Background: an optimization exercise with open tools, aiming at small area and a short achievable clock period. Do not read the settings as production practice.
At most, simulation tests tie the RTL to the original design; equivalence was not proved.
Not every run is shown, and edits may drop behaviour that the tests do not exercise.
Only the layout flow was run in runs 1, 8 to 13 and 18; the RTL was not checked for function there.

[flow/abc_area.script]
strash
dch -f
map -D 2500 -A 0.9
topo
stime -c
buffer -c
upsize -c -D 2500
dnsize -c -D 2500
[config.mk]
export PLATFORM = sky130hd
export DESIGN_NAME = part2
export DESIGN_NICKNAME = part2
export VERILOG_FILES = /design/flow/design.v
export SDC_FILE = /design/flow/constraint.sdc
export NUM_CORES = 4
export LEC_CHECK = 0
export ABC_AREA = 1
export CAP_MARGIN = 20
export CORE_MARGIN = 2
export CORE_UTILIZATION = 40
export SETUP_SLACK_MARGIN = 2.75
export SLEW_MARGIN = 20
[constraint.sdc]
create_clock -name core_clock -period 6.5 [get_ports {clock}]
set_input_delay 1.3000 -clock core_clock [delete_from_list [all_inputs] [get_ports {clock}]]
set_output_delay 1.3000 -clock core_clock [all_outputs]
set_load 0.01 [all_outputs]
[standard.sh]
#!/bin/bash
# synth_recipe.tcl (not shown) runs the flow's synth.tcl, then flattens the netlist and writes it again
# the make line also repeats each setting of config.mk as NAME=value (left out here)
make -C /OpenROAD-flow-scripts/flow DESIGN_CONFIG=/design/flow/config.mk WORK_HOME=/design/flow/orfs CLKGATE_MAP_FILE= SYNTH_SCRIPT=/design/flow/synth_recipe.tcl "${@:-finish}"
[design.v]
module part2 (
    clear,
    clock,
    digit,
    digit_valid,
    end_of_line,
    total,
    line_result
);
    input clear;
    input clock;
    input [3:0] digit;
    input digit_valid;
    input end_of_line;
    output [63:0] total;
    output [47:0] line_result;
    reg [47:4] z;        
    reg [3:0] x0;        
    reg [39:0] ls;       
    reg [3:0] lg;        
    reg [4:1] lp;        
    reg [63:0] tot;
    integer k;
    reg  [11:1] shr;     
    wire        sh0 = shr[1] | (x0 < digit);    
    wire [3:0]  y0 = sh0 ? digit : x0;
    wire [47:0] y = {z, y0};
    reg  [11:1] ysh;
    always @(*) begin
        ysh[11] = y[47:44] < y[43:40];
        for (k = 10; k >= 1; k = k - 1)
            ysh[k] = ysh[k + 1] | (y[4 * k +: 4] < y[4 * k - 4 +: 4]);
    end
    reg  [47:4] zn;
    always @(*)
        for (k = 1; k < 12; k = k + 1)
            zn[4 * k +: 4] = ysh[k] ? y[4 * k - 4 +: 4] : y[4 * k +: 4];
    wire [3:0] r0;    
    assign r0[0] = (y[0]);
    assign r0[1] = (y[1]);
    assign r0[2] = (y[2]);
    assign r0[3] = (y[3]);
    wire [5:0] r1;    
    assign r1[0] = (y[4]);
    assign r1[1] = (y[5]);
    assign r1[2] = (y[4] & ~y[6]) | (~y[4] & y[6]);
    assign r1[3] = (~y[4] & y[5]) | (y[5] & ~y[6]) | (y[4] & ~y[5] & y[6]) | (y[7]);
    assign r1[4] = (~y[4] & y[6]) | (~y[5] & y[6]);
    assign r1[5] = (y[4] & y[5] & y[6]) | (y[7]);
    wire [7:0] r2;    
    assign r2[0] = (y[8]);
    assign r2[1] = (y[9]);
    assign r2[2] = (y[10]);
    assign r2[3] = (y[8] & ~y[11]) | (~y[8] & y[11]);
    assign r2[4] = (~y[8] & y[9]) | (y[8] & ~y[9] & ~y[11]);
    assign r2[5] = (y[8] & y[10]) | (~y[9] & y[10]) | (~y[8] & y[9] & ~y[10]) | (y[8] & y[11]);
    assign r2[6] = (~y[9] & y[10]) | (y[8] & y[9] & ~y[10]) | (y[11]);
    assign r2[7] = (y[9] & y[10]) | (y[11]);
    wire [10:0] r3;    
    assign r3[0] = (y[12]);
    assign r3[1] = (y[13]);
    assign r3[2] = (y[12] & ~y[14]) | (~y[12] & y[14]);
    assign r3[3] = (~y[12] & y[13]) | (y[13] & y[14]) | (~y[12] & y[15]) | (y[12] & ~y[13] & ~y[14] & ~y[15]);
    assign r3[4] = (y[13] & ~y[14]) | (~y[13] & y[14]) | (y[12] & ~y[13] & ~y[15]);
    assign r3[5] = (y[12]) | (y[13]) | (y[14]) | (y[15]);
    assign r3[6] = (y[12]) | (y[13]) | (y[14]) | (y[15]);
    assign r3[7] = (~y[12] & y[13]) | (~y[12] & y[14]) | (~y[12] & y[15]);
    assign r3[8] = (y[12] & y[13]) | (~y[12] & ~y[13] & y[14]) | (~y[12] & y[15]);
    assign r3[9] = (y[12] & y[14]) | (y[13] & y[14]) | (~y[12] & y[15]);
    assign r3[10] = (y[12] & y[15]);
    wire [12:0] r4;    
    assign r4[0] = (y[16]);
    assign r4[1] = (y[17]);
    assign r4[2] = (y[18]);
    assign r4[3] = (y[19]);
    assign r4[4] = (y[16]);
    assign r4[5] = (y[16] & ~y[17]) | (~y[16] & y[17]);
    assign r4[6] = (y[16] & ~y[18]) | (y[17] & ~y[18]) | (~y[16] & ~y[17] & y[18]);
    assign r4[7] = (~y[16] & y[17]) | (~y[16] & y[18]) | (y[19]);
    assign r4[8] = (y[16] & y[17]) | (~y[16] & ~y[17] & y[18]) | (y[19]);
    assign r4[9] = (~y[16] & y[17] & y[18]) | (~y[16] & y[19]) | (y[16] & ~y[18] & ~y[19]);
    assign r4[10] = (~y[16] & y[17]) | (y[17] & ~y[18]) | (y[16] & ~y[17] & y[18]) | (y[16] & y[19]);
    assign r4[11] = (~y[16] & y[18]) | (~y[17] & y[18]);
    assign r4[12] = (y[16] & y[17] & y[18]) | (y[19]);
    wire [14:0] r5;    
    assign r5[0] = (y[20]);
    assign r5[1] = (y[21]);
    assign r5[2] = (y[20] & ~y[22]) | (~y[20] & y[22]);
    assign r5[3] = (~y[20] & y[21]) | (y[21] & ~y[22]) | (y[20] & ~y[21] & y[22]) | (y[23]);
    assign r5[4] = (y[20] & y[21]) | (y[20] & ~y[22]) | (~y[20] & y[22]);
    assign r5[5] = (~y[20] & y[21]) | (y[21] & y[22]) | (~y[20] & y[23]) | (y[20] & ~y[21] & ~y[22] & ~y[23]);
    assign r5[6] = (~y[20] & y[21] & ~y[22]) | (~y[20] & ~y[21] & y[22]) | (y[20] & y[21] & y[22]) | (y[20] & y[23]);
    assign r5[7] = (y[20] & y[21] & ~y[22]) | (~y[20] & ~y[21] & y[22]) | (y[23]);
    assign r5[8] = (y[20] & y[22]) | (y[21] & y[22]) | (y[23]);
    assign r5[9] = 1'b0;
    assign r5[10] = (y[20]);
    assign r5[11] = (y[20] & ~y[21]) | (~y[20] & y[21]);
    assign r5[12] = (y[20] & y[22]) | (~y[21] & y[22]) | (~y[20] & y[21] & ~y[22]);
    assign r5[13] = (~y[21] & y[22]) | (y[20] & y[21] & ~y[22]) | (y[23]);
    assign r5[14] = (y[21] & y[22]) | (y[23]);
    wire [17:0] r6;    
    assign r6[0] = (y[24]);
    assign r6[1] = (y[25]);
    assign r6[2] = (y[26]);
    assign r6[3] = (y[24] & ~y[27]) | (~y[24] & y[27]);
    assign r6[4] = (y[25]) | (y[24] & y[27]);
    assign r6[5] = (y[26]);
    assign r6[6] = (y[27]);
    assign r6[7] = 1'b0;
    assign r6[8] = (y[24]);
    assign r6[9] = (y[25]);
    assign r6[10] = (y[24] & ~y[26]) | (~y[24] & y[26]);
    assign r6[11] = (~y[24] & y[25]) | (y[25] & y[26]) | (~y[24] & y[27]) | (y[24] & ~y[25] & ~y[26] & ~y[27]);
    assign r6[12] = (y[25] & ~y[26]) | (~y[25] & y[26]) | (y[24] & ~y[25] & ~y[27]);
    assign r6[13] = (y[24]) | (y[25]) | (y[26]) | (y[27]);
    assign r6[14] = (~y[24] & y[25]) | (~y[24] & y[26]) | (~y[24] & y[27]);
    assign r6[15] = (y[24] & y[25]) | (~y[24] & ~y[25] & y[26]) | (~y[24] & y[27]);
    assign r6[16] = (y[24] & y[26]) | (y[25] & y[26]) | (~y[24] & y[27]);
    assign r6[17] = (y[24] & y[27]);
    wire [19:0] r7;    
    assign r7[0] = (y[28]);
    assign r7[1] = (y[29]);
    assign r7[2] = (y[28] & ~y[30]) | (~y[28] & y[30]);
    assign r7[3] = (~y[28] & y[29]) | (y[29] & y[30]) | (~y[28] & y[31]) | (y[28] & ~y[29] & ~y[30] & ~y[31]);
    assign r7[4] = (~y[28] & y[29] & ~y[30]) | (~y[28] & ~y[29] & y[30]) | (y[28] & y[29] & y[30]) | (y[28] & y[31]);
    assign r7[5] = (y[28] & y[30]) | (~y[29] & y[30]) | (~y[28] & y[31]) | (y[28] & ~y[29] & ~y[31]);
    assign r7[6] = (~y[28] & y[29] & ~y[30]) | (y[28] & ~y[29] & y[30]) | (~y[28] & y[31]);
    assign r7[7] = (~y[29] & y[30]) | (y[28] & y[29] & ~y[30]) | (y[28] & y[31]);
    assign r7[8] = (~y[28] & y[29] & y[30]) | (~y[28] & y[31]) | (y[28] & ~y[29] & ~y[31]) | (y[28] & ~y[30] & ~y[31]);
    assign r7[9] = (~y[28] & y[29]) | (y[29] & ~y[30]) | (y[28] & y[31]);
    assign r7[10] = (~y[28] & y[30]) | (~y[29] & y[30]);
    assign r7[11] = (y[28] & y[29] & y[30]) | (y[31]);
    assign r7[12] = (y[28]);
    assign r7[13] = (y[28] & ~y[29]) | (~y[28] & y[29]);
    assign r7[14] = (y[28] & y[30]) | (~y[29] & y[30]) | (~y[28] & y[29] & ~y[30]);
    assign r7[15] = (~y[29] & y[30]) | (y[28] & y[29] & ~y[30]) | (y[31]);
    assign r7[16] = (~y[28] & y[29] & y[30]) | (~y[28] & y[31]) | (y[28] & ~y[29] & ~y[31]) | (y[28] & ~y[30] & ~y[31]);
    assign r7[17] = (~y[28] & y[29]) | (y[29] & ~y[30]) | (y[28] & y[31]);
    assign r7[18] = (~y[28] & y[30]) | (~y[29] & y[30]);
    assign r7[19] = (y[28] & y[29] & y[30]) | (y[31]);
    wire [21:0] r8;    
    assign r8[0] = (y[32]);
    assign r8[1] = (y[33]);
    assign r8[2] = (y[34]);
    assign r8[3] = (y[35]);
    assign r8[4] = 1'b0;
    assign r8[5] = (y[32]);
    assign r8[6] = (y[32] & ~y[33]) | (~y[32] & y[33]);
    assign r8[7] = (y[32] & ~y[34]) | (y[33] & ~y[34]) | (~y[32] & ~y[33] & y[34]);
    assign r8[8] = (y[33]) | (y[34]) | (y[32] & ~y[35]) | (~y[32] & y[35]);
    assign r8[9] = (~y[32] & y[33]) | (~y[32] & y[34]) | (~y[32] & y[35]);
    assign r8[10] = (y[32] & ~y[33]) | (~y[33] & y[34]) | (y[35]);
    assign r8[11] = (y[32] & y[34]) | (~y[32] & y[33] & ~y[34]) | (~y[32] & y[35]);
    assign r8[12] = (~y[32] & ~y[33] & y[34]) | (y[32] & y[33] & y[34]) | (y[32] & ~y[33] & ~y[34] & ~y[35]);
    assign r8[13] = (y[32] & y[33]) | (y[32] & ~y[34]) | (y[33] & ~y[34]) | (y[35]);
    assign r8[14] = (~y[32] & y[34]) | (y[33] & ~y[34]) | (y[32] & ~y[33] & ~y[35]);
    assign r8[15] = (y[32]) | (y[33]) | (y[34]) | (y[35]);
    assign r8[16] = (y[32]) | (y[33]) | (y[34]) | (y[35]);
    assign r8[17] = (~y[32] & y[33]) | (~y[32] & y[34]) | (~y[32] & y[35]);
    assign r8[18] = (y[32] & ~y[33]) | (~y[33] & y[34]) | (y[35]);
    assign r8[19] = (y[32] & y[34]) | (~y[32] & y[33] & ~y[34]) | (~y[32] & y[35]);
    assign r8[20] = (~y[33] & y[34]) | (y[32] & y[33] & ~y[34]) | (y[32] & y[35]);
    assign r8[21] = (y[33] & y[34]) | (y[35]);
    wire [24:0] r9;    
    assign r9[0] = (y[36]);
    assign r9[1] = (y[37]);
    assign r9[2] = (y[36] & ~y[38]) | (~y[36] & y[38]);
    assign r9[3] = (~y[36] & y[37]) | (y[37] & ~y[38]) | (y[36] & ~y[37] & y[38]) | (y[39]);
    assign r9[4] = (~y[36] & y[38]) | (~y[37] & y[38]);
    assign r9[5] = (~y[36] & y[39]) | (y[36] & ~y[37] & ~y[39]) | (y[36] & ~y[38] & ~y[39]);
    assign r9[6] = (~y[36] & y[37]) | (y[37] & y[38]) | (y[36] & ~y[37] & ~y[39]);
    assign r9[7] = (y[36] & y[38]) | (~y[37] & y[38]) | (~y[36] & y[37] & ~y[38]) | (y[36] & y[39]);
    assign r9[8] = (~y[36] & ~y[37] & y[38]) | (y[36] & y[37] & y[38]) | (~y[36] & y[39]) | (y[36] & ~y[37] & ~y[38] & ~y[39]);
    assign r9[9] = (~y[36] & y[37] & ~y[38]) | (y[36] & ~y[37] & y[38]) | (~y[36] & y[39]);
    assign r9[10] = (~y[36] & ~y[37] & y[38]) | (y[36] & y[37] & y[38]) | (y[36] & ~y[37] & ~y[38] & ~y[39]);
    assign r9[11] = (y[36] & y[37]) | (y[36] & ~y[38]) | (y[37] & ~y[38]) | (y[39]);
    assign r9[12] = (~y[36] & y[37]) | (~y[36] & y[38]) | (y[37] & y[38]) | (y[36] & y[39]);
    assign r9[13] = (y[36] & y[37] & ~y[38]) | (~y[36] & ~y[37] & y[38]) | (y[39]);
    assign r9[14] = (~y[36] & y[37] & y[38]) | (~y[36] & y[39]) | (y[36] & ~y[38] & ~y[39]);
    assign r9[15] = (~y[36] & y[37]) | (y[37] & y[38]) | (y[36] & ~y[37] & ~y[38] & ~y[39]);
    assign r9[16] = (y[37] & ~y[38]) | (~y[37] & y[38]) | (y[36] & ~y[37] & ~y[39]);
    assign r9[17] = (~y[36] & y[37]) | (~y[36] & y[38]) | (~y[36] & y[39]);
    assign r9[18] = (y[36] & ~y[37]) | (~y[37] & y[38]) | (y[39]);
    assign r9[19] = (y[36] & ~y[38]) | (y[37] & ~y[38]) | (y[39]);
    assign r9[20] = (y[37]) | (y[38]) | (y[36] & ~y[39]);
    assign r9[21] = (~y[36] & y[37]) | (~y[36] & y[38]) | (~y[36] & y[39]);
    assign r9[22] = (y[36] & y[37]) | (~y[36] & ~y[37] & y[38]) | (~y[36] & y[39]);
    assign r9[23] = (y[36] & y[38]) | (y[37] & y[38]) | (~y[36] & y[39]);
    assign r9[24] = (y[36] & y[39]);
    wire [26:0] r10;    
    assign r10[0] = (y[40]);
    assign r10[1] = (y[41]);
    assign r10[2] = (y[42]);
    assign r10[3] = (y[40] & ~y[43]) | (~y[40] & y[43]);
    assign r10[4] = (~y[40] & y[41]) | (y[40] & ~y[41] & ~y[43]);
    assign r10[5] = (y[41] & ~y[42]) | (~y[40] & ~y[41] & y[42]) | (y[40] & ~y[42] & ~y[43]);
    assign r10[6] = (y[40]) | (y[41]) | (y[42]) | (y[43]);
    assign r10[7] = (y[40]) | (y[41]) | (y[42]) | (y[43]);
    assign r10[8] = (~y[40] & y[41]) | (~y[40] & y[42]) | (~y[40] & y[43]);
    assign r10[9] = (y[40] & ~y[41]) | (~y[41] & y[42]) | (y[43]);
    assign r10[10] = (y[40] & y[42]) | (~y[40] & y[41] & ~y[42]) | (~y[40] & y[43]);
    assign r10[11] = (~y[41] & y[42]) | (y[40] & y[41] & ~y[42]) | (y[40] & y[43]);
    assign r10[12] = (y[41] & y[42]) | (y[43]);
    assign r10[13] = 1'b0;
    assign r10[14] = 1'b0;
    assign r10[15] = 1'b0;
    assign r10[16] = (y[40]);
    assign r10[17] = (y[41]);
    assign r10[18] = (y[40] & ~y[42]) | (~y[40] & y[42]);
    assign r10[19] = (~y[40] & y[41]) | (y[41] & ~y[42]) | (y[40] & ~y[41] & y[42]) | (y[43]);
    assign r10[20] = (y[40] & y[41]) | (y[40] & ~y[42]) | (~y[40] & y[42]);
    assign r10[21] = (~y[40] & y[41]) | (y[41] & ~y[42]) | (y[40] & ~y[41] & y[42]) | (y[43]);
    assign r10[22] = (~y[40] & y[42]) | (~y[41] & y[42]);
    assign r10[23] = (~y[40] & y[43]) | (y[40] & ~y[41] & ~y[43]) | (y[40] & ~y[42] & ~y[43]);
    assign r10[24] = (~y[40] & y[41]) | (y[41] & ~y[42]) | (y[40] & y[43]);
    assign r10[25] = (~y[40] & y[42]) | (~y[41] & y[42]);
    assign r10[26] = (y[40] & y[41] & y[42]) | (y[43]);
    wire [28:0] r11;    
    assign r11[0] = (y[44]);
    assign r11[1] = (y[45]);
    assign r11[2] = (y[44] & ~y[46]) | (~y[44] & y[46]);
    assign r11[3] = (~y[44] & y[45]) | (y[45] & y[46]) | (~y[44] & y[47]) | (y[44] & ~y[45] & ~y[46] & ~y[47]);
    assign r11[4] = (y[45] & ~y[46]) | (~y[45] & y[46]) | (y[44] & ~y[45] & ~y[47]);
    assign r11[5] = (~y[44] & y[45]) | (~y[44] & y[46]) | (~y[44] & y[47]);
    assign r11[6] = (y[44] & ~y[45]) | (~y[45] & y[46]) | (y[47]);
    assign r11[7] = (y[44] & ~y[46]) | (y[45] & ~y[46]) | (y[47]);
    assign r11[8] = (~y[44] & y[45]) | (~y[44] & y[46]) | (y[44] & y[47]);
    assign r11[9] = (~y[45] & y[46]) | (~y[44] & y[47]) | (y[44] & ~y[45] & ~y[47]);
    assign r11[10] = (y[44] & ~y[46]) | (y[45] & ~y[46]) | (y[47]);
    assign r11[11] = (y[45]) | (y[46]) | (y[44] & ~y[47]);
    assign r11[12] = (~y[44] & y[45]) | (~y[44] & y[46]) | (~y[44] & y[47]);
    assign r11[13] = (y[44] & y[45]) | (~y[44] & ~y[45] & y[46]) | (~y[44] & y[47]);
    assign r11[14] = (y[44] & y[46]) | (y[45] & y[46]) | (~y[44] & y[47]);
    assign r11[15] = (y[44] & y[47]);
    assign r11[16] = (y[44]);
    assign r11[17] = (y[45]);
    assign r11[18] = (y[46]);
    assign r11[19] = (y[44] & ~y[47]) | (~y[44] & y[47]);
    assign r11[20] = (y[45]) | (y[44] & y[47]);
    assign r11[21] = (y[44] & ~y[46]) | (~y[44] & y[46]);
    assign r11[22] = (~y[44] & y[45]) | (y[45] & y[46]) | (~y[44] & y[47]) | (y[44] & ~y[45] & ~y[46] & ~y[47]);
    assign r11[23] = (y[45] & ~y[46]) | (~y[45] & y[46]) | (y[44] & ~y[45] & ~y[47]);
    assign r11[24] = (~y[44] & y[45]) | (~y[44] & y[46]) | (~y[44] & y[47]);
    assign r11[25] = (y[44] & ~y[45]) | (~y[45] & y[46]) | (y[47]);
    assign r11[26] = (y[44] & y[46]) | (~y[44] & y[45] & ~y[46]) | (~y[44] & y[47]);
    assign r11[27] = (~y[45] & y[46]) | (y[44] & y[45] & ~y[46]) | (y[44] & y[47]);
    assign r11[28] = (y[45] & y[46]) | (y[47]);
    wire s1 = r2[6] ^ r3[5];
    wire c2 = r2[6] & r3[5];
    wire s3 = r2[7] ^ r3[6] ^ r4[5];
    wire c4 = (r2[7] & r3[6]) | (r2[7] & r4[5]) | (r3[6] & r4[5]);
    wire s5 = r5[4] ^ r6[3];
    wire c6 = r5[4] & r6[3];
    wire s7 = r3[7] ^ r4[6] ^ r5[5];
    wire c8 = (r3[7] & r4[6]) | (r3[7] & r5[5]) | (r4[6] & r5[5]);
    wire s9 = r6[4] ^ r7[3] ^ r8[2];
    wire c10 = (r6[4] & r7[3]) | (r6[4] & r8[2]) | (r7[3] & r8[2]);
    wire s11 = r3[8] ^ r4[7] ^ r5[6];
    wire c12 = (r3[8] & r4[7]) | (r3[8] & r5[6]) | (r4[7] & r5[6]);
    wire s13 = r6[5] ^ r7[4] ^ r8[3];
    wire c14 = (r6[5] & r7[4]) | (r6[5] & r8[3]) | (r7[4] & r8[3]);
    wire s15 = r9[2] ^ r10[1];
    wire c16 = r9[2] & r10[1];
    wire s17 = r3[9] ^ r4[8] ^ r5[7];
    wire c18 = (r3[9] & r4[8]) | (r3[9] & r5[7]) | (r4[8] & r5[7]);
    wire s19 = r6[6] ^ r7[5] ^ r8[4];
    wire c20 = (r6[6] & r7[5]) | (r6[6] & r8[4]) | (r7[5] & r8[4]);
    wire s21 = r9[3] ^ r10[2] ^ r11[1];
    wire c22 = (r9[3] & r10[2]) | (r9[3] & r11[1]) | (r10[2] & r11[1]);
    wire s23 = r3[10] ^ r4[9] ^ r5[8];
    wire c24 = (r3[10] & r4[9]) | (r3[10] & r5[8]) | (r4[9] & r5[8]);
    wire s25 = r6[7] ^ r7[6] ^ r8[5];
    wire c26 = (r6[7] & r7[6]) | (r6[7] & r8[5]) | (r7[6] & r8[5]);
    wire s27 = r9[4] ^ r10[3] ^ r11[2];
    wire c28 = (r9[4] & r10[3]) | (r9[4] & r11[2]) | (r10[3] & r11[2]);
    wire s29 = r4[10] ^ r5[9] ^ r6[8];
    wire c30 = (r4[10] & r5[9]) | (r4[10] & r6[8]) | (r5[9] & r6[8]);
    wire s31 = r7[7] ^ r8[6] ^ r9[5];
    wire c32 = (r7[7] & r8[6]) | (r7[7] & r9[5]) | (r8[6] & r9[5]);
    wire s33 = r10[4] ^ r11[3];
    wire c34 = r10[4] & r11[3];
    wire s35 = r4[11] ^ r5[10] ^ r6[9];
    wire c36 = (r4[11] & r5[10]) | (r4[11] & r6[9]) | (r5[10] & r6[9]);
    wire s37 = r7[8] ^ r8[7] ^ r9[6];
    wire c38 = (r7[8] & r8[7]) | (r7[8] & r9[6]) | (r8[7] & r9[6]);
    wire s39 = r10[5] ^ r11[4];
    wire c40 = r10[5] & r11[4];
    wire s41 = r4[12] ^ r5[11] ^ r6[10];
    wire c42 = (r4[12] & r5[11]) | (r4[12] & r6[10]) | (r5[11] & r6[10]);
    wire s43 = r7[9] ^ r8[8] ^ r9[7];
    wire c44 = (r7[9] & r8[8]) | (r7[9] & r9[7]) | (r8[8] & r9[7]);
    wire s45 = r10[6] ^ r11[5];
    wire c46 = r10[6] & r11[5];
    wire s47 = r5[12] ^ r6[11] ^ r7[10];
    wire c48 = (r5[12] & r6[11]) | (r5[12] & r7[10]) | (r6[11] & r7[10]);
    wire s49 = r8[9] ^ r9[8] ^ r10[7];
    wire c50 = (r8[9] & r9[8]) | (r8[9] & r10[7]) | (r9[8] & r10[7]);
    wire s51 = r5[13] ^ r6[12] ^ r7[11];
    wire c52 = (r5[13] & r6[12]) | (r5[13] & r7[11]) | (r6[12] & r7[11]);
    wire s53 = r8[10] ^ r9[9];
    wire c54 = r8[10] & r9[9];
    wire s55 = r5[14] ^ r6[13] ^ r7[12];
    wire c56 = (r5[14] & r6[13]) | (r5[14] & r7[12]) | (r6[13] & r7[12]);
    wire s57 = r8[11] ^ r9[10];
    wire c58 = r8[11] & r9[10];
    wire s59 = r6[14] ^ r7[13] ^ r8[12];
    wire c60 = (r6[14] & r7[13]) | (r6[14] & r8[12]) | (r7[13] & r8[12]);
    wire s61 = r6[15] ^ r7[14];
    wire c62 = r6[15] & r7[14];
    wire s63 = r6[16] ^ r7[15];
    wire c64 = r6[16] & r7[15];
    wire s65 = r6[17] ^ r7[16];
    wire c66 = r6[17] & r7[16];
    wire s67 = r1[4] ^ r2[3];
    wire c68 = r1[4] & r2[3];
    wire s69 = r1[5] ^ r2[4] ^ r3[3];
    wire c70 = (r1[5] & r2[4]) | (r1[5] & r3[3]) | (r2[4] & r3[3]);
    wire s71 = r4[2] ^ r5[1];
    wire c72 = r4[2] & r5[1];
    wire s73 = r2[5] ^ r3[4] ^ r4[3];
    wire c74 = (r2[5] & r3[4]) | (r2[5] & r4[3]) | (r3[4] & r4[3]);
    wire s75 = r5[2] ^ r6[1] ^ r7[0];
    wire c76 = (r5[2] & r6[1]) | (r5[2] & r7[0]) | (r6[1] & r7[0]);
    wire s77 = s1 ^ r4[4] ^ r5[3];
    wire c78 = (s1 & r4[4]) | (s1 & r5[3]) | (r4[4] & r5[3]);
    wire s79 = r6[2] ^ r7[1] ^ r8[0];
    wire c80 = (r6[2] & r7[1]) | (r6[2] & r8[0]) | (r7[1] & r8[0]);
    wire s81 = c2 ^ s3 ^ s5;
    wire c82 = (c2 & s3) | (c2 & s5) | (s3 & s5);
    wire s83 = r7[2] ^ r8[1] ^ r9[0];
    wire c84 = (r7[2] & r8[1]) | (r7[2] & r9[0]) | (r8[1] & r9[0]);
    wire s85 = c4 ^ c6 ^ s7;
    wire c86 = (c4 & c6) | (c4 & s7) | (c6 & s7);
    wire s87 = s9 ^ r9[1] ^ r10[0];
    wire c88 = (s9 & r9[1]) | (s9 & r10[0]) | (r9[1] & r10[0]);
    wire s89 = c8 ^ c10 ^ s11;
    wire c90 = (c8 & c10) | (c8 & s11) | (c10 & s11);
    wire s91 = s13 ^ s15 ^ r11[0];
    wire c92 = (s13 & s15) | (s13 & r11[0]) | (s15 & r11[0]);
    wire s93 = c12 ^ c14 ^ c16;
    wire c94 = (c12 & c14) | (c12 & c16) | (c14 & c16);
    wire s95 = s17 ^ s19 ^ s21;
    wire c96 = (s17 & s19) | (s17 & s21) | (s19 & s21);
    wire s97 = c18 ^ c20 ^ c22;
    wire c98 = (c18 & c20) | (c18 & c22) | (c20 & c22);
    wire s99 = s23 ^ s25 ^ s27;
    wire c100 = (s23 & s25) | (s23 & s27) | (s25 & s27);
    wire s101 = c24 ^ c26 ^ c28;
    wire c102 = (c24 & c26) | (c24 & c28) | (c26 & c28);
    wire s103 = s29 ^ s31 ^ s33;
    wire c104 = (s29 & s31) | (s29 & s33) | (s31 & s33);
    wire s105 = c30 ^ c32 ^ c34;
    wire c106 = (c30 & c32) | (c30 & c34) | (c32 & c34);
    wire s107 = s35 ^ s37 ^ s39;
    wire c108 = (s35 & s37) | (s35 & s39) | (s37 & s39);
    wire s109 = c36 ^ c38 ^ c40;
    wire c110 = (c36 & c38) | (c36 & c40) | (c38 & c40);
    wire s111 = s41 ^ s43 ^ s45;
    wire c112 = (s41 & s43) | (s41 & s45) | (s43 & s45);
    wire s113 = c42 ^ c44 ^ c46;
    wire c114 = (c42 & c44) | (c42 & c46) | (c44 & c46);
    wire s115 = s47 ^ s49 ^ r11[6];
    wire c116 = (s47 & s49) | (s47 & r11[6]) | (s49 & r11[6]);
    wire s117 = c48 ^ c50 ^ s51;
    wire c118 = (c48 & c50) | (c48 & s51) | (c50 & s51);
    wire s119 = s53 ^ r10[8] ^ r11[7];
    wire c120 = (s53 & r10[8]) | (s53 & r11[7]) | (r10[8] & r11[7]);
    wire s121 = c52 ^ c54 ^ s55;
    wire c122 = (c52 & c54) | (c52 & s55) | (c54 & s55);
    wire s123 = s57 ^ r10[9] ^ r11[8];
    wire c124 = (s57 & r10[9]) | (s57 & r11[8]) | (r10[9] & r11[8]);
    wire s125 = c56 ^ c58 ^ s59;
    wire c126 = (c56 & c58) | (c56 & s59) | (c58 & s59);
    wire s127 = r9[11] ^ r10[10] ^ r11[9];
    wire c128 = (r9[11] & r10[10]) | (r9[11] & r11[9]) | (r10[10] & r11[9]);
    wire s129 = c60 ^ s61 ^ r8[13];
    wire c130 = (c60 & s61) | (c60 & r8[13]) | (s61 & r8[13]);
    wire s131 = r9[12] ^ r10[11] ^ r11[10];
    wire c132 = (r9[12] & r10[11]) | (r9[12] & r11[10]) | (r10[11] & r11[10]);
    wire s133 = c62 ^ s63 ^ r8[14];
    wire c134 = (c62 & s63) | (c62 & r8[14]) | (s63 & r8[14]);
    wire s135 = r9[13] ^ r10[12] ^ r11[11];
    wire c136 = (r9[13] & r10[12]) | (r9[13] & r11[11]) | (r10[12] & r11[11]);
    wire s137 = c64 ^ s65 ^ r8[15];
    wire c138 = (c64 & s65) | (c64 & r8[15]) | (s65 & r8[15]);
    wire s139 = r9[14] ^ r10[13] ^ r11[12];
    wire c140 = (r9[14] & r10[13]) | (r9[14] & r11[12]) | (r10[13] & r11[12]);
    wire s141 = c66 ^ r7[17] ^ r8[16];
    wire c142 = (c66 & r7[17]) | (c66 & r8[16]) | (r7[17] & r8[16]);
    wire s143 = r9[15] ^ r10[14] ^ r11[13];
    wire c144 = (r9[15] & r10[14]) | (r9[15] & r11[13]) | (r10[14] & r11[13]);
    wire s145 = r7[18] ^ r8[17] ^ r9[16];
    wire c146 = (r7[18] & r8[17]) | (r7[18] & r9[16]) | (r8[17] & r9[16]);
    wire s147 = r10[15] ^ r11[14];
    wire c148 = r10[15] & r11[14];
    wire s149 = r7[19] ^ r8[18] ^ r9[17];
    wire c150 = (r7[19] & r8[18]) | (r7[19] & r9[17]) | (r8[18] & r9[17]);
    wire s151 = r10[16] ^ r11[15];
    wire c152 = r10[16] & r11[15];
    wire s153 = r8[19] ^ r9[18] ^ r10[17];
    wire c154 = (r8[19] & r9[18]) | (r8[19] & r10[17]) | (r9[18] & r10[17]);
    wire s155 = r8[20] ^ r9[19];
    wire c156 = r8[20] & r9[19];
    wire s157 = r8[21] ^ r9[20];
    wire c158 = r8[21] & r9[20];
    wire s159 = r1[2] ^ r2[1];
    wire c160 = r1[2] & r2[1];
    wire s161 = r1[3] ^ r2[2] ^ r3[1];
    wire c162 = (r1[3] & r2[2]) | (r1[3] & r3[1]) | (r2[2] & r3[1]);
    wire s163 = s67 ^ r3[2] ^ r4[1];
    wire c164 = (s67 & r3[2]) | (s67 & r4[1]) | (r3[2] & r4[1]);
    wire s165 = c68 ^ s69 ^ s71;
    wire c166 = (c68 & s69) | (c68 & s71) | (s69 & s71);
    wire s167 = c70 ^ c72 ^ s73;
    wire c168 = (c70 & c72) | (c70 & s73) | (c72 & s73);
    wire s169 = c74 ^ c76 ^ s77;
    wire c170 = (c74 & c76) | (c74 & s77) | (c76 & s77);
    wire s171 = c78 ^ c80 ^ s81;
    wire c172 = (c78 & c80) | (c78 & s81) | (c80 & s81);
    wire s173 = c82 ^ c84 ^ s85;
    wire c174 = (c82 & c84) | (c82 & s85) | (c84 & s85);
    wire s175 = c86 ^ c88 ^ s89;
    wire c176 = (c86 & c88) | (c86 & s89) | (c88 & s89);
    wire s177 = c90 ^ c92 ^ s93;
    wire c178 = (c90 & c92) | (c90 & s93) | (c92 & s93);
    wire s179 = c94 ^ c96 ^ s97;
    wire c180 = (c94 & c96) | (c94 & s97) | (c96 & s97);
    wire s181 = c98 ^ c100 ^ s101;
    wire c182 = (c98 & c100) | (c98 & s101) | (c100 & s101);
    wire s183 = c102 ^ c104 ^ s105;
    wire c184 = (c102 & c104) | (c102 & s105) | (c104 & s105);
    wire s185 = c106 ^ c108 ^ s109;
    wire c186 = (c106 & c108) | (c106 & s109) | (c108 & s109);
    wire s187 = c110 ^ c112 ^ s113;
    wire c188 = (c110 & c112) | (c110 & s113) | (c112 & s113);
    wire s189 = c114 ^ c116 ^ s117;
    wire c190 = (c114 & c116) | (c114 & s117) | (c116 & s117);
    wire s191 = c118 ^ c120 ^ s121;
    wire c192 = (c118 & c120) | (c118 & s121) | (c120 & s121);
    wire s193 = c122 ^ c124 ^ s125;
    wire c194 = (c122 & c124) | (c122 & s125) | (c124 & s125);
    wire s195 = c126 ^ c128 ^ s129;
    wire c196 = (c126 & c128) | (c126 & s129) | (c128 & s129);
    wire s197 = c130 ^ c132 ^ s133;
    wire c198 = (c130 & c132) | (c130 & s133) | (c132 & s133);
    wire s199 = c134 ^ c136 ^ s137;
    wire c200 = (c134 & c136) | (c134 & s137) | (c136 & s137);
    wire s201 = c138 ^ c140 ^ s141;
    wire c202 = (c138 & c140) | (c138 & s141) | (c140 & s141);
    wire s203 = c142 ^ c144 ^ s145;
    wire c204 = (c142 & c144) | (c142 & s145) | (c144 & s145);
    wire s205 = c146 ^ c148 ^ s149;
    wire c206 = (c146 & c148) | (c146 & s149) | (c148 & s149);
    wire s207 = c150 ^ c152 ^ s153;
    wire c208 = (c150 & c152) | (c150 & s153) | (c152 & s153);
    wire s209 = c154 ^ s155 ^ r10[18];
    wire c210 = (c154 & s155) | (c154 & r10[18]) | (s155 & r10[18]);
    wire s211 = c156 ^ s157 ^ r10[19];
    wire c212 = (c156 & s157) | (c156 & r10[19]) | (s157 & r10[19]);
    wire s213 = c158 ^ r9[21] ^ r10[20];
    wire c214 = (c158 & r9[21]) | (c158 & r10[20]) | (r9[21] & r10[20]);
    wire s215 = r9[22] ^ r10[21];
    wire c216 = r9[22] & r10[21];
    wire s217 = r9[23] ^ r10[22];
    wire c218 = r9[23] & r10[22];
    wire s219 = r9[24] ^ r10[23];
    wire c220 = r9[24] & r10[23];
    wire s221 = r1[1] ^ r2[0];
    wire c222 = r1[1] & r2[0];
    wire s223 = s159 ^ r3[0] ^ r0[3];
    wire c224 = (s159 & r3[0]) | (s159 & r0[3]) | (r3[0] & r0[3]);
    wire s225 = c160 ^ s161 ^ r4[0];
    wire c226 = (c160 & s161) | (c160 & r4[0]) | (s161 & r4[0]);
    wire s227 = c162 ^ s163 ^ r5[0];
    wire c228 = (c162 & s163) | (c162 & r5[0]) | (s163 & r5[0]);
    wire s229 = c164 ^ s165 ^ r6[0];
    wire c230 = (c164 & s165) | (c164 & r6[0]) | (s165 & r6[0]);
    wire s231 = c166 ^ s167 ^ s75;
    wire c232 = (c166 & s167) | (c166 & s75) | (s167 & s75);
    wire s233 = c168 ^ s169 ^ s79;
    wire c234 = (c168 & s169) | (c168 & s79) | (s169 & s79);
    wire s235 = c170 ^ s171 ^ s83;
    wire c236 = (c170 & s171) | (c170 & s83) | (s171 & s83);
    wire s237 = c172 ^ s173 ^ s87;
    wire c238 = (c172 & s173) | (c172 & s87) | (s173 & s87);
    wire s239 = c174 ^ s175 ^ s91;
    wire c240 = (c174 & s175) | (c174 & s91) | (s175 & s91);
    wire s241 = c176 ^ s177 ^ s95;
    wire c242 = (c176 & s177) | (c176 & s95) | (s177 & s95);
    wire s243 = c178 ^ s179 ^ s99;
    wire c244 = (c178 & s179) | (c178 & s99) | (s179 & s99);
    wire s245 = c180 ^ s181 ^ s103;
    wire c246 = (c180 & s181) | (c180 & s103) | (s181 & s103);
    wire s247 = c182 ^ s183 ^ s107;
    wire c248 = (c182 & s183) | (c182 & s107) | (s183 & s107);
    wire s249 = c184 ^ s185 ^ s111;
    wire c250 = (c184 & s185) | (c184 & s111) | (s185 & s111);
    wire s251 = c186 ^ s187 ^ s115;
    wire c252 = (c186 & s187) | (c186 & s115) | (s187 & s115);
    wire s253 = c188 ^ s189 ^ s119;
    wire c254 = (c188 & s189) | (c188 & s119) | (s189 & s119);
    wire s255 = c190 ^ s191 ^ s123;
    wire c256 = (c190 & s191) | (c190 & s123) | (s191 & s123);
    wire s257 = c192 ^ s193 ^ s127;
    wire c258 = (c192 & s193) | (c192 & s127) | (s193 & s127);
    wire s259 = c194 ^ s195 ^ s131;
    wire c260 = (c194 & s195) | (c194 & s131) | (s195 & s131);
    wire s261 = c196 ^ s197 ^ s135;
    wire c262 = (c196 & s197) | (c196 & s135) | (s197 & s135);
    wire s263 = c198 ^ s199 ^ s139;
    wire c264 = (c198 & s199) | (c198 & s139) | (s199 & s139);
    wire s265 = c200 ^ s201 ^ s143;
    wire c266 = (c200 & s201) | (c200 & s143) | (s201 & s143);
    wire s267 = c202 ^ s203 ^ s147;
    wire c268 = (c202 & s203) | (c202 & s147) | (s203 & s147);
    wire s269 = c204 ^ s205 ^ s151;
    wire c270 = (c204 & s205) | (c204 & s151) | (s205 & s151);
    wire s271 = c206 ^ s207 ^ r11[16];
    wire c272 = (c206 & s207) | (c206 & r11[16]) | (s207 & r11[16]);
    wire s273 = c208 ^ s209 ^ r11[17];
    wire c274 = (c208 & s209) | (c208 & r11[17]) | (s209 & r11[17]);
    wire s275 = c210 ^ s211 ^ r11[18];
    wire c276 = (c210 & s211) | (c210 & r11[18]) | (s211 & r11[18]);
    wire s277 = c212 ^ s213 ^ r11[19];
    wire c278 = (c212 & s213) | (c212 & r11[19]) | (s213 & r11[19]);
    wire s279 = c214 ^ s215 ^ r11[20];
    wire c280 = (c214 & s215) | (c214 & r11[20]) | (s215 & r11[20]);
    wire s281 = c216 ^ s217 ^ r11[21];
    wire c282 = (c216 & s217) | (c216 & r11[21]) | (s217 & r11[21]);
    wire s283 = c218 ^ s219 ^ r11[22];
    wire c284 = (c218 & s219) | (c218 & r11[22]) | (s219 & r11[22]);
    wire s285 = c220 ^ r10[24] ^ r11[23];
    wire c286 = (c220 & r10[24]) | (c220 & r11[23]) | (r10[24] & r11[23]);
    wire s287 = r10[25] ^ r11[24];
    wire c288 = r10[25] & r11[24];
    wire s289 = r10[26] ^ r11[25];
    wire c290 = r10[26] & r11[25];
    wire [39:0] ya = {r11[28], r11[27], c290, c288, c286, c284, c282, c280, c278, c276, c274, c272, c270, c268, c266, c264, c262, c260, c258, c256, c254, c252, c250, c248, c246, c244, c242, c240, c238, c236, c234, c232, c230, c228, c226, c224, c222, s221, r1[0], r0[0]};
    wire [39:0] yb = {1'b0, 1'b0, r11[26], s289, s287, s285, s283, s281, s279, s277, s275, s273, s271, s269, s267, s265, s263, s261, s259, s257, s255, s253, s251, s249, s247, s245, s243, s241, s239, s237, s235, s233, s231, s229, s227, s225, s223, r0[2], r0[1], 1'b0};
    wire b0_g291 = r0[0] & 1'b0;
    wire b0_p292 = r0[0] ^ 1'b0;
    wire b0_g293 = r1[0] & r0[1];
    wire b0_p294 = r1[0] ^ r0[1];
    wire b0_g295 = s221 & r0[2];
    wire b0_p296 = s221 ^ r0[2];
    wire b0_g297 = c222 & s223;
    wire b0_p298 = c222 ^ s223;
    wire b0_g299 = c224 & s225;
    wire b0_p300 = c224 ^ s225;
    wire b0_g301 = c226 & s227;
    wire b0_p302 = c226 ^ s227;
    wire b0_g303 = c228 & s229;
    wire b0_p304 = c228 ^ s229;
    wire b0_g305 = c230 & s231;
    wire b0_p306 = c230 ^ s231;
    wire b0_G307 = b0_g293 | (b0_p294 & b0_g291);
    wire b0_P308 = b0_p294 & b0_p292;
    wire b0_G309 = b0_g297 | (b0_p298 & b0_g295);
    wire b0_P310 = b0_p298 & b0_p296;
    wire b0_G311 = b0_g301 | (b0_p302 & b0_g299);
    wire b0_P312 = b0_p302 & b0_p300;
    wire b0_G313 = b0_g305 | (b0_p306 & b0_g303);
    wire b0_P314 = b0_p306 & b0_p304;
    wire b0_G315 = b0_g295 | (b0_p296 & b0_G307);
    wire b0_P316 = b0_p296 & b0_P308;
    wire b0_G317 = b0_G309 | (b0_P310 & b0_G307);
    wire b0_P318 = b0_P310 & b0_P308;
    wire b0_G319 = b0_g303 | (b0_p304 & b0_G311);
    wire b0_P320 = b0_p304 & b0_P312;
    wire b0_G321 = b0_G313 | (b0_P314 & b0_G311);
    wire b0_P322 = b0_P314 & b0_P312;
    wire b0_G323 = b0_g299 | (b0_p300 & b0_G317);
    wire b0_P324 = b0_p300 & b0_P318;
    wire b0_G325 = b0_G311 | (b0_P312 & b0_G317);
    wire b0_P326 = b0_P312 & b0_P318;
    wire b0_G327 = b0_G319 | (b0_P320 & b0_G317);
    wire b0_P328 = b0_P320 & b0_P318;
    wire b0_G329 = b0_G321 | (b0_P322 & b0_G317);
    wire b0_P330 = b0_P322 & b0_P318;
    wire b0_s331 = b0_p294 ^ b0_g291;
    wire b0_s332 = b0_p296 ^ b0_G307;
    wire b0_s333 = b0_p298 ^ b0_G315;
    wire b0_s334 = b0_p300 ^ b0_G317;
    wire b0_s335 = b0_p302 ^ b0_G323;
    wire b0_s336 = b0_p304 ^ b0_G325;
    wire b0_s337 = b0_p306 ^ b0_G327;
    wire bp338 = (r0[0] ^ 1'b0) & (r1[0] ^ r0[1]) & (s221 ^ r0[2]) & (c222 ^ s223) & (c224 ^ s225) & (c226 ^ s227) & (c228 ^ s229) & (c230 ^ s231);
    wire b1_g339 = c232 & s233;
    wire b1_p340 = c232 ^ s233;
    wire b1_g341 = c234 & s235;
    wire b1_p342 = c234 ^ s235;
    wire b1_g343 = c236 & s237;
    wire b1_p344 = c236 ^ s237;
    wire b1_g345 = c238 & s239;
    wire b1_p346 = c238 ^ s239;
    wire b1_g347 = c240 & s241;
    wire b1_p348 = c240 ^ s241;
    wire b1_g349 = c242 & s243;
    wire b1_p350 = c242 ^ s243;
    wire b1_g351 = c244 & s245;
    wire b1_p352 = c244 ^ s245;
    wire b1_g353 = c246 & s247;
    wire b1_p354 = c246 ^ s247;
    wire b1_G355 = b1_g341 | (b1_p342 & b1_g339);
    wire b1_P356 = b1_p342 & b1_p340;
    wire b1_G357 = b1_g345 | (b1_p346 & b1_g343);
    wire b1_P358 = b1_p346 & b1_p344;
    wire b1_G359 = b1_g349 | (b1_p350 & b1_g347);
    wire b1_P360 = b1_p350 & b1_p348;
    wire b1_G361 = b1_g353 | (b1_p354 & b1_g351);
    wire b1_P362 = b1_p354 & b1_p352;
    wire b1_G363 = b1_g343 | (b1_p344 & b1_G355);
    wire b1_P364 = b1_p344 & b1_P356;
    wire b1_G365 = b1_G357 | (b1_P358 & b1_G355);
    wire b1_P366 = b1_P358 & b1_P356;
    wire b1_G367 = b1_g351 | (b1_p352 & b1_G359);
    wire b1_P368 = b1_p352 & b1_P360;
    wire b1_G369 = b1_G361 | (b1_P362 & b1_G359);
    wire b1_P370 = b1_P362 & b1_P360;
    wire b1_G371 = b1_g347 | (b1_p348 & b1_G365);
    wire b1_P372 = b1_p348 & b1_P366;
    wire b1_G373 = b1_G359 | (b1_P360 & b1_G365);
    wire b1_P374 = b1_P360 & b1_P366;
    wire b1_G375 = b1_G367 | (b1_P368 & b1_G365);
    wire b1_P376 = b1_P368 & b1_P366;
    wire b1_G377 = b1_G369 | (b1_P370 & b1_G365);
    wire b1_P378 = b1_P370 & b1_P366;
    wire b1_s379 = b1_p342 ^ b1_g339;
    wire b1_s380 = b1_p344 ^ b1_G355;
    wire b1_s381 = b1_p346 ^ b1_G363;
    wire b1_s382 = b1_p348 ^ b1_G365;
    wire b1_s383 = b1_p350 ^ b1_G371;
    wire b1_s384 = b1_p352 ^ b1_G373;
    wire b1_s385 = b1_p354 ^ b1_G375;
    wire bp386 = (c232 ^ s233) & (c234 ^ s235) & (c236 ^ s237) & (c238 ^ s239) & (c240 ^ s241) & (c242 ^ s243) & (c244 ^ s245) & (c246 ^ s247);
    wire b2_g387 = c248 & s249;
    wire b2_p388 = c248 ^ s249;
    wire b2_g389 = c250 & s251;
    wire b2_p390 = c250 ^ s251;
    wire b2_g391 = c252 & s253;
    wire b2_p392 = c252 ^ s253;
    wire b2_g393 = c254 & s255;
    wire b2_p394 = c254 ^ s255;
    wire b2_g395 = c256 & s257;
    wire b2_p396 = c256 ^ s257;
    wire b2_g397 = c258 & s259;
    wire b2_p398 = c258 ^ s259;
    wire b2_g399 = c260 & s261;
    wire b2_p400 = c260 ^ s261;
    wire b2_g401 = c262 & s263;
    wire b2_p402 = c262 ^ s263;
    wire b2_G403 = b2_g389 | (b2_p390 & b2_g387);
    wire b2_P404 = b2_p390 & b2_p388;
    wire b2_G405 = b2_g393 | (b2_p394 & b2_g391);
    wire b2_P406 = b2_p394 & b2_p392;
    wire b2_G407 = b2_g397 | (b2_p398 & b2_g395);
    wire b2_P408 = b2_p398 & b2_p396;
    wire b2_G409 = b2_g401 | (b2_p402 & b2_g399);
    wire b2_P410 = b2_p402 & b2_p400;
    wire b2_G411 = b2_g391 | (b2_p392 & b2_G403);
    wire b2_P412 = b2_p392 & b2_P404;
    wire b2_G413 = b2_G405 | (b2_P406 & b2_G403);
    wire b2_P414 = b2_P406 & b2_P404;
    wire b2_G415 = b2_g399 | (b2_p400 & b2_G407);
    wire b2_P416 = b2_p400 & b2_P408;
    wire b2_G417 = b2_G409 | (b2_P410 & b2_G407);
    wire b2_P418 = b2_P410 & b2_P408;
    wire b2_G419 = b2_g395 | (b2_p396 & b2_G413);
    wire b2_P420 = b2_p396 & b2_P414;
    wire b2_G421 = b2_G407 | (b2_P408 & b2_G413);
    wire b2_P422 = b2_P408 & b2_P414;
    wire b2_G423 = b2_G415 | (b2_P416 & b2_G413);
    wire b2_P424 = b2_P416 & b2_P414;
    wire b2_G425 = b2_G417 | (b2_P418 & b2_G413);
    wire b2_P426 = b2_P418 & b2_P414;
    wire b2_s427 = b2_p390 ^ b2_g387;
    wire b2_s428 = b2_p392 ^ b2_G403;
    wire b2_s429 = b2_p394 ^ b2_G411;
    wire b2_s430 = b2_p396 ^ b2_G413;
    wire b2_s431 = b2_p398 ^ b2_G419;
    wire b2_s432 = b2_p400 ^ b2_G421;
    wire b2_s433 = b2_p402 ^ b2_G423;
    wire bp434 = (c248 ^ s249) & (c250 ^ s251) & (c252 ^ s253) & (c254 ^ s255) & (c256 ^ s257) & (c258 ^ s259) & (c260 ^ s261) & (c262 ^ s263);
    wire b3_g435 = c264 & s265;
    wire b3_p436 = c264 ^ s265;
    wire b3_g437 = c266 & s267;
    wire b3_p438 = c266 ^ s267;
    wire b3_g439 = c268 & s269;
    wire b3_p440 = c268 ^ s269;
    wire b3_g441 = c270 & s271;
    wire b3_p442 = c270 ^ s271;
    wire b3_g443 = c272 & s273;
    wire b3_p444 = c272 ^ s273;
    wire b3_g445 = c274 & s275;
    wire b3_p446 = c274 ^ s275;
    wire b3_g447 = c276 & s277;
    wire b3_p448 = c276 ^ s277;
    wire b3_g449 = c278 & s279;
    wire b3_p450 = c278 ^ s279;
    wire b3_G451 = b3_g437 | (b3_p438 & b3_g435);
    wire b3_P452 = b3_p438 & b3_p436;
    wire b3_G453 = b3_g441 | (b3_p442 & b3_g439);
    wire b3_P454 = b3_p442 & b3_p440;
    wire b3_G455 = b3_g445 | (b3_p446 & b3_g443);
    wire b3_P456 = b3_p446 & b3_p444;
    wire b3_G457 = b3_g449 | (b3_p450 & b3_g447);
    wire b3_P458 = b3_p450 & b3_p448;
    wire b3_G459 = b3_g439 | (b3_p440 & b3_G451);
    wire b3_P460 = b3_p440 & b3_P452;
    wire b3_G461 = b3_G453 | (b3_P454 & b3_G451);
    wire b3_P462 = b3_P454 & b3_P452;
    wire b3_G463 = b3_g447 | (b3_p448 & b3_G455);
    wire b3_P464 = b3_p448 & b3_P456;
    wire b3_G465 = b3_G457 | (b3_P458 & b3_G455);
    wire b3_P466 = b3_P458 & b3_P456;
    wire b3_G467 = b3_g443 | (b3_p444 & b3_G461);
    wire b3_P468 = b3_p444 & b3_P462;
    wire b3_G469 = b3_G455 | (b3_P456 & b3_G461);
    wire b3_P470 = b3_P456 & b3_P462;
    wire b3_G471 = b3_G463 | (b3_P464 & b3_G461);
    wire b3_P472 = b3_P464 & b3_P462;
    wire b3_G473 = b3_G465 | (b3_P466 & b3_G461);
    wire b3_P474 = b3_P466 & b3_P462;
    wire b3_s475 = b3_p438 ^ b3_g435;
    wire b3_s476 = b3_p440 ^ b3_G451;
    wire b3_s477 = b3_p442 ^ b3_G459;
    wire b3_s478 = b3_p444 ^ b3_G461;
    wire b3_s479 = b3_p446 ^ b3_G467;
    wire b3_s480 = b3_p448 ^ b3_G469;
    wire b3_s481 = b3_p450 ^ b3_G471;
    wire bp482 = (c264 ^ s265) & (c266 ^ s267) & (c268 ^ s269) & (c270 ^ s271) & (c272 ^ s273) & (c274 ^ s275) & (c276 ^ s277) & (c278 ^ s279);
    wire b4_g483 = c280 & s281;
    wire b4_p484 = c280 ^ s281;
    wire b4_g485 = c282 & s283;
    wire b4_p486 = c282 ^ s283;
    wire b4_g487 = c284 & s285;
    wire b4_p488 = c284 ^ s285;
    wire b4_g489 = c286 & s287;
    wire b4_p490 = c286 ^ s287;
    wire b4_g491 = c288 & s289;
    wire b4_p492 = c288 ^ s289;
    wire b4_g493 = c290 & r11[26];
    wire b4_p494 = c290 ^ r11[26];
    wire b4_g495 = r11[27] & 1'b0;
    wire b4_p496 = r11[27] ^ 1'b0;
    wire b4_g497 = r11[28] & 1'b0;
    wire b4_p498 = r11[28] ^ 1'b0;
    wire b4_G499 = b4_g485 | (b4_p486 & b4_g483);
    wire b4_P500 = b4_p486 & b4_p484;
    wire b4_G501 = b4_g489 | (b4_p490 & b4_g487);
    wire b4_P502 = b4_p490 & b4_p488;
    wire b4_G503 = b4_g493 | (b4_p494 & b4_g491);
    wire b4_P504 = b4_p494 & b4_p492;
    wire b4_G505 = b4_g497 | (b4_p498 & b4_g495);
    wire b4_P506 = b4_p498 & b4_p496;
    wire b4_G507 = b4_g487 | (b4_p488 & b4_G499);
    wire b4_P508 = b4_p488 & b4_P500;
    wire b4_G509 = b4_G501 | (b4_P502 & b4_G499);
    wire b4_P510 = b4_P502 & b4_P500;
    wire b4_G511 = b4_g495 | (b4_p496 & b4_G503);
    wire b4_P512 = b4_p496 & b4_P504;
    wire b4_G513 = b4_G505 | (b4_P506 & b4_G503);
    wire b4_P514 = b4_P506 & b4_P504;
    wire b4_G515 = b4_g491 | (b4_p492 & b4_G509);
    wire b4_P516 = b4_p492 & b4_P510;
    wire b4_G517 = b4_G503 | (b4_P504 & b4_G509);
    wire b4_P518 = b4_P504 & b4_P510;
    wire b4_G519 = b4_G511 | (b4_P512 & b4_G509);
    wire b4_P520 = b4_P512 & b4_P510;
    wire b4_G521 = b4_G513 | (b4_P514 & b4_G509);
    wire b4_P522 = b4_P514 & b4_P510;
    wire b4_s523 = b4_p486 ^ b4_g483;
    wire b4_s524 = b4_p488 ^ b4_G499;
    wire b4_s525 = b4_p490 ^ b4_G507;
    wire b4_s526 = b4_p492 ^ b4_G509;
    wire b4_s527 = b4_p494 ^ b4_G515;
    wire b4_s528 = b4_p496 ^ b4_G517;
    wire b4_s529 = b4_p498 ^ b4_G519;
    wire bp530 = (c280 ^ s281) & (c282 ^ s283) & (c284 ^ s285) & (c286 ^ s287) & (c288 ^ s289) & (c290 ^ r11[26]) & (r11[27] ^ 1'b0) & (r11[28] ^ 1'b0);
    wire [39:0] ys = {b4_s529, b4_s528, b4_s527, b4_s526, b4_s525, b4_s524, b4_s523, b4_p484, b3_s481, b3_s480, b3_s479, b3_s478, b3_s477, b3_s476, b3_s475, b3_p436, b2_s433, b2_s432, b2_s431, b2_s430, b2_s429, b2_s428, b2_s427, b2_p388, b1_s385, b1_s384, b1_s383, b1_s382, b1_s381, b1_s380, b1_s379, b1_p340, b0_s337, b0_s336, b0_s335, b0_s334, b0_s333, b0_s332, b0_s331, b0_p292};
    wire [3:0] yg = {b3_G473, b2_G425, b1_G377, b0_G329};
    wire [4:1] yp = {bp530, bp482, bp434, bp386};
    wire [4:0] lc;
    assign lc[0] = 1'b0;
    assign lc[1] = lg[0];
    assign lc[2] = lg[1] | (lp[1] & lc[1]);
    assign lc[3] = lg[2] | (lp[2] & lc[2]);
    assign lc[4] = lg[3] | (lp[3] & lc[3]);
    wire [39:0] lr = {(ls[39] ^ (lc[4] & ls[32] & ls[33] & ls[34] & ls[35] & ls[36] & ls[37] & ls[38])), (ls[38] ^ (lc[4] & ls[32] & ls[33] & ls[34] & ls[35] & ls[36] & ls[37])), (ls[37] ^ (lc[4] & ls[32] & ls[33] & ls[34] & ls[35] & ls[36])), (ls[36] ^ (lc[4] & ls[32] & ls[33] & ls[34] & ls[35])), (ls[35] ^ (lc[4] & ls[32] & ls[33] & ls[34])), (ls[34] ^ (lc[4] & ls[32] & ls[33])), (ls[33] ^ (lc[4] & ls[32])), (ls[32] ^ (lc[4])), (ls[31] ^ (lc[3] & ls[24] & ls[25] & ls[26] & ls[27] & ls[28] & ls[29] & ls[30])), (ls[30] ^ (lc[3] & ls[24] & ls[25] & ls[26] & ls[27] & ls[28] & ls[29])), (ls[29] ^ (lc[3] & ls[24] & ls[25] & ls[26] & ls[27] & ls[28])), (ls[28] ^ (lc[3] & ls[24] & ls[25] & ls[26] & ls[27])), (ls[27] ^ (lc[3] & ls[24] & ls[25] & ls[26])), (ls[26] ^ (lc[3] & ls[24] & ls[25])), (ls[25] ^ (lc[3] & ls[24])), (ls[24] ^ (lc[3])), (ls[23] ^ (lc[2] & ls[16] & ls[17] & ls[18] & ls[19] & ls[20] & ls[21] & ls[22])), (ls[22] ^ (lc[2] & ls[16] & ls[17] & ls[18] & ls[19] & ls[20] & ls[21])), (ls[21] ^ (lc[2] & ls[16] & ls[17] & ls[18] & ls[19] & ls[20])), (ls[20] ^ (lc[2] & ls[16] & ls[17] & ls[18] & ls[19])), (ls[19] ^ (lc[2] & ls[16] & ls[17] & ls[18])), (ls[18] ^ (lc[2] & ls[16] & ls[17])), (ls[17] ^ (lc[2] & ls[16])), (ls[16] ^ (lc[2])), (ls[15] ^ (lc[1] & ls[8] & ls[9] & ls[10] & ls[11] & ls[12] & ls[13] & ls[14])), (ls[14] ^ (lc[1] & ls[8] & ls[9] & ls[10] & ls[11] & ls[12] & ls[13])), (ls[13] ^ (lc[1] & ls[8] & ls[9] & ls[10] & ls[11] & ls[12])), (ls[12] ^ (lc[1] & ls[8] & ls[9] & ls[10] & ls[11])), (ls[11] ^ (lc[1] & ls[8] & ls[9] & ls[10])), (ls[10] ^ (lc[1] & ls[8] & ls[9])), (ls[9] ^ (lc[1] & ls[8])), (ls[8] ^ (lc[1])), ls[7], ls[6], ls[5], ls[4], ls[3], ls[2], ls[1], ls[0]};
    wire tg531 = tot[0] & lr[0];
    wire tp532 = tot[0] ^ lr[0];
    wire tg533 = tot[1] & lr[1];
    wire tp534 = tot[1] ^ lr[1];
    wire tg535 = tot[2] & lr[2];
    wire tp536 = tot[2] ^ lr[2];
    wire tg537 = tot[3] & lr[3];
    wire tp538 = tot[3] ^ lr[3];
    wire tg539 = tot[4] & lr[4];
    wire tp540 = tot[4] ^ lr[4];
    wire tg541 = tot[5] & lr[5];
    wire tp542 = tot[5] ^ lr[5];
    wire tg543 = tot[6] & lr[6];
    wire tp544 = tot[6] ^ lr[6];
    wire tg545 = tot[7] & lr[7];
    wire tp546 = tot[7] ^ lr[7];
    wire tg547 = tot[8] & lr[8];
    wire tp548 = tot[8] ^ lr[8];
    wire tg549 = tot[9] & lr[9];
    wire tp550 = tot[9] ^ lr[9];
    wire tg551 = tot[10] & lr[10];
    wire tp552 = tot[10] ^ lr[10];
    wire tg553 = tot[11] & lr[11];
    wire tp554 = tot[11] ^ lr[11];
    wire tg555 = tot[12] & lr[12];
    wire tp556 = tot[12] ^ lr[12];
    wire tg557 = tot[13] & lr[13];
    wire tp558 = tot[13] ^ lr[13];
    wire tg559 = tot[14] & lr[14];
    wire tp560 = tot[14] ^ lr[14];
    wire tg561 = tot[15] & lr[15];
    wire tp562 = tot[15] ^ lr[15];
    wire tg563 = tot[16] & lr[16];
    wire tp564 = tot[16] ^ lr[16];
    wire tg565 = tot[17] & lr[17];
    wire tp566 = tot[17] ^ lr[17];
    wire tg567 = tot[18] & lr[18];
    wire tp568 = tot[18] ^ lr[18];
    wire tg569 = tot[19] & lr[19];
    wire tp570 = tot[19] ^ lr[19];
    wire tg571 = tot[20] & lr[20];
    wire tp572 = tot[20] ^ lr[20];
    wire tg573 = tot[21] & lr[21];
    wire tp574 = tot[21] ^ lr[21];
    wire tg575 = tot[22] & lr[22];
    wire tp576 = tot[22] ^ lr[22];
    wire tg577 = tot[23] & lr[23];
    wire tp578 = tot[23] ^ lr[23];
    wire tg579 = tot[24] & lr[24];
    wire tp580 = tot[24] ^ lr[24];
    wire tg581 = tot[25] & lr[25];
    wire tp582 = tot[25] ^ lr[25];
    wire tg583 = tot[26] & lr[26];
    wire tp584 = tot[26] ^ lr[26];
    wire tg585 = tot[27] & lr[27];
    wire tp586 = tot[27] ^ lr[27];
    wire tg587 = tot[28] & lr[28];
    wire tp588 = tot[28] ^ lr[28];
    wire tg589 = tot[29] & lr[29];
    wire tp590 = tot[29] ^ lr[29];
    wire tg591 = tot[30] & lr[30];
    wire tp592 = tot[30] ^ lr[30];
    wire tg593 = tot[31] & lr[31];
    wire tp594 = tot[31] ^ lr[31];
    wire tg595 = tot[32] & lr[32];
    wire tp596 = tot[32] ^ lr[32];
    wire tg597 = tot[33] & lr[33];
    wire tp598 = tot[33] ^ lr[33];
    wire tg599 = tot[34] & lr[34];
    wire tp600 = tot[34] ^ lr[34];
    wire tg601 = tot[35] & lr[35];
    wire tp602 = tot[35] ^ lr[35];
    wire tg603 = tot[36] & lr[36];
    wire tp604 = tot[36] ^ lr[36];
    wire tg605 = tot[37] & lr[37];
    wire tp606 = tot[37] ^ lr[37];
    wire tg607 = tot[38] & lr[38];
    wire tp608 = tot[38] ^ lr[38];
    wire tg609 = tot[39] & lr[39];
    wire tp610 = tot[39] ^ lr[39];
    wire tG611 = tg533 | (tp534 & tg531);
    wire tP612 = tp534 & tp532;
    wire tG613 = tg537 | (tp538 & tg535);
    wire tP614 = tp538 & tp536;
    wire tG615 = tg541 | (tp542 & tg539);
    wire tP616 = tp542 & tp540;
    wire tG617 = tg545 | (tp546 & tg543);
    wire tP618 = tp546 & tp544;
    wire tG619 = tg549 | (tp550 & tg547);
    wire tP620 = tp550 & tp548;
    wire tG621 = tg553 | (tp554 & tg551);
    wire tP622 = tp554 & tp552;
    wire tG623 = tg557 | (tp558 & tg555);
    wire tP624 = tp558 & tp556;
    wire tG625 = tg561 | (tp562 & tg559);
    wire tP626 = tp562 & tp560;
    wire tG627 = tg565 | (tp566 & tg563);
    wire tP628 = tp566 & tp564;
    wire tG629 = tg569 | (tp570 & tg567);
    wire tP630 = tp570 & tp568;
    wire tG631 = tg573 | (tp574 & tg571);
    wire tP632 = tp574 & tp572;
    wire tG633 = tg577 | (tp578 & tg575);
    wire tP634 = tp578 & tp576;
    wire tG635 = tg581 | (tp582 & tg579);
    wire tP636 = tp582 & tp580;
    wire tG637 = tg585 | (tp586 & tg583);
    wire tP638 = tp586 & tp584;
    wire tG639 = tg589 | (tp590 & tg587);
    wire tP640 = tp590 & tp588;
    wire tG641 = tg593 | (tp594 & tg591);
    wire tP642 = tp594 & tp592;
    wire tG643 = tg597 | (tp598 & tg595);
    wire tP644 = tp598 & tp596;
    wire tG645 = tg601 | (tp602 & tg599);
    wire tP646 = tp602 & tp600;
    wire tG647 = tg605 | (tp606 & tg603);
    wire tP648 = tp606 & tp604;
    wire tG649 = tg609 | (tp610 & tg607);
    wire tP650 = tp610 & tp608;
    wire tG651 = tg535 | (tp536 & tG611);
    wire tP652 = tp536 & tP612;
    wire tG653 = tG613 | (tP614 & tG611);
    wire tP654 = tP614 & tP612;
    wire tG655 = tg543 | (tp544 & tG615);
    wire tP656 = tp544 & tP616;
    wire tG657 = tG617 | (tP618 & tG615);
    wire tP658 = tP618 & tP616;
    wire tG659 = tg551 | (tp552 & tG619);
    wire tP660 = tp552 & tP620;
    wire tG661 = tG621 | (tP622 & tG619);
    wire tP662 = tP622 & tP620;
    wire tG663 = tg559 | (tp560 & tG623);
    wire tP664 = tp560 & tP624;
    wire tG665 = tG625 | (tP626 & tG623);
    wire tP666 = tP626 & tP624;
    wire tG667 = tg567 | (tp568 & tG627);
    wire tP668 = tp568 & tP628;
    wire tG669 = tG629 | (tP630 & tG627);
    wire tP670 = tP630 & tP628;
    wire tG671 = tg575 | (tp576 & tG631);
    wire tP672 = tp576 & tP632;
    wire tG673 = tG633 | (tP634 & tG631);
    wire tP674 = tP634 & tP632;
    wire tG675 = tg583 | (tp584 & tG635);
    wire tP676 = tp584 & tP636;
    wire tG677 = tG637 | (tP638 & tG635);
    wire tP678 = tP638 & tP636;
    wire tG679 = tg591 | (tp592 & tG639);
    wire tP680 = tp592 & tP640;
    wire tG681 = tG641 | (tP642 & tG639);
    wire tP682 = tP642 & tP640;
    wire tG683 = tg599 | (tp600 & tG643);
    wire tP684 = tp600 & tP644;
    wire tG685 = tG645 | (tP646 & tG643);
    wire tP686 = tP646 & tP644;
    wire tG687 = tg607 | (tp608 & tG647);
    wire tP688 = tp608 & tP648;
    wire tG689 = tG649 | (tP650 & tG647);
    wire tP690 = tP650 & tP648;
    wire tG691 = tg539 | (tp540 & tG653);
    wire tP692 = tp540 & tP654;
    wire tG693 = tG615 | (tP616 & tG653);
    wire tP694 = tP616 & tP654;
    wire tG695 = tG655 | (tP656 & tG653);
    wire tP696 = tP656 & tP654;
    wire tG697 = tG657 | (tP658 & tG653);
    wire tP698 = tP658 & tP654;
    wire tG699 = tg555 | (tp556 & tG661);
    wire tP700 = tp556 & tP662;
    wire tG701 = tG623 | (tP624 & tG661);
    wire tP702 = tP624 & tP662;
    wire tG703 = tG663 | (tP664 & tG661);
    wire tP704 = tP664 & tP662;
    wire tG705 = tG665 | (tP666 & tG661);
    wire tP706 = tP666 & tP662;
    wire tG707 = tg571 | (tp572 & tG669);
    wire tP708 = tp572 & tP670;
    wire tG709 = tG631 | (tP632 & tG669);
    wire tP710 = tP632 & tP670;
    wire tG711 = tG671 | (tP672 & tG669);
    wire tP712 = tP672 & tP670;
    wire tG713 = tG673 | (tP674 & tG669);
    wire tP714 = tP674 & tP670;
    wire tG715 = tg587 | (tp588 & tG677);
    wire tP716 = tp588 & tP678;
    wire tG717 = tG639 | (tP640 & tG677);
    wire tP718 = tP640 & tP678;
    wire tG719 = tG679 | (tP680 & tG677);
    wire tP720 = tP680 & tP678;
    wire tG721 = tG681 | (tP682 & tG677);
    wire tP722 = tP682 & tP678;
    wire tG723 = tg603 | (tp604 & tG685);
    wire tP724 = tp604 & tP686;
    wire tG725 = tG647 | (tP648 & tG685);
    wire tP726 = tP648 & tP686;
    wire tG727 = tG687 | (tP688 & tG685);
    wire tP728 = tP688 & tP686;
    wire tG729 = tG689 | (tP690 & tG685);
    wire tP730 = tP690 & tP686;
    wire tG731 = tg547 | (tp548 & tG697);
    wire tP732 = tp548 & tP698;
    wire tG733 = tG619 | (tP620 & tG697);
    wire tP734 = tP620 & tP698;
    wire tG735 = tG659 | (tP660 & tG697);
    wire tP736 = tP660 & tP698;
    wire tG737 = tG661 | (tP662 & tG697);
    wire tP738 = tP662 & tP698;
    wire tG739 = tG699 | (tP700 & tG697);
    wire tP740 = tP700 & tP698;
    wire tG741 = tG701 | (tP702 & tG697);
    wire tP742 = tP702 & tP698;
    wire tG743 = tG703 | (tP704 & tG697);
    wire tP744 = tP704 & tP698;
    wire tG745 = tG705 | (tP706 & tG697);
    wire tP746 = tP706 & tP698;
    wire tG747 = tg579 | (tp580 & tG713);
    wire tP748 = tp580 & tP714;
    wire tG749 = tG635 | (tP636 & tG713);
    wire tP750 = tP636 & tP714;
    wire tG751 = tG675 | (tP676 & tG713);
    wire tP752 = tP676 & tP714;
    wire tG753 = tG677 | (tP678 & tG713);
    wire tP754 = tP678 & tP714;
    wire tG755 = tG715 | (tP716 & tG713);
    wire tP756 = tP716 & tP714;
    wire tG757 = tG717 | (tP718 & tG713);
    wire tP758 = tP718 & tP714;
    wire tG759 = tG719 | (tP720 & tG713);
    wire tP760 = tP720 & tP714;
    wire tG761 = tG721 | (tP722 & tG713);
    wire tP762 = tP722 & tP714;
    wire tG763 = tg563 | (tp564 & tG745);
    wire tP764 = tp564 & tP746;
    wire tG765 = tG627 | (tP628 & tG745);
    wire tP766 = tP628 & tP746;
    wire tG767 = tG667 | (tP668 & tG745);
    wire tP768 = tP668 & tP746;
    wire tG769 = tG669 | (tP670 & tG745);
    wire tP770 = tP670 & tP746;
    wire tG771 = tG707 | (tP708 & tG745);
    wire tP772 = tP708 & tP746;
    wire tG773 = tG709 | (tP710 & tG745);
    wire tP774 = tP710 & tP746;
    wire tG775 = tG711 | (tP712 & tG745);
    wire tP776 = tP712 & tP746;
    wire tG777 = tG713 | (tP714 & tG745);
    wire tP778 = tP714 & tP746;
    wire tG779 = tG747 | (tP748 & tG745);
    wire tP780 = tP748 & tP746;
    wire tG781 = tG749 | (tP750 & tG745);
    wire tP782 = tP750 & tP746;
    wire tG783 = tG751 | (tP752 & tG745);
    wire tP784 = tP752 & tP746;
    wire tG785 = tG753 | (tP754 & tG745);
    wire tP786 = tP754 & tP746;
    wire tG787 = tG755 | (tP756 & tG745);
    wire tP788 = tP756 & tP746;
    wire tG789 = tG757 | (tP758 & tG745);
    wire tP790 = tP758 & tP746;
    wire tG791 = tG759 | (tP760 & tG745);
    wire tP792 = tP760 & tP746;
    wire tG793 = tG761 | (tP762 & tG745);
    wire tP794 = tP762 & tP746;
    wire tG795 = tg595 | (tp596 & tG793);
    wire tP796 = tp596 & tP794;
    wire tG797 = tG643 | (tP644 & tG793);
    wire tP798 = tP644 & tP794;
    wire tG799 = tG683 | (tP684 & tG793);
    wire tP800 = tP684 & tP794;
    wire tG801 = tG685 | (tP686 & tG793);
    wire tP802 = tP686 & tP794;
    wire tG803 = tG723 | (tP724 & tG793);
    wire tP804 = tP724 & tP794;
    wire tG805 = tG725 | (tP726 & tG793);
    wire tP806 = tP726 & tP794;
    wire tG807 = tG727 | (tP728 & tG793);
    wire tP808 = tP728 & tP794;
    wire tG809 = tG729 | (tP730 & tG793);
    wire tP810 = tP730 & tP794;
    wire ts811 = tp534 ^ tg531;
    wire ts812 = tp536 ^ tG611;
    wire ts813 = tp538 ^ tG651;
    wire ts814 = tp540 ^ tG653;
    wire ts815 = tp542 ^ tG691;
    wire ts816 = tp544 ^ tG693;
    wire ts817 = tp546 ^ tG695;
    wire ts818 = tp548 ^ tG697;
    wire ts819 = tp550 ^ tG731;
    wire ts820 = tp552 ^ tG733;
    wire ts821 = tp554 ^ tG735;
    wire ts822 = tp556 ^ tG737;
    wire ts823 = tp558 ^ tG739;
    wire ts824 = tp560 ^ tG741;
    wire ts825 = tp562 ^ tG743;
    wire ts826 = tp564 ^ tG745;
    wire ts827 = tp566 ^ tG763;
    wire ts828 = tp568 ^ tG765;
    wire ts829 = tp570 ^ tG767;
    wire ts830 = tp572 ^ tG769;
    wire ts831 = tp574 ^ tG771;
    wire ts832 = tp576 ^ tG773;
    wire ts833 = tp578 ^ tG775;
    wire ts834 = tp580 ^ tG777;
    wire ts835 = tp582 ^ tG779;
    wire ts836 = tp584 ^ tG781;
    wire ts837 = tp586 ^ tG783;
    wire ts838 = tp588 ^ tG785;
    wire ts839 = tp590 ^ tG787;
    wire ts840 = tp592 ^ tG789;
    wire ts841 = tp594 ^ tG791;
    wire ts842 = tp596 ^ tG793;
    wire ts843 = tp598 ^ tG795;
    wire ts844 = tp600 ^ tG797;
    wire ts845 = tp602 ^ tG799;
    wire ts846 = tp604 ^ tG801;
    wire ts847 = tp606 ^ tG803;
    wire ts848 = tp608 ^ tG805;
    wire ts849 = tp610 ^ tG807;
    wire tP850 = tot[41] & tot[40];
    wire tP851 = tot[43] & tot[42];
    wire tP852 = tot[45] & tot[44];
    wire tP853 = tot[47] & tot[46];
    wire tP854 = tot[49] & tot[48];
    wire tP855 = tot[51] & tot[50];
    wire tP856 = tot[53] & tot[52];
    wire tP857 = tot[55] & tot[54];
    wire tP858 = tot[57] & tot[56];
    wire tP859 = tot[59] & tot[58];
    wire tP860 = tot[61] & tot[60];
    wire tP861 = tot[63] & tot[62];
    wire tP862 = tot[42] & tP850;
    wire tP863 = tP851 & tP850;
    wire tP864 = tot[46] & tP852;
    wire tP865 = tP853 & tP852;
    wire tP866 = tot[50] & tP854;
    wire tP867 = tP855 & tP854;
    wire tP868 = tot[54] & tP856;
    wire tP869 = tP857 & tP856;
    wire tP870 = tot[58] & tP858;
    wire tP871 = tP859 & tP858;
    wire tP872 = tot[62] & tP860;
    wire tP873 = tP861 & tP860;
    wire tP874 = tot[44] & tP863;
    wire tP875 = tP852 & tP863;
    wire tP876 = tP864 & tP863;
    wire tP877 = tP865 & tP863;
    wire tP878 = tot[52] & tP867;
    wire tP879 = tP856 & tP867;
    wire tP880 = tP868 & tP867;
    wire tP881 = tP869 & tP867;
    wire tP882 = tot[60] & tP871;
    wire tP883 = tP860 & tP871;
    wire tP884 = tP872 & tP871;
    wire tP885 = tP873 & tP871;
    wire tP886 = tot[48] & tP877;
    wire tP887 = tP854 & tP877;
    wire tP888 = tP866 & tP877;
    wire tP889 = tP867 & tP877;
    wire tP890 = tP878 & tP877;
    wire tP891 = tP879 & tP877;
    wire tP892 = tP880 & tP877;
    wire tP893 = tP881 & tP877;
    wire tP894 = tot[56] & tP893;
    wire tP895 = tP858 & tP893;
    wire tP896 = tP870 & tP893;
    wire tP897 = tP871 & tP893;
    wire tP898 = tP882 & tP893;
    wire tP899 = tP883 & tP893;
    wire tP900 = tP884 & tP893;
    wire tP901 = tP885 & tP893;
    wire [63:0] tsum = {(tot[63] ^ (tG809 & tP900)), (tot[62] ^ (tG809 & tP899)), (tot[61] ^ (tG809 & tP898)), (tot[60] ^ (tG809 & tP897)), (tot[59] ^ (tG809 & tP896)), (tot[58] ^ (tG809 & tP895)), (tot[57] ^ (tG809 & tP894)), (tot[56] ^ (tG809 & tP893)), (tot[55] ^ (tG809 & tP892)), (tot[54] ^ (tG809 & tP891)), (tot[53] ^ (tG809 & tP890)), (tot[52] ^ (tG809 & tP889)), (tot[51] ^ (tG809 & tP888)), (tot[50] ^ (tG809 & tP887)), (tot[49] ^ (tG809 & tP886)), (tot[48] ^ (tG809 & tP877)), (tot[47] ^ (tG809 & tP876)), (tot[46] ^ (tG809 & tP875)), (tot[45] ^ (tG809 & tP874)), (tot[44] ^ (tG809 & tP863)), (tot[43] ^ (tG809 & tP862)), (tot[42] ^ (tG809 & tP850)), (tot[41] ^ (tG809 & tot[40])), (tot[40] ^ tG809), ts849, ts848, ts847, ts846, ts845, ts844, ts843, ts842, ts841, ts840, ts839, ts838, ts837, ts836, ts835, ts834, ts833, ts832, ts831, ts830, ts829, ts828, ts827, ts826, ts825, ts824, ts823, ts822, ts821, ts820, ts819, ts818, ts817, ts816, ts815, ts814, ts813, ts812, ts811, tp532};
    always @(posedge clock) begin
        if (clear | end_of_line) begin
            z  <= 44'd0;
            x0 <= 4'd0;
            shr <= 11'd0;
            ls <= 40'd0;
            lg <= 0;
            lp <= 0;
        end else if (digit_valid) begin
            z  <= zn;
            x0 <= y0;
            shr <= ysh;
            ls <= ys;
            lg <= yg;
            lp <= yp;
        end
        if (clear)
            tot <= 64'd0;
        else if (end_of_line)
            tot <= tsum;
    end
    assign total = tot;
    assign line_result = {8'd0, lr};
endmodule
[flow/run.sh]
#!/bin/bash
# The standard layout (standard.sh), with these changes:
#  - synthesis leaves adders to ABC as plain gates (ADDER_MAP_FILE empty: no
#    full or half adder cells), so ABC can restructure the arithmetic;
#  - ABC's area script maps for a delay target (flow/abc_area.script) instead
#    of the unreachable default, so it can recover area off the critical paths;
set -euo pipefail
here=$(pwd)
rm -rf "$here/synth_scripts"
cp -r "$FLOW_HOME/scripts" "$here/synth_scripts"
cp "$here/flow/abc_area.script" "$here/synth_scripts/abc_area.script"
bash standard.sh ADDER_MAP_FILE= SCRIPTS_DIR="$here/synth_scripts" synth > synth.log 2>&1
export BUFFER_PORTS_ARGS="-buffer_cell sky130_fd_sc_hd__buf_2"
bash standard.sh ADDER_MAP_FILE= "BUFFER_PORTS_ARGS=$BUFFER_PORTS_ARGS" finish > layout.log 2>&1
==> flow_summary.toml, run 1 <==
[status]
status = "complete, no violations"

[floorplan]
rows = 72
dieWidth_um = 202
ioPinCount = 120
dieArea_sq_mm = 0.0406

[clocking]
cts_buffers = 17
clkLatencyLatePin_ps = 450
holdBufCountCts = 0
clk_path_buf_depth = 2
postCtsSetupBuffers = 2
clk_pin_slew_ps = 70
clkSinkCount = 159

[critical_path]
cp_max_fo = 4
critical_path_buf_inv_count = 3
crit_family = "simple AND/OR/NAND/NOR gates"
endpoint_kind = "output port"
crit_arrival_ps = 2370
startpoint_type = "flop"
crit_required_ps = 5200
crit_path_top_delay_cell = "dfxtp_4"
critPathKind = "reg -> out"

[global_route]
grt_max_degree = 90
antenna_found_initial = 0
grt_util_all_layers_pct = 21.5
overflow = 0
grt_pass1_vias = 14900

[layout]
most-common-layout-cells = "nand2_1 (797), nor2_1 (481), inv_1 (330), a21oi_1 (190), o21ai_0 (187)"
regArea_sq_mm = 0.00326
fin_util_pct = 46.2
nets = 2905
drive_above_1_share_pct = 13.6
diodes = 0
area_delta_synth_final_pct = 14.1
fill_cells = 4117

[timing]
fmax_mhz = 273
fin_crit_sh_pct = 56.4
setup_violations = 0
finClkSkew_ps = 9.69
period_minus_slack_ps = 3670
hold_viol = 0
totalNegativeSetupSlack_ps = 0
rsz0062_at_grt = "true"

[route]
drtIter0Drc = 1345
dr.pass1.iters = 5
drc_errors = 0
viasPerCell = 4.79
postRouteAntennaNets = 0
routed_wl_mm = 43.8

[placement]
placedCellCount = 3360
pre_cts_ws_ps = 2320
dp_hpwl_mm = 34.1

[logic_synthesis]
yosys_most_used_dff = "dfxtp_1"
synth_seq_area_share_pct = 20.4
avgSynthCellArea_sq_um = 5.57
synth_edf_count = 0
syn_inst = 2803
synth_fa_ha_area_share_pct = 0.128
synth_simple_gate_area_share_pct = 40.7
synth_top_family_by_area = "simple AND/OR/NAND/NOR gates"
synth_cell_types = 51
synthArstFlopShare_pct = 0
ys_ff_latch = 159

[job]
drv_cap = 0

[min_path]
hold_path_class = "reg -> reg"
-- run 1: registers in the layout (all words and copies together) (netlist names) --
register / count
shr: 1
tot: 64
x0: 3
lp: 3
z: 44
lg: 4
ls: 40
-- run 1: routing by layer --
layer | vias up | global-route usage [%] | routed length [um]
li1 | 8790 | - | -
met2 | 370 | 35.1 | 19100
met1 | 7216 | 29.5 | 21500
met4 | 0 | 6.33 | 904
met5 | - | 0 | 0
met3 | 54 | 3.00 | 2220
-- run 1: cell type report --
cell class              count  area share, %
multi-input cells        2211           62.0
inverters                 356           7.59
repair buffers            152           4.90
clock buffers              18           2.47
well taps                 518           3.64
flip-flops and latches    159           18.3
clock inverters            13           1.12
-- run 1: synthesized netlist by cell type (8+ instances only) --
library cell / n / area share [%]
nand2_1: 809 / 19
nor2_1: 511 / 12
inv_1: 338 / 8.1
o21ai_0: 200 / 6.4
a21oi_1: 196 / 6.3
dfxtp_1: 159 / 20
xor2_1: 139 / 7.8
xnor2_1: 77 / 4.3
nand3_1: 56 / 1.8
or2_2: 41 / 1.6
clkbuf_1: 39 / 0.94
or2_1: 31 / 1.2
nor3_1: 27 / 0.87
buf_2: 25 / 0.80
and2_1: 18 / 0.72
buf_4: 18 / 0.87
inv_2: 14 / 0.34
o21ai_1: 11 / 0.35
a31oi_1: 10 / 0.40
nor2_4: 10 / 0.72
nand3b_1: 9 / 0.43
nand2_2: 8 / 0.32
nor2_2: 8 / 0.32
-- run 1: tightest hold or removal path: stages (launching register included) --
cell and delay (ps):
dfxtp_1 320, inv_1 50, a21oi_1 50
-- run 1: logic make-up after synthesis --
logic type	Yosys count
simple gates	1543
xor+xnor	223
other cells	1
fa+ha+maj	2
buf+inv	440
compound gates	435
flops	159
-- run 1: stage by stage --
stage / hold slack [ps] / area, sq um
finish: 463 / 17800
global route: 493 / 17800
CTS: 465 / 17200
detailed placement: 455 / 16500
global placement: 452 / 16500
floorplan: 445 / 15600
-- run 1: worst paths after layout --
path / startpoint / endpoint / slack [ps] / depth (start not counted)
max: lg[0]$_SDFFE_PP0P_ / line_result[39] / 2830 / 14
min: tot[55]$_SDFFE_PP0P_ / tot[55]$_SDFFE_PP0P_ / 460 / 2
max reg2reg: lg[0]$_SDFFE_PP0P_ / tot[45]$_SDFFE_PP0P_ / 2930 / 26
min reg2reg: tot[55]$_SDFFE_PP0P_ / tot[55]$_SDFFE_PP0P_ / 460 / 2
==> run_1/m3.png <==
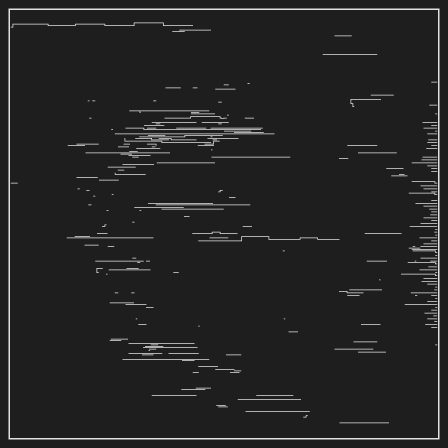
The wires run mostly horizontal. The layer carries 2220 um of wire. 185 nets have wire on it. The layer holds 5.1% of the routed length. The longest straight run is 75.0 um.

==> run_1/cts.png <==
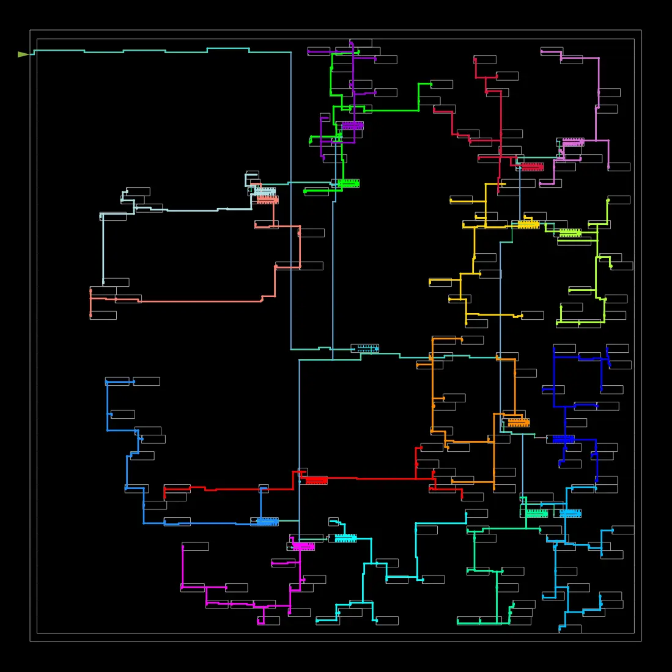
CTS root buf: clkbuf_16
H-tree Lvls: 4
seq_cells: 159

==> run_1/gates.png <==
Bar = 50 um.
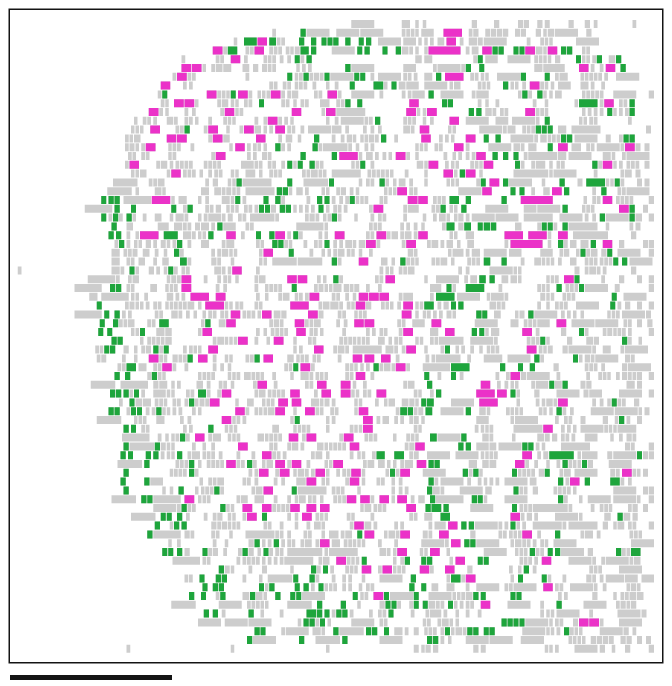
Key: magenta = xor and xnor cells [cells 223]; green = aoi and oai cells [cells 432, where widely spread]

==> run_1/util_map.png <==
20 x 20 tiles, from white (low) to dark blue (high), 0 to 100% covered.
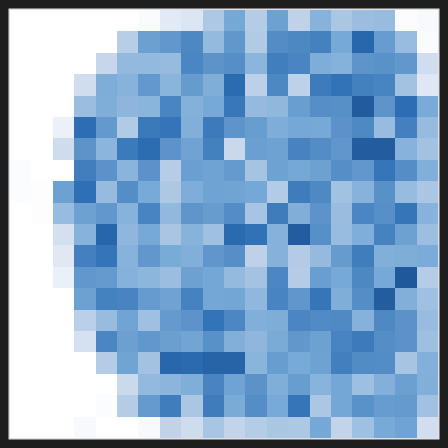
The emptiest ninth of the die: bottom left. The mean over all tiles is 42%. 4.3% of the tiles are over 75% full. 16% of the tiles are nearly empty.

==> run_1/ir_map.png <==
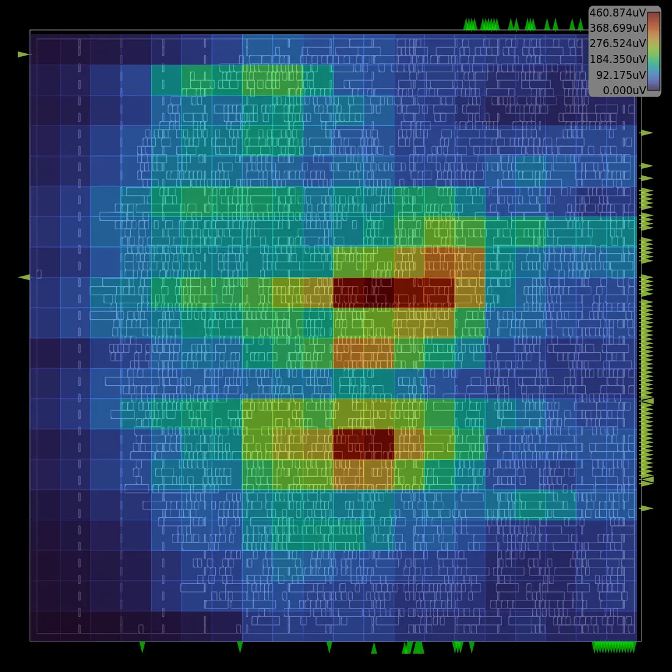

--- run 2: outline of the changes from run 1 ---
design.v: 1185 -> 1184 lines; modules unchanged: 0
  part2: edited, 1185 -> 1184 lines
==> flow/abc_area.script (replaced) <==
strash
dch -f
map -D 3000 -A 0.9
topo
stime -c
buffer -c
upsize -c -D 3000
dnsize -c -D 3000
--- a/config.mk
+++ b/config.mk
@@ -10,4 +10,4 @@
 export CORE_MARGIN = 2
 export CORE_UTILIZATION = 40
-export SETUP_SLACK_MARGIN = 2.75
+export SETUP_SLACK_MARGIN = 2.6
 export SLEW_MARGIN = 20
==> run_2/ir_map.png <==
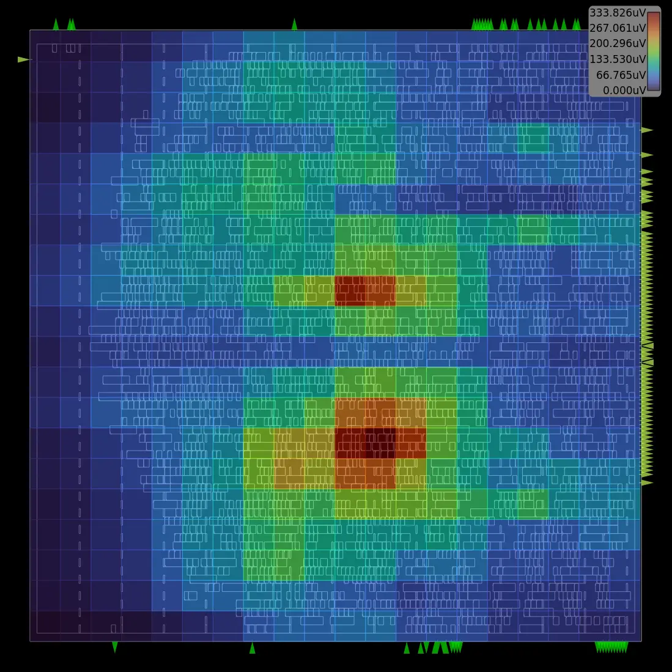

==> run_2/cts.png <==
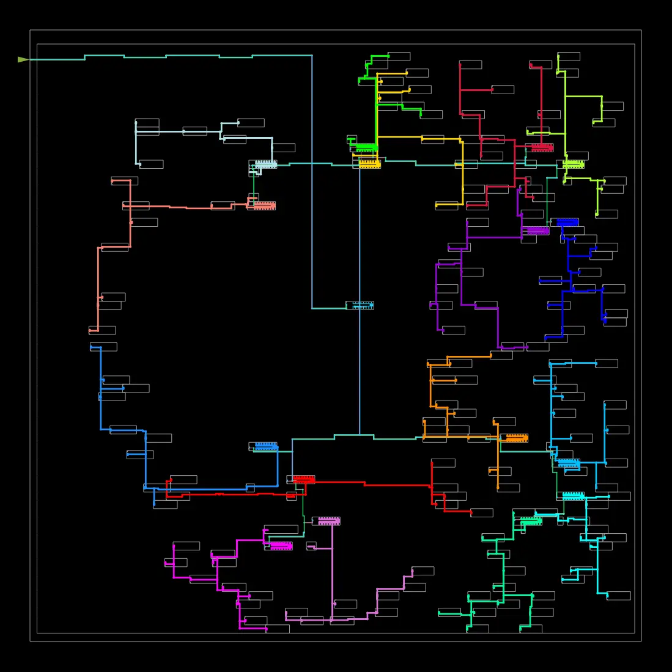
CTS Sinks: 160
total CTS buffers: 17
seq_cells: 160

==> run_2/m3.png <==
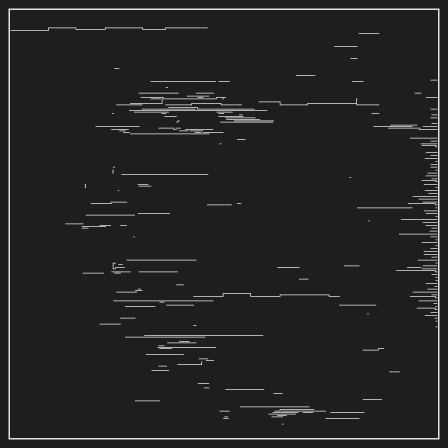
GR Util met3: 3.28%
drt total wl: 43.5 mm
routed vias: 16000

==> flow_summary.toml, run 2 <==
[critical_path]
critical_path_buf_inv_count = 1
rr_endpoint = "tot[59]$_SDFFE_PP0P_"
r2r-start = "lg[0]$_SDFFE_PP0P_"
crit_chain = "a21oi_4, nor2_2, nor2_1, inv_2, nand2_1, nor2_4, nand2_2, nor2_4, nand2_2, nor2_4, xor2_4, nor2_1, or2_1, or2_1, nor3_2, nor2_2, o21ai_2, a21oi_4, nor2_4, nand2_1, nor2_2, o21ai_0, a21oi_1"
endpoint = "tot[59]$_SDFFE_PP0P_"
critPathKind = "reg -> reg"
crit_family = "simple AND/OR/NAND/NOR gates"
crit_required_ps = 6880
cp_max_fo = 5
endpoint_kind = "flop"
cp-startpoint = "lg[0]$_SDFFE_PP0P_"
max_stage_delay_ps = 370
crit_path_top_delay_cell = "dfxtp_4"
crit_arrival_ps = 4090
crit_cells = 23
startpoint_type = "flop"
r2r_setup_slack_ps = 2790
reg2reg_depth = 23
cp_common_cell = "nor2_4"

[timing]
slew_headroom_pct = 29.0
finClkSkew_ps = 11.2
hold_viol = 0
fin_crit_sh_pct = 57.1
setup_violations = 0
rsz0062_at_grt = "true"
period_minus_slack_ps = 3710
worst_slew_pin_slew_ps = 1060
maxSlewViolCount = 0
totalNegativeSetupSlack_ps = 0
fmax_mhz = 269

[clocking]
clkLatencyLatePin_ps = 450
clk_pin_slew_ps = 70
cts_htree_levels = 4
cts_tree = "built"
clk_path_buf_depth = 2
root_buffer = "clkbuf_16"

[layout]
multi_input_area_sq_mm = 0.0110
nets = 2928
regArea_sq_mm = 0.00330
layout_commonest_cell = "nand2_1"
top_regs = "tot x64, z x44, ls x40"
most-common-layout-cells = "nand2_1 (737), nor2_1 (486), inv_1 (385), a21oi_1 (205), o21ai_0 (187)"
drive_above_1_share_pct = 16.2
fin_util_pct = 47.9
fill_cells = 4017
diodes = 0
top_register = "tot"
area_delta_synth_final_pct = 17.4
largest_reg_flops = 64

[floorplan]
dieArea_sq_mm = 0.0402
ioPinCount = 120
die_h_um = 200
dieWidth_um = 200
rows = 71
initial_core_util_pct = 40.8
fp.coreArea_sq_mm = 0.0378

[min_path]
min_from = "tot[57]$_SDFFE_PP0P_"
hold_end = "tot[57]$_SDFFE_PP0P_"
hold_path_class = "reg -> reg"
worstHoldPathCells = 2

[logic_synthesis]
synth_fa_ha_area_share_pct = 0.195
synth_edf_count = 0
synth_top_area_cell = "dfxtp_1"
yosys_warnings = 1
synth-xor-area-share_pct = 13.3
ys_top_cells_by_area = "dfxtp_1 (21%), nand2_1 (18%), nor2_1 (13%)"
synth.area.mux_share_pct = 0
synth_cell_types = 48
synthArstFlopShare_pct = 0
synth_top_family_by_area = "simple AND/OR/NAND/NOR gates"
synth_seq_area_share_pct = 20.7
synth_simple_gate_area_share_pct = 38.7
yosys_most_used_dff = "dfxtp_1"
syn_area_sq_mm = 0.0154
avgSynthCellArea_sq_um = 5.51
yosysTopAreaCellShare_pct = 20.7
synth_compound_gate_area_share_pct = 14.5
ys_top_cells_by_count = "nand2_1 (760), nor2_1 (547), inv_1 (398), a21oi_1 (216), o21ai_0 (200)"
syn_inst = 2800
ys_ff_latch = 160
synth_most_common_cell = "nand2_1"

[global_route]
grt_pass1_wl_mm = 69.5
antenna_found_initial = 0
grt_max_degree = 98
grt_util_all_layers_pct = 20.9
overflow = 0
grt_pass1_vias = 14000

[route]
wl_per_cell_um = 12.6
postRouteAntennaNets = 0
drtIter0Drc = 928
viasPerCell = 4.66
dr.pass1.iters = 6
drc_errors = 0

[status]
status = "complete, no violations"

[placement]
finalWeightedCongestion = 0.901
dp_hpwl_mm = 33.3
io_buffers = 111

[job]
drv_cap = 0
[run 2: cell types whose count changed after synthesis, sizes merged, moves of 6 or more]
cell and delta:
nand3 -23, buf -9, nand2 -50, inv +57, xor2 +6, a31oi -7, o21ai -10, nand3b -7
a21oi +20, nor2 +34
[run 2: cell type report]
type / instances / area share, %
multi-input cells: 2159 / 60.8
well taps: 511 / 3.53
inverters: 414 / 8.82
repair buffers: 168 / 5.63
clock inverters: 11 / 0.587
flip-flops and latches: 160 / 18.2
clock buffers: 21 / 2.49
[run 2: metrics by stage]
stage | setup WS [ps] | hold WS, ps | instances | cell area, sq um
after global routing | 2500 | 487 | 3444 | 18100
after detailed placement | 2220 | 458 | 3360 | 16300
final | 2790 | 472 | 3444 | 18100
after global placement | 2360 | 449 | 3360 | 16300
after CTS | 2590 | 469 | 3397 | 17000
after floorplan | 2690 | 445 | 2807 | 15500
[run 2: timing repair]
action / 4_1_cts / 5_1_grt
endpoints found under the setup margin: 46 / 66
gates resized for setup: 27 / 229
pin swaps: 3 / 52
hold buffers: 0 / 0
setup buffers: 5 / 46
gates cloned: 0 / 1
hold endpoints to repair: 0 / 0
[run 2: metal layers]
metal | wire length, um | track usage, % | share of wire [%]
met1 | 21400 | 29.2 | 49
met2 | 19300 | 33.9 | 45
met3 | 2080 | 3.28 | 4.8
met4 | 603 | 4.74 | 1.4
met5 | 0 | 0 | 0
[run 2: cells by family (layout without fill, tap and decap cells)]
kind of cell / after synthesis / count (layout)
adder cells (fa/ha/maj): 3 / 3
XOR/XNOR: 229 / 229
other: 1 / 8
AO/OA/AOI/OAI: 436 / 436
AND/OR/NAND/NOR: 1483 / 1483
buffers and inverters: 488 / 614
flip-flops: 160 / 160
[run 2: worst register-to-register path: stages, from the launching register on]
cell     delay [ps]
dfxtp_4         370
a21oi_4          70
nor2_2          100
nor2_1           70
inv_2            70
nand2_1         100
nor2_4          150
nand2_2          80
nor2_4          140
nand2_2          90
nor2_4          190
xor2_4          240
nor2_1           60
or2_1           250
or2_1           250
nor3_2          210
nor2_2           90
o21ai_2         240
a21oi_4         150
nor2_4          200
nand2_1         120
nor2_2          140
o21ai_0         100
a21oi_1         160
==> run_2/util_map.png <==
20 x 20 tiles, from white (low) to dark blue (high), 0 to 100% covered.
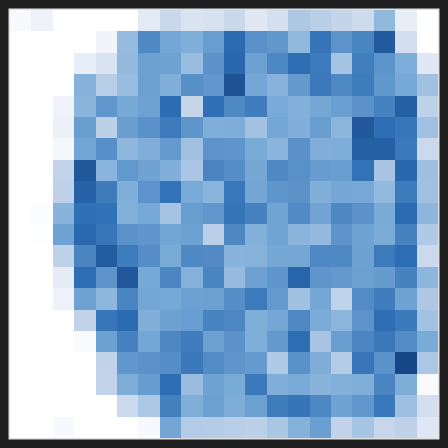

==> run 3: changes to the inputs <==
--- a/config.mk
+++ b/config.mk
@@ -9,5 +9,5 @@
 export CAP_MARGIN = 20
 export CORE_MARGIN = 2
 export CORE_UTILIZATION = 40
-export SETUP_SLACK_MARGIN = 2.6
+export SETUP_SLACK_MARGIN = 2.2
 export SLEW_MARGIN = 20
==> run_3/util_map.png <==
20 x 20 tiles, from white (low) to dark blue (high), 0 to 100% covered.
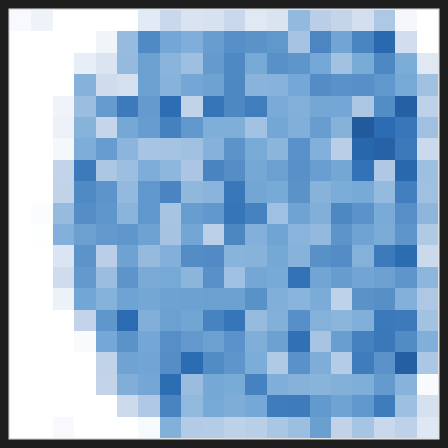
3.3% of the tiles are over 75% full. 15% of the tiles are nearly empty. The emptiest ninth of the die: bottom left. The fullest tile reaches 83%. The mean over all tiles is 41%.

==> run_3/clock_wires.png <==
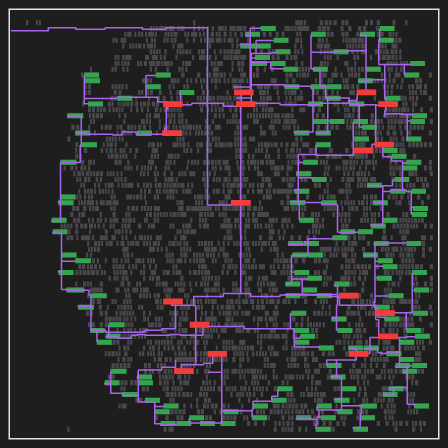
Key: green = flip-flops [count 160]; purple = clock wires [length 2510 um]; red = clock-net drivers [count 17]
Position of the flops: widely spread. There are 18 routed clock nets.

==> flow_summary.toml, run 3 <==
[floorplan]
dieArea_sq_mm = 0.0402
rows = 71
die_h_um = 200
initial_core_util_pct = 40.8
fp.coreArea_sq_mm = 0.0378

[logic_synthesis]
ys_top_cells_by_count = "nand2_1 (760), nor2_1 (547), inv_1 (398), a21oi_1 (216), o21ai_0 (200)"
synthArstFlopShare_pct = 0
synth.area.mux_share_pct = 0
yosysTopAreaCellShare_pct = 20.7
yosys_most_used_dff = "dfxtp_1"
ys_top_cells_by_area = "dfxtp_1 (21%), nand2_1 (18%), nor2_1 (13%)"
synth_fa_ha_area_share_pct = 0.195
syn_area_sq_mm = 0.0154
yosys_warnings = 1
synth_top_area_cell = "dfxtp_1"
synth_cell_types = 48
synth_top_family_by_area = "simple AND/OR/NAND/NOR gates"
ys_ff_latch = 160
synth_seq_area_share_pct = 20.7
synth_most_common_cell = "nand2_1"
synth_edf_count = 0
synth_simple_gate_area_share_pct = 38.7
synth_compound_gate_area_share_pct = 14.5

[clocking]
root_buffer = "clkbuf_16"
clkSinkCount = 160
clk_pin_slew_ps = 70
clk_path_buf_depth = 2
cts_htree_levels = 4
cts_tree = "built"
clkLatencyLatePin_ps = 450

[timing]
period_minus_slack_ps = 3940
hold_ws_ps = 470
fmax_mhz = 254
fin_crit_sh_pct = 60.6
maxSlewViolCount = 0
finClkSkew_ps = 11.6
hold_viol = 0
slew_headroom_pct = 28.8
totalNegativeSetupSlack_ps = 0
setup_violations = 0

[global_route]
grt_pass1_wl_mm = 69.4
antenna_found_initial = 0
grt_max_degree = 98
grt_util_all_layers_pct = 20.9
overflow = 0
grt_pass1_vias = 14000

[route]
via_count = 15700
viasPerCell = 4.62
dr.pass1.iters = 6
wl_per_cell_um = 12.4
routed_wl_mm = 42.0
drc_errors = 0
postRouteAntennaNets = 0

[critical_path]
reg2reg_depth = 20
cp-startpoint = "lg[0]$_SDFFE_PP0P_"
critPathKind = "reg -> out"
r2r_setup_slack_ps = 2560
endpoint_kind = "output port"
cp_max_fo = 4
rr_endpoint = "ls[23]$_SDFFE_PP0P_"
crit_arrival_ps = 2640
max_stage_delay_ps = 360
crit_chain = "a21oi_2, nor2_1, nor2_1, inv_1, a21oi_1, nor2_1, nand2_1, inv_1, nand2_1, inv_1, nand2_1, nor2_2, nand2_1, nor2_1, xor2_1, buf_2"
crit_required_ps = 5200
r2r-start = "z[43]$_SDFFE_PP0P_"

[placement]
placed_area_sq_mm = 0.0163

[layout]
layout_commonest_cell = "nand2_1"
regArea_sq_mm = 0.00322
area_delta_synth_final_pct = 10.2
fin_util_pct = 45.0
most-common-layout-cells = "nand2_1 (760), nor2_1 (534), inv_1 (396), a21oi_1 (215), o21ai_0 (198)"
top_regs = "tot x64, z x44, ls x40"
diodes = 0
drive_above_1_share_pct = 9.36
top_register = "tot"
fill_cells = 4112
largest_reg_flops = 64
stdcell_area_sq_mm = 0.0170

[min_path]
hold_end = "lp[1]$_SDFFE_PP0P_"
min_from = "lp[1]$_SDFFE_PP0P_"
worstHoldPathCells = 2
hold_path_class = "reg -> reg"

[status]
status = "complete, no violations"
==> run_3/gates.png <==
Bar = 50 um.
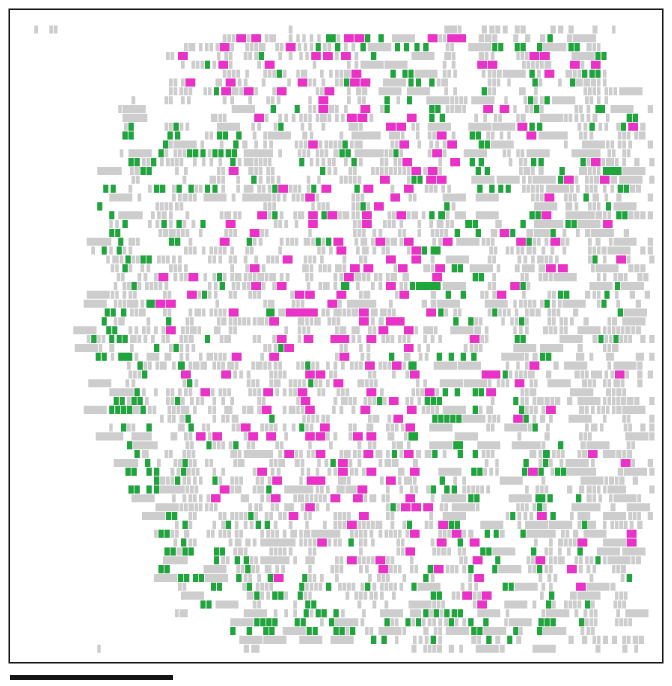
Key: magenta = xor and xnor cells [cells 229]; green = aoi and oai cells [cells 435, where widely spread]

-- run 3: worst max-delay path by stage --
stage / endpoint / slack [ps] / depth (start not counted)
after floorplan: ls[7]$_SDFFE_PP0P_ / 2690 / 22
after global placement: ls[7]$_SDFFE_PP0P_ / 2360 / 23
after detailed placement: ls[7]$_SDFFE_PP0P_ / 2220 / 23
after CTS: ls[31]$_SDFFE_PP0P_ / 2310 / 22
after global routing: ls[31]$_SDFFE_PP0P_ / 2130 / 26
final: line_result[39] / 2560 / 16
-- run 3: cell families (layout without fill, tap and decap cells) --
| family | Yosys count | in the layout |
|---|---|---|
| buffers and inverters | 488 | 567 |
| xor gates and xnor gates | 229 | 229 |
| AOI/OAI and AO/OA | 436 | 436 |
| adders and majority gates | 3 | 3 |
| and+or+nand+nor | 1483 | 1483 |
| other | 1 | 8 |
| DFF | 160 | 160 |
-- run 3: cell type report --
cell class                      instances  share of cell area, %
Sequential cell                       160                   18.9
Timing Repair Buffer                  121                   3.71
Multi-Input combinational cell       2159                   61.1
Clock inverter                         11                  0.625
Inverter                              414                   9.23
Tap cell                              511                   3.76
Clock buffer                           21                   2.65
-- run 3: worst max-delay path, delay by kind of cell (launching register included) --
| family | cells | cell delay [ps] |
|---|---|---|
| AO/OA/AOI/OAI | 2 | 210 |
| XOR/XNOR | 1 | 280 |
| buffers and inverters | 4 | 450 |
| AND/OR/NAND/NOR | 9 | 890 |
| flip-flops | 1 | 360 |
-- run 3: through the flow --
stage / setup slack (ps) / instances
2_1_floorplan: 2690 / 2807
3_3_place_gp: 2360 / 3360
3_5_place_dp: 2220 / 3360
4_1_cts: 2310 / 3392
5_1_grt: 2130 / 3397
6_report: 2560 / 3397
-- run 3: what timing repair did --
item                                   4_1_cts  5_1_grt
setup endpoints to repair                    0       47
hold buffers                                 0        0
endpoints found under the hold margin        0        0
resized for setup                            0       36
buffers inserted                             0        5
-- run 3: metal layers --
metal  up-vias  part of all wire [%]  global-route usage (%)  wire length, um
li1       8643                     -                       -                -
met1      6685                    50                    29.1            21200
met3        27                   4.9                    3.28             2070
met4         0                   1.1                    4.74              479
met5         -                     0                       0                0
met2       344                    44                    33.8            18300
==> run_3/cts.png <==
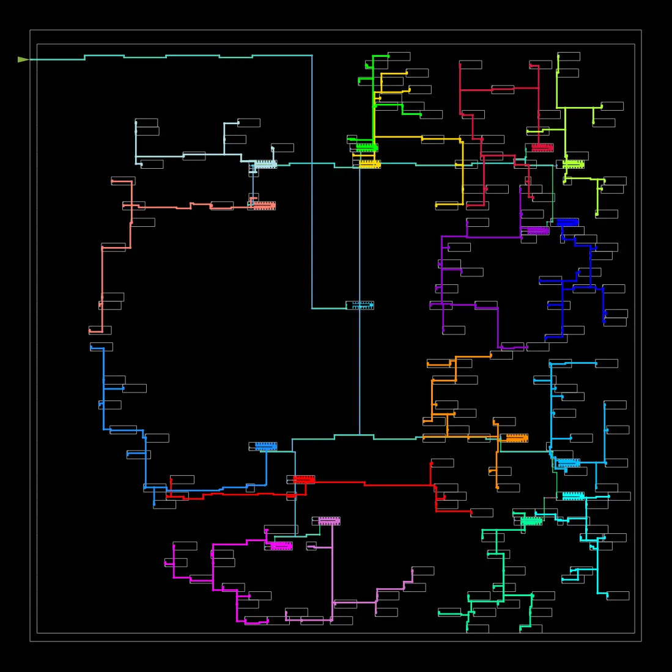

==> run 4: changes to the inputs <==
==> flow/abc_area.script (replaced) <==
strash
dch -f
map -D 3500 -A 0.9
topo
stime -c
buffer -c
upsize -c -D 3500
dnsize -c -D 3500
==> run_4/cts.png <==
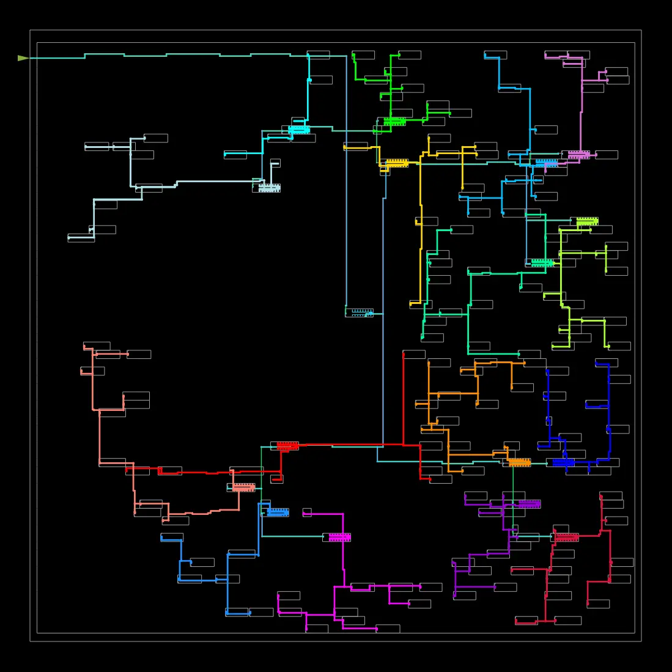

==> run_4/gates.png <==
Bar = 50 um.
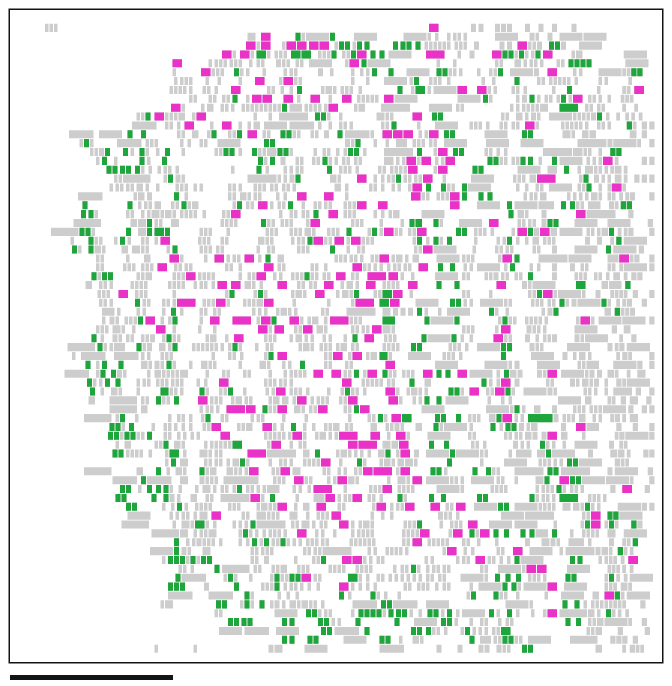
Key: green = aoi and oai cells [cells 443, where widely spread]; magenta = xor and xnor cells [cells 215]

==> run_4/util_map.png <==
20 x 20 tiles, from white (low) to dark blue (high), 0 to 100% covered.
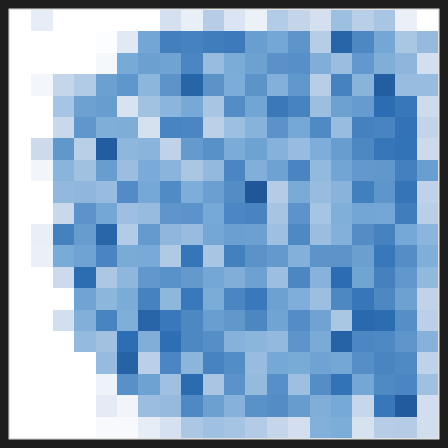
4.3% of the tiles are over 75% full. The fullest tile reaches 84%. The mean over all tiles is 42%.

==> flow_summary.toml, run 4 <==
[status]
status = "complete, no violations"

[clocking]
cts_htree_levels = 4
clk_path_buf_depth = 2
cts_buffers = 17
root_buffer = "clkbuf_16"
clkSinkCount = 160
clkLatencyLatePin_ps = 450

[route]
viasPerCell = 4.63
drc_errors = 0
highest_layer = "met4"
routed_wl_mm = 42.7
drtIter0Drc = 901
postRouteAntennaNets = 0
via_count = 16100
met1Wirelength_mm = 21.6
wl_per_cell_um = 12.3
wl_met2_mm = 18.2

[critical_path]
endpoint_kind = "flop"
endpoint = "tot[59]$_SDFFE_PP0P_"
max_stage_delay_ps = 370
critPathKind = "reg -> reg"
crit_path_top_delay_cell = "dfxtp_4"
crit_required_ps = 6840
cp_max_fo = 5
crit_arrival_ps = 4490
crit_cells = 33
reg2reg_depth = 33
crit_family = "simple AND/OR/NAND/NOR gates"
r2r-start = "ls[1]$_SDFFE_PP0P_"
cp-startpoint = "ls[1]$_SDFFE_PP0P_"
rr_endpoint = "tot[59]$_SDFFE_PP0P_"
r2r_setup_slack_ps = 2350

[layout]
layout_commonest_cell = "nand2_1"
top_register = "tot"
nets = 2971
top_regs = "tot x64, z x44, ls x40"
largest_reg_flops = 64
diodes = 0
final_cells = 3487
most-common-layout-cells = "nand2_1 (665), nor2_1 (623), inv_1 (479), a21oi_1 (219), o21ai_0 (191)"

[floorplan]
dieArea_sq_mm = 0.0400
fp.coreArea_sq_mm = 0.0378
initial_core_util_pct = 40.7
rows = 71
dieWidth_um = 200
die_h_um = 200

[logic_synthesis]
yosysTopAreaCellShare_pct = 20.9
synth_most_common_cell = "nand2_1"
yosys_warnings = 1
synth_edf_count = 0
ys_top_cells_by_area = "dfxtp_1 (21%), nand2_1 (17%), nor2_1 (16%)"
synthArstFlopShare_pct = 0
ys_top_cells_by_count = "nand2_1 (679), nor2_1 (671), inv_1 (493), a21oi_1 (228), o21ai_0 (200)"
avgSynthCellArea_sq_um = 5.35
syn_inst = 2871
ys_ff_latch = 160

[timing]
fin_crit_sh_pct = 63.8
period_minus_slack_ps = 4150
totalNegativeSetupSlack_ps = 0
rsz0062_at_grt = "true"
fmax_mhz = 241
maxSlewViolCount = 0
setup_violations = 0
hold_viol = 0
worst_slew_pin_slew_ps = 967
finClkSkew_ps = 13.9
slew_headroom_pct = 35.5

[placement]
io_buffers = 111
dp_hpwl_mm = 33.6
finalWeightedCongestion = 0.897
placedCellCount = 3429

[global_route]
grt_max_degree = 98
grt_pass1_wl_mm = 69.4
busiest_layer = "met2"
met1_usage_pct = 29.4
grt_pass1_vias = 14400
grt_util_all_layers_pct = 21.6
met3_usage_pct = 3.71
antenna_found_initial = 0

[min_path]
hold_path_class = "reg -> reg"

[job]
drv_cap = 0
-- run 4: repair_timing --
action / 4_1_cts / 5_1_grt
resized for setup: 8 / 165
pin swaps: 1 / 34
buffers inserted: 2 / 24
hold endpoints to repair: 0 / 0
hold buffers: 0 / 0
endpoints found under the setup margin: 22 / 53
-- run 4: worst min path at each step --
stage                         startpoint                    to  slack (ps)  depth (start not counted)
floorplan             lp[0]$_SDFFE_PP0P_    lp[0]$_SDFFE_PP0P_         450                          2
global placement    tot[57]$_SDFFE_PP0P_  tot[57]$_SDFFE_PP0P_         450                          2
detailed placement  tot[57]$_SDFFE_PP0P_  tot[57]$_SDFFE_PP0P_         450                          2
CTS                 tot[57]$_SDFFE_PP0P_  tot[57]$_SDFFE_PP0P_         460                          2
global route          lp[1]$_SDFFE_PP0P_    lp[1]$_SDFFE_PP0P_         490                          2
finish              tot[57]$_SDFFE_PP0P_  tot[57]$_SDFFE_PP0P_         460                          2
-- run 4: through the flow --
| stage | instance area, sq um | setup WS (ps) | hold slack [ps] | util, % |
|---|---|---|---|---|
| after global placement | 16300 | 2090 | 450 | 43.1 |
| after floorplan | 15400 | 2690 | 445 | - |
| after detailed placement | 16300 | 2000 | 454 | 43.1 |
| final | 17500 | 2350 | 462 | 46.4 |
| after global routing | 17500 | 2060 | 487 | 46.4 |
| after CTS | 16900 | 2200 | 465 | 44.7 |
-- run 4: cells by family (layout without fill, tap and decap cells) --
kind of cell | count (synthesis) | in the layout | share of synthesized area (%)
AOI/OAI and AO/OA | 444 | 444 | 14.6
xor gates and xnor gates | 215 | 215 | 12.3
adders and majority gates | 3 | 3 | 0.196
buffers and inverters | 577 | 675 | 14.6
DFF | 160 | 160 | 20.9
other | 1 | 8 | 0.0244
and+or+nand+nor | 1471 | 1471 | 37.4
-- run 4: cell type report --
type | instances | area [sq um] | share of cell area [%]
multi-input combinational | 2141 | 10300 | 58.9
sequential | 160 | 3280 | 18.7
inverter | 501 | 1900 | 10.9
timing repair buffer | 142 | 788 | 4.50
tap | 511 | 639 | 3.65
clock buffer | 20 | 467 | 2.66
clock inverter | 12 | 121 | 0.693
==> run_4/clock_wires.png <==
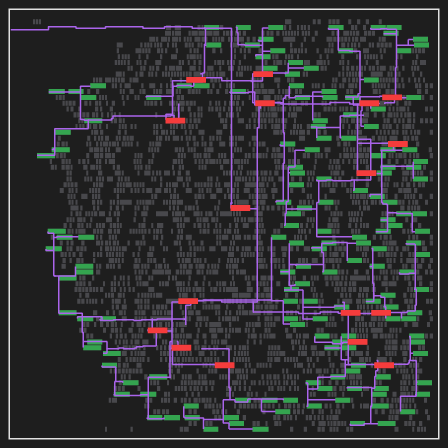

==> run 5: changes to the inputs <==
==> flow/abc_area.script (replaced) <==
strash
dch -f
map -D 2000 -A 0.9
topo
stime -c
buffer -c
upsize -c -D 2000
dnsize -c -D 2000
--- a/config.mk
+++ b/config.mk
@@ -9,5 +9,5 @@
 export CAP_MARGIN = 20
 export CORE_MARGIN = 2
 export CORE_UTILIZATION = 40
-export SETUP_SLACK_MARGIN = 2.2
+export SETUP_SLACK_MARGIN = 2.9
 export SLEW_MARGIN = 20
==> run_5/clock_wires.png <==
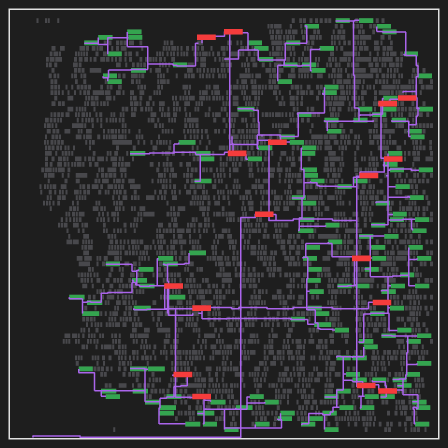
Key: green = flip-flops [count 160]; red = clock-net drivers [count 17]; purple = clock wires [length 2690 um]
There are 18 routed clock nets. Position of the flops: widely spread.

==> run_5/m3.png <==
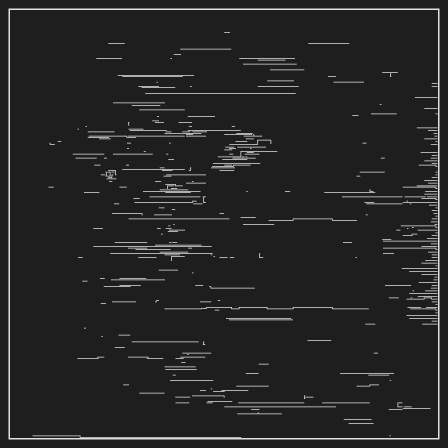
GR Util met3: 3.18%
drt total wl: 56.4 mm

==> run_5/util_map.png <==
21 x 21 tiles, from white (low) to dark blue (high), 0 to 100% covered.
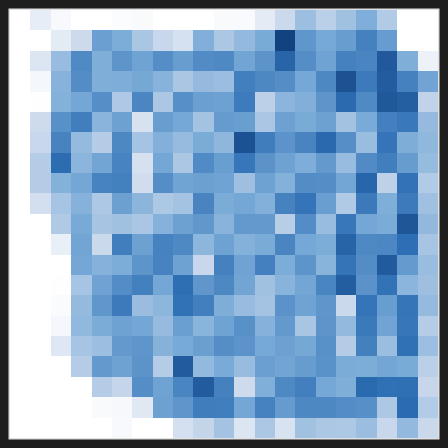
13% of the tiles are nearly empty. 4.8% of the tiles are over 75% full. The densest ninth of the die: right middle. The mean over all tiles is 44%. The fullest tile reaches 93%. The emptiest ninth of the die: bottom left.

==> flow_summary.toml, run 5 <==
[floorplan]
initial_core_util_pct = 40.6
ioPinCount = 120
dieArea_sq_mm = 0.0444
dieWidth_um = 211
rows = 75
die_h_um = 211
fp.coreArea_sq_mm = 0.0420

[min_path]
hold_path_class = "reg -> reg"

[clocking]
cts_htree_levels = 4
clk_path_buf_depth = 2
cts_tree = "built"
clk_pin_slew_ps = 80
root_buffer = "clkbuf_16"

[route]
wl_per_cell_um = 14.8
drc_errors = 0
drtIter0Drc = 1441
wl_met2_mm = 25.1
viasPerCell = 5.24
highest_layer = "met5"
dr.pass1.iters = 6
via_count = 20000
route.met3.wl_mm = 3.15

[layout]
largest_reg_flops = 64
nets = 3271
fin_util_pct = 47.5
diodes = 0
area_delta_synth_final_pct = 17.0
layout_commonest_cell = "nand2_1"
most-common-layout-cells = "nand2_1 (912), nor2_1 (401), inv_1 (328), nand3_1 (255), a21oi_1 (213)"
top_register = "tot"
stdcell_area_sq_mm = 0.0200
top_regs = "tot x64, z x44, ls x40"

[job]
drv_cap = 0

[critical_path]
crit_path_top_delay_cell = "dfxtp_4"
max_stage_delay_ps = 380
startpoint_type = "flop"
endpoint_kind = "output port"
critPathKind = "reg -> out"
crit_chain = "a21oi_4, o21ai_2, buf_4, buf_6, nand2_4, nor2_4, nand2_2, nor3_4, and2_4, buf_12, xor2_4, buf_2"
crit_arrival_ps = 2310

[global_route]
grt_pass1_vias = 17900
grt_pass1_wl_mm = 90.6
overflow = 0
grt_max_degree = 57
antenna_found_initial = 1

[logic_synthesis]
synth_seq_area_share_pct = 18.8
syn_area_sq_mm = 0.0171
yosysTopAreaCellShare_pct = 20.5
ys_top_cells_by_area = "nand2_1 (21%), dfxtp_1 (19%), nor2_1 (9.9%)"
yosys_warnings = 1
synth_edf_count = 0
synth_cell_types = 60
synth_most_common_cell = "nand2_1"
synth_top_area_cell = "nand2_1"
ys_ff_latch = 160
synthArstFlopShare_pct = 0
ys_top_cells_by_count = "nand2_1 (933), nor2_1 (450), inv_1 (338), nand3_1 (276), a21oi_1 (227)"
avgSynthCellArea_sq_um = 5.45
yosys_most_used_dff = "dfxtp_1"
syn_inst = 3136

[timing]
period_minus_slack_ps = 3610
fin_crit_sh_pct = 55.5
finClkSkew_ps = 14.1
hold_viol = 0
setup_slack_ps = 2890
fmax_mhz = 277
slew_headroom_pct = 39.4
totalNegativeSetupSlack_ps = 0
maxSlewViolCount = 0

[placement]
io_buffers = 111
pre_cts_ws_ps = 2510

[status]
status = "complete, no violations"
## run 5: cell count changes after synthesis, sizes merged, moves of 33 or more
cell,before,now
nand2,679,937
xor2,146,101
nand3,32,278
o21ai,208,241
inv,497,343
nor2,674,457
## run 5: stage by stage
step	hold slack (ps)	std cells
global placement	455	3719
finish	474	3815
CTS	474	3783
floorplan	445	3143
detailed placement	460	3719
global route	486	3815
## run 5: cell type report
type / instances / area [sq um]
Fill cell: 4461 / 22100
Tap cell: 539 / 674
Timing Repair Buffer: 181 / 1130
Clock buffer: 18 / 429
Clock inverter: 14 / 156
Inverter: 349 / 1340
Sequential cell: 160 / 3280
Multi-Input combinational cell: 2554 / 13000
## run 5: worst max-delay path: cells and delay by family, from the launching register on
| kind | cells | cell delay (ps) |
|---|---|---|
| AO/OA/AOI/OAI | 2 | 210 |
| buffers and inverters | 4 | 490 |
| XOR/XNOR | 1 | 160 |
| flip-flops | 1 | 380 |
| AND/OR/NAND/NOR | 5 | 580 |
## run 5: final timing paths
| kind | start | endpoint | slack, ps | cells past startpoint |
|---|---|---|---|---|
| setup / recovery | lg[0]$_SDFFE_PP0P_ | line_result[30] | 2890 | 12 |
| hold / removal | x0[0]$_SDFFE_PP0P_ | x0[0]$_SDFFE_PP0P_ | 470 | 2 |
| setup reg to reg | lg[0]$_SDFFE_PP0P_ | tot[42]$_SDFFE_PP0P_ | 3000 | 19 |
| hold reg to reg | x0[0]$_SDFFE_PP0P_ | x0[0]$_SDFFE_PP0P_ | 470 | 2 |
## run 5: repair_timing
action / in CTS / in global routing
gates cloned: 2 / 0
endpoints found under the setup margin: 65 / 91
pin swaps: 14 / 51
hold buffers: 0 / 0
setup buffers: 30 / 32
gates resized for setup: 65 / 202
## run 5: cells by family after synthesis
| kind of cell | Yosys count | synth area share, % |
|---|---|---|
| other cells | 1 | 0.0220 |
| compound gates | 559 | 17.9 |
| xor+xnor | 152 | 8.01 |
| flops | 160 | 18.8 |
| buf+inv | 431 | 10.1 |
| simple gates | 1833 | 45.2 |
## run 5: routing by layer
metal,track usage [%],vias up
met4,9.06,2
met5,0,-
met2,42.0,550
li1,-,10400
met1,33.5,9008
met3,3.18,94
==> run_5/ir_map.png <==
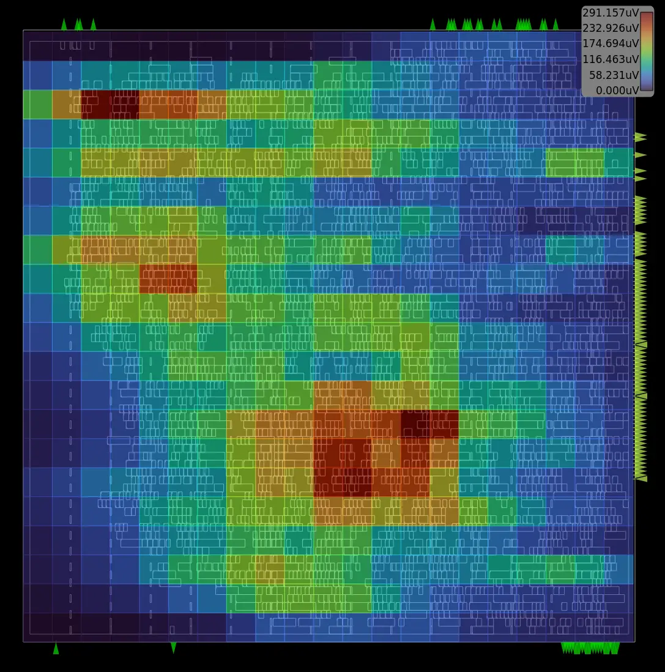

==> run 6: changes to the inputs <==
==> flow/abc_area.script (replaced) <==
strash
dch -f
map -D 2500 -A 0.9
topo
stime -c
buffer -c
upsize -c -D 2500
dnsize -c -D 2500
==> run_6/ir_map.png <==
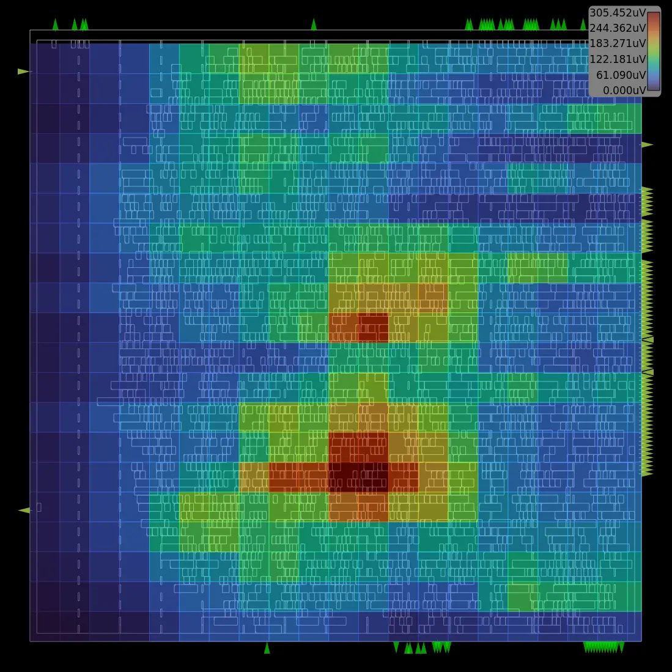

==> run_6/m3.png <==
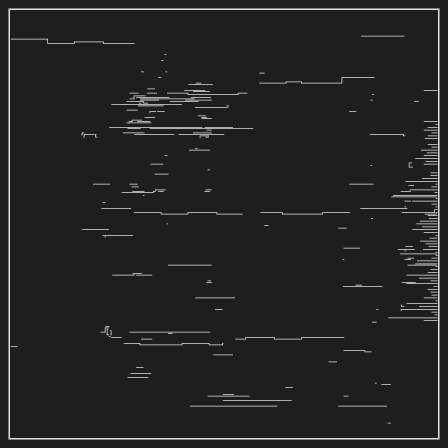
drt total wl: 45.8 mm
routed vias: 16800

==> run_6/util_map.png <==
20 x 20 tiles, from white (low) to dark blue (high), 0 to 100% covered.
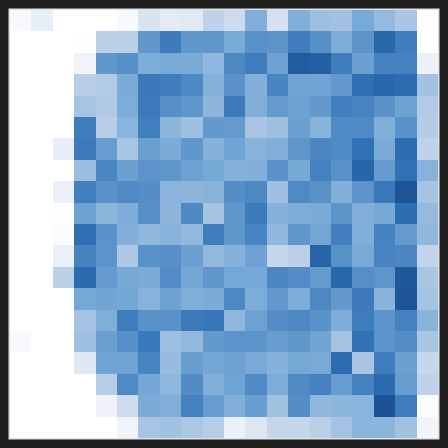
The mean over all tiles is 43%. 16% of the tiles are nearly empty. The densest ninth of the die: right middle. 4.5% of the tiles are over 75% full.

==> flow_summary.toml, run 6 <==
[status]
status = "complete, no violations"

[clocking]
clk_path_buf_depth = 2
cts_tree = "built"
clkLatencyLatePin_ps = 460
root_buffer = "clkbuf_16"
clk_pin_slew_ps = 80
cts_htree_levels = 4

[layout]
nets = 2957
final_cells = 3487
layout_commonest_cell = "nand2_1"
multi_input_area_sq_mm = 0.0118
regArea_sq_mm = 0.00329

[timing]
hold_ws_ps = 469
setup_slack_ps = 2950
slew_headroom_pct = 37.4
finClkSkew_ps = 11.2
fin_crit_sh_pct = 54.6
hold_viol = 0
period_minus_slack_ps = 3550

[logic_synthesis]
syn_area_sq_mm = 0.0161
ys_top_cells_by_area = "dfxtp_1 (20%), nand2_1 (18%), nor2_1 (11%)"
synthArstFlopShare_pct = 0
yosysTopAreaCellShare_pct = 19.9
yosys_warnings = 1
synth_top_area_cell = "dfxtp_1"
synth_most_common_cell = "nand2_1"
yosys_most_used_dff = "dfxtp_1"

[critical_path]
crit_chain = "a21oi_4, o21ai_2, buf_4, nand2_4, nor2_4, nand2_2, nor2_4, nand2_4, nor2_8, nand2_4, xnor2_4, buf_6"
crit_path_top_delay_cell = "dfxtp_4"
crit_family = "simple AND/OR/NAND/NOR gates"
crit_arrival_ps = 2250
max_stage_delay_ps = 370
r2r-start = "lg[0]$_SDFFE_PP0P_"
crit_required_ps = 5200
cp_max_fo = 3
r2r_setup_slack_ps = 2980
cp_common_cell = "nand2_4"
rr_endpoint = "tot[58]$_SDFFE_PP0P_"
endpoint_kind = "output port"
reg2reg_depth = 24
cp-startpoint = "lg[0]$_SDFFE_PP0P_"

[global_route]
grt_pass1_wl_mm = 73.2
antenna_found_initial = 0
grt_pass1_vias = 14900
overflow = 0
grt_util_all_layers_pct = 21.4

[floorplan]
ioPinCount = 120
rows = 73
dieArea_sq_mm = 0.0419
initial_core_util_pct = 40.5

[placement]
placedCellCount = 3408
dp_hpwl_mm = 35.6
io_buffers = 111
finalWeightedCongestion = 0.910
pre_cts_ws_ps = 2190
placed_area_sq_mm = 0.0170

[route]
dr.pass1.iters = 5
drtIter0Drc = 971
viasPerCell = 4.81
postRouteAntennaNets = 0

[job]
drv_cap = 0
## run 6: what timing repair did
action | 4_1_cts | 5_1_grt
setup endpoints to repair | 50 | 80
pin swaps | 11 | 59
buffers inserted | 8 | 39
gates resized for setup | 24 | 203
hold buffers | 0 | 0
endpoints found under the hold margin | 0 | 0
## run 6: per-layer routing
metal  up-vias  part of all wire (%)  global-route usage [%]
met1      7461                    49                    28.9
met4         0                   1.7                    5.72
li1       8940                     -                       -
met2       330                    45                    35.3
met3        45                   4.1                    3.53
met5         -                     0                       0
## run 6: logic make-up (layout without fill, tap and decap cells)
group / Yosys count / after routing / synth area share [%]
xor+xnor: 227 / 227 / 12.9
other cells: 1 / 8 / 0.0233
compound gates: 463 / 463 / 15.4
buf+inv: 452 / 573 / 11.2
fa+ha+maj: 4 / 4 / 0.264
flops: 160 / 160 / 19.9
simple gates: 1527 / 1527 / 40.3
## run 6: tightest hold or removal path: stages, from the launching register on
cell	delay, ps
dfxtp_1	330
inv_1	50
a21oi_1	50
## run 6: how the worst min path moves through the flow
stage | to | cells past startpoint | startpoint
floorplan | lp[1]$_SDFFE_PP0P_ | 2 | lp[1]$_SDFFE_PP0P_
global placement | tot[57]$_SDFFE_PP0P_ | 2 | tot[57]$_SDFFE_PP0P_
detailed placement | tot[57]$_SDFFE_PP0P_ | 2 | tot[57]$_SDFFE_PP0P_
global route | tot[57]$_SDFFE_PP0P_ | 2 | tot[57]$_SDFFE_PP0P_
finish | tot[57]$_SDFFE_PP0P_ | 2 | tot[57]$_SDFFE_PP0P_
CTS | tot[57]$_SDFFE_PP0P_ | 2 | tot[57]$_SDFFE_PP0P_
## run 6: area by class of cell
| type | instances | area share (%) |
|---|---|---|
| Inverter | 380 | 7.77 |
| Multi-Input combinational cell | 2229 | 62.9 |
| Sequential cell | 160 | 17.6 |
| Timing Repair Buffer | 161 | 5.11 |
| Clock buffer | 17 | 2.27 |
| Clock inverter | 15 | 0.922 |
| Tap cell | 525 | 3.51 |
==> run_6/gates.png <==
Bar = 50 um.
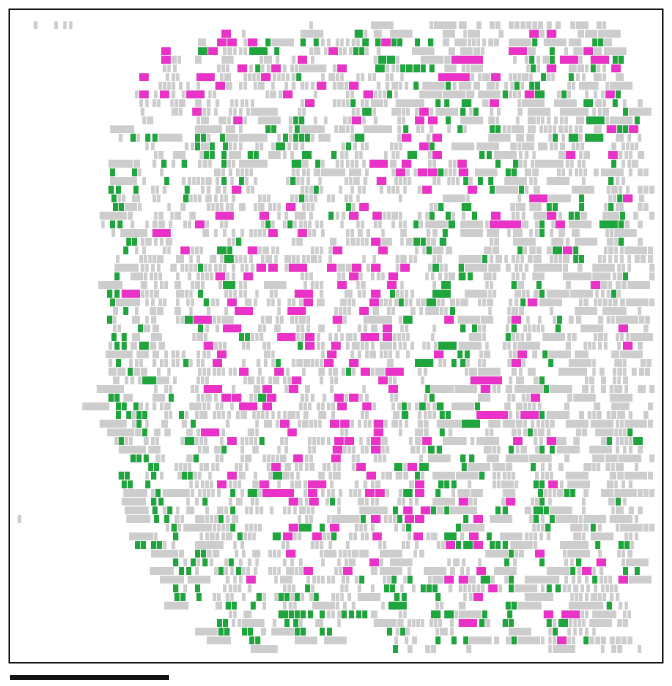

==> run 7: changes to the inputs <==
--- a/config.mk
+++ b/config.mk
@@ -9,5 +9,5 @@
 export CAP_MARGIN = 20
 export CORE_MARGIN = 2
 export CORE_UTILIZATION = 40
-export SETUP_SLACK_MARGIN = 2.9
+export SETUP_SLACK_MARGIN = 2.6
 export SLEW_MARGIN = 20
==> run_7/gates.png <==
Bar = 50 um.
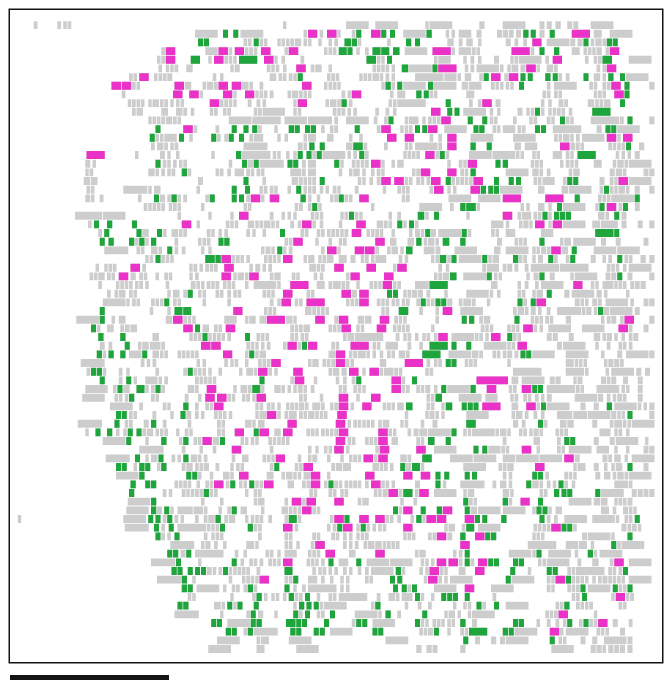
Key: green = aoi and oai cells [cells 459, where widely spread]; magenta = xor and xnor cells [cells 227]

==> run_7/util_map.png <==
20 x 20 tiles, from white (low) to dark blue (high), 0 to 100% covered.
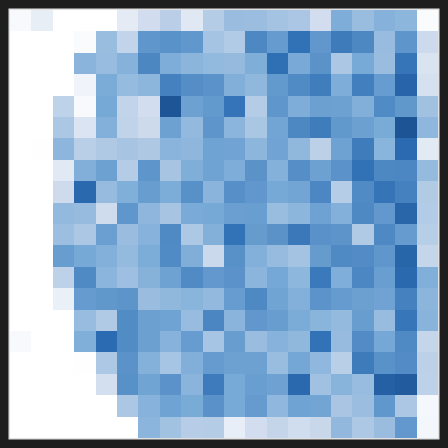
The densest ninth of the die: right middle. The fullest tile reaches 86%. 14% of the tiles are nearly empty. The mean over all tiles is 41%. 3.0% of the tiles are over 75% full.

==> flow_summary.toml, run 7 <==
[timing]
slew_headroom_pct = 33.8
hold_viol = 0
setup_violations = 0
finClkSkew_ps = 10.5
rsz0062_at_grt = "true"
totalNegativeSetupSlack_ps = 0
worst_slew_pin_slew_ps = 987
maxSlewViolCount = 0
setup_slack_ps = 2810
fmax_mhz = 271
fin_crit_sh_pct = 56.8
period_minus_slack_ps = 3690

[clocking]
post_cts_resized = 3
clk_pin_slew_ps = 70
clkLatencyLatePin_ps = 460
cts_buffers = 17
cts_tree = "built"
root_buffer = "clkbuf_16"
clkSinkCount = 160
holdBufCountCts = 0
postCtsSetupBuffers = 1
cts_htree_levels = 4
clk_path_buf_depth = 2

[logic_synthesis]
synth_most_common_cell = "nand2_1"
yosysTopAreaCellShare_pct = 19.9
synthArstFlopShare_pct = 0
synth_edf_count = 0
syn_area_sq_mm = 0.0161
ys_top_cells_by_count = "nand2_1 (773), nor2_1 (490), inv_1 (356), a21oi_1 (205), o21ai_0 (197)"
yosys_warnings = 1
synth_seq_area_share_pct = 19.9
ys_top_cells_by_area = "dfxtp_1 (20%), nand2_1 (18%), nor2_1 (11%)"
avgSynthCellArea_sq_um = 5.68
syn_inst = 2834
yosys_most_used_dff = "dfxtp_1"
synth_cell_types = 59
ys_ff_latch = 160
synth_top_area_cell = "dfxtp_1"

[critical_path]
crit_required_ps = 5200
crit_arrival_ps = 2390
crit_family = "simple AND/OR/NAND/NOR gates"
max_stage_delay_ps = 370
crit_path_top_delay_cell = "dfxtp_2"
critical_path_buf_inv_count = 2
endpoint_kind = "output port"
cp_max_fo = 4
startpoint_type = "flop"
critPathKind = "reg -> out"
crit_chain = "a21oi_2, o21ai_2, buf_4, nand2_2, nor2_4, nand2_2, nor2_4, nand2_4, nor2_8, nand2_1, xnor2_2, buf_2"

[layout]
top_regs = "tot x64, z x44, ls x40"
top_register = "tot"
layout_commonest_cell = "nand2_1"
area_delta_synth_final_pct = 10.3
drive_above_1_share_pct = 12.1
diodes = 0
stdcell_area_sq_mm = 0.0178
largest_reg_flops = 64
nets = 2920
most-common-layout-cells = "nand2_1 (771), nor2_1 (478), inv_1 (354), a21oi_1 (203), o21ai_0 (193)"
fill_cells = 4236

[placement]
dp_hpwl_mm = 35.6
pre_cts_ws_ps = 2270
io_buffers = 111
finalWeightedCongestion = 0.905
placed_area_sq_mm = 0.0170

[global_route]
overflow = 0
grt_pass1_wl_mm = 73.4
grt_util_all_layers_pct = 21.6
grt_max_degree = 97
antenna_found_initial = 0
grt_pass1_vias = 14800

[route]
drc_errors = 0
dr.pass1.iters = 5
wl_per_cell_um = 13.0
viasPerCell = 4.74
via_count = 16400
drtIter0Drc = 1116
routed_wl_mm = 44.7
postRouteAntennaNets = 0

[min_path]
hold_path_class = "reg -> reg"

[floorplan]
ioPinCount = 120
rows = 73
die_h_um = 205
dieWidth_um = 205
dieArea_sq_mm = 0.0419
initial_core_util_pct = 40.5
fp.coreArea_sq_mm = 0.0397

[status]
status = "complete, no violations"

[job]
drv_cap = 0
==> run_7/ir_map.png <==
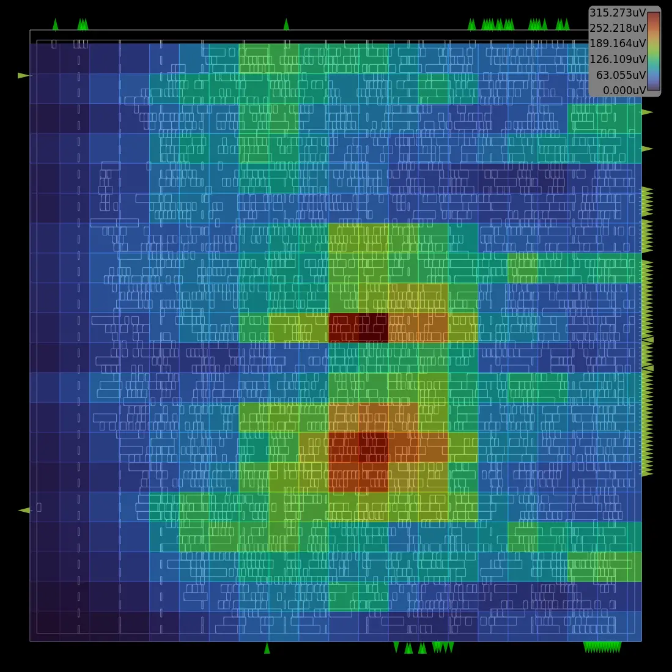

-- run 7: cell counts after synthesis --
No cell type changed its count.
-- run 7: path summary, 6_finish.rpt --
check | start | to | slack (ps) | cells after the start
max reg2reg | z[31]$_SDFFE_PP0P_ | ls[31]$_SDFFE_PP0P_ | 2920 | 21
max | lg[0]$_SDFFE_PP0P_ | line_result[31] | 2810 | 12
min reg2reg | tot[57]$_SDFFE_PP0P_ | tot[57]$_SDFFE_PP0P_ | 460 | 2
min | tot[57]$_SDFFE_PP0P_ | tot[57]$_SDFFE_PP0P_ | 460 | 2
-- run 7: cell families after synthesis --
| group | count (synthesis) | synth area share (%) |
|---|---|---|
| compound gates | 463 | 15.4 |
| other cells | 1 | 0.0233 |
| flops | 160 | 19.9 |
| buf+inv | 452 | 11.2 |
| simple gates | 1527 | 40.3 |
| xor+xnor | 227 | 12.9 |
| fa+ha+maj | 4 | 0.264 |
-- run 7: worst reg2reg max path, stage by stage (launching register included) --
cell and delay [ps]:
dfxtp_1 400, inv_2 230, nor2_4 70, nor2_1 270, nand2_1 110, nand3_1 80
nand2_1 120, or2_1 260, nand2_1 70, xor2_1 200, inv_1 60, nand2_1 80
nand2_1 90, xor2_1 140, nand3_1 140, nand2_2 130, o21ai_2 80, maj3_2 340
a21oi_4 270, nor2_1 70, o21ai_1 120, a31oi_1 80
-- run 7: cell type report --
type / count / area [sq um] / share of cell area [%]
Clock inverter: 10 / 78.8 / 0.444
Clock buffer: 22 / 464 / 2.61
Multi-Input combinational cell: 2229 / 11300 / 63.4
Tap cell: 525 / 657 / 3.70
Sequential cell: 160 / 3230 / 18.2
Inverter: 380 / 1430 / 8.04
Timing Repair Buffer: 124 / 653 / 3.68
-- run 7: through the flow --
stage	utilization [%]	cells	hold slack [ps]
finish	44.7	3450	459
global placement	42.8	3409	446
CTS	44.2	3442	464
detailed placement	42.8	3409	453
floorplan	-	2841	445
global route	44.7	3450	484
-- run 7: metal layers --
layer | global-route usage [%] | part of all wire (%)
met1 | 29.5 | 50
met2 | 35.1 | 44
met3 | 3.72 | 4.3
met4 | 5.64 | 1.8
met5 | 0 | 0
==> run_7/clock_wires.png <==
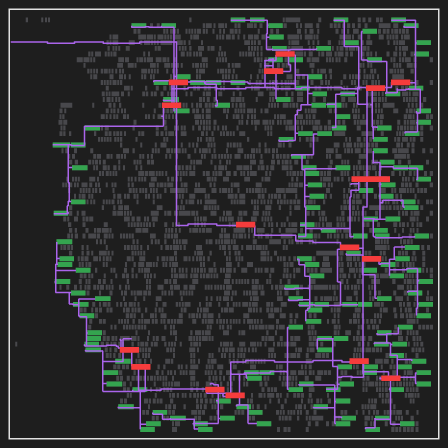

==> run 8: changes to the inputs <==
--- a/design.v
+++ b/design.v
@@ -17,12 +17,12 @@
     reg [47:4] z;        
     reg [3:0] x0;        
     reg [39:0] ls;       
-    reg [3:0] lg;        
-    reg [4:1] lp;        
+    reg [4:1] lcr;       
     reg [63:0] tot;
     integer k;
     reg  [11:1] shr;     
-    wire [3:0]  y0 = (shr[1] | (x0 < digit)) ? digit : x0;
+    wire        sh0 = shr[1] | (x0 < digit);    
+    wire [3:0]  y0 = sh0 ? digit : x0;
     wire [47:0] y = {z, y0};
     reg  [11:1] ysh;
     always @(*) begin
@@ -779,12 +779,12 @@
     wire [39:0] ys = {b4_s529, b4_s528, b4_s527, b4_s526, b4_s525, b4_s524, b4_s523, b4_p484, b3_s481, b3_s480, b3_s479, b3_s478, b3_s477, b3_s476, b3_s475, b3_p436, b2_s433, b2_s432, b2_s431, b2_s430, b2_s429, b2_s428, b2_s427, b2_p388, b1_s385, b1_s384, b1_s383, b1_s382, b1_s381, b1_s380, b1_s379, b1_p340, b0_s337, b0_s336, b0_s335, b0_s334, b0_s333, b0_s332, b0_s331, b0_p292};
     wire [3:0] yg = {b3_G473, b2_G425, b1_G377, b0_G329};
     wire [4:1] yp = {bp530, bp482, bp434, bp386};
-    wire [4:0] lc;
-    assign lc[0] = 1'b0;
-    assign lc[1] = lg[0];
-    assign lc[2] = lg[1] | (lp[1] & lc[1]);
-    assign lc[3] = lg[2] | (lp[2] & lc[2]);
-    assign lc[4] = lg[3] | (lp[3] & lc[3]);
+    wire [4:1] yc;    
+    assign yc[1] = b0_G329;
+    assign yc[2] = b1_G377 | (bp386 & yc[1]);
+    assign yc[3] = b2_G425 | (bp434 & yc[2]);
+    assign yc[4] = b3_G473 | (bp482 & yc[3]);
+    wire [4:0] lc = {lcr, 1'b0};
     wire [39:0] lr = {(ls[39] ^ (lc[4] & ls[32] & ls[33] & ls[34] & ls[35] & ls[36] & ls[37] & ls[38])), (ls[38] ^ (lc[4] & ls[32] & ls[33] & ls[34] & ls[35] & ls[36] & ls[37])), (ls[37] ^ (lc[4] & ls[32] & ls[33] & ls[34] & ls[35] & ls[36])), (ls[36] ^ (lc[4] & ls[32] & ls[33] & ls[34] & ls[35])), (ls[35] ^ (lc[4] & ls[32] & ls[33] & ls[34])), (ls[34] ^ (lc[4] & ls[32] & ls[33])), (ls[33] ^ (lc[4] & ls[32])), (ls[32] ^ (lc[4])), (ls[31] ^ (lc[3] & ls[24] & ls[25] & ls[26] & ls[27] & ls[28] & ls[29] & ls[30])), (ls[30] ^ (lc[3] & ls[24] & ls[25] & ls[26] & ls[27] & ls[28] & ls[29])), (ls[29] ^ (lc[3] & ls[24] & ls[25] & ls[26] & ls[27] & ls[28])), (ls[28] ^ (lc[3] & ls[24] & ls[25] & ls[26] & ls[27])), (ls[27] ^ (lc[3] & ls[24] & ls[25] & ls[26])), (ls[26] ^ (lc[3] & ls[24] & ls[25])), (ls[25] ^ (lc[3] & ls[24])), (ls[24] ^ (lc[3])), (ls[23] ^ (lc[2] & ls[16] & ls[17] & ls[18] & ls[19] & ls[20] & ls[21] & ls[22])), (ls[22] ^ (lc[2] & ls[16] & ls[17] & ls[18] & ls[19] & ls[20] & ls[21])), (ls[21] ^ (lc[2] & ls[16] & ls[17] & ls[18] & ls[19] & ls[20])), (ls[20] ^ (lc[2] & ls[16] & ls[17] & ls[18] & ls[19])), (ls[19] ^ (lc[2] & ls[16] & ls[17] & ls[18])), (ls[18] ^ (lc[2] & ls[16] & ls[17])), (ls[17] ^ (lc[2] & ls[16])), (ls[16] ^ (lc[2])), (ls[15] ^ (lc[1] & ls[8] & ls[9] & ls[10] & ls[11] & ls[12] & ls[13] & ls[14])), (ls[14] ^ (lc[1] & ls[8] & ls[9] & ls[10] & ls[11] & ls[12] & ls[13])), (ls[13] ^ (lc[1] & ls[8] & ls[9] & ls[10] & ls[11] & ls[12])), (ls[12] ^ (lc[1] & ls[8] & ls[9] & ls[10] & ls[11])), (ls[11] ^ (lc[1] & ls[8] & ls[9] & ls[10])), (ls[10] ^ (lc[1] & ls[8] & ls[9])), (ls[9] ^ (lc[1] & ls[8])), (ls[8] ^ (lc[1])), ls[7], ls[6], ls[5], ls[4], ls[3], ls[2], ls[1], ls[0]};
     wire tg531 = tot[0] & lr[0];
     wire tp532 = tot[0] ^ lr[0];
@@ -1164,15 +1164,13 @@
             x0 <= 4'd0;
             shr <= 11'd0;
             ls <= 40'd0;
-            lg <= 0;
-            lp <= 0;
+            lcr <= 0;
         end else if (digit_valid) begin
             z  <= zn;
             x0 <= y0;
             shr <= ysh;
             ls <= ys;
-            lg <= yg;
-            lp <= yp;
+            lcr <= yc;
         end
         if (clear)
             tot <= 64'd0;
==> run_8/clock_wires.png <==
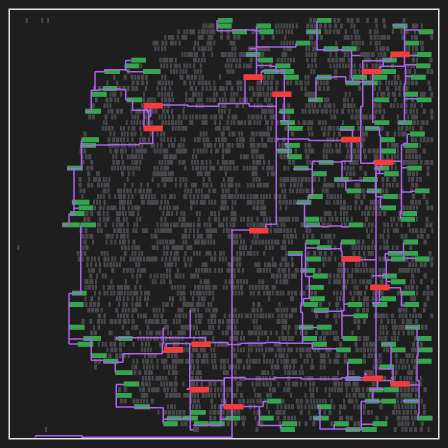
Key: red = clock-net drivers [count 17]; green = flip-flops [count 157]; purple = clock wires [length 2590 um]
Position of the flops: widely spread. There are 18 routed clock nets.

==> run_8/ir_map.png <==
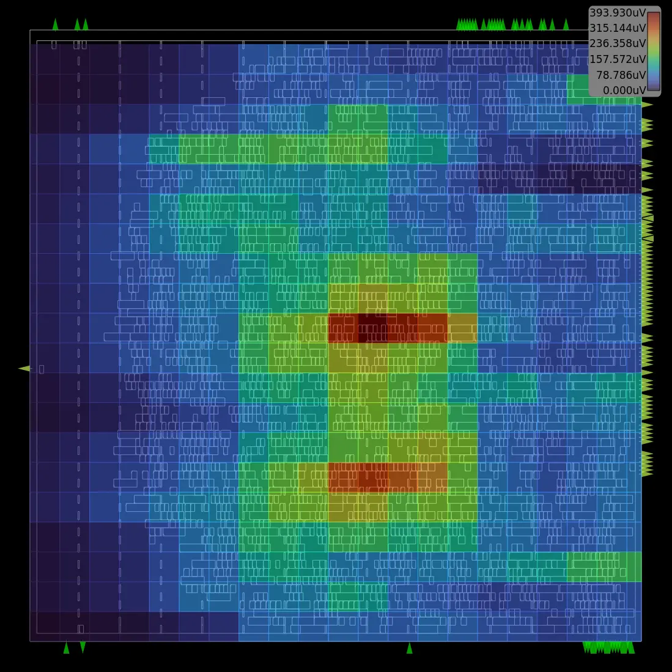

==> flow_summary.toml, run 8 <==
[logic_synthesis]
syn_area_sq_mm = 0.0161
synth_simple_gate_area_share_pct = 40.7
syn_inst = 2856
synth_most_common_cell = "nand2_1"
avgSynthCellArea_sq_um = 5.65
ys_ff_latch = 157
synth_top_family_by_area = "simple AND/OR/NAND/NOR gates"
synth_top_area_cell = "dfxtp_1"
synthArstFlopShare_pct = 0
synth_compound_gate_area_share_pct = 15.6
ys_top_cells_by_area = "dfxtp_1 (19%), nand2_1 (18%), nor2_1 (11%)"
synth_seq_area_share_pct = 19.5
yosysTopAreaCellShare_pct = 19.5
synth-xor-area-share_pct = 12.9
synth_fa_ha_area_share_pct = 0.194
synth.area.mux_share_pct = 0
synth_edf_count = 0
yosys_most_used_dff = "dfxtp_1"
synth_cell_types = 63
ys_top_cells_by_count = "nand2_1 (794), nor2_1 (461), inv_1 (326), o21ai_0 (213), a21oi_1 (208)"
yosys_warnings = 1

[critical_path]
max_stage_delay_ps = 220
crit_family = "simple AND/OR/NAND/NOR gates"
cp_max_fo = 6
critical_path_buf_inv_count = 2
cp_common_cell = "nand2_1"
crit_path_top_delay_cell = "xor2_1"
crit_chain = "buf_2, nor2_1, a21oi_1, o21ai_0, nand2_1, a21oi_4, inv_1, nand2_1, nand2_1, nand2_1, xor2_1, nor2_1, nor2_1, nor2_1, nor2_2, o21ai_2, nand2_1, nand2_1, nand2_1, nand2_1, nand4_1, a21oi_2, o21ai_1, a21oi_1"
r2r_setup_slack_ps = 2900
endpoint_kind = "flop"
startpoint_type = "input pin"
crit_arrival_ps = 4000
rr_endpoint = "z[4]$_SDFFE_PP0P_"
r2r-start = "z[44]$_SDFFE_PP0P_"
crit_required_ps = 6840
reg2reg_depth = 21
critPathKind = "in -> reg"

[global_route]
grt_util_all_layers_pct = 21.6
met1_usage_pct = 28.7
busiest_layer = "met2"
met3_usage_pct = 2.77
antenna_found_initial = 0
grt_pass1_vias = 14900
gr-usage-met2_pct = 35.9
overflow = 0
grt_pass1_wl_mm = 73.2
grt_max_degree = 95

[floorplan]
fp.coreArea_sq_mm = 0.0398
dieWidth_um = 205
die_h_um = 205
dieArea_sq_mm = 0.0420
ioPinCount = 120
initial_core_util_pct = 40.5
rows = 73

[clocking]
clk_pin_slew_ps = 60
clkLatencyLatePin_ps = 470
cts_buffers = 17
clk_path_buf_depth = 2
root_buffer = "clkbuf_16"
holdBufCountCts = 0
cts_htree_levels = 4
cts_tree = "built"
clkSinkCount = 157

[route]
drtIter0Drc = 1129
wl_met2_mm = 20.2
highest_layer = "met4"
route.met3.wl_mm = 1.98
viasPerCell = 4.81
met1Wirelength_mm = 21.8
dr.pass1.iters = 5
drc_errors = 0
routed_wl_mm = 45.1
wl_per_cell_um = 13.0
postRouteAntennaNets = 0
via_count = 16700

[status]
status = "complete, no violations"

[timing]
hold_viol = 0
worst_slew_pin_slew_ps = 962
maxSlewViolCount = 0
rsz0062_at_grt = "true"
period_minus_slack_ps = 3660
slew_headroom_pct = 35.8
setup_violations = 0
fin_crit_sh_pct = 56.3
hold_ws_ps = 483
fmax_mhz = 273
finClkSkew_ps = 17.8
totalNegativeSetupSlack_ps = 0

[min_path]
hold_path_class = "reg -> reg"
hold_end = "x0[0]$_SDFFE_PP0P_"
worstHoldPathCells = 2
min_from = "x0[0]$_SDFFE_PP0P_"

[layout]
stdcell_area_sq_mm = 0.0178
fill_cells = 4201
top_register = "tot"
layout_commonest_cell = "nand2_1"
area_delta_synth_final_pct = 10.2
largest_reg_flops = 64
drive_above_1_share_pct = 11.9
top_regs = "tot x64, z x44, ls x40"
nets = 2936
diodes = 0
most-common-layout-cells = "nand2_1 (794), nor2_1 (452), inv_1 (325), o21ai_0 (211), a21oi_1 (207)"

[placement]
dp_hpwl_mm = 35.7
io_buffers = 111
finalWeightedCongestion = 0.982
placed_area_sq_mm = 0.0170

[job]
drv_cap = 0
==> run_8/util_map.png <==
20 x 20 tiles, from white (low) to dark blue (high), 0 to 100% covered.
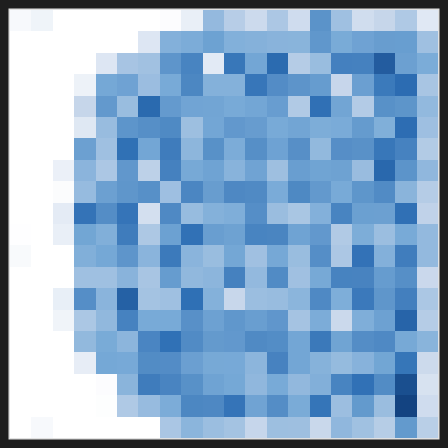
17% of the tiles are nearly empty. 2.5% of the tiles are over 75% full. The fullest tile reaches 93%.

==> run 8: cell types whose count changed after synthesis, moves of 8 or more <==
cell,before,now
buf_4,20,28
nor2_1,490,461
xnor2_1,73,81
inv_1,356,326
or2_1,35,49
nor3_1,24,37
nand3_1,49,72
nand2_1,773,794
a31oi_1,12,4
o21ai_0,197,213
or2_2,27,19
xor2_1,143,133
==> run 8: final cells by class <==
type,instances,area [sq um],share of cell area (%)
Clock buffer,21,470,2.65
Clock inverter,11,108,0.605
Inverter,359,1370,7.70
Multi-Input combinational cell,2270,11300,63.8
Sequential cell,157,3190,17.9
Tap cell,525,657,3.69
Timing Repair Buffer,123,646,3.63
==> run 8: through the flow <==
step           utilization (%)  setup slack, ps  instances
2_1_floorplan                -             2870       2863
3_3_place_gp              42.7             2300       3427
3_5_place_dp              42.7             2220       3427
4_1_cts                   44.2             2670       3459
5_1_grt                   44.6             2520       3466
6_report                  44.6             2840       3466
==> run 8: worst min-delay path: cells and delay by family (launching register included) <==
family	cells	cell delay, ps
flops	1	310
compound gates	1	60
simple gates	1	60
==> run 8: cells by family after synthesis <==
kind of cell / Yosys count
fa+ha+maj: 3
simple gates: 1556
compound gates: 476
flops: 157
xor+xnor: 227
other cells: 1
buf+inv: 436
==> run 8: worst max-delay path by stage <==
stage	from	endpoint	slack, ps	cells after the start
3_5_place_dp	digit[1]	lcr[4]$_SDFFE_PP0P_	2220	22
3_3_place_gp	digit[1]	lcr[4]$_SDFFE_PP0P_	2300	22
6_report	digit[1]	lcr[4]$_SDFFE_PP0P_	2840	24
2_1_floorplan	digit[1]	lcr[4]$_SDFFE_PP0P_	2870	21
5_1_grt	digit[1]	lcr[4]$_SDFFE_PP0P_	2520	24
4_1_cts	z[44]$_SDFFE_PP0P_	z[7]$_SDFFE_PP0P_	2670	21
==> run 8: what timing repair did <==
| item | 4_1_cts | 5_1_grt |
|---|---|---|
| endpoints found under the setup margin | 0 | 36 |
| gates resized for setup | 0 | 53 |
| setup buffers | 0 | 7 |
==> run_8/cts.png <==
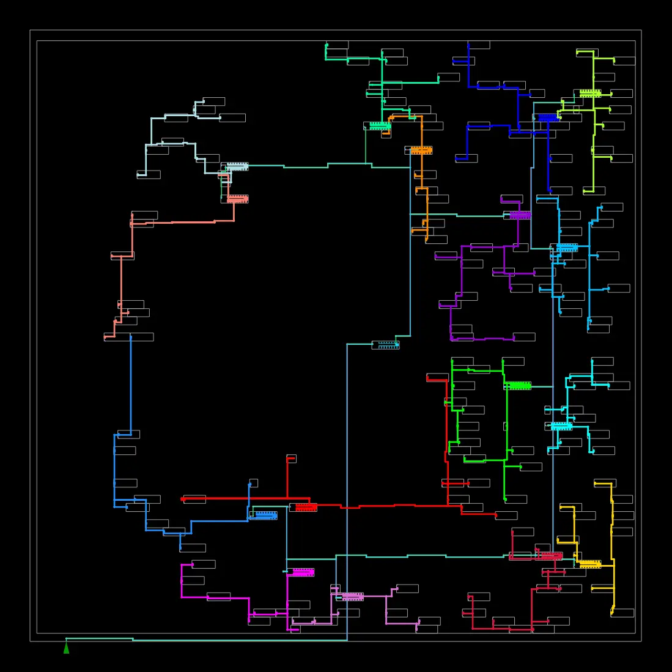

==> run 9: changes to the inputs <==
--- a/design.v
+++ b/design.v
@@ -17,12 +17,12 @@
     reg [47:4] z;        
     reg [3:0] x0;        
     reg [39:0] ls;       
-    reg [4:1] lcr;       
+    reg [3:0] lg;        
+    reg [4:1] lp;        
     reg [63:0] tot;
     integer k;
     reg  [11:1] shr;     
-    wire        sh0 = shr[1] | (x0 < digit);    
-    wire [3:0]  y0 = sh0 ? digit : x0;
+    wire [3:0]  y0 = (shr[1] | (x0 < digit)) ? digit : x0;
     wire [47:0] y = {z, y0};
     reg  [11:1] ysh;
     always @(*) begin
@@ -779,93 +779,93 @@
     wire [39:0] ys = {b4_s529, b4_s528, b4_s527, b4_s526, b4_s525, b4_s524, b4_s523, b4_p484, b3_s481, b3_s480, b3_s479, b3_s478, b3_s477, b3_s476, b3_s475, b3_p436, b2_s433, b2_s432, b2_s431, b2_s430, b2_s429, b2_s428, b2_s427, b2_p388, b1_s385, b1_s384, b1_s383, b1_s382, b1_s381, b1_s380, b1_s379, b1_p340, b0_s337, b0_s336, b0_s335, b0_s334, b0_s333, b0_s332, b0_s331, b0_p292};
     wire [3:0] yg = {b3_G473, b2_G425, b1_G377, b0_G329};
     wire [4:1] yp = {bp530, bp482, bp434, bp386};
-    wire [4:1] yc;    
-    assign yc[1] = b0_G329;
-    assign yc[2] = b1_G377 | (bp386 & yc[1]);
-    assign yc[3] = b2_G425 | (bp434 & yc[2]);
-    assign yc[4] = b3_G473 | (bp482 & yc[3]);
-    wire [4:0] lc = {lcr, 1'b0};
+    wire [4:0] lc;
+    assign lc[0] = 1'b0;
+    assign lc[1] = lg[0];
+    assign lc[2] = lg[1] | (lp[1] & lc[1]);
+    assign lc[3] = lg[2] | (lp[2] & lc[2]);
+    assign lc[4] = lg[3] | (lp[3] & lc[3]);
     wire [39:0] lr = {(ls[39] ^ (lc[4] & ls[32] & ls[33] & ls[34] & ls[35] & ls[36] & ls[37] & ls[38])), (ls[38] ^ (lc[4] & ls[32] & ls[33] & ls[34] & ls[35] & ls[36] & ls[37])), (ls[37] ^ (lc[4] & ls[32] & ls[33] & ls[34] & ls[35] & ls[36])), (ls[36] ^ (lc[4] & ls[32] & ls[33] & ls[34] & ls[35])), (ls[35] ^ (lc[4] & ls[32] & ls[33] & ls[34])), (ls[34] ^ (lc[4] & ls[32] & ls[33])), (ls[33] ^ (lc[4] & ls[32])), (ls[32] ^ (lc[4])), (ls[31] ^ (lc[3] & ls[24] & ls[25] & ls[26] & ls[27] & ls[28] & ls[29] & ls[30])), (ls[30] ^ (lc[3] & ls[24] & ls[25] & ls[26] & ls[27] & ls[28] & ls[29])), (ls[29] ^ (lc[3] & ls[24] & ls[25] & ls[26] & ls[27] & ls[28])), (ls[28] ^ (lc[3] & ls[24] & ls[25] & ls[26] & ls[27])), (ls[27] ^ (lc[3] & ls[24] & ls[25] & ls[26])), (ls[26] ^ (lc[3] & ls[24] & ls[25])), (ls[25] ^ (lc[3] & ls[24])), (ls[24] ^ (lc[3])), (ls[23] ^ (lc[2] & ls[16] & ls[17] & ls[18] & ls[19] & ls[20] & ls[21] & ls[22])), (ls[22] ^ (lc[2] & ls[16] & ls[17] & ls[18] & ls[19] & ls[20] & ls[21])), (ls[21] ^ (lc[2] & ls[16] & ls[17] & ls[18] & ls[19] & ls[20])), (ls[20] ^ (lc[2] & ls[16] & ls[17] & ls[18] & ls[19])), (ls[19] ^ (lc[2] & ls[16] & ls[17] & ls[18])), (ls[18] ^ (lc[2] & ls[16] & ls[17])), (ls[17] ^ (lc[2] & ls[16])), (ls[16] ^ (lc[2])), (ls[15] ^ (lc[1] & ls[8] & ls[9] & ls[10] & ls[11] & ls[12] & ls[13] & ls[14])), (ls[14] ^ (lc[1] & ls[8] & ls[9] & ls[10] & ls[11] & ls[12] & ls[13])), (ls[13] ^ (lc[1] & ls[8] & ls[9] & ls[10] & ls[11] & ls[12])), (ls[12] ^ (lc[1] & ls[8] & ls[9] & ls[10] & ls[11])), (ls[11] ^ (lc[1] & ls[8] & ls[9] & ls[10])), (ls[10] ^ (lc[1] & ls[8] & ls[9])), (ls[9] ^ (lc[1] & ls[8])), (ls[8] ^ (lc[1])), ls[7], ls[6], ls[5], ls[4], ls[3], ls[2], ls[1], ls[0]};
-    wire tg531 = tot[0] & lr[0];
-    wire tp532 = tot[0] ^ lr[0];
-    wire tg533 = tot[1] & lr[1];
-    wire tp534 = tot[1] ^ lr[1];
-    wire tg535 = tot[2] & lr[2];
-    wire tp536 = tot[2] ^ lr[2];
-    wire tg537 = tot[3] & lr[3];
-    wire tp538 = tot[3] ^ lr[3];
-    wire tg539 = tot[4] & lr[4];
-    wire tp540 = tot[4] ^ lr[4];
-    wire tg541 = tot[5] & lr[5];
-    wire tp542 = tot[5] ^ lr[5];
-    wire tg543 = tot[6] & lr[6];
-    wire tp544 = tot[6] ^ lr[6];
-    wire tg545 = tot[7] & lr[7];
-    wire tp546 = tot[7] ^ lr[7];
-    wire tg547 = tot[8] & lr[8];
-    wire tp548 = tot[8] ^ lr[8];
-    wire tg549 = tot[9] & lr[9];
-    wire tp550 = tot[9] ^ lr[9];
-    wire tg551 = tot[10] & lr[10];
-    wire tp552 = tot[10] ^ lr[10];
-    wire tg553 = tot[11] & lr[11];
-    wire tp554 = tot[11] ^ lr[11];
-    wire tg555 = tot[12] & lr[12];
-    wire tp556 = tot[12] ^ lr[12];
-    wire tg557 = tot[13] & lr[13];
-    wire tp558 = tot[13] ^ lr[13];
-    wire tg559 = tot[14] & lr[14];
-    wire tp560 = tot[14] ^ lr[14];
-    wire tg561 = tot[15] & lr[15];
-    wire tp562 = tot[15] ^ lr[15];
-    wire tg563 = tot[16] & lr[16];
-    wire tp564 = tot[16] ^ lr[16];
-    wire tg565 = tot[17] & lr[17];
-    wire tp566 = tot[17] ^ lr[17];
-    wire tg567 = tot[18] & lr[18];
-    wire tp568 = tot[18] ^ lr[18];
-    wire tg569 = tot[19] & lr[19];
-    wire tp570 = tot[19] ^ lr[19];
-    wire tg571 = tot[20] & lr[20];
-    wire tp572 = tot[20] ^ lr[20];
-    wire tg573 = tot[21] & lr[21];
-    wire tp574 = tot[21] ^ lr[21];
-    wire tg575 = tot[22] & lr[22];
-    wire tp576 = tot[22] ^ lr[22];
-    wire tg577 = tot[23] & lr[23];
-    wire tp578 = tot[23] ^ lr[23];
-    wire tg579 = tot[24] & lr[24];
-    wire tp580 = tot[24] ^ lr[24];
-    wire tg581 = tot[25] & lr[25];
-    wire tp582 = tot[25] ^ lr[25];
-    wire tg583 = tot[26] & lr[26];
-    wire tp584 = tot[26] ^ lr[26];
-    wire tg585 = tot[27] & lr[27];
-    wire tp586 = tot[27] ^ lr[27];
-    wire tg587 = tot[28] & lr[28];
-    wire tp588 = tot[28] ^ lr[28];
-    wire tg589 = tot[29] & lr[29];
-    wire tp590 = tot[29] ^ lr[29];
-    wire tg591 = tot[30] & lr[30];
-    wire tp592 = tot[30] ^ lr[30];
-    wire tg593 = tot[31] & lr[31];
-    wire tp594 = tot[31] ^ lr[31];
-    wire tg595 = tot[32] & lr[32];
-    wire tp596 = tot[32] ^ lr[32];
-    wire tg597 = tot[33] & lr[33];
-    wire tp598 = tot[33] ^ lr[33];
-    wire tg599 = tot[34] & lr[34];
-    wire tp600 = tot[34] ^ lr[34];
-    wire tg601 = tot[35] & lr[35];
-    wire tp602 = tot[35] ^ lr[35];
-    wire tg603 = tot[36] & lr[36];
-    wire tp604 = tot[36] ^ lr[36];
-    wire tg605 = tot[37] & lr[37];
-    wire tp606 = tot[37] ^ lr[37];
-    wire tg607 = tot[38] & lr[38];
-    wire tp608 = tot[38] ^ lr[38];
-    wire tg609 = tot[39] & lr[39];
-    wire tp610 = tot[39] ^ lr[39];
+    wire tg531 = tot[0] & (lr[0] & end_of_line);
+    wire tp532 = tot[0] ^ (lr[0] & end_of_line);
+    wire tg533 = tot[1] & (lr[1] & end_of_line);
+    wire tp534 = tot[1] ^ (lr[1] & end_of_line);
+    wire tg535 = tot[2] & (lr[2] & end_of_line);
+    wire tp536 = tot[2] ^ (lr[2] & end_of_line);
+    wire tg537 = tot[3] & (lr[3] & end_of_line);
+    wire tp538 = tot[3] ^ (lr[3] & end_of_line);
+    wire tg539 = tot[4] & (lr[4] & end_of_line);
+    wire tp540 = tot[4] ^ (lr[4] & end_of_line);
+    wire tg541 = tot[5] & (lr[5] & end_of_line);
+    wire tp542 = tot[5] ^ (lr[5] & end_of_line);
+    wire tg543 = tot[6] & (lr[6] & end_of_line);
+    wire tp544 = tot[6] ^ (lr[6] & end_of_line);
+    wire tg545 = tot[7] & (lr[7] & end_of_line);
+    wire tp546 = tot[7] ^ (lr[7] & end_of_line);
+    wire tg547 = tot[8] & (lr[8] & end_of_line);
+    wire tp548 = tot[8] ^ (lr[8] & end_of_line);
+    wire tg549 = tot[9] & (lr[9] & end_of_line);
+    wire tp550 = tot[9] ^ (lr[9] & end_of_line);
+    wire tg551 = tot[10] & (lr[10] & end_of_line);
+    wire tp552 = tot[10] ^ (lr[10] & end_of_line);
+    wire tg553 = tot[11] & (lr[11] & end_of_line);
+    wire tp554 = tot[11] ^ (lr[11] & end_of_line);
+    wire tg555 = tot[12] & (lr[12] & end_of_line);
+    wire tp556 = tot[12] ^ (lr[12] & end_of_line);
+    wire tg557 = tot[13] & (lr[13] & end_of_line);
+    wire tp558 = tot[13] ^ (lr[13] & end_of_line);
+    wire tg559 = tot[14] & (lr[14] & end_of_line);
+    wire tp560 = tot[14] ^ (lr[14] & end_of_line);
+    wire tg561 = tot[15] & (lr[15] & end_of_line);
+    wire tp562 = tot[15] ^ (lr[15] & end_of_line);
+    wire tg563 = tot[16] & (lr[16] & end_of_line);
+    wire tp564 = tot[16] ^ (lr[16] & end_of_line);
+    wire tg565 = tot[17] & (lr[17] & end_of_line);
+    wire tp566 = tot[17] ^ (lr[17] & end_of_line);
+    wire tg567 = tot[18] & (lr[18] & end_of_line);
+    wire tp568 = tot[18] ^ (lr[18] & end_of_line);
+    wire tg569 = tot[19] & (lr[19] & end_of_line);
+    wire tp570 = tot[19] ^ (lr[19] & end_of_line);
+    wire tg571 = tot[20] & (lr[20] & end_of_line);
+    wire tp572 = tot[20] ^ (lr[20] & end_of_line);
+    wire tg573 = tot[21] & (lr[21] & end_of_line);
+    wire tp574 = tot[21] ^ (lr[21] & end_of_line);
+    wire tg575 = tot[22] & (lr[22] & end_of_line);
+    wire tp576 = tot[22] ^ (lr[22] & end_of_line);
+    wire tg577 = tot[23] & (lr[23] & end_of_line);
+    wire tp578 = tot[23] ^ (lr[23] & end_of_line);
+    wire tg579 = tot[24] & (lr[24] & end_of_line);
+    wire tp580 = tot[24] ^ (lr[24] & end_of_line);
+    wire tg581 = tot[25] & (lr[25] & end_of_line);
+    wire tp582 = tot[25] ^ (lr[25] & end_of_line);
+    wire tg583 = tot[26] & (lr[26] & end_of_line);
+    wire tp584 = tot[26] ^ (lr[26] & end_of_line);
+    wire tg585 = tot[27] & (lr[27] & end_of_line);
+    wire tp586 = tot[27] ^ (lr[27] & end_of_line);
+    wire tg587 = tot[28] & (lr[28] & end_of_line);
+    wire tp588 = tot[28] ^ (lr[28] & end_of_line);
+    wire tg589 = tot[29] & (lr[29] & end_of_line);
+    wire tp590 = tot[29] ^ (lr[29] & end_of_line);
+    wire tg591 = tot[30] & (lr[30] & end_of_line);
+    wire tp592 = tot[30] ^ (lr[30] & end_of_line);
+    wire tg593 = tot[31] & (lr[31] & end_of_line);
+    wire tp594 = tot[31] ^ (lr[31] & end_of_line);
+    wire tg595 = tot[32] & (lr[32] & end_of_line);
+    wire tp596 = tot[32] ^ (lr[32] & end_of_line);
+    wire tg597 = tot[33] & (lr[33] & end_of_line);
+    wire tp598 = tot[33] ^ (lr[33] & end_of_line);
+    wire tg599 = tot[34] & (lr[34] & end_of_line);
+    wire tp600 = tot[34] ^ (lr[34] & end_of_line);
+    wire tg601 = tot[35] & (lr[35] & end_of_line);
+    wire tp602 = tot[35] ^ (lr[35] & end_of_line);
+    wire tg603 = tot[36] & (lr[36] & end_of_line);
+    wire tp604 = tot[36] ^ (lr[36] & end_of_line);
+    wire tg605 = tot[37] & (lr[37] & end_of_line);
+    wire tp606 = tot[37] ^ (lr[37] & end_of_line);
+    wire tg607 = tot[38] & (lr[38] & end_of_line);
+    wire tp608 = tot[38] ^ (lr[38] & end_of_line);
+    wire tg609 = tot[39] & (lr[39] & end_of_line);
+    wire tp610 = tot[39] ^ (lr[39] & end_of_line);
     wire tG611 = tg533 | (tp534 & tg531);
     wire tP612 = tp534 & tp532;
     wire tG613 = tg537 | (tp538 & tg535);
@@ -1164,17 +1164,19 @@
             x0 <= 4'd0;
             shr <= 11'd0;
             ls <= 40'd0;
-            lcr <= 0;
+            lg <= 0;
+            lp <= 0;
         end else if (digit_valid) begin
             z  <= zn;
             x0 <= y0;
             shr <= ysh;
             ls <= ys;
-            lcr <= yc;
+            lg <= yg;
+            lp <= yp;
         end
         if (clear)
             tot <= 64'd0;
-        else if (end_of_line)
+        else
             tot <= tsum;
     end
     assign total = tot;
==> run_9/cts.png <==
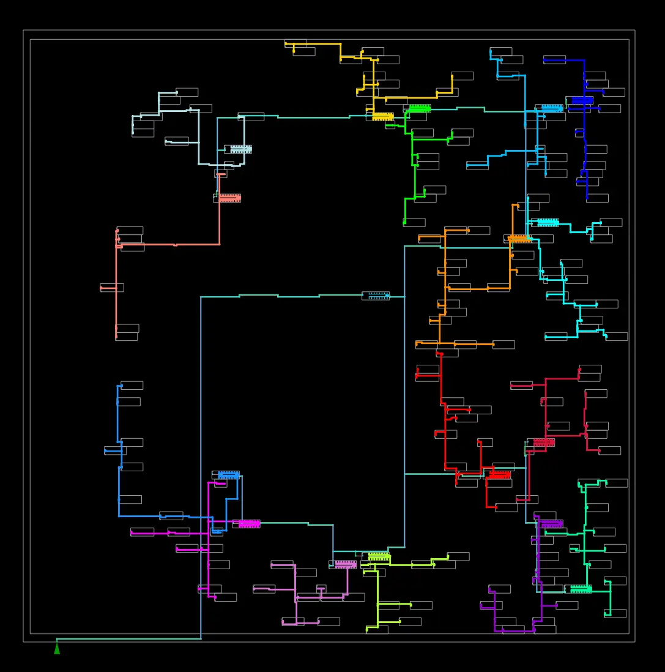

==> run_9/clock_wires.png <==
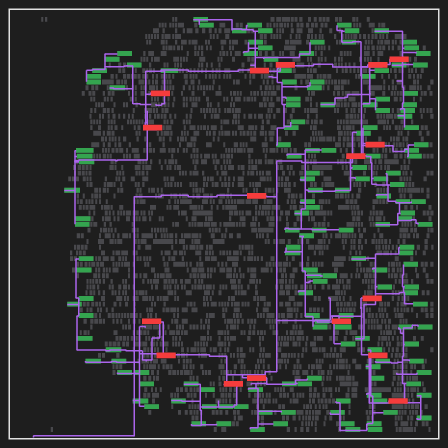
Key: red = clock-net drivers [count 17]; green = flip-flops [count 160]; purple = clock wires [length 2510 um]
Position of the flops: widely spread. There are 18 routed clock nets.

==> flow_summary.toml, run 9 <==
[timing]
finClkSkew_ps = 9.60
period_minus_slack_ps = 3710
fmax_mhz = 270
rsz0062_at_grt = "true"
hold_viol = 0
worst_slew_pin_slew_ps = 912
maxSlewViolCount = 0
setup_violations = 0
setup_slack_ps = 2790
totalNegativeSetupSlack_ps = 0
fin_crit_sh_pct = 57.0
slew_headroom_pct = 39.2

[global_route]
overflow = 0
antenna_found_initial = 0
grt_max_degree = 89
grt_pass1_vias = 14400
grt_util_all_layers_pct = 20.6
grt_pass1_wl_mm = 69.7

[logic_synthesis]
synthArstFlopShare_pct = 0
synth_top_area_cell = "dfxtp_1"
synth_edf_count = 0
yosys_most_used_dff = "dfxtp_1"
synth_seq_area_share_pct = 19.9
syn_inst = 2844
ys_top_cells_by_count = "nand2_1 (835), nor2_1 (464), inv_1 (388), a21oi_1 (183), o21ai_0 (161)"
ys_ff_latch = 160
syn_area_sq_mm = 0.0161
avgSynthCellArea_sq_um = 5.65
ys_top_cells_by_area = "dfxtp_1 (20%), nand2_1 (20%), nor2_1 (11%)"
yosysTopAreaCellShare_pct = 19.9

[critical_path]
cp_common_cell = "nand2_2"
crit_required_ps = 5200
crit_path_top_delay_cell = "dfxtp_4"
crit_arrival_ps = 2410
cp-startpoint = "lg[0]$_SDFFE_PP0P_"
startpoint_type = "flop"
r2r_setup_slack_ps = 2950
max_stage_delay_ps = 370
crit_chain = "a21oi_2, nor2_2, or2_1, nand2_2, nand2_1, nand2_1, nor2_2, nand2_2, nor2_4, nand2_4, nor2_4, nand2_2, xnor2_2, buf_2"
cp_max_fo = 4
endpoint_kind = "output port"
r2r-start = "z[25]$_SDFFE_PP0P_"
critPathKind = "reg -> out"

[placement]
dp_hpwl_mm = 34.2
placed_area_sq_mm = 0.0170
io_buffers = 111
pre_cts_ws_ps = 2080
finalWeightedCongestion = 0.949

[route]
drtIter0Drc = 1049
drc_errors = 0
postRouteAntennaNets = 0
wl_per_cell_um = 12.4
viasPerCell = 4.66
via_count = 16100
routed_wl_mm = 42.9

[floorplan]
ioPinCount = 120
fp.coreArea_sq_mm = 0.0397
dieArea_sq_mm = 0.0418
rows = 73

[clocking]
clkLatencyLatePin_ps = 470
cts_tree = "built"
cts_buffers = 17
postCtsSetupBuffers = 3
clk_path_buf_depth = 2
clkSinkCount = 160

[layout]
diodes = 0
stdcell_area_sq_mm = 0.0178
top_regs = "tot x64, z x44, ls x40"
drive_above_1_share_pct = 12.7
largest_reg_flops = 64
area_delta_synth_final_pct = 11.0
nets = 2928
most-common-layout-cells = "nand2_1 (824), nor2_1 (458), inv_1 (385), a21oi_1 (175), o21ai_0 (154)"

[job]
drv_cap = 0

[status]
status = "complete, no violations"

[min_path]
min_from = "lp[1]$_SDFFE_PP0P_"
==> run_9/gates.png <==
Bar = 50 um.
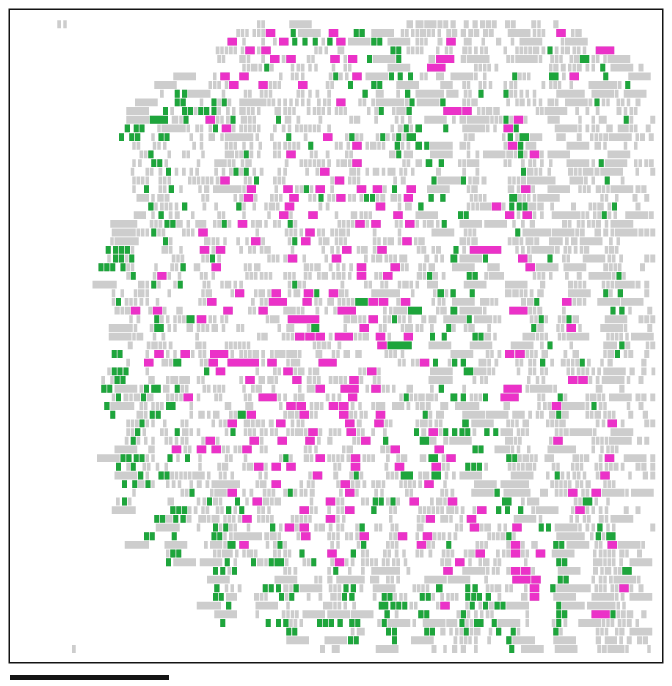
filler-free cell count of the finished design: 3458
multi-input combinational area share: 62.2%
most common cell after layout, fill and taps aside: nand2_1

-- run 9: worst paths after layout --
| path | to | depth (start not counted) |
|---|---|---|
| setup / recovery | line_result[39] | 14 |
| hold / removal | lp[1]$_SDFFE_PP0P_ | 2 |
| setup reg to reg | lg[2]$_SDFFE_PP0P_ | 21 |
| hold reg to reg | lp[1]$_SDFFE_PP0P_ | 2 |
-- run 9: final cells by class --
| cell class | count | area, sq um |
|---|---|---|
| Inverter | 413 | 1560 |
| Multi-Input combinational cell | 2203 | 11100 |
| Clock buffer | 19 | 443 |
| Clock inverter | 13 | 140 |
| Fill cell | 4218 | 21900 |
| Timing Repair Buffer | 125 | 701 |
| Tap cell | 525 | 657 |
| Sequential cell | 160 | 3230 |
-- run 9: cells by family after synthesis --
kind of cell               after synthesis  synth area share (%)
DFF                                    160                  19.9
other                                    1                0.0233
xor gates and xnor gates               226                  13.2
adders and majority gates                3                 0.187
and+or+nand+nor                       1562                  41.2
buffers and inverters                  488                  12.2
AOI/OAI and AO/OA                      404                  13.3
-- run 9: routing by layer --
| layer | up-vias | share of wire (%) | global-route usage, % |
|---|---|---|---|
| met2 | 308 | 43 | 32.6 |
| met5 | - | 0 | 0 |
| met4 | 0 | 2.9 | 7.69 |
| met3 | 66 | 4.5 | 3.59 |
| met1 | 6923 | 49 | 27.9 |
| li1 | 8812 | - | - |
-- run 9: worst max-delay path: cells and delay by family, from the launching register on --
family / cells / cell delay [ps]
AOI/OAI and AO/OA: 1 / 80
xor gates and xnor gates: 1 / 160
DFF: 1 / 370
and+or+nand+nor: 11 / 1170
buffers and inverters: 1 / 160
-- run 9: through the flow --
stage / utilization, % / std cells / hold slack, ps
2_1_floorplan: - / 2851 / 445
3_3_place_gp: 42.7 / 3417 / 453
3_5_place_dp: 42.7 / 3417 / 455
4_1_cts: 44.3 / 3452 / 467
5_1_grt: 44.9 / 3458 / 486
6_report: 44.9 / 3458 / 466
==> run_9/m3.png <==
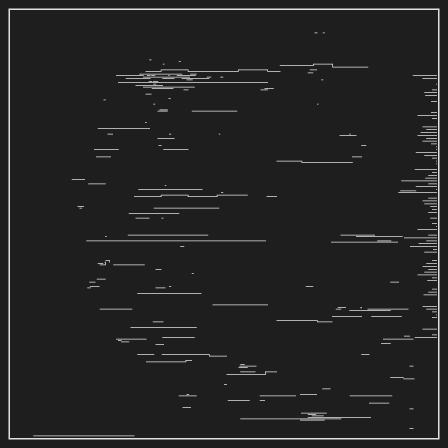

--- run 10: outline of the changes from run 9 ---
design.v: 1184 -> 1158 lines; modules unchanged: 0
  part2: edited, 1184 -> 1158 lines
==> run_10/m3.png <==
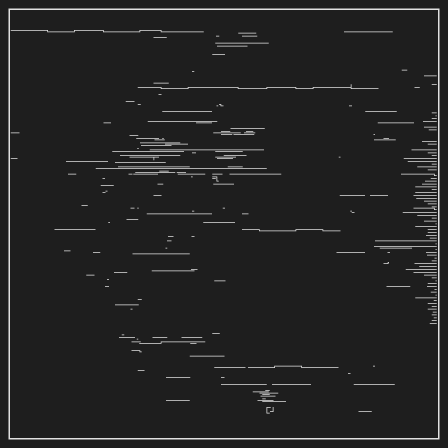
The wires run mostly horizontal. The layer holds 4.4% of the routed length.

==> run_10/cts.png <==
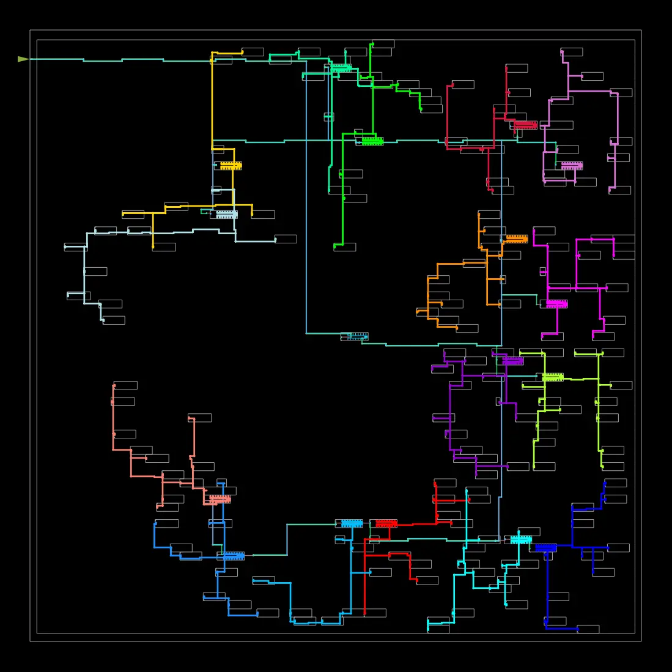
seq_cells: 164
CTS Sinks: 164

==> run_10/clock_wires.png <==
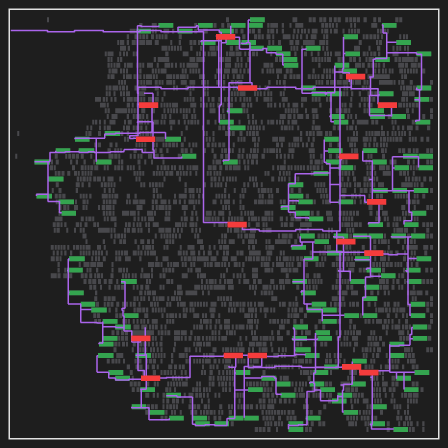
Key: purple = clock wires [length 2680 um]; green = flip-flops [count 164]; red = clock-net drivers [count 17]
There are 18 routed clock nets.

==> flow_summary.toml, run 10 <==
[placement]
placedCellCount = 3461
io_buffers = 111
finalWeightedCongestion = 0.985
dp_hpwl_mm = 36.5

[logic_synthesis]
yosys_warnings = 1
synth_edf_count = 0
ys_top_cells_by_count = "nand2_1 (827), nor2_1 (520), inv_1 (354), a21oi_1 (205), o21ai_0 (195)"
syn_area_sq_mm = 0.0161
ys_ff_latch = 164
ys_top_cells_by_area = "dfxtp_1 (20%), nand2_1 (19%), nor2_1 (12%)"
synth_cell_types = 51
synth_top_area_cell = "dfxtp_1"
syn_inst = 2889
synthArstFlopShare_pct = 0
yosysTopAreaCellShare_pct = 20.4
avgSynthCellArea_sq_um = 5.57
synth_most_common_cell = "nand2_1"
synth_seq_area_share_pct = 20.4
yosys_most_used_dff = "dfxtp_1"

[global_route]
grt_max_degree = 96
gr-usage-met2_pct = 35.5
grt_util_all_layers_pct = 22.1
busiest_layer = "met2"
grt_pass1_wl_mm = 74.5
grt_pass1_vias = 15000
overflow = 0
met3_usage_pct = 3.47
met1_usage_pct = 30.2
antenna_found_initial = 0

[layout]
multi_input_area_sq_mm = 0.0111
layout_commonest_cell = "nand2_1"
top_register = "tot"
nets = 2964
largest_reg_flops = 64
area_delta_synth_final_pct = 10.1
regArea_sq_mm = 0.00331
most-common-layout-cells = "nand2_1 (824), nor2_1 (511), inv_1 (352), a21oi_1 (204), o21ai_0 (195)"
final_cells = 3494
fill_cells = 4249
top_regs = "tot x64, z x44, ls x40"
drive_above_1_share_pct = 10.4
diodes = 0

[route]
dr.pass1.iters = 5
wl_per_cell_um = 13.1
drtIter0Drc = 1024
postRouteAntennaNets = 0
routed_wl_mm = 45.7
via_count = 16600
viasPerCell = 4.76
drc_errors = 0

[timing]
fmax_mhz = 270
setup_violations = 0
fin_crit_sh_pct = 57.0
worst_slew_pin_slew_ps = 956
slew_headroom_pct = 36.3
rsz0062_at_grt = "true"
totalNegativeSetupSlack_ps = 0
period_minus_slack_ps = 3710
maxSlewViolCount = 0
finClkSkew_ps = 9.37
hold_viol = 0

[clocking]
root_buffer = "clkbuf_16"
cts_buffers = 17
cts_htree_levels = 4
cts_tree = "built"
clk_pin_slew_ps = 70
clk_path_buf_depth = 2
holdBufCountCts = 0
clkLatencyLatePin_ps = 460

[critical_path]
startpoint_type = "flop"
crit_arrival_ps = 2410
crit_required_ps = 5200
r2r_setup_slack_ps = 2930
critPathKind = "reg -> out"
cp_max_fo = 4
endpoint_kind = "output port"
reg2reg_depth = 22

[job]
drv_cap = 0

[min_path]
worstHoldPathCells = 2
hold_path_class = "reg -> reg"

[floorplan]
ioPinCount = 120
die_h_um = 205
dieWidth_um = 205
rows = 73
dieArea_sq_mm = 0.0418
fp.coreArea_sq_mm = 0.0397
initial_core_util_pct = 40.5

[status]
status = "complete, no violations"
-- run 10: timing repair --
| action | 4_1_cts | 5_1_grt |
|---|---|---|
| setup buffers | 1 | 0 |
| cloned | 0 | 0 |
| pin swaps | 1 | 2 |
| resized for setup | 2 | 43 |
| endpoints found under the setup margin | 2 | 25 |
-- run 10: routing by layer --
metal | up-vias | share of wire [%]
li1 | 8977 | -
met1 | 7243 | 50
met2 | 346 | 43
met3 | 51 | 4.4
met4 | 0 | 2.4
met5 | - | 0
-- run 10: cells by family after synthesis --
family	after synthesis	share of synthesized area [%]
buf+inv	464	11.5
simple gates	1562	39.7
fa+ha+maj	3	0.187
flops	164	20.4
other cells	1	0.0233
xor+xnor	243	13.6
compound gates	452	14.7
-- run 10: stage by stage --
stage	setup slack, ps	instance area (sq um)	hold slack (ps)	util, %
finish	2790	17700	468	44.6
detailed placement	2620	17000	459	42.8
global placement	2720	17000	452	42.8
floorplan	3040	16100	445	-
global route	2570	17700	483	44.6
CTS	2650	17600	469	44.3
-- run 10: path summary, 6_finish.rpt --
check	start	endpoint
worst max register to register	z[45]$_SDFFE_PP0P_	ls[29]$_SDFFE_PP0P_
worst max-delay path	lg[0]$_SDFFE_PP0P_	line_result[35]
worst min register to register	lp[3]$_SDFFE_PP0P_	lp[3]$_SDFFE_PP0P_
worst min-delay path	lp[3]$_SDFFE_PP0P_	lp[3]$_SDFFE_PP0P_
-- run 10: final cells by class --
cell class              count  share of cell area, %
clock inverters            13                  0.833
inverters                 387                   8.26
flip-flops and latches    164                   18.7
well taps                 525                   3.71
multi-input cells        2268                   62.6
repair buffers            118                   3.43
clock buffers              19                   2.50
-- run 10: worst max-delay path, cell delays in order (launching register included) --
cell and delay [ps]:
dfxtp_2 360, a21oi_2 90, o21ai_4 200, nand2_1 90, nand2_2 90, nand2_1 80
nand2_2 90, nand2_1 80, nor2_2 150, nand2_2 90, nor2_4 110, nand2_2 80
xor2_2 190, inv_1 80, buf_2 140
==> run_10/ir_map.png <==
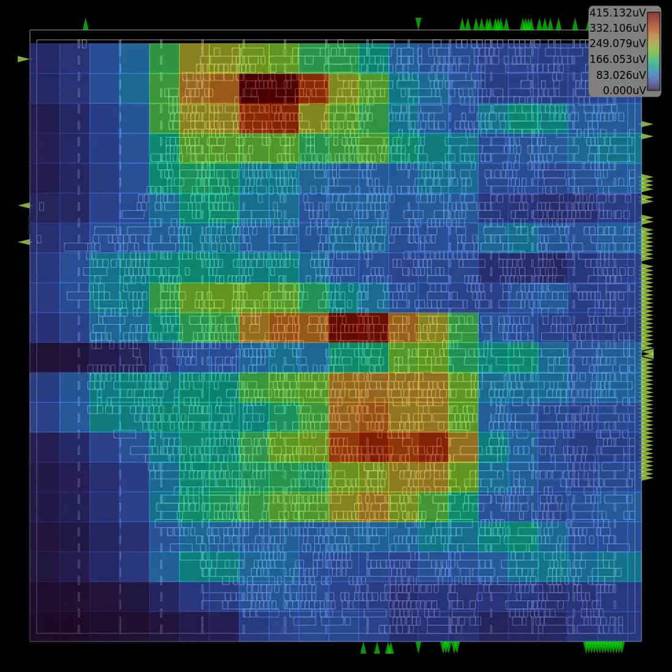

## Run 11: large edit since run 10, in outline
design.v: 1158 -> 1165 lines; modules unchanged: 0
  part2: edited, 1158 -> 1165 lines
==> run_11/ir_map.png <==
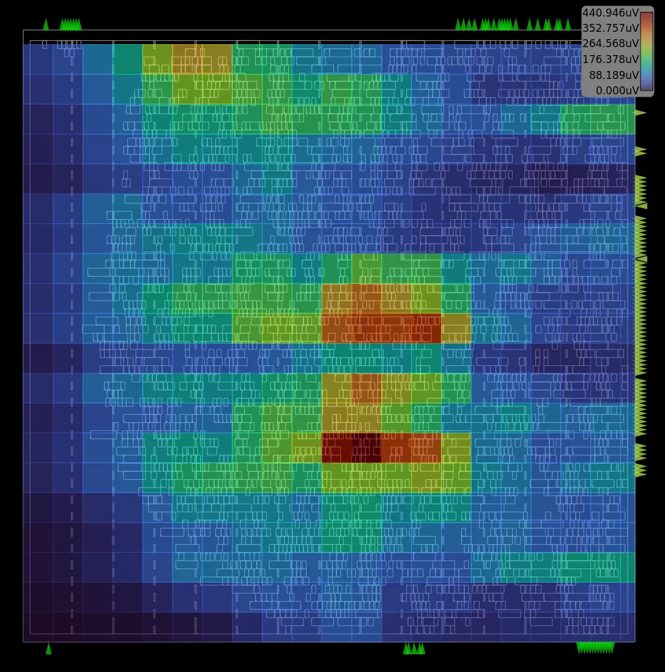

==> run_11/m3.png <==
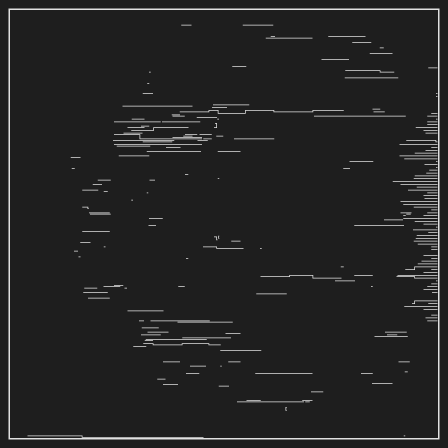
The wires run mostly horizontal. The layer holds 4.6% of the routed length. 168 nets have wire on it. The layer carries 2050 um of wire.

==> flow_summary.toml, run 11 <==
[placement]
dp_hpwl_mm = 35.6
placedCellCount = 3399
finalWeightedCongestion = 0.945
io_buffers = 111
placed_area_sq_mm = 0.0170

[timing]
slew_headroom_pct = 31.1
fin_crit_sh_pct = 56.6
finClkSkew_ps = 13.3
rsz0062_at_grt = "false"
totalNegativeSetupSlack_ps = 0
maxSlewViolCount = 0
setup_violations = 0
hold_ws_ps = 475
period_minus_slack_ps = 3680
worst_slew_pin_slew_ps = 1030
hold_viol = 0
fmax_mhz = 272

[route]
viasPerCell = 4.78
dr.pass1.iters = 5
postRouteAntennaNets = 0
drtIter0Drc = 1173
routed_wl_mm = 44.5
wl_per_cell_um = 13.0
drc_errors = 0
via_count = 16400

[clocking]
cts_htree_levels = 4
root_buffer = "clkbuf_16"
clkSinkCount = 162
cts_buffers = 17
clk_path_buf_depth = 2
holdBufCountCts = 0
cts_tree = "built"
clk_pin_slew_ps = 70
clkLatencyLatePin_ps = 470

[layout]
area_delta_synth_final_pct = 9.38
drive_above_1_share_pct = 11.3
multi_input_area_sq_mm = 0.0112
top_register = "tot"
largest_reg_flops = 64
diodes = 0
stdcell_area_sq_mm = 0.0176
nets = 2903
final_cells = 3433
most-common-layout-cells = "nand2_1 (801), nor2_1 (459), inv_1 (326), a21oi_1 (215), o21ai_0 (207)"
top_regs = "tot x64, z x44, ls x40"
fill_cells = 4249
regArea_sq_mm = 0.00327
layout_commonest_cell = "nand2_1"

[floorplan]
ioPinCount = 120
rows = 73
die_h_um = 205
dieWidth_um = 205
dieArea_sq_mm = 0.0420

[critical_path]
endpoint_kind = "output port"
crit_chain = "nand2_1, nand2_2, a21oi_4, inv_2, a21oi_4, inv_1, a21oi_2, nor2_1, nand2_1, nor2_2, nand2_2, xor2_2, inv_1, buf_2"
crit_arrival_ps = 2380
crit_path_top_delay_cell = "dfxtp_2"
critPathKind = "reg -> out"
cp_max_fo = 5
crit_family = "compound AO/OA/AOI/OAI gates"
critical_path_buf_inv_count = 4
max_stage_delay_ps = 350
crit_required_ps = 5200
startpoint_type = "flop"

[logic_synthesis]
avgSynthCellArea_sq_um = 5.71
syn_inst = 2828
synth_top_area_cell = "dfxtp_1"
ys_ff_latch = 162
syn_area_sq_mm = 0.0161
yosys_most_used_dff = "dfxtp_1"
synth_edf_count = 0
ys_top_cells_by_area = "dfxtp_1 (20%), nand2_1 (19%), nor2_1 (11%)"
synth_seq_area_share_pct = 20.1
synth_most_common_cell = "nand2_1"
synthArstFlopShare_pct = 0
yosysTopAreaCellShare_pct = 20.1
synth_cell_types = 52
ys_top_cells_by_count = "nand2_1 (803), nor2_1 (464), inv_1 (328), a21oi_1 (217), o21ai_0 (208)"
yosys_warnings = 1

[global_route]
grt_pass1_wl_mm = 73.0
grt_max_degree = 93
overflow = 0
grt_pass1_vias = 14800
antenna_found_initial = 0
grt_util_all_layers_pct = 21.5

[job]
drv_cap = 0

[status]
status = "complete, no violations"

[min_path]
hold_path_class = "reg -> reg"
==> run_11/util_map.png <==
20 x 20 tiles, from white (low) to dark blue (high), 0 to 100% covered.
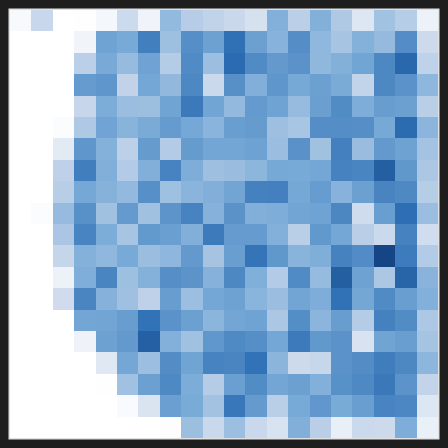
final core utilization: 44.4%
Initial Util: 40.6%
CORE AREA: 0.0397 sq mm

## run 11: area by class of cell
class,instances,share of cell area (%)
multi-input cells,2243,63.6
flip-flops and latches,162,18.5
inverters,352,7.50
well taps,525,3.72
repair buffers,119,3.49
clock buffers,21,2.61
clock inverters,11,0.553
## run 11: worst min-delay path: cells and delay by family, from the launching register on
kind	cells	cell delay, ps
DFF	1	330
buffers and inverters	1	50
AOI/OAI and AO/OA	1	50
## run 11: logic make-up after synthesis
logic type	share of synthesized area, %
compound gates	15.7
fa+ha+maj	0.124
buf+inv	10.9
xor+xnor	14.3
flops	20.1
simple gates	38.9
other cells	0.0232
## run 11: final timing paths
path                        start                   end  slack, ps  depth (start not counted)
min reg2reg  tot[57]$_SDFFE_PP0P_  tot[57]$_SDFFE_PP0P_        470                          2
min          tot[57]$_SDFFE_PP0P_  tot[57]$_SDFFE_PP0P_        470                          2
max            lg[0]$_SDFFE_PP0P_       line_result[39]       2820                         14
max reg2reg    z[47]$_SDFFE_PP0P_   ls[26]$_SDFFE_PP0P_       2950                         17
## run 11: per-stage QoR
stage,util (%),setup WS (ps)
floorplan,-,2820
global placement,42.8,2430
detailed placement,42.8,2420
CTS,44.2,2610
global route,44.4,2580
finish,44.4,2820
## run 11: timing repair
item	in CTS	in global routing
setup buffers	1	1
pin swaps	2	4
setup endpoints to repair	3	31
gates resized for setup	3	31
## run 11: routing by layer
metal  vias to the layer above  part of all wire (%)  global-route usage (%)
li1                       8850                     -                       -
met3                        42                   4.6                    2.94
met5                         -                     0                       0
met2                       323                    44                    35.5
met1                      7189                    50                    29.2
met4                         0                   1.7                    5.95
==> run_11/cts.png <==
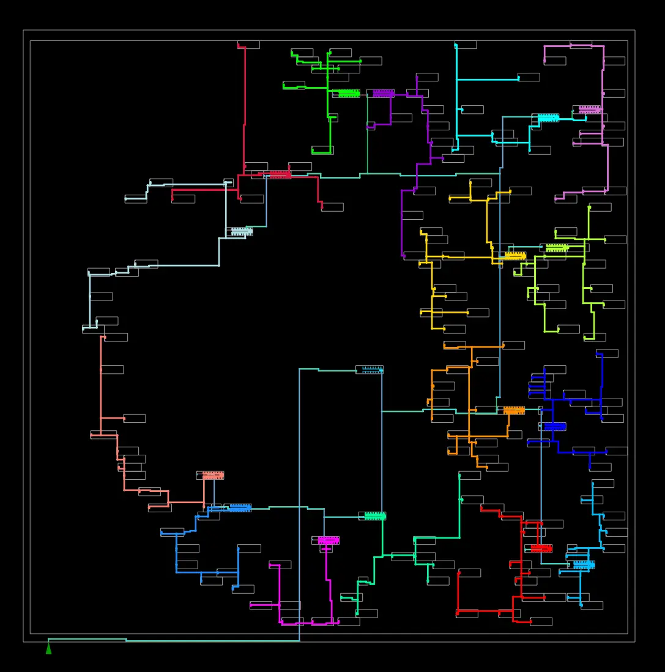

==> run 12: changes to the inputs <==
--- a/config.mk
+++ b/config.mk
@@ -8,6 +8,6 @@
 export ABC_AREA = 1
 export CAP_MARGIN = 20
 export CORE_MARGIN = 2
-export CORE_UTILIZATION = 40
+export CORE_UTILIZATION = 50
 export SETUP_SLACK_MARGIN = 2.6
 export SLEW_MARGIN = 20
==> run_12/cts.png <==
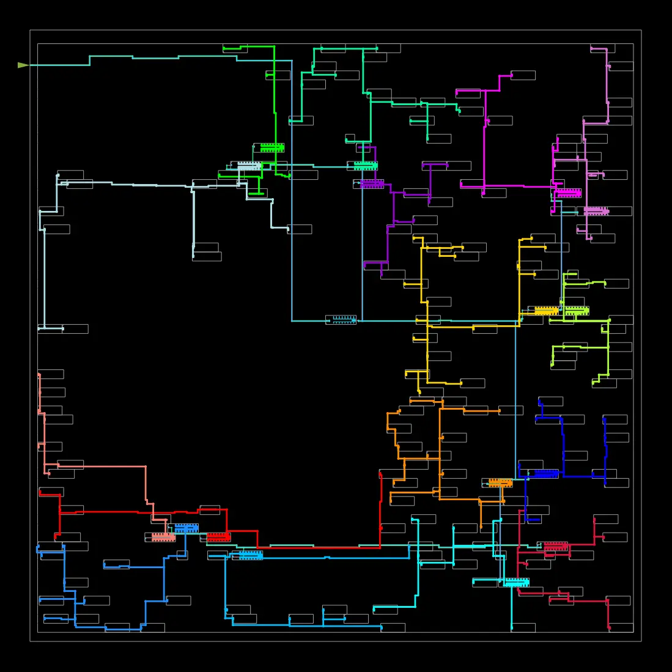
seq_cells: 162
CTS Sinks: 162

==> run_12/clock_wires.png <==
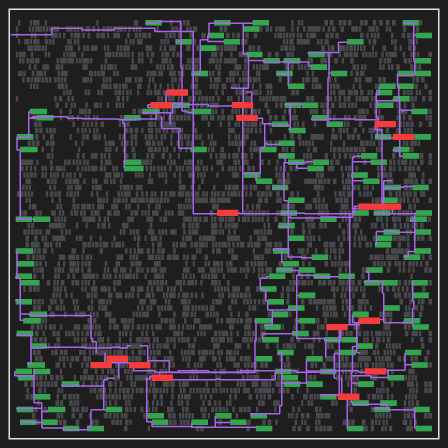
Key: purple = clock wires [length 2650 um]; red = clock-net drivers [count 17]; green = flip-flops [count 162]
Position of the flops: widely spread. There are 18 routed clock nets.

==> run_12/gates.png <==
Bar = 50 um.
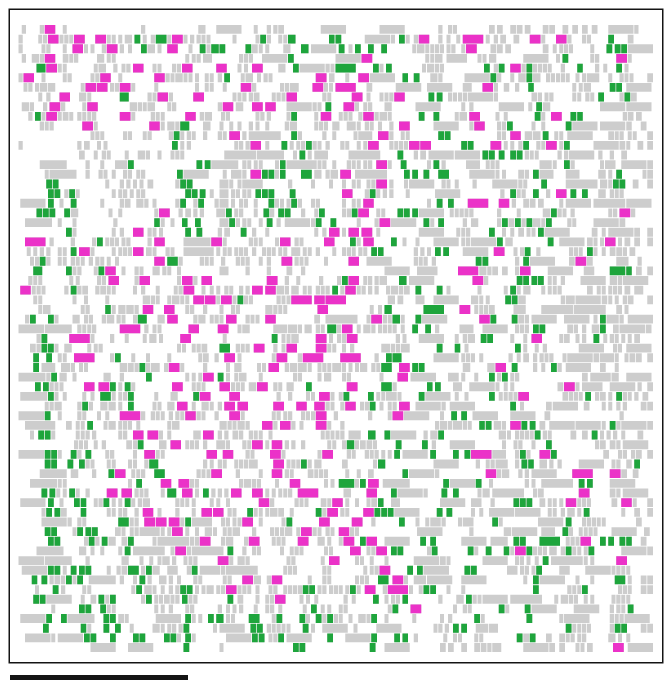
Key: magenta = xor and xnor cells [cells 251, where widely spread]; green = aoi and oai cells [cells 478, where widely spread]

==> flow_summary.toml, run 12 <==
[layout]
fill_cells = 3372
layout_commonest_cell = "nand2_1"
most-common-layout-cells = "nand2_1 (802), nor2_1 (461), inv_1 (325), a21oi_1 (215), o21ai_0 (206)"
nets = 2908
top_register = "tot"
diodes = 0
multi_input_area_sq_mm = 0.0112
final_cells = 3315
fin_util_pct = 55.5
regArea_sq_mm = 0.00327
largest_reg_flops = 64

[clocking]
clk_pin_slew_ps = 80
cts_tree = "built"
cts_htree_levels = 4
clkLatencyLatePin_ps = 460
root_buffer = "clkbuf_16"
clk_path_buf_depth = 2
holdBufCountCts = 0
cts_buffers = 17

[global_route]
overflow = 0
grt_util_all_layers_pct = 27.0
grt_pass1_vias = 14900

[critical_path]
r2r-start = "z[40]$_SDFFE_PP0P_"
endpoint_kind = "output port"
cp-startpoint = "lg[0]$_SDFFE_PP0P_"
cp_common_cell = "nand2_1"
rr_endpoint = "z[5]$_SDFFE_PP0P_"
cp_max_fo = 5
critPathKind = "reg -> out"
startpoint_type = "flop"
crit_path_top_delay_cell = "dfxtp_2"
crit_chain = "nand2_1, nand2_2, a21oi_4, inv_2, a21oi_4, inv_1, a21oi_2, nor2_1, nand2_1, nor2_1, nand2_1, xor2_2, inv_1, buf_2"
r2r_setup_slack_ps = 2900
max_stage_delay_ps = 350
reg2reg_depth = 20

[min_path]
hold_end = "tot[57]$_SDFFE_PP0P_"
worstHoldPathCells = 2
hold_path_class = "reg -> reg"

[timing]
totalNegativeSetupSlack_ps = 0
period_minus_slack_ps = 3710
worst_slew_pin_slew_ps = 1060
rsz0062_at_grt = "false"
fin_crit_sh_pct = 57.0
fmax_mhz = 270
maxSlewViolCount = 0
finClkSkew_ps = 17.7

[floorplan]
dieWidth_um = 184
dieArea_sq_mm = 0.0337
rows = 65
fp.coreArea_sq_mm = 0.0316
ioPinCount = 120
initial_core_util_pct = 51.0
die_h_um = 184

[placement]
placedCellCount = 3276
finalWeightedCongestion = 0.941
dp_hpwl_mm = 35.5
io_buffers = 111

[logic_synthesis]
synth_most_common_cell = "nand2_1"
avgSynthCellArea_sq_um = 5.71
yosysTopAreaCellShare_pct = 20.1
ys_top_cells_by_area = "dfxtp_1 (20%), nand2_1 (19%), nor2_1 (11%)"
synth_seq_area_share_pct = 20.1
yosys_warnings = 1
ys_top_cells_by_count = "nand2_1 (803), nor2_1 (464), inv_1 (328), a21oi_1 (217), o21ai_0 (208)"
ys_ff_latch = 162
syn_inst = 2828
synth_cell_types = 52
synth_edf_count = 0
synth_top_area_cell = "dfxtp_1"

[route]
routed_wl_mm = 44.8
postRouteAntennaNets = 0
viasPerCell = 4.97
via_count = 16500
drtIter0Drc = 1170

[status]
status = "complete, no violations"
run 12: cell counts after synthesis:
No cell type changed its count.
run 12: per-layer routing:
metal | track usage [%] | routed length (um)
met2 | 43.7 | 19200
met4 | 6.27 | 696
met3 | 3.33 | 2220
met5 | 0 | 0
met1 | 38.1 | 22700
run 12: layout make-up:
| class | count | area share (%) |
|---|---|---|
| Clock buffer | 18 | 2.50 |
| Clock inverter | 14 | 0.905 |
| Inverter | 352 | 7.54 |
| Multi-Input combinational cell | 2243 | 63.8 |
| Sequential cell | 162 | 18.6 |
| Tap cell | 402 | 2.86 |
| Timing Repair Buffer | 124 | 3.72 |
run 12: metrics by stage:
step	setup slack, ps	hold slack (ps)	instance area [sq um]
after floorplan	2820	445	16200
after global placement	2440	444	16800
after detailed placement	2410	460	16800
after CTS	2650	470	17400
after global routing	2600	504	17600
final	2790	471	17600
run 12: how the worst max path moves through the flow:
stage	end	slack, ps	cells after the start
6_report	line_result[39]	2790	14
3_5_place_dp	ls[6]$_SDFFE_PP0P_	2410	23
5_1_grt	ls[24]$_SDFFE_PP0P_	2600	22
3_3_place_gp	ls[6]$_SDFFE_PP0P_	2440	23
4_1_cts	line_result[39]	2650	14
2_1_floorplan	ls[6]$_SDFFE_PP0P_	2820	22
run 12: kinds of logic (layout without fill, tap and decap cells):
logic type      count (synthesis)  count (layout)  synth area share, %
other cells                     1               8               0.0232
flops                         162             162                 20.1
simple gates                 1502            1502                 38.9
xor+xnor                      251             251                 14.3
fa+ha+maj                       2               2                0.124
compound gates                480             480                 15.7
buf+inv                       430             508                 10.9
run 12: repair_timing:
| action | 4_1_cts | 5_1_grt |
|---|---|---|
| resized for setup | 1 | 35 |
| setup endpoints to repair | 1 | 42 |
| endpoints found under the hold margin | 0 | 0 |
| buffers inserted | 0 | 7 |
| pin swaps | 0 | 4 |
| gates cloned | 0 | 0 |
==> run_12/m3.png <==
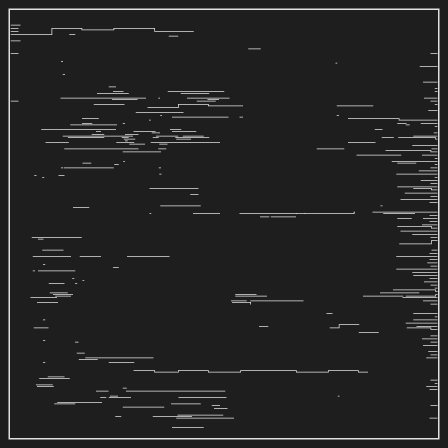

==> run 13: changes to the inputs <==
==> flow/abc_area.script (replaced) <==
strash
dch -f
map -D 2500 -A 2
topo
stime -c
buffer -c
upsize -c -D 2500
dnsize -c -D 2500
--- a/config.mk
+++ b/config.mk
@@ -8,6 +8,6 @@
 export ABC_AREA = 1
 export CAP_MARGIN = 20
 export CORE_MARGIN = 2
-export CORE_UTILIZATION = 50
+export CORE_UTILIZATION = 40
 export SETUP_SLACK_MARGIN = 2.6
 export SLEW_MARGIN = 20
==> run_13/m3.png <==
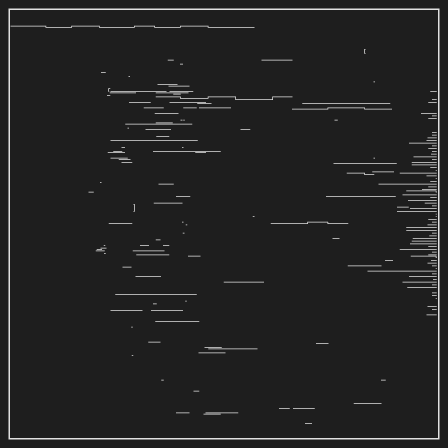
GR Util met3: 2.62%
routed vias: 17900

==> run_13/cts.png <==
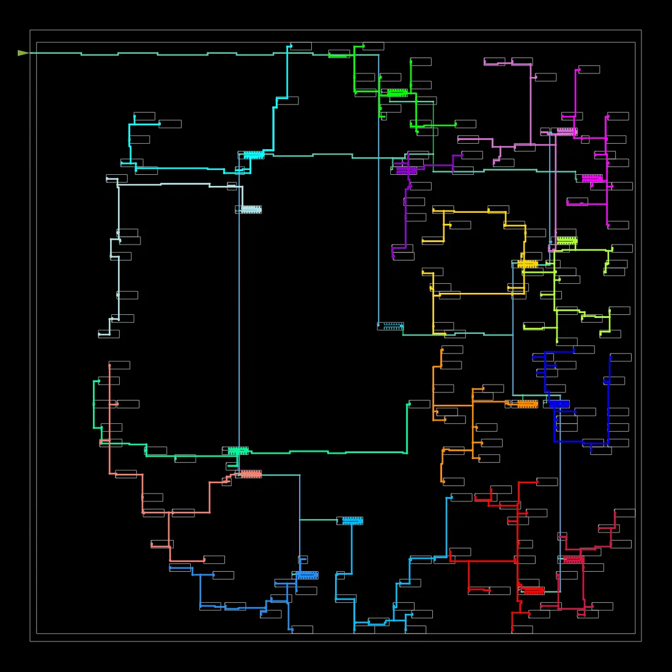

==> flow_summary.toml, run 13 <==
[status]
status = "complete, no violations"

[route]
wl_per_cell_um = 11.3
dr.pass1.iters = 8
drtIter0Drc = 966
drc_errors = 0
viasPerCell = 4.35
routed_wl_mm = 46.4

[global_route]
grt_pass1_wl_mm = 76.8
grt_pass1_vias = 15800
grt_util_all_layers_pct = 20.9
grt_max_degree = 65
overflow = 0
antenna_found_initial = 0

[logic_synthesis]
avgSynthCellArea_sq_um = 5.11
synth_most_common_cell = "nand2_1"
synth_seq_area_share_pct = 18.4
ys_top_cells_by_count = "nand2_1 (1319), nor2_1 (868), inv_1 (444), dfxtp_1 (162), xor2_1 (144)"
synthArstFlopShare_pct = 0
synth_edf_count = 0
ys_top_cells_by_area = "nand2_1 (28%), nor2_1 (19%), dfxtp_1 (18%)"
syn_area_sq_mm = 0.0176
synth_cell_types = 43
synth_top_area_cell = "nand2_1"
yosys_most_used_dff = "dfxtp_1"
yosys_warnings = 1
syn_inst = 3446

[floorplan]
dieWidth_um = 214
die_h_um = 214
dieArea_sq_mm = 0.0457
initial_core_util_pct = 40.7
fp.coreArea_sq_mm = 0.0433
rows = 76

[layout]
fill_cells = 4870
multi_input_area_sq_mm = 0.0122
area_delta_synth_final_pct = 9.64
nets = 3527
drive_above_1_share_pct = 9.17
top_register = "tot"
fin_util_pct = 44.6
diodes = 0
final_cells = 4117
top_regs = "tot x64, z x44, ls x40"
layout_commonest_cell = "nand2_1"
most-common-layout-cells = "nand2_1 (1310), nor2_1 (861), inv_1 (444), dfxtp_1 (150), xor2_1 (142)"

[timing]
fin_crit_sh_pct = 57.1
period_minus_slack_ps = 3710
worst_slew_pin_slew_ps = 781
maxSlewViolCount = 0
setup_violations = 0
slew_headroom_pct = 47.9
fmax_mhz = 269
rsz0062_at_grt = "false"
totalNegativeSetupSlack_ps = 0

[job]
drv_cap = 0

[critical_path]
crit_path_top_delay_cell = "dfxtp_2"
cp_max_fo = 3
crit_chain = "nand2_2, nand2_2, and2_4, nor2_2, inv_2, nand2_2, nand2_2, and2_4, nor2_2, nor2_2, nand2_2, nor2_4, inv_2, nor2_4, xor2_2, buf_2"
critPathKind = "reg -> out"
endpoint_kind = "output port"
max_stage_delay_ps = 350
crit_required_ps = 5200

[clocking]
holdBufCountCts = 0
clk_path_buf_depth = 2
cts_tree = "built"
clkSinkCount = 162
clkLatencyLatePin_ps = 490
cts_buffers = 17
root_buffer = "clkbuf_16"
cts_htree_levels = 4
clk_pin_slew_ps = 70

[placement]
placedCellCount = 4079
finalWeightedCongestion = 0.912
io_buffers = 111
dp_hpwl_mm = 37.4
==> run_13/clock_wires.png <==
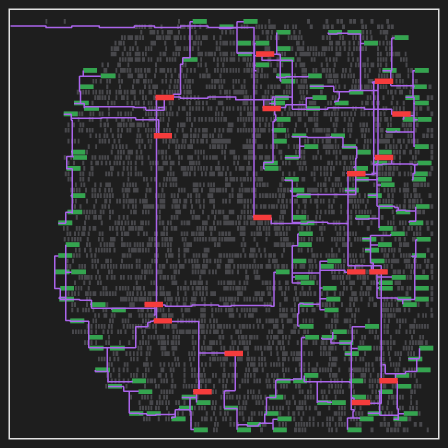
Key: purple = clock wires [length 2930 um]; red = clock-net drivers [count 17]; green = flip-flops [count 162]
There are 18 routed clock nets.

[run 13: logic make-up (layout without fill, tap and decap cells)]
group	count (synthesis)	after routing	share of synthesized area (%)
DFF	162	162	18.4
and+or+nand+nor	2411	2411	54.7
xor gates and xnor gates	225	225	11.6
buffers and inverters	568	647	12.8
other	1	8	0.0213
AOI/OAI and AO/OA	79	79	2.57
[run 13: critical path, delay by kind of cell, from the launching register on]
| family | cells | cell delay, ps |
|---|---|---|
| simple gates | 12 | 1110 |
| flops | 1 | 350 |
| buf+inv | 3 | 290 |
| xor+xnor | 1 | 180 |
[run 13: worst paths after layout]
check / start / end / slack (ps) / depth (start not counted)
min: lp[1]$_SDFFE_PP0P_ / lp[1]$_SDFFE_PP0P_ / 470 / 2
max reg2reg: z[34]$_SDFFE_PP0P_ / ls[20]$_SDFFE_PP0P_ / 2950 / 22
max: lg[0]$_SDFFE_PP0P_ / line_result[39] / 2790 / 16
min reg2reg: lp[1]$_SDFFE_PP0P_ / lp[1]$_SDFFE_PP0P_ / 470 / 2
[run 13: cell type report]
cell class | count | area share [%]
Timing Repair Buffer | 124 | 3.39
Tap cell | 585 | 3.79
Inverter | 491 | 9.62
Clock inverter | 12 | 0.506
Multi-Input combinational cell | 2723 | 63.4
Clock buffer | 20 | 2.42
Sequential cell | 162 | 16.9
[run 13: layer usage]
layer,share of wire (%),GRT usage (%)
met5,0,0
met4,1.6,5.87
met3,3.6,2.62
met2,43,34.3
met1,52,28.8
[run 13: metrics by stage]
step	worst slack (ps)	area, sq um	hold slack [ps]
floorplan	2870	17600	441
global placement	2500	18600	454
detailed placement	2490	18600	455
CTS	2620	19200	468
global route	2600	19300	483
finish	2790	19300	468
[run 13: what timing repair did]
| action | CTS | global route |
|---|---|---|
| pin swaps | 3 | 9 |
| endpoints found under the setup margin | 6 | 39 |
| hold endpoints to repair | 0 | 0 |
| resized for setup | 9 | 30 |
| setup buffers | 3 | 3 |
==> run_13/gates.png <==
Bar = 50 um.
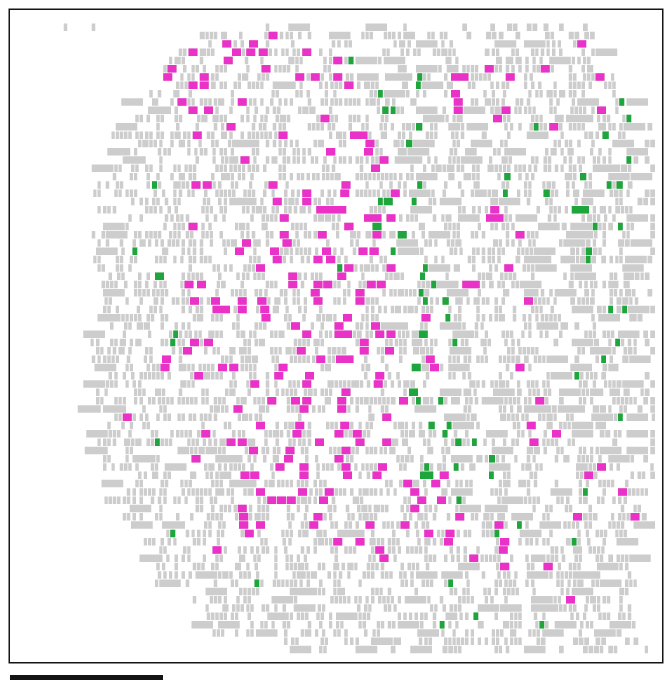

==> run 14: changes to the inputs <==
--- a/design.v
+++ b/design.v
@@ -22,7 +22,8 @@
     reg [63:0] tot;
     integer k;
     reg  [11:1] shr;     
-    wire [3:0]  y0 = (shr[1] | (x0 < digit)) ? digit : x0;
+    wire        sh0 = shr[1] | (x0 < digit);    
+    wire [3:0]  y0 = sh0 ? digit : x0;
     wire [47:0] y = {z, y0};
     reg  [11:1] ysh;
     always @(*) begin
==> flow/abc_area.script (replaced) <==
strash
dch -f
map -D 2500 -A 0.9
topo
stime -c
buffer -c
upsize -c -D 2500
dnsize -c -D 2500
--- a/config.mk
+++ b/config.mk
@@ -9,5 +9,5 @@
 export CAP_MARGIN = 20
 export CORE_MARGIN = 2
 export CORE_UTILIZATION = 40
-export SETUP_SLACK_MARGIN = 2.6
+export SETUP_SLACK_MARGIN = 2.45
 export SLEW_MARGIN = 20
==> run_14/gates.png <==
Bar = 50 um.
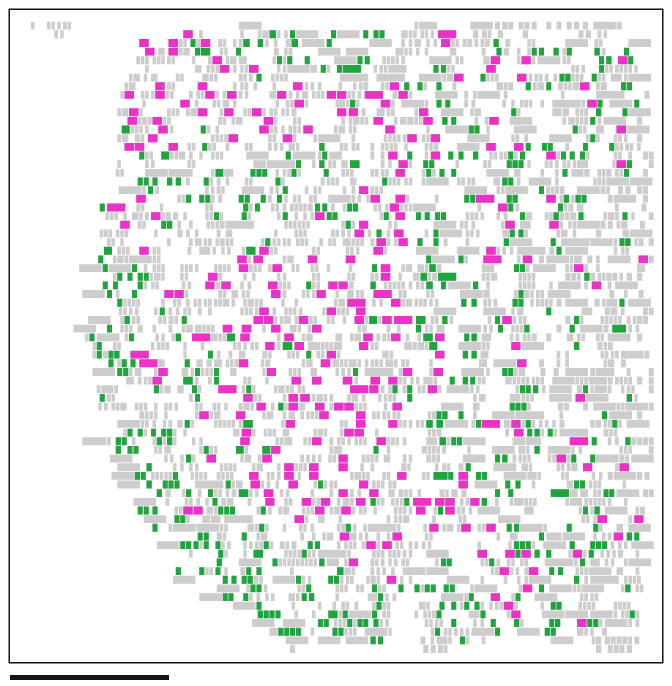
Key: green = aoi and oai cells [cells 478, where widely spread]; magenta = xor and xnor cells [cells 251]

==> run_14/clock_wires.png <==
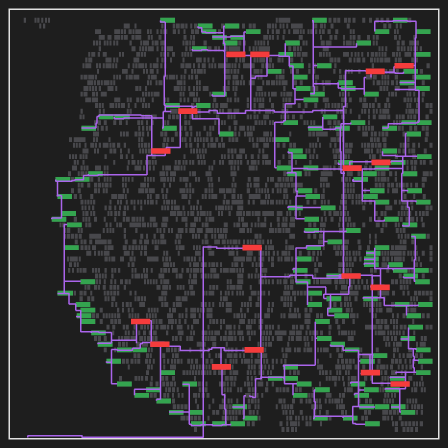
Key: purple = clock wires [length 2710 um]; green = flip-flops [count 162]; red = clock-net drivers [count 17]
Position of the flops: widely spread.

==> run_14/util_map.png <==
20 x 20 tiles, from white (low) to dark blue (high), 0 to 100% covered.
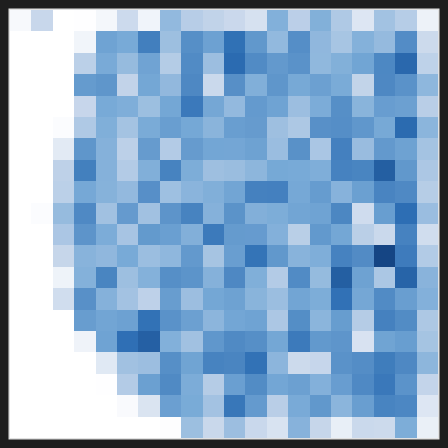
The mean over all tiles is 40%. The fullest tile reaches 92%. 15% of the tiles are nearly empty. The emptiest ninth of the die: bottom left. 2.2% of the tiles are over 75% full.

==> flow_summary.toml, run 14 <==
[logic_synthesis]
ys_top_cells_by_area = "dfxtp_1 (20%), nand2_1 (19%), nor2_1 (11%)"
synth_simple_gate_area_share_pct = 38.9
synth_seq_area_share_pct = 20.1
synth.area.mux_share_pct = 0
synthArstFlopShare_pct = 0
synth_compound_gate_area_share_pct = 15.7
synth_fa_ha_area_share_pct = 0.124
syn_inst = 2828
avgSynthCellArea_sq_um = 5.71
yosys_warnings = 1
ys_ff_latch = 162
yosysTopAreaCellShare_pct = 20.1
yosys_most_used_dff = "dfxtp_1"
synth_top_family_by_area = "simple AND/OR/NAND/NOR gates"
synth-xor-area-share_pct = 14.3
syn_area_sq_mm = 0.0161
synth_most_common_cell = "nand2_1"
synth_cell_types = 52
synth_edf_count = 0

[critical_path]
critPathKind = "reg -> out"
crit_arrival_ps = 2480
crit_required_ps = 5200
reg2reg_depth = 18
cp-startpoint = "lg[0]$_SDFFE_PP0P_"
cp_max_fo = 5
r2r_setup_slack_ps = 2780
endpoint = "line_result[39]"
startpoint_type = "flop"
rr_endpoint = "ls[26]$_SDFFE_PP0P_"
r2r-start = "z[43]$_SDFFE_PP0P_"

[global_route]
grt_pass1_vias = 14800
overflow = 0
grt_pass1_wl_mm = 73.0
grt_max_degree = 93
grt_util_all_layers_pct = 21.5

[clocking]
clk_path_buf_depth = 2
clkLatencyLatePin_ps = 470
cts_buffers = 17
holdBufCountCts = 0
cts_htree_levels = 4
clkSinkCount = 162
root_buffer = "clkbuf_16"
cts_tree = "built"
clk_pin_slew_ps = 70

[layout]
largest_reg_flops = 64
drive_above_1_share_pct = 10.4
most-common-layout-cells = "nand2_1 (803), nor2_1 (463), inv_1 (326), a21oi_1 (217), o21ai_0 (208)"
diodes = 0
top_register = "tot"
layout_commonest_cell = "nand2_1"
area_delta_synth_final_pct = 8.93
stdcell_area_sq_mm = 0.0176
top_regs = "tot x64, z x44, ls x40"
final_cells = 3432

[route]
drc_errors = 0
wl_per_cell_um = 13.0
postRouteAntennaNets = 0
routed_wl_mm = 44.6
via_count = 16400
dr.pass1.iters = 5

[status]
status = "complete, no violations"

[timing]
fmax_mhz = 264
maxSlewViolCount = 0
period_minus_slack_ps = 3780
slew_headroom_pct = 28.7
totalNegativeSetupSlack_ps = 0
finClkSkew_ps = 12.7
setup_slack_ps = 2720
worst_slew_pin_slew_ps = 1060
fin_crit_sh_pct = 58.2
hold_viol = 0
hold_ws_ps = 475

[floorplan]
die_h_um = 205
dieWidth_um = 205
initial_core_util_pct = 40.6
ioPinCount = 120
rows = 73

[min_path]
hold_path_class = "reg -> reg"

[job]
drv_cap = 0

[placement]
placed_area_sq_mm = 0.0170
finalWeightedCongestion = 0.945
pre_cts_ws_ps = 2420
placedCellCount = 3399
==> run 14: cells by family (layout without fill, tap and decap cells) <==
| family | after synthesis | count (layout) |
|---|---|---|
| buffers and inverters | 430 | 502 |
| AO/OA/AOI/OAI | 480 | 480 |
| flip-flops | 162 | 162 |
| other | 1 | 8 |
| adder cells (fa/ha/maj) | 2 | 2 |
| AND/OR/NAND/NOR | 1502 | 1502 |
| XOR/XNOR | 251 | 251 |
==> run 14: critical path: stages, from the launching register on <==
cell,delay [ps]
dfxtp_1,350
nand2_1,90
nand2_2,90
a21oi_4,200
inv_2,80
a21oi_4,180
inv_1,80
a21oi_1,170
nor2_1,90
nand2_1,80
nor2_1,60
nand2_1,110
xor2_2,190
inv_1,100
buf_2,150
==> run 14: layout make-up <==
type                            instances  area (sq um)
Tap cell                              525           657
Multi-Input combinational cell       2243         11200
Timing Repair Buffer                  118           608
Fill cell                            4253         22200
Clock buffer                           21           460
Inverter                              352          1320
Sequential cell                       162          3250
Clock inverter                         11          97.6
==> run 14: layer usage <==
layer  wire (um)  GRT usage [%]  share of wire, %
met1       22300           29.2                50
met2       19600           35.6                44
met3        1920           2.94               4.3
met4         725           5.95               1.6
met5           0              0                 0
==> run 14: what timing repair did <==
action / CTS / global route
gates resized for setup: 1 / 4
buffers inserted: 0 / 1
pin swaps: 1 / 1
setup endpoints to repair: 1 / 12
==> run 14: worst min path at each step <==
stage	startpoint	endpoint	depth (start not counted)
6_report	tot[57]$_SDFFE_PP0P_	tot[57]$_SDFFE_PP0P_	2
5_1_grt	tot[63]$_SDFFE_PP0P_	tot[63]$_SDFFE_PP0P_	2
4_1_cts	tot[57]$_SDFFE_PP0P_	tot[57]$_SDFFE_PP0P_	2
3_5_place_dp	tot[57]$_SDFFE_PP0P_	tot[57]$_SDFFE_PP0P_	2
3_3_place_gp	tot[57]$_SDFFE_PP0P_	tot[57]$_SDFFE_PP0P_	2
2_1_floorplan	lp[3]$_SDFFE_PP0P_	lp[3]$_SDFFE_PP0P_	2
==> run_14/m3.png <==
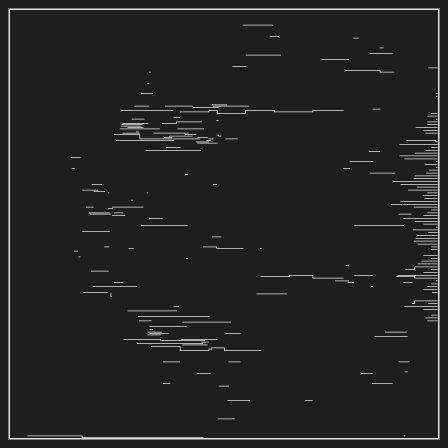

==> run 15: changes to the inputs <==
--- a/config.mk
+++ b/config.mk
@@ -9,5 +9,5 @@
 export CAP_MARGIN = 20
 export CORE_MARGIN = 2
 export CORE_UTILIZATION = 40
-export SETUP_SLACK_MARGIN = 2.45
+export SETUP_SLACK_MARGIN = 2.75
 export SLEW_MARGIN = 20
==> run_15/m3.png <==
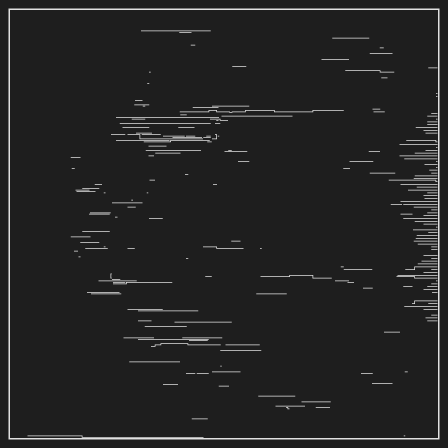
The longest straight run is 58.0 um. The wires run mostly horizontal. The layer holds 4.6% of the routed length. The layer carries 2030 um of wire.

==> run_15/gates.png <==
Bar = 50 um.
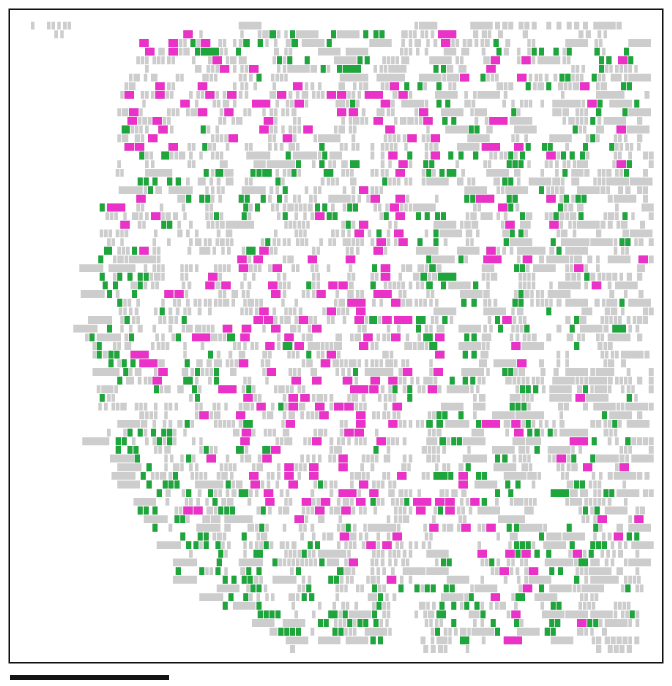
filler-free cell count of the finished design: 3438
multi-input combinational area share: 63.5%

==> flow_summary.toml, run 15 <==
[logic_synthesis]
syn_area_sq_mm = 0.0161
synth.area.mux_share_pct = 0
ys_top_cells_by_count = "nand2_1 (803), nor2_1 (464), inv_1 (328), a21oi_1 (217), o21ai_0 (208)"
yosysTopAreaCellShare_pct = 20.1
synth_cell_types = 52
ys_top_cells_by_area = "dfxtp_1 (20%), nand2_1 (19%), nor2_1 (11%)"
ys_ff_latch = 162
avgSynthCellArea_sq_um = 5.71
yosys_warnings = 1
syn_inst = 2828
synth_top_area_cell = "dfxtp_1"
synth_most_common_cell = "nand2_1"
synth-xor-area-share_pct = 14.3
synth_compound_gate_area_share_pct = 15.7
synth_simple_gate_area_share_pct = 38.9
synth_fa_ha_area_share_pct = 0.124
synth_seq_area_share_pct = 20.1
synth_top_family_by_area = "simple AND/OR/NAND/NOR gates"
synthArstFlopShare_pct = 0
synth_edf_count = 0
yosys_most_used_dff = "dfxtp_1"

[layout]
inverters = 352
layout_commonest_cell = "nand2_1"
multi_input_area_sq_mm = 0.0113
area_delta_synth_final_pct = 10.6
non_clock_buffer_area_share_pct = 3.70
biggestCellCategory = "multi-input combinational cells"
seq_area_share_pct = 18.5
fill_cells = 4249
diodes = 0
nClkBuffers = 21
regArea_sq_mm = 0.00329
drive_above_1_share_pct = 12.8
clkCellAreaFrac_pct = 3.13
buffers = 124
comb.multi_input.count = 2243
top_regs = "tot x64, z x44, ls x40"
most-common-layout-cells = "nand2_1 (793), nor2_1 (452), inv_1 (320), a21oi_1 (214), o21ai_0 (200)"
largest_reg_flops = 64
top_register = "tot"
nFlopsAndLatches = 162
nets = 2908

[critical_path]
cp_common_cell = "inv_2"
critical_path_buf_inv_count = 4
critPathKind = "reg -> out"
crit_path_top_delay_cell = "dfxtp_4"
crit_required_ps = 5200
startpoint_type = "flop"
crit_family = "compound AO/OA/AOI/OAI gates"
crit_chain = "nand2_4, nand2_4, a21oi_4, inv_2, a21oi_4, inv_2, a21oi_2, nor2_2, nand2_2, nor2_2, nand2_2, xor2_2, inv_2, buf_6"
crit_arrival_ps = 2340
cp_max_fo = 5
endpoint_kind = "output port"

[placement]
finalWeightedCongestion = 0.945
dp_hpwl_mm = 35.6
io_buffers = 111
pre_cts_ws_ps = 2420

[min_path]
hold_path_class = "reg -> reg"

[timing]
worst_slew_pin_slew_ps = 1050
maxSlewViolCount = 0
rsz0062_at_grt = "true"
slew_headroom_pct = 29.6
totalNegativeSetupSlack_ps = 0
period_minus_slack_ps = 3640
hold_viol = 0
setup_violations = 0
fin_crit_sh_pct = 55.9
finClkSkew_ps = 15.9
setup_slack_ps = 2860
fmax_mhz = 275

[global_route]
grt_max_degree = 93
grt_pass1_vias = 14900
overflow = 0
grt_util_all_layers_pct = 21.5
antenna_found_initial = 0
grt_pass1_wl_mm = 73.0

[route]
drc_errors = 0
drtIter0Drc = 1218
via_count = 16400
postRouteAntennaNets = 0
routed_wl_mm = 44.6
wl_per_cell_um = 13.0
dr.pass1.iters = 5
viasPerCell = 4.78

[floorplan]
ioPinCount = 120
die_h_um = 205
initial_core_util_pct = 40.6
fp.coreArea_sq_mm = 0.0397
dieWidth_um = 205
tap_cells = 525
dieArea_sq_mm = 0.0420

[clocking]
cts_htree_levels = 4
cts_buffers = 17
clkLatencyLatePin_ps = 470
cts_tree = "built"
root_buffer = "clkbuf_16"
clk_path_buf_depth = 2
clkSinkCount = 162

[status]
status = "complete, no violations"

[job]
drv_cap = 0
==> run_15/ir_map.png <==
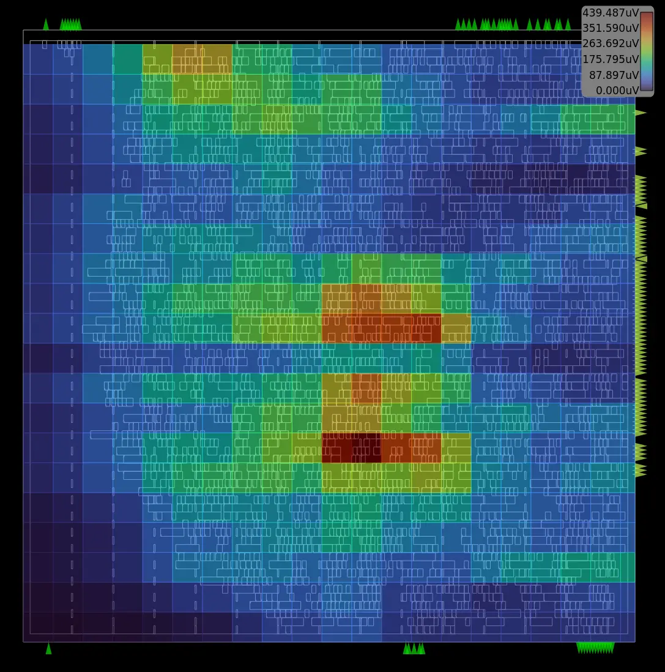

==> run 15: timing repair <==
item	4_1_cts	5_1_grt
hold buffers	0	0
setup buffers	3	4
endpoints found under the setup margin	9	68
pin swaps	4	15
resized for setup	10	87
==> run 15: path summary, 6_finish.rpt <==
path / slack [ps] / to / startpoint / cells past startpoint
max: 2860 / line_result[39] / lg[0]$_SDFFE_PP0P_ / 14
min: 470 / tot[57]$_SDFFE_PP0P_ / tot[57]$_SDFFE_PP0P_ / 2
max reg2reg: 3010 / z[7]$_SDFFE_PP0P_ / z[40]$_SDFFE_PP0P_ / 20
min reg2reg: 470 / tot[57]$_SDFFE_PP0P_ / tot[57]$_SDFFE_PP0P_ / 2
==> run 15: cells by family (layout without fill, tap and decap cells) <==
group,after synthesis,in the layout
buffers and inverters,430,508
other,1,8
AOI/OAI and AO/OA,480,480
and+or+nand+nor,1502,1502
xor gates and xnor gates,251,251
DFF,162,162
adders and majority gates,2,2
==> run 15: worst reg2reg max path, cell delays in order, from the launching register on <==
cell and delay (ps):
dfxtp_2 410, inv_4 120, nor2_1 50, a21oi_1 120, a21oi_1 50, a21oi_1 110
o21ai_0 80, o21ai_0 150, nand3_1 170, or3_1 370, nand2b_1 200, or2_1 250
nor2_2 160, nand3_1 130, or3_1 320, nand2_1 110, o21ai_2 100, inv_2 120
nand2_2 110, o21ai_0 160, a21oi_1 50
==> run 15: layer usage <==
| layer | GRT usage [%] | part of all wire, % | wire (um) |
|---|---|---|---|
| met5 | 0 | 0 | 0 |
| met2 | 35.6 | 44 | 19800 |
| met1 | 29.2 | 50 | 22100 |
| met3 | 2.94 | 4.6 | 2030 |
| met4 | 5.95 | 1.6 | 736 |
==> run 15: per-stage QoR <==
step	cell area, sq um	util [%]	std cells	hold slack, ps
2_1_floorplan	16200	-	2835	445
5_1_grt	17800	44.9	3438	495
4_1_cts	17600	44.3	3434	480
3_3_place_gp	17000	42.8	3399	447
3_5_place_dp	17000	42.8	3399	469
6_report	17800	44.9	3438	475
==> run_15/clock_wires.png <==
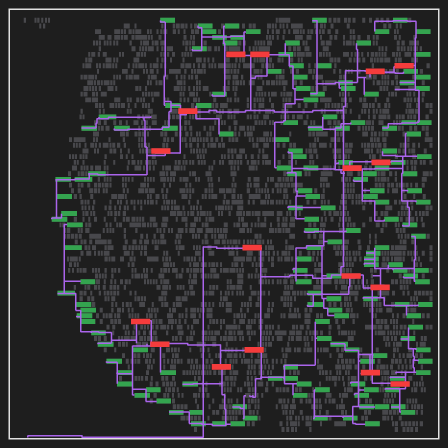

==> run 16: changes to the inputs <==
--- a/config.mk
+++ b/config.mk
@@ -9,5 +9,5 @@
 export CAP_MARGIN = 20
 export CORE_MARGIN = 2
 export CORE_UTILIZATION = 40
-export SETUP_SLACK_MARGIN = 2.75
+export SETUP_SLACK_MARGIN = 2.6
 export SLEW_MARGIN = 20
==> run_16/clock_wires.png <==
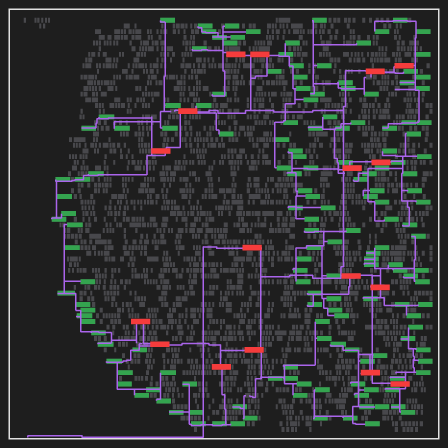
Key: green = flip-flops [count 162]; red = clock-net drivers [count 17]; purple = clock wires [length 2690 um]
Position of the flops: widely spread. There are 18 routed clock nets.

==> run_16/gates.png <==
Bar = 50 um.
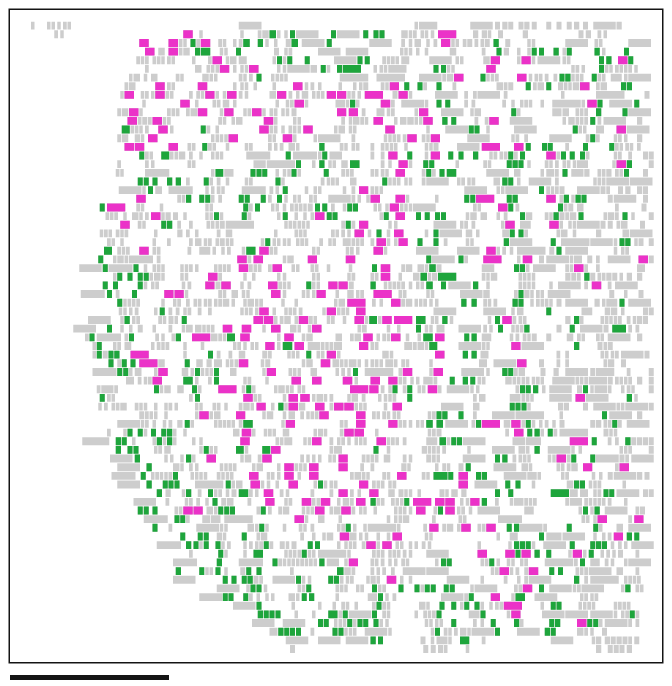
multi-input combinational area share: 63.6%
filler-free cell count of the finished design: 3433

==> flow_summary.toml, run 16 <==
[status]
status = "complete, no violations"

[timing]
fmax_mhz = 272
finClkSkew_ps = 13.3
slew_headroom_pct = 31.1
totalNegativeSetupSlack_ps = 0
setup_violations = 0
period_minus_slack_ps = 3680
worst_slew_pin_slew_ps = 1030
maxSlewViolCount = 0
rsz0062_at_grt = "false"
hold_ws_ps = 475

[logic_synthesis]
avgSynthCellArea_sq_um = 5.71
yosys_most_used_dff = "dfxtp_1"
syn_inst = 2828
yosys_warnings = 1
synth_simple_gate_area_share_pct = 38.9
synth_edf_count = 0
synth_most_common_cell = "nand2_1"
synth_fa_ha_area_share_pct = 0.124
synth_compound_gate_area_share_pct = 15.7
ys_ff_latch = 162
synth-xor-area-share_pct = 14.3
synth_cell_types = 52
synth_seq_area_share_pct = 20.1
ys_top_cells_by_count = "nand2_1 (803), nor2_1 (464), inv_1 (328), a21oi_1 (217), o21ai_0 (208)"
synth_top_area_cell = "dfxtp_1"
synth_top_family_by_area = "simple AND/OR/NAND/NOR gates"
synthArstFlopShare_pct = 0
ys_top_cells_by_area = "dfxtp_1 (20%), nand2_1 (19%), nor2_1 (11%)"

[placement]
io_buffers = 111
placedCellCount = 3399
finalWeightedCongestion = 0.945
dp_hpwl_mm = 35.6
placed_area_sq_mm = 0.0170
pre_cts_ws_ps = 2420

[route]
wl_per_cell_um = 13.0
drc_errors = 0
via_count = 16400
routed_wl_mm = 44.5

[layout]
diodes = 0
largest_reg_flops = 64
multi_input_area_sq_mm = 0.0112
stdcell_area_sq_mm = 0.0176
regArea_sq_mm = 0.00327
drive_above_1_share_pct = 11.3
layout_commonest_cell = "nand2_1"
fin_util_pct = 44.4
nets = 2903
top_register = "tot"
fill_cells = 4249

[min_path]
hold_path_class = "reg -> reg"

[critical_path]
r2r_setup_slack_ps = 2950
max_stage_delay_ps = 350
startpoint_type = "flop"
crit_chain = "nand2_1, nand2_2, a21oi_4, inv_2, a21oi_4, inv_1, a21oi_2, nor2_1, nand2_1, nor2_2, nand2_2, xor2_2, inv_1, buf_2"
critPathKind = "reg -> out"
endpoint_kind = "output port"
r2r-start = "z[47]$_SDFFE_PP0P_"
crit_required_ps = 5200
crit_family = "compound AO/OA/AOI/OAI gates"
reg2reg_depth = 17
rr_endpoint = "ls[26]$_SDFFE_PP0P_"
crit_arrival_ps = 2380
crit_cells = 14
critical_path_buf_inv_count = 4

[clocking]
cts_buffers = 17
clkSinkCount = 162
clk_path_buf_depth = 2
cts_htree_levels = 4
cts_tree = "built"
root_buffer = "clkbuf_16"
clkLatencyLatePin_ps = 470

[floorplan]
dieWidth_um = 205
initial_core_util_pct = 40.6
ioPinCount = 120
die_h_um = 205

[global_route]
antenna_found_initial = 0
grt_pass1_vias = 14800
overflow = 0
grt_util_all_layers_pct = 21.5
grt_max_degree = 93
grt_pass1_wl_mm = 73.0
## run 16: tightest hold or removal path, cell delays in order (launching register included)
cell and delay [ps]:
dfxtp_1 330, inv_1 50, a21oi_1 50
## run 16: logic make-up (layout without fill, tap and decap cells)
family,after synthesis,in the layout
and+or+nand+nor,1502,1502
AOI/OAI and AO/OA,480,480
buffers and inverters,430,503
xor gates and xnor gates,251,251
DFF,162,162
adders and majority gates,2,2
other,1,8
## run 16: worst min-delay path by stage
stage | startpoint | endpoint | slack, ps | cells after the start
after floorplan | lp[3]$_SDFFE_PP0P_ | lp[3]$_SDFFE_PP0P_ | 450 | 2
after global placement | tot[57]$_SDFFE_PP0P_ | tot[57]$_SDFFE_PP0P_ | 450 | 2
after detailed placement | tot[57]$_SDFFE_PP0P_ | tot[57]$_SDFFE_PP0P_ | 470 | 2
after CTS | tot[57]$_SDFFE_PP0P_ | tot[57]$_SDFFE_PP0P_ | 480 | 2
after global routing | tot[63]$_SDFFE_PP0P_ | tot[63]$_SDFFE_PP0P_ | 500 | 2
final | tot[57]$_SDFFE_PP0P_ | tot[57]$_SDFFE_PP0P_ | 470 | 2
## run 16: area by class of cell
cell class | count | area share, %
Inverter | 352 | 7.50
Tap cell | 525 | 3.72
Clock inverter | 11 | 0.553
Clock buffer | 21 | 2.61
Multi-Input combinational cell | 2243 | 63.6
Sequential cell | 162 | 18.5
Timing Repair Buffer | 119 | 3.49
## run 16: routing by layer
layer	share of wire (%)	GRT usage, %
met1	50	29.2
met2	44	35.5
met3	4.6	2.94
met4	1.7	5.95
met5	0	0
## run 16: repair_timing
action | in CTS | in global routing
endpoints found under the setup margin | 3 | 31
hold buffers | 0 | 0
pin swaps | 2 | 4
buffers inserted | 1 | 1
resized for setup | 3 | 31
==> run 17: changes to the inputs <==
--- a/flow/run.sh
+++ b/flow/run.sh
@@ -10,5 +10,5 @@
 cp -r "$FLOW_HOME/scripts" "$here/synth_scripts"
 cp "$here/flow/abc_area.script" "$here/synth_scripts/abc_area.script"
 bash standard.sh ADDER_MAP_FILE= SCRIPTS_DIR="$here/synth_scripts" synth > synth.log 2>&1
-export BUFFER_PORTS_ARGS="-buffer_cell sky130_fd_sc_hd__buf_2"
+export BUFFER_PORTS_ARGS="-buffer_cell sky130_fd_sc_hd__buf_1"
 bash standard.sh ADDER_MAP_FILE= "BUFFER_PORTS_ARGS=$BUFFER_PORTS_ARGS" finish > layout.log 2>&1
==> run_17/cts.png <==
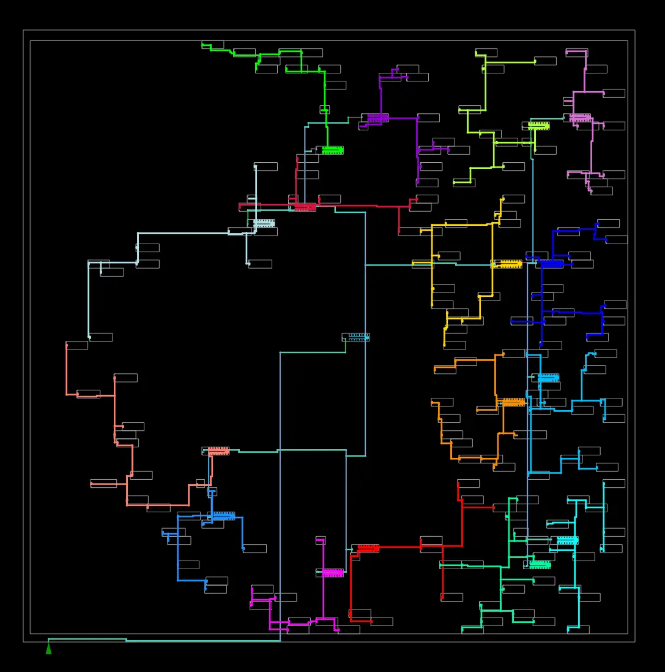

==> run_17/clock_wires.png <==
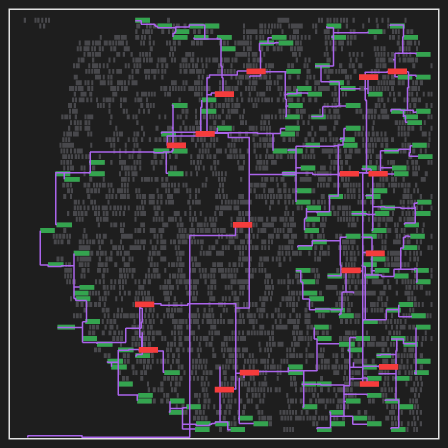
Key: red = clock-net drivers [count 17]; purple = clock wires [length 2640 um]; green = flip-flops [count 162]
Position of the flops: widely spread. There are 18 routed clock nets.

==> run_17/util_map.png <==
20 x 20 tiles, from white (low) to dark blue (high), 0 to 100% covered.
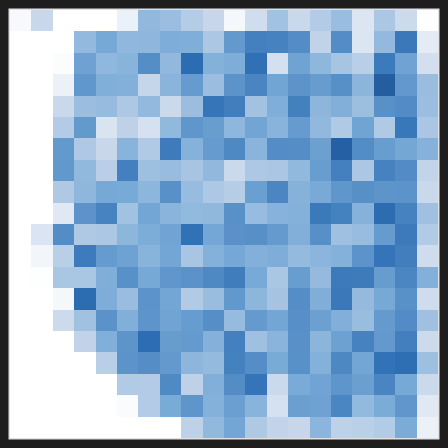
The densest ninth of the die: right middle. The mean over all tiles is 40%. The emptiest ninth of the die: bottom left. 14% of the tiles are nearly empty. 1.5% of the tiles are over 75% full. The fullest tile reaches 81%.

==> flow_summary.toml, run 17 <==
[logic_synthesis]
synth_seq_area_share_pct = 20.1
yosysTopAreaCellShare_pct = 20.1
synth_edf_count = 0
synth_top_area_cell = "dfxtp_1"
yosys_most_used_dff = "dfxtp_1"
avgSynthCellArea_sq_um = 5.71
synth_most_common_cell = "nand2_1"
synthArstFlopShare_pct = 0
ys_top_cells_by_area = "dfxtp_1 (20%), nand2_1 (19%), nor2_1 (11%)"

[route]
drtIter0Drc = 1135
routed_wl_mm = 45.3
via_count = 16600
viasPerCell = 4.82
wl_per_cell_um = 13.2
drc_errors = 0

[floorplan]
dieWidth_um = 205
fp.coreArea_sq_mm = 0.0397
ioPinCount = 120
die_h_um = 205

[job]
drv_cap = 0

[timing]
setup_slack_ps = 2790
hold_viol = 0
maxSlewViolCount = 0
fmax_mhz = 269
period_minus_slack_ps = 3710
totalNegativeSetupSlack_ps = 0
setup_violations = 0
worst_slew_pin_slew_ps = 1010

[layout]
top_register = "tot"
most-common-layout-cells = "nand2_1 (801), nor2_1 (456), inv_1 (326), a21oi_1 (215), o21ai_0 (208)"
nets = 2904
area_delta_synth_final_pct = 8.72
layout_commonest_cell = "nand2_1"

[critical_path]
critical_path_buf_inv_count = 4
critPathKind = "reg -> out"
cp_max_fo = 3
crit_family = "compound AO/OA/AOI/OAI gates"
max_stage_delay_ps = 330
crit_required_ps = 5200
crit_arrival_ps = 2410
startpoint_type = "flop"
crit_chain = "nand2_1, nand2_2, a21oi_4, inv_2, a21oi_4, inv_1, a21oi_2, nor2_1, nand2_1, nor2_2, nand2_2, xor2_2, inv_1, buf_1"

[clocking]
clk_path_buf_depth = 2
clkSinkCount = 162
cts_htree_levels = 4
cts_buffers = 17
holdBufCountCts = 0
cts_tree = "built"
clkLatencyLatePin_ps = 470

[min_path]
hold_path_class = "reg -> reg"

[placement]
finalWeightedCongestion = 0.917
dp_hpwl_mm = 36.1
placed_area_sq_mm = 0.0169
pre_cts_ws_ps = 2440
io_buffers = 111

[global_route]
grt_max_degree = 91
gr-usage-met2_pct = 35.9
grt_util_all_layers_pct = 21.9
grt_pass1_vias = 14700
antenna_found_initial = 0

[status]
status = "complete, no violations"
[run 17: cell count changes in the layout (fill, tap and decap cells not counted), sizes merged]
cell      change
clkinv        +2
bufinv        +1
clkinvlp      -1
inv           -1
[run 17: cells by family after synthesis]
| logic type | count (synthesis) | synth area share, % |
|---|---|---|
| AOI/OAI and AO/OA | 480 | 15.7 |
| xor gates and xnor gates | 251 | 14.3 |
| adders and majority gates | 2 | 0.124 |
| buffers and inverters | 430 | 10.9 |
| DFF | 162 | 20.1 |
| other | 1 | 0.0232 |
| and+or+nand+nor | 1502 | 38.9 |
[run 17: layout make-up]
class	instances	area, sq um
Inverter	352	1320
Multi-Input combinational cell	2243	11200
Clock inverter	12	124
Timing Repair Buffer	120	487
Fill cell	4312	22200
Tap cell	525	657
Sequential cell	162	3270
Clock buffer	20	447
[run 17: worst register-to-register path: cells and delay by family, from the launching register on]
kind,cells,cell delay [ps]
simple gates,10,1920
buf+inv,2,270
flops,1,400
compound gates,8,880
[run 17: final timing paths]
path | from | end | slack, ps | cells after the start
max | lp[0]$_SDFFE_PP0P_ | line_result[39] | 2790 | 14
min | tot[57]$_SDFFE_PP0P_ | tot[57]$_SDFFE_PP0P_ | 480 | 2
max reg2reg | z[40]$_SDFFE_PP0P_ | z[5]$_SDFFE_PP0P_ | 2900 | 20
min reg2reg | tot[57]$_SDFFE_PP0P_ | tot[57]$_SDFFE_PP0P_ | 480 | 2
[run 17: per-stage QoR]
stage          util, %  hold WS [ps]  instances
5_1_grt           44.2           495       3434
3_5_place_dp      42.4           461       3400
2_1_floorplan        -           445       2835
3_3_place_gp      42.4           442       3400
4_1_cts           43.9           470       3433
6_report          44.2           477       3434
[run 17: what timing repair did]
action,CTS,global route
pin swaps,1,5
setup buffers,1,1
setup endpoints to repair,2,57
resized for setup,2,36
[run 17: routing by layer]
| metal | up-vias | part of all wire, % | wire (um) |
|---|---|---|---|
| li1 | 8852 | - | - |
| met1 | 7305 | 50 | 22500 |
| met2 | 345 | 44 | 20100 |
| met3 | 48 | 4.3 | 1950 |
| met4 | 0 | 1.7 | 771 |
| met5 | - | 0 | 0 |
==> run_17/m3.png <==
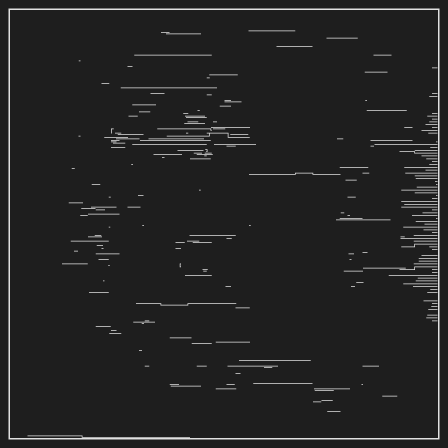

==> run 18: changes to the inputs <==
--- a/design.v
+++ b/design.v
@@ -17,8 +17,7 @@
     reg [47:4] z;        
     reg [3:0] x0;        
     reg [39:0] ls;       
-    reg [4:0] lg;        
-    reg [5:1] lp;        
+    reg [5:1] lcr;       
     reg [63:0] tot;
     integer k;
     reg  [11:1] shr;     
@@ -760,13 +759,13 @@
     wire [39:0] ys = {b5_s509, b5_s508, b5_s507, b5_s506, b5_p487, b4_s484, b4_s483, b4_s482, b4_s481, b4_s480, b4_s479, b4_p448, b3_s445, b3_s444, b3_s443, b3_s442, b3_s441, b3_s440, b3_p409, b2_s406, b2_s405, b2_s404, b2_s403, b2_s402, b2_s401, b2_p370, b1_s367, b1_s366, b1_s365, b1_s364, b1_s363, b1_s362, b1_p331, b0_s328, b0_s327, b0_s326, b0_s325, b0_s324, b0_s323, b0_p292};
     wire [4:0] yg = {b4_G477, b3_G438, b2_G399, b1_G360, b0_G321};
     wire [5:1] yp = {bp510, bp485, bp446, bp407, bp368};
-    wire [5:0] lc;
-    assign lc[0] = 1'b0;
-    assign lc[1] = lg[0];
-    assign lc[2] = lg[1] | (lp[1] & lc[1]);
-    assign lc[3] = lg[2] | (lp[2] & lc[2]);
-    assign lc[4] = lg[3] | (lp[3] & lc[3]);
-    assign lc[5] = lg[4] | (lp[4] & lc[4]);
+    wire [5:1] yc;    
+    assign yc[1] = b0_G321;
+    assign yc[2] = b1_G360 | (bp368 & yc[1]);
+    assign yc[3] = b2_G399 | (bp407 & yc[2]);
+    assign yc[4] = b3_G438 | (bp446 & yc[3]);
+    assign yc[5] = b4_G477 | (bp485 & yc[4]);
+    wire [5:0] lc = {lcr, 1'b0};
     wire [39:0] lr = {(ls[39] ^ (lc[5] & ls[35] & ls[36] & ls[37] & ls[38])), (ls[38] ^ (lc[5] & ls[35] & ls[36] & ls[37])), (ls[37] ^ (lc[5] & ls[35] & ls[36])), (ls[36] ^ (lc[5] & ls[35])), (ls[35] ^ (lc[5])), (ls[34] ^ (lc[4] & ls[28] & ls[29] & ls[30] & ls[31] & ls[32] & ls[33])), (ls[33] ^ (lc[4] & ls[28] & ls[29] & ls[30] & ls[31] & ls[32])), (ls[32] ^ (lc[4] & ls[28] & ls[29] & ls[30] & ls[31])), (ls[31] ^ (lc[4] & ls[28] & ls[29] & ls[30])), (ls[30] ^ (lc[4] & ls[28] & ls[29])), (ls[29] ^ (lc[4] & ls[28])), (ls[28] ^ (lc[4])), (ls[27] ^ (lc[3] & ls[21] & ls[22] & ls[23] & ls[24] & ls[25] & ls[26])), (ls[26] ^ (lc[3] & ls[21] & ls[22] & ls[23] & ls[24] & ls[25])), (ls[25] ^ (lc[3] & ls[21] & ls[22] & ls[23] & ls[24])), (ls[24] ^ (lc[3] & ls[21] & ls[22] & ls[23])), (ls[23] ^ (lc[3] & ls[21] & ls[22])), (ls[22] ^ (lc[3] & ls[21])), (ls[21] ^ (lc[3])), (ls[20] ^ (lc[2] & ls[14] & ls[15] & ls[16] & ls[17] & ls[18] & ls[19])), (ls[19] ^ (lc[2] & ls[14] & ls[15] & ls[16] & ls[17] & ls[18])), (ls[18] ^ (lc[2] & ls[14] & ls[15] & ls[16] & ls[17])), (ls[17] ^ (lc[2] & ls[14] & ls[15] & ls[16])), (ls[16] ^ (lc[2] & ls[14] & ls[15])), (ls[15] ^ (lc[2] & ls[14])), (ls[14] ^ (lc[2])), (ls[13] ^ (lc[1] & ls[7] & ls[8] & ls[9] & ls[10] & ls[11] & ls[12])), (ls[12] ^ (lc[1] & ls[7] & ls[8] & ls[9] & ls[10] & ls[11])), (ls[11] ^ (lc[1] & ls[7] & ls[8] & ls[9] & ls[10])), (ls[10] ^ (lc[1] & ls[7] & ls[8] & ls[9])), (ls[9] ^ (lc[1] & ls[7] & ls[8])), (ls[8] ^ (lc[1] & ls[7])), (ls[7] ^ (lc[1])), ls[6], ls[5], ls[4], ls[3], ls[2], ls[1], ls[0]};
     wire tg511 = tot[0] & lr[0];
     wire tp512 = tot[0] ^ lr[0];
@@ -1146,15 +1145,13 @@
             x0 <= 4'd0;
             shr <= 11'd0;
             ls <= 40'd0;
-            lg <= 0;
-            lp <= 0;
+            lcr <= 0;
         end else if (digit_valid) begin
             z  <= zn;
             x0 <= y0;
             shr <= ysh;
             ls <= ys;
-            lg <= yg;
-            lp <= yp;
+            lcr <= yc;
         end
         if (clear)
             tot <= 64'd0;
--- a/flow/run.sh
+++ b/flow/run.sh
@@ -10,5 +10,5 @@
 cp -r "$FLOW_HOME/scripts" "$here/synth_scripts"
 cp "$here/flow/abc_area.script" "$here/synth_scripts/abc_area.script"
 bash standard.sh ADDER_MAP_FILE= SCRIPTS_DIR="$here/synth_scripts" synth > synth.log 2>&1
-export BUFFER_PORTS_ARGS="-buffer_cell sky130_fd_sc_hd__buf_1"
+export BUFFER_PORTS_ARGS="-buffer_cell sky130_fd_sc_hd__buf_2"
 bash standard.sh ADDER_MAP_FILE= "BUFFER_PORTS_ARGS=$BUFFER_PORTS_ARGS" finish > layout.log 2>&1
==> run_18/m3.png <==
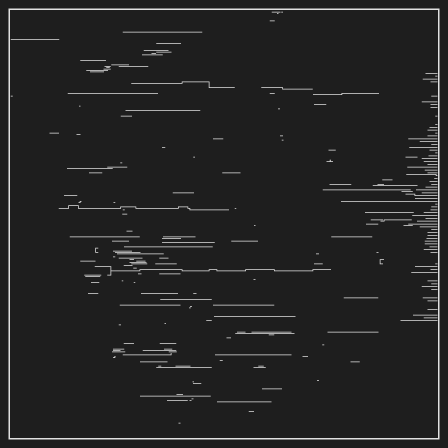
The layer holds 4.4% of the routed length. The longest straight run is 45.9 um. The wires run mostly horizontal.

==> run_18/ir_map.png <==
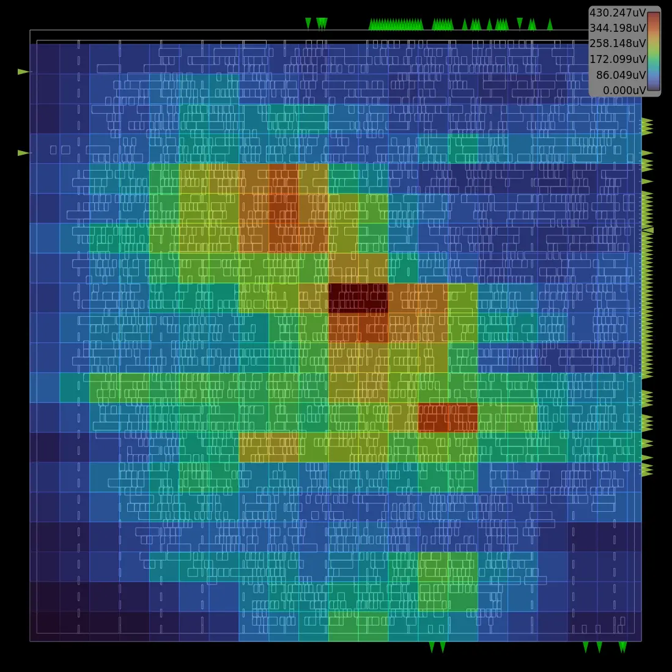

==> run_18/util_map.png <==
20 x 20 tiles, from white (low) to dark blue (high), 0 to 100% covered.
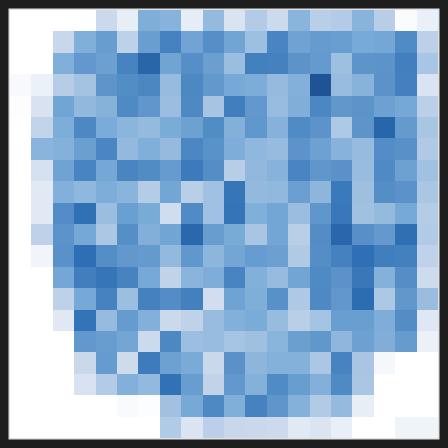
14% of the tiles are nearly empty. The fullest tile reaches 85%. 1.8% of the tiles are over 75% full. The mean over all tiles is 41%. The emptiest ninth of the die: bottom left.

==> flow_summary.toml, run 18 <==
[clocking]
cts_buffers = 17
clkLatencyLatePin_ps = 450
cts_tree = "built"
clk_pin_slew_ps = 70
clkSinkCount = 158
root_buffer = "clkbuf_16"
clk_path_buf_depth = 2

[route]
via_count = 17200
met1Wirelength_mm = 22.3
drc_errors = 0
highest_layer = "met4"
viasPerCell = 4.89
drtIter0Drc = 1114
route.met3.wl_mm = 2.08
wl_per_cell_um = 13.4
dr.pass1.iters = 6
wl_met2_mm = 21.5
routed_wl_mm = 47.1

[timing]
rsz0062_at_grt = "true"
period_minus_slack_ps = 3640
slew_headroom_pct = 38.9
fin_crit_sh_pct = 56.1
totalNegativeSetupSlack_ps = 0
hold_ws_ps = 469
fmax_mhz = 274
maxSlewViolCount = 0
hold_viol = 0
setup_violations = 0
finClkSkew_ps = 13.4

[placement]
io_buffers = 111
pre_cts_ws_ps = 2320
dp_hpwl_mm = 37.4
placed_area_sq_mm = 0.0170
finalWeightedCongestion = 0.927

[logic_synthesis]
synth_compound_gate_area_share_pct = 15.7
synth_simple_gate_area_share_pct = 41.5
syn_area_sq_mm = 0.0161
synth_edf_count = 0
syn_inst = 2899
synth_top_area_cell = "dfxtp_1"
yosysTopAreaCellShare_pct = 19.6
yosys_warnings = 1
synth_cell_types = 55
synth_seq_area_share_pct = 19.6
ys_ff_latch = 158
synth_top_family_by_area = "simple AND/OR/NAND/NOR gates"
synthArstFlopShare_pct = 0
ys_top_cells_by_area = "dfxtp_1 (20%), nand2_1 (19%), nor2_1 (12%)"
synth_fa_ha_area_share_pct = 0.256
yosys_most_used_dff = "dfxtp_1"
ys_top_cells_by_count = "nand2_1 (815), nor2_1 (507), inv_1 (338), a21oi_1 (213), o21ai_0 (207)"
avgSynthCellArea_sq_um = 5.56

[layout]
top_register = "tot"
stdcell_area_sq_mm = 0.0178
layout_commonest_cell = "nand2_1"
drive_above_1_share_pct = 10.8
area_delta_synth_final_pct = 10.3
diodes = 0
largest_reg_flops = 64
most-common-layout-cells = "nand2_1 (815), nor2_1 (495), inv_1 (335), a21oi_1 (208), o21ai_0 (203)"
nets = 2978

[floorplan]
initial_core_util_pct = 40.6
dieWidth_um = 205
ioPinCount = 120
rows = 73
dieArea_sq_mm = 0.0419

[global_route]
overflow = 0
grt_util_all_layers_pct = 22.6
antenna_found_initial = 1
grt_max_degree = 95
grt_pass1_vias = 15800

[critical_path]
cp_common_cell = "nand2_1"
crit_family = "simple AND/OR/NAND/NOR gates"
critical_path_buf_inv_count = 1
endpoint_kind = "flop"
cp_max_fo = 12
crit_arrival_ps = 4030
crit_chain = "inv_1, nor2_2, nand2_1, o21ai_2, nor2_1, or2_4, and2_1, or2_1, nand2_1, nand2_1, nand2_2, xor2_1, a21oi_1, a21oi_1, nand3_1, nand2_1, nand4_1, nand3_1, nand3_1, a21oi_2, o21bai_1, a21oi_1"
crit_required_ps = 6880
startpoint_type = "flop"

[min_path]
hold_path_class = "reg -> reg"

[job]
drv_cap = 0

[status]
status = "complete, no violations"
## run 18: cells by family after synthesis
family,count (synthesis)
AOI/OAI and AO/OA,481
xor gates and xnor gates,208
adders and majority gates,4
buffers and inverters,442
DFF,158
other,1
and+or+nand+nor,1605
## run 18: area by class of cell
| cell class | count | area, sq um |
|---|---|---|
| clock inverter | 14 | 171 |
| timing repair buffer | 123 | 657 |
| fill | 4355 | 21900 |
| tap | 525 | 657 |
| clock buffer | 18 | 429 |
| multi-input combinational | 2306 | 11300 |
| inverter | 364 | 1390 |
| sequential | 158 | 3200 |
## run 18: routing by layer
metal	up-vias	GRT usage [%]
met5	-	0
li1	9145	-
met2	347	38.1
met1	7610	29.6
met4	0	7.40
met3	56	3.05
## run 18: timing repair
action,4_1_cts,5_1_grt
endpoints found under the hold margin,0,0
pin swaps,0,1
buffers inserted,0,5
resized for setup,1,62
endpoints found under the setup margin,4,45
hold buffers,0,0
## run 18: path summary, 6_finish.rpt
kind,startpoint,endpoint,slack (ps),depth (start not counted)
max reg2reg,z[37]$_SDFFE_PP0P_,lcr[5]$_SDFFE_PP0P_,2860,22
min,tot[57]$_SDFFE_PP0P_,tot[57]$_SDFFE_PP0P_,470,2
max,z[37]$_SDFFE_PP0P_,lcr[5]$_SDFFE_PP0P_,2860,22
min reg2reg,tot[57]$_SDFFE_PP0P_,tot[57]$_SDFFE_PP0P_,470,2
## run 18: stage by stage
step                utilization (%)  instances
floorplan                         -       2906
global placement               42.7       3470
detailed placement             42.7       3470
CTS                            44.3       3502
global route                   44.8       3508
finish                         44.8       3508
## run 18: tightest hold or removal path: stages, from the launching register on
cell	delay, ps
dfxtp_1	330
inv_1	50
a21oi_1	50

[static timing again, ports no longer ideal]
No port has a modelled driver above. Below, the same layouts with a new extraction and two added sets of constraints.
Step 1 (the two cells are an assumption about what drives the block):
set clk [get_ports {clock}]
set_driving_cell -lib_cell sky130_fd_sc_hd__clkbuf_16 $clk
set_driving_cell -lib_cell sky130_fd_sc_hd__buf_2 [delete_from_list [all_inputs] $clk]
Step 2 times the ports against the registers' clock, not the clock port: input delays grow and output delays shrink by t, the midpoint of the rising clock arrivals with the driver on.
Slacks: ideal / step 1 / step 2; pairs: ideal / step 1.
| run | t (ns) | slack for setup (ns) | hold WS [ns] |
|---|---|---|---|
| run 1 | 0.506 | 2.834 / 2.776 / 2.567 | 0.463 / 0.463 / 0.463 |
| run 2 | 0.496 | 2.785 / 2.744 / 2.472 | 0.472 / 0.472 / 0.472 |
| run 3 | 0.494 | 2.560 / 2.505 / 2.216 | 0.470 / 0.470 / 0.470 |
| run 4 | 0.501 | 2.351 / 2.351 / 2.252 | 0.462 / 0.462 / 0.462 |
| run 5 | 0.514 | 2.891 / 2.838 / 2.708 | 0.474 / 0.474 / 0.474 |
| run 6 | 0.512 | 2.952 / 2.896 / 2.625 | 0.469 / 0.469 / 0.469 |
| run 7 | 0.508 | 2.806 / 2.751 / 2.444 | 0.459 / 0.459 / 0.459 |
| run 8 | 0.512 | 2.842 / 2.873 / 2.361 | 0.483 / 0.483 / 0.483 |
| run 9 | 0.520 | 2.793 / 2.736 / 2.291 | 0.466 / 0.466 / 0.466 |
| run 10 | 0.514 | 2.793 / 2.739 / 2.513 | 0.468 / 0.468 / 0.468 |
| run 11 | 0.513 | 2.820 / 2.769 / 2.471 | 0.475 / 0.475 / 0.475 |
| run 12 | 0.504 | 2.793 / 2.738 / 2.468 | 0.471 / 0.471 / 0.471 |
| run 13 | 0.534 | 2.786 / 2.729 / 2.537 | 0.468 / 0.468 / 0.468 |
| run 14 | 0.512 | 2.717 / 2.666 / 2.433 | 0.475 / 0.475 / 0.475 |
| run 15 | 0.512 | 2.864 / 2.814 / 2.576 | 0.475 / 0.475 / 0.475 |
| run 16 | 0.513 | 2.820 / 2.769 / 2.471 | 0.475 / 0.475 / 0.475 |
| run 17 | 0.512 | 2.789 / 2.735 / 2.531 | 0.477 / 0.477 / 0.477 |
| run 18 | 0.502 | 2.856 / 2.856 / 2.434 | 0.469 / 0.469 / 0.469 |
After both steps every run listed still meets setup and hold. The setup slack of run 9, which loses most, moves by -0.057 ns with the drivers and by -0.502 ns with both steps.
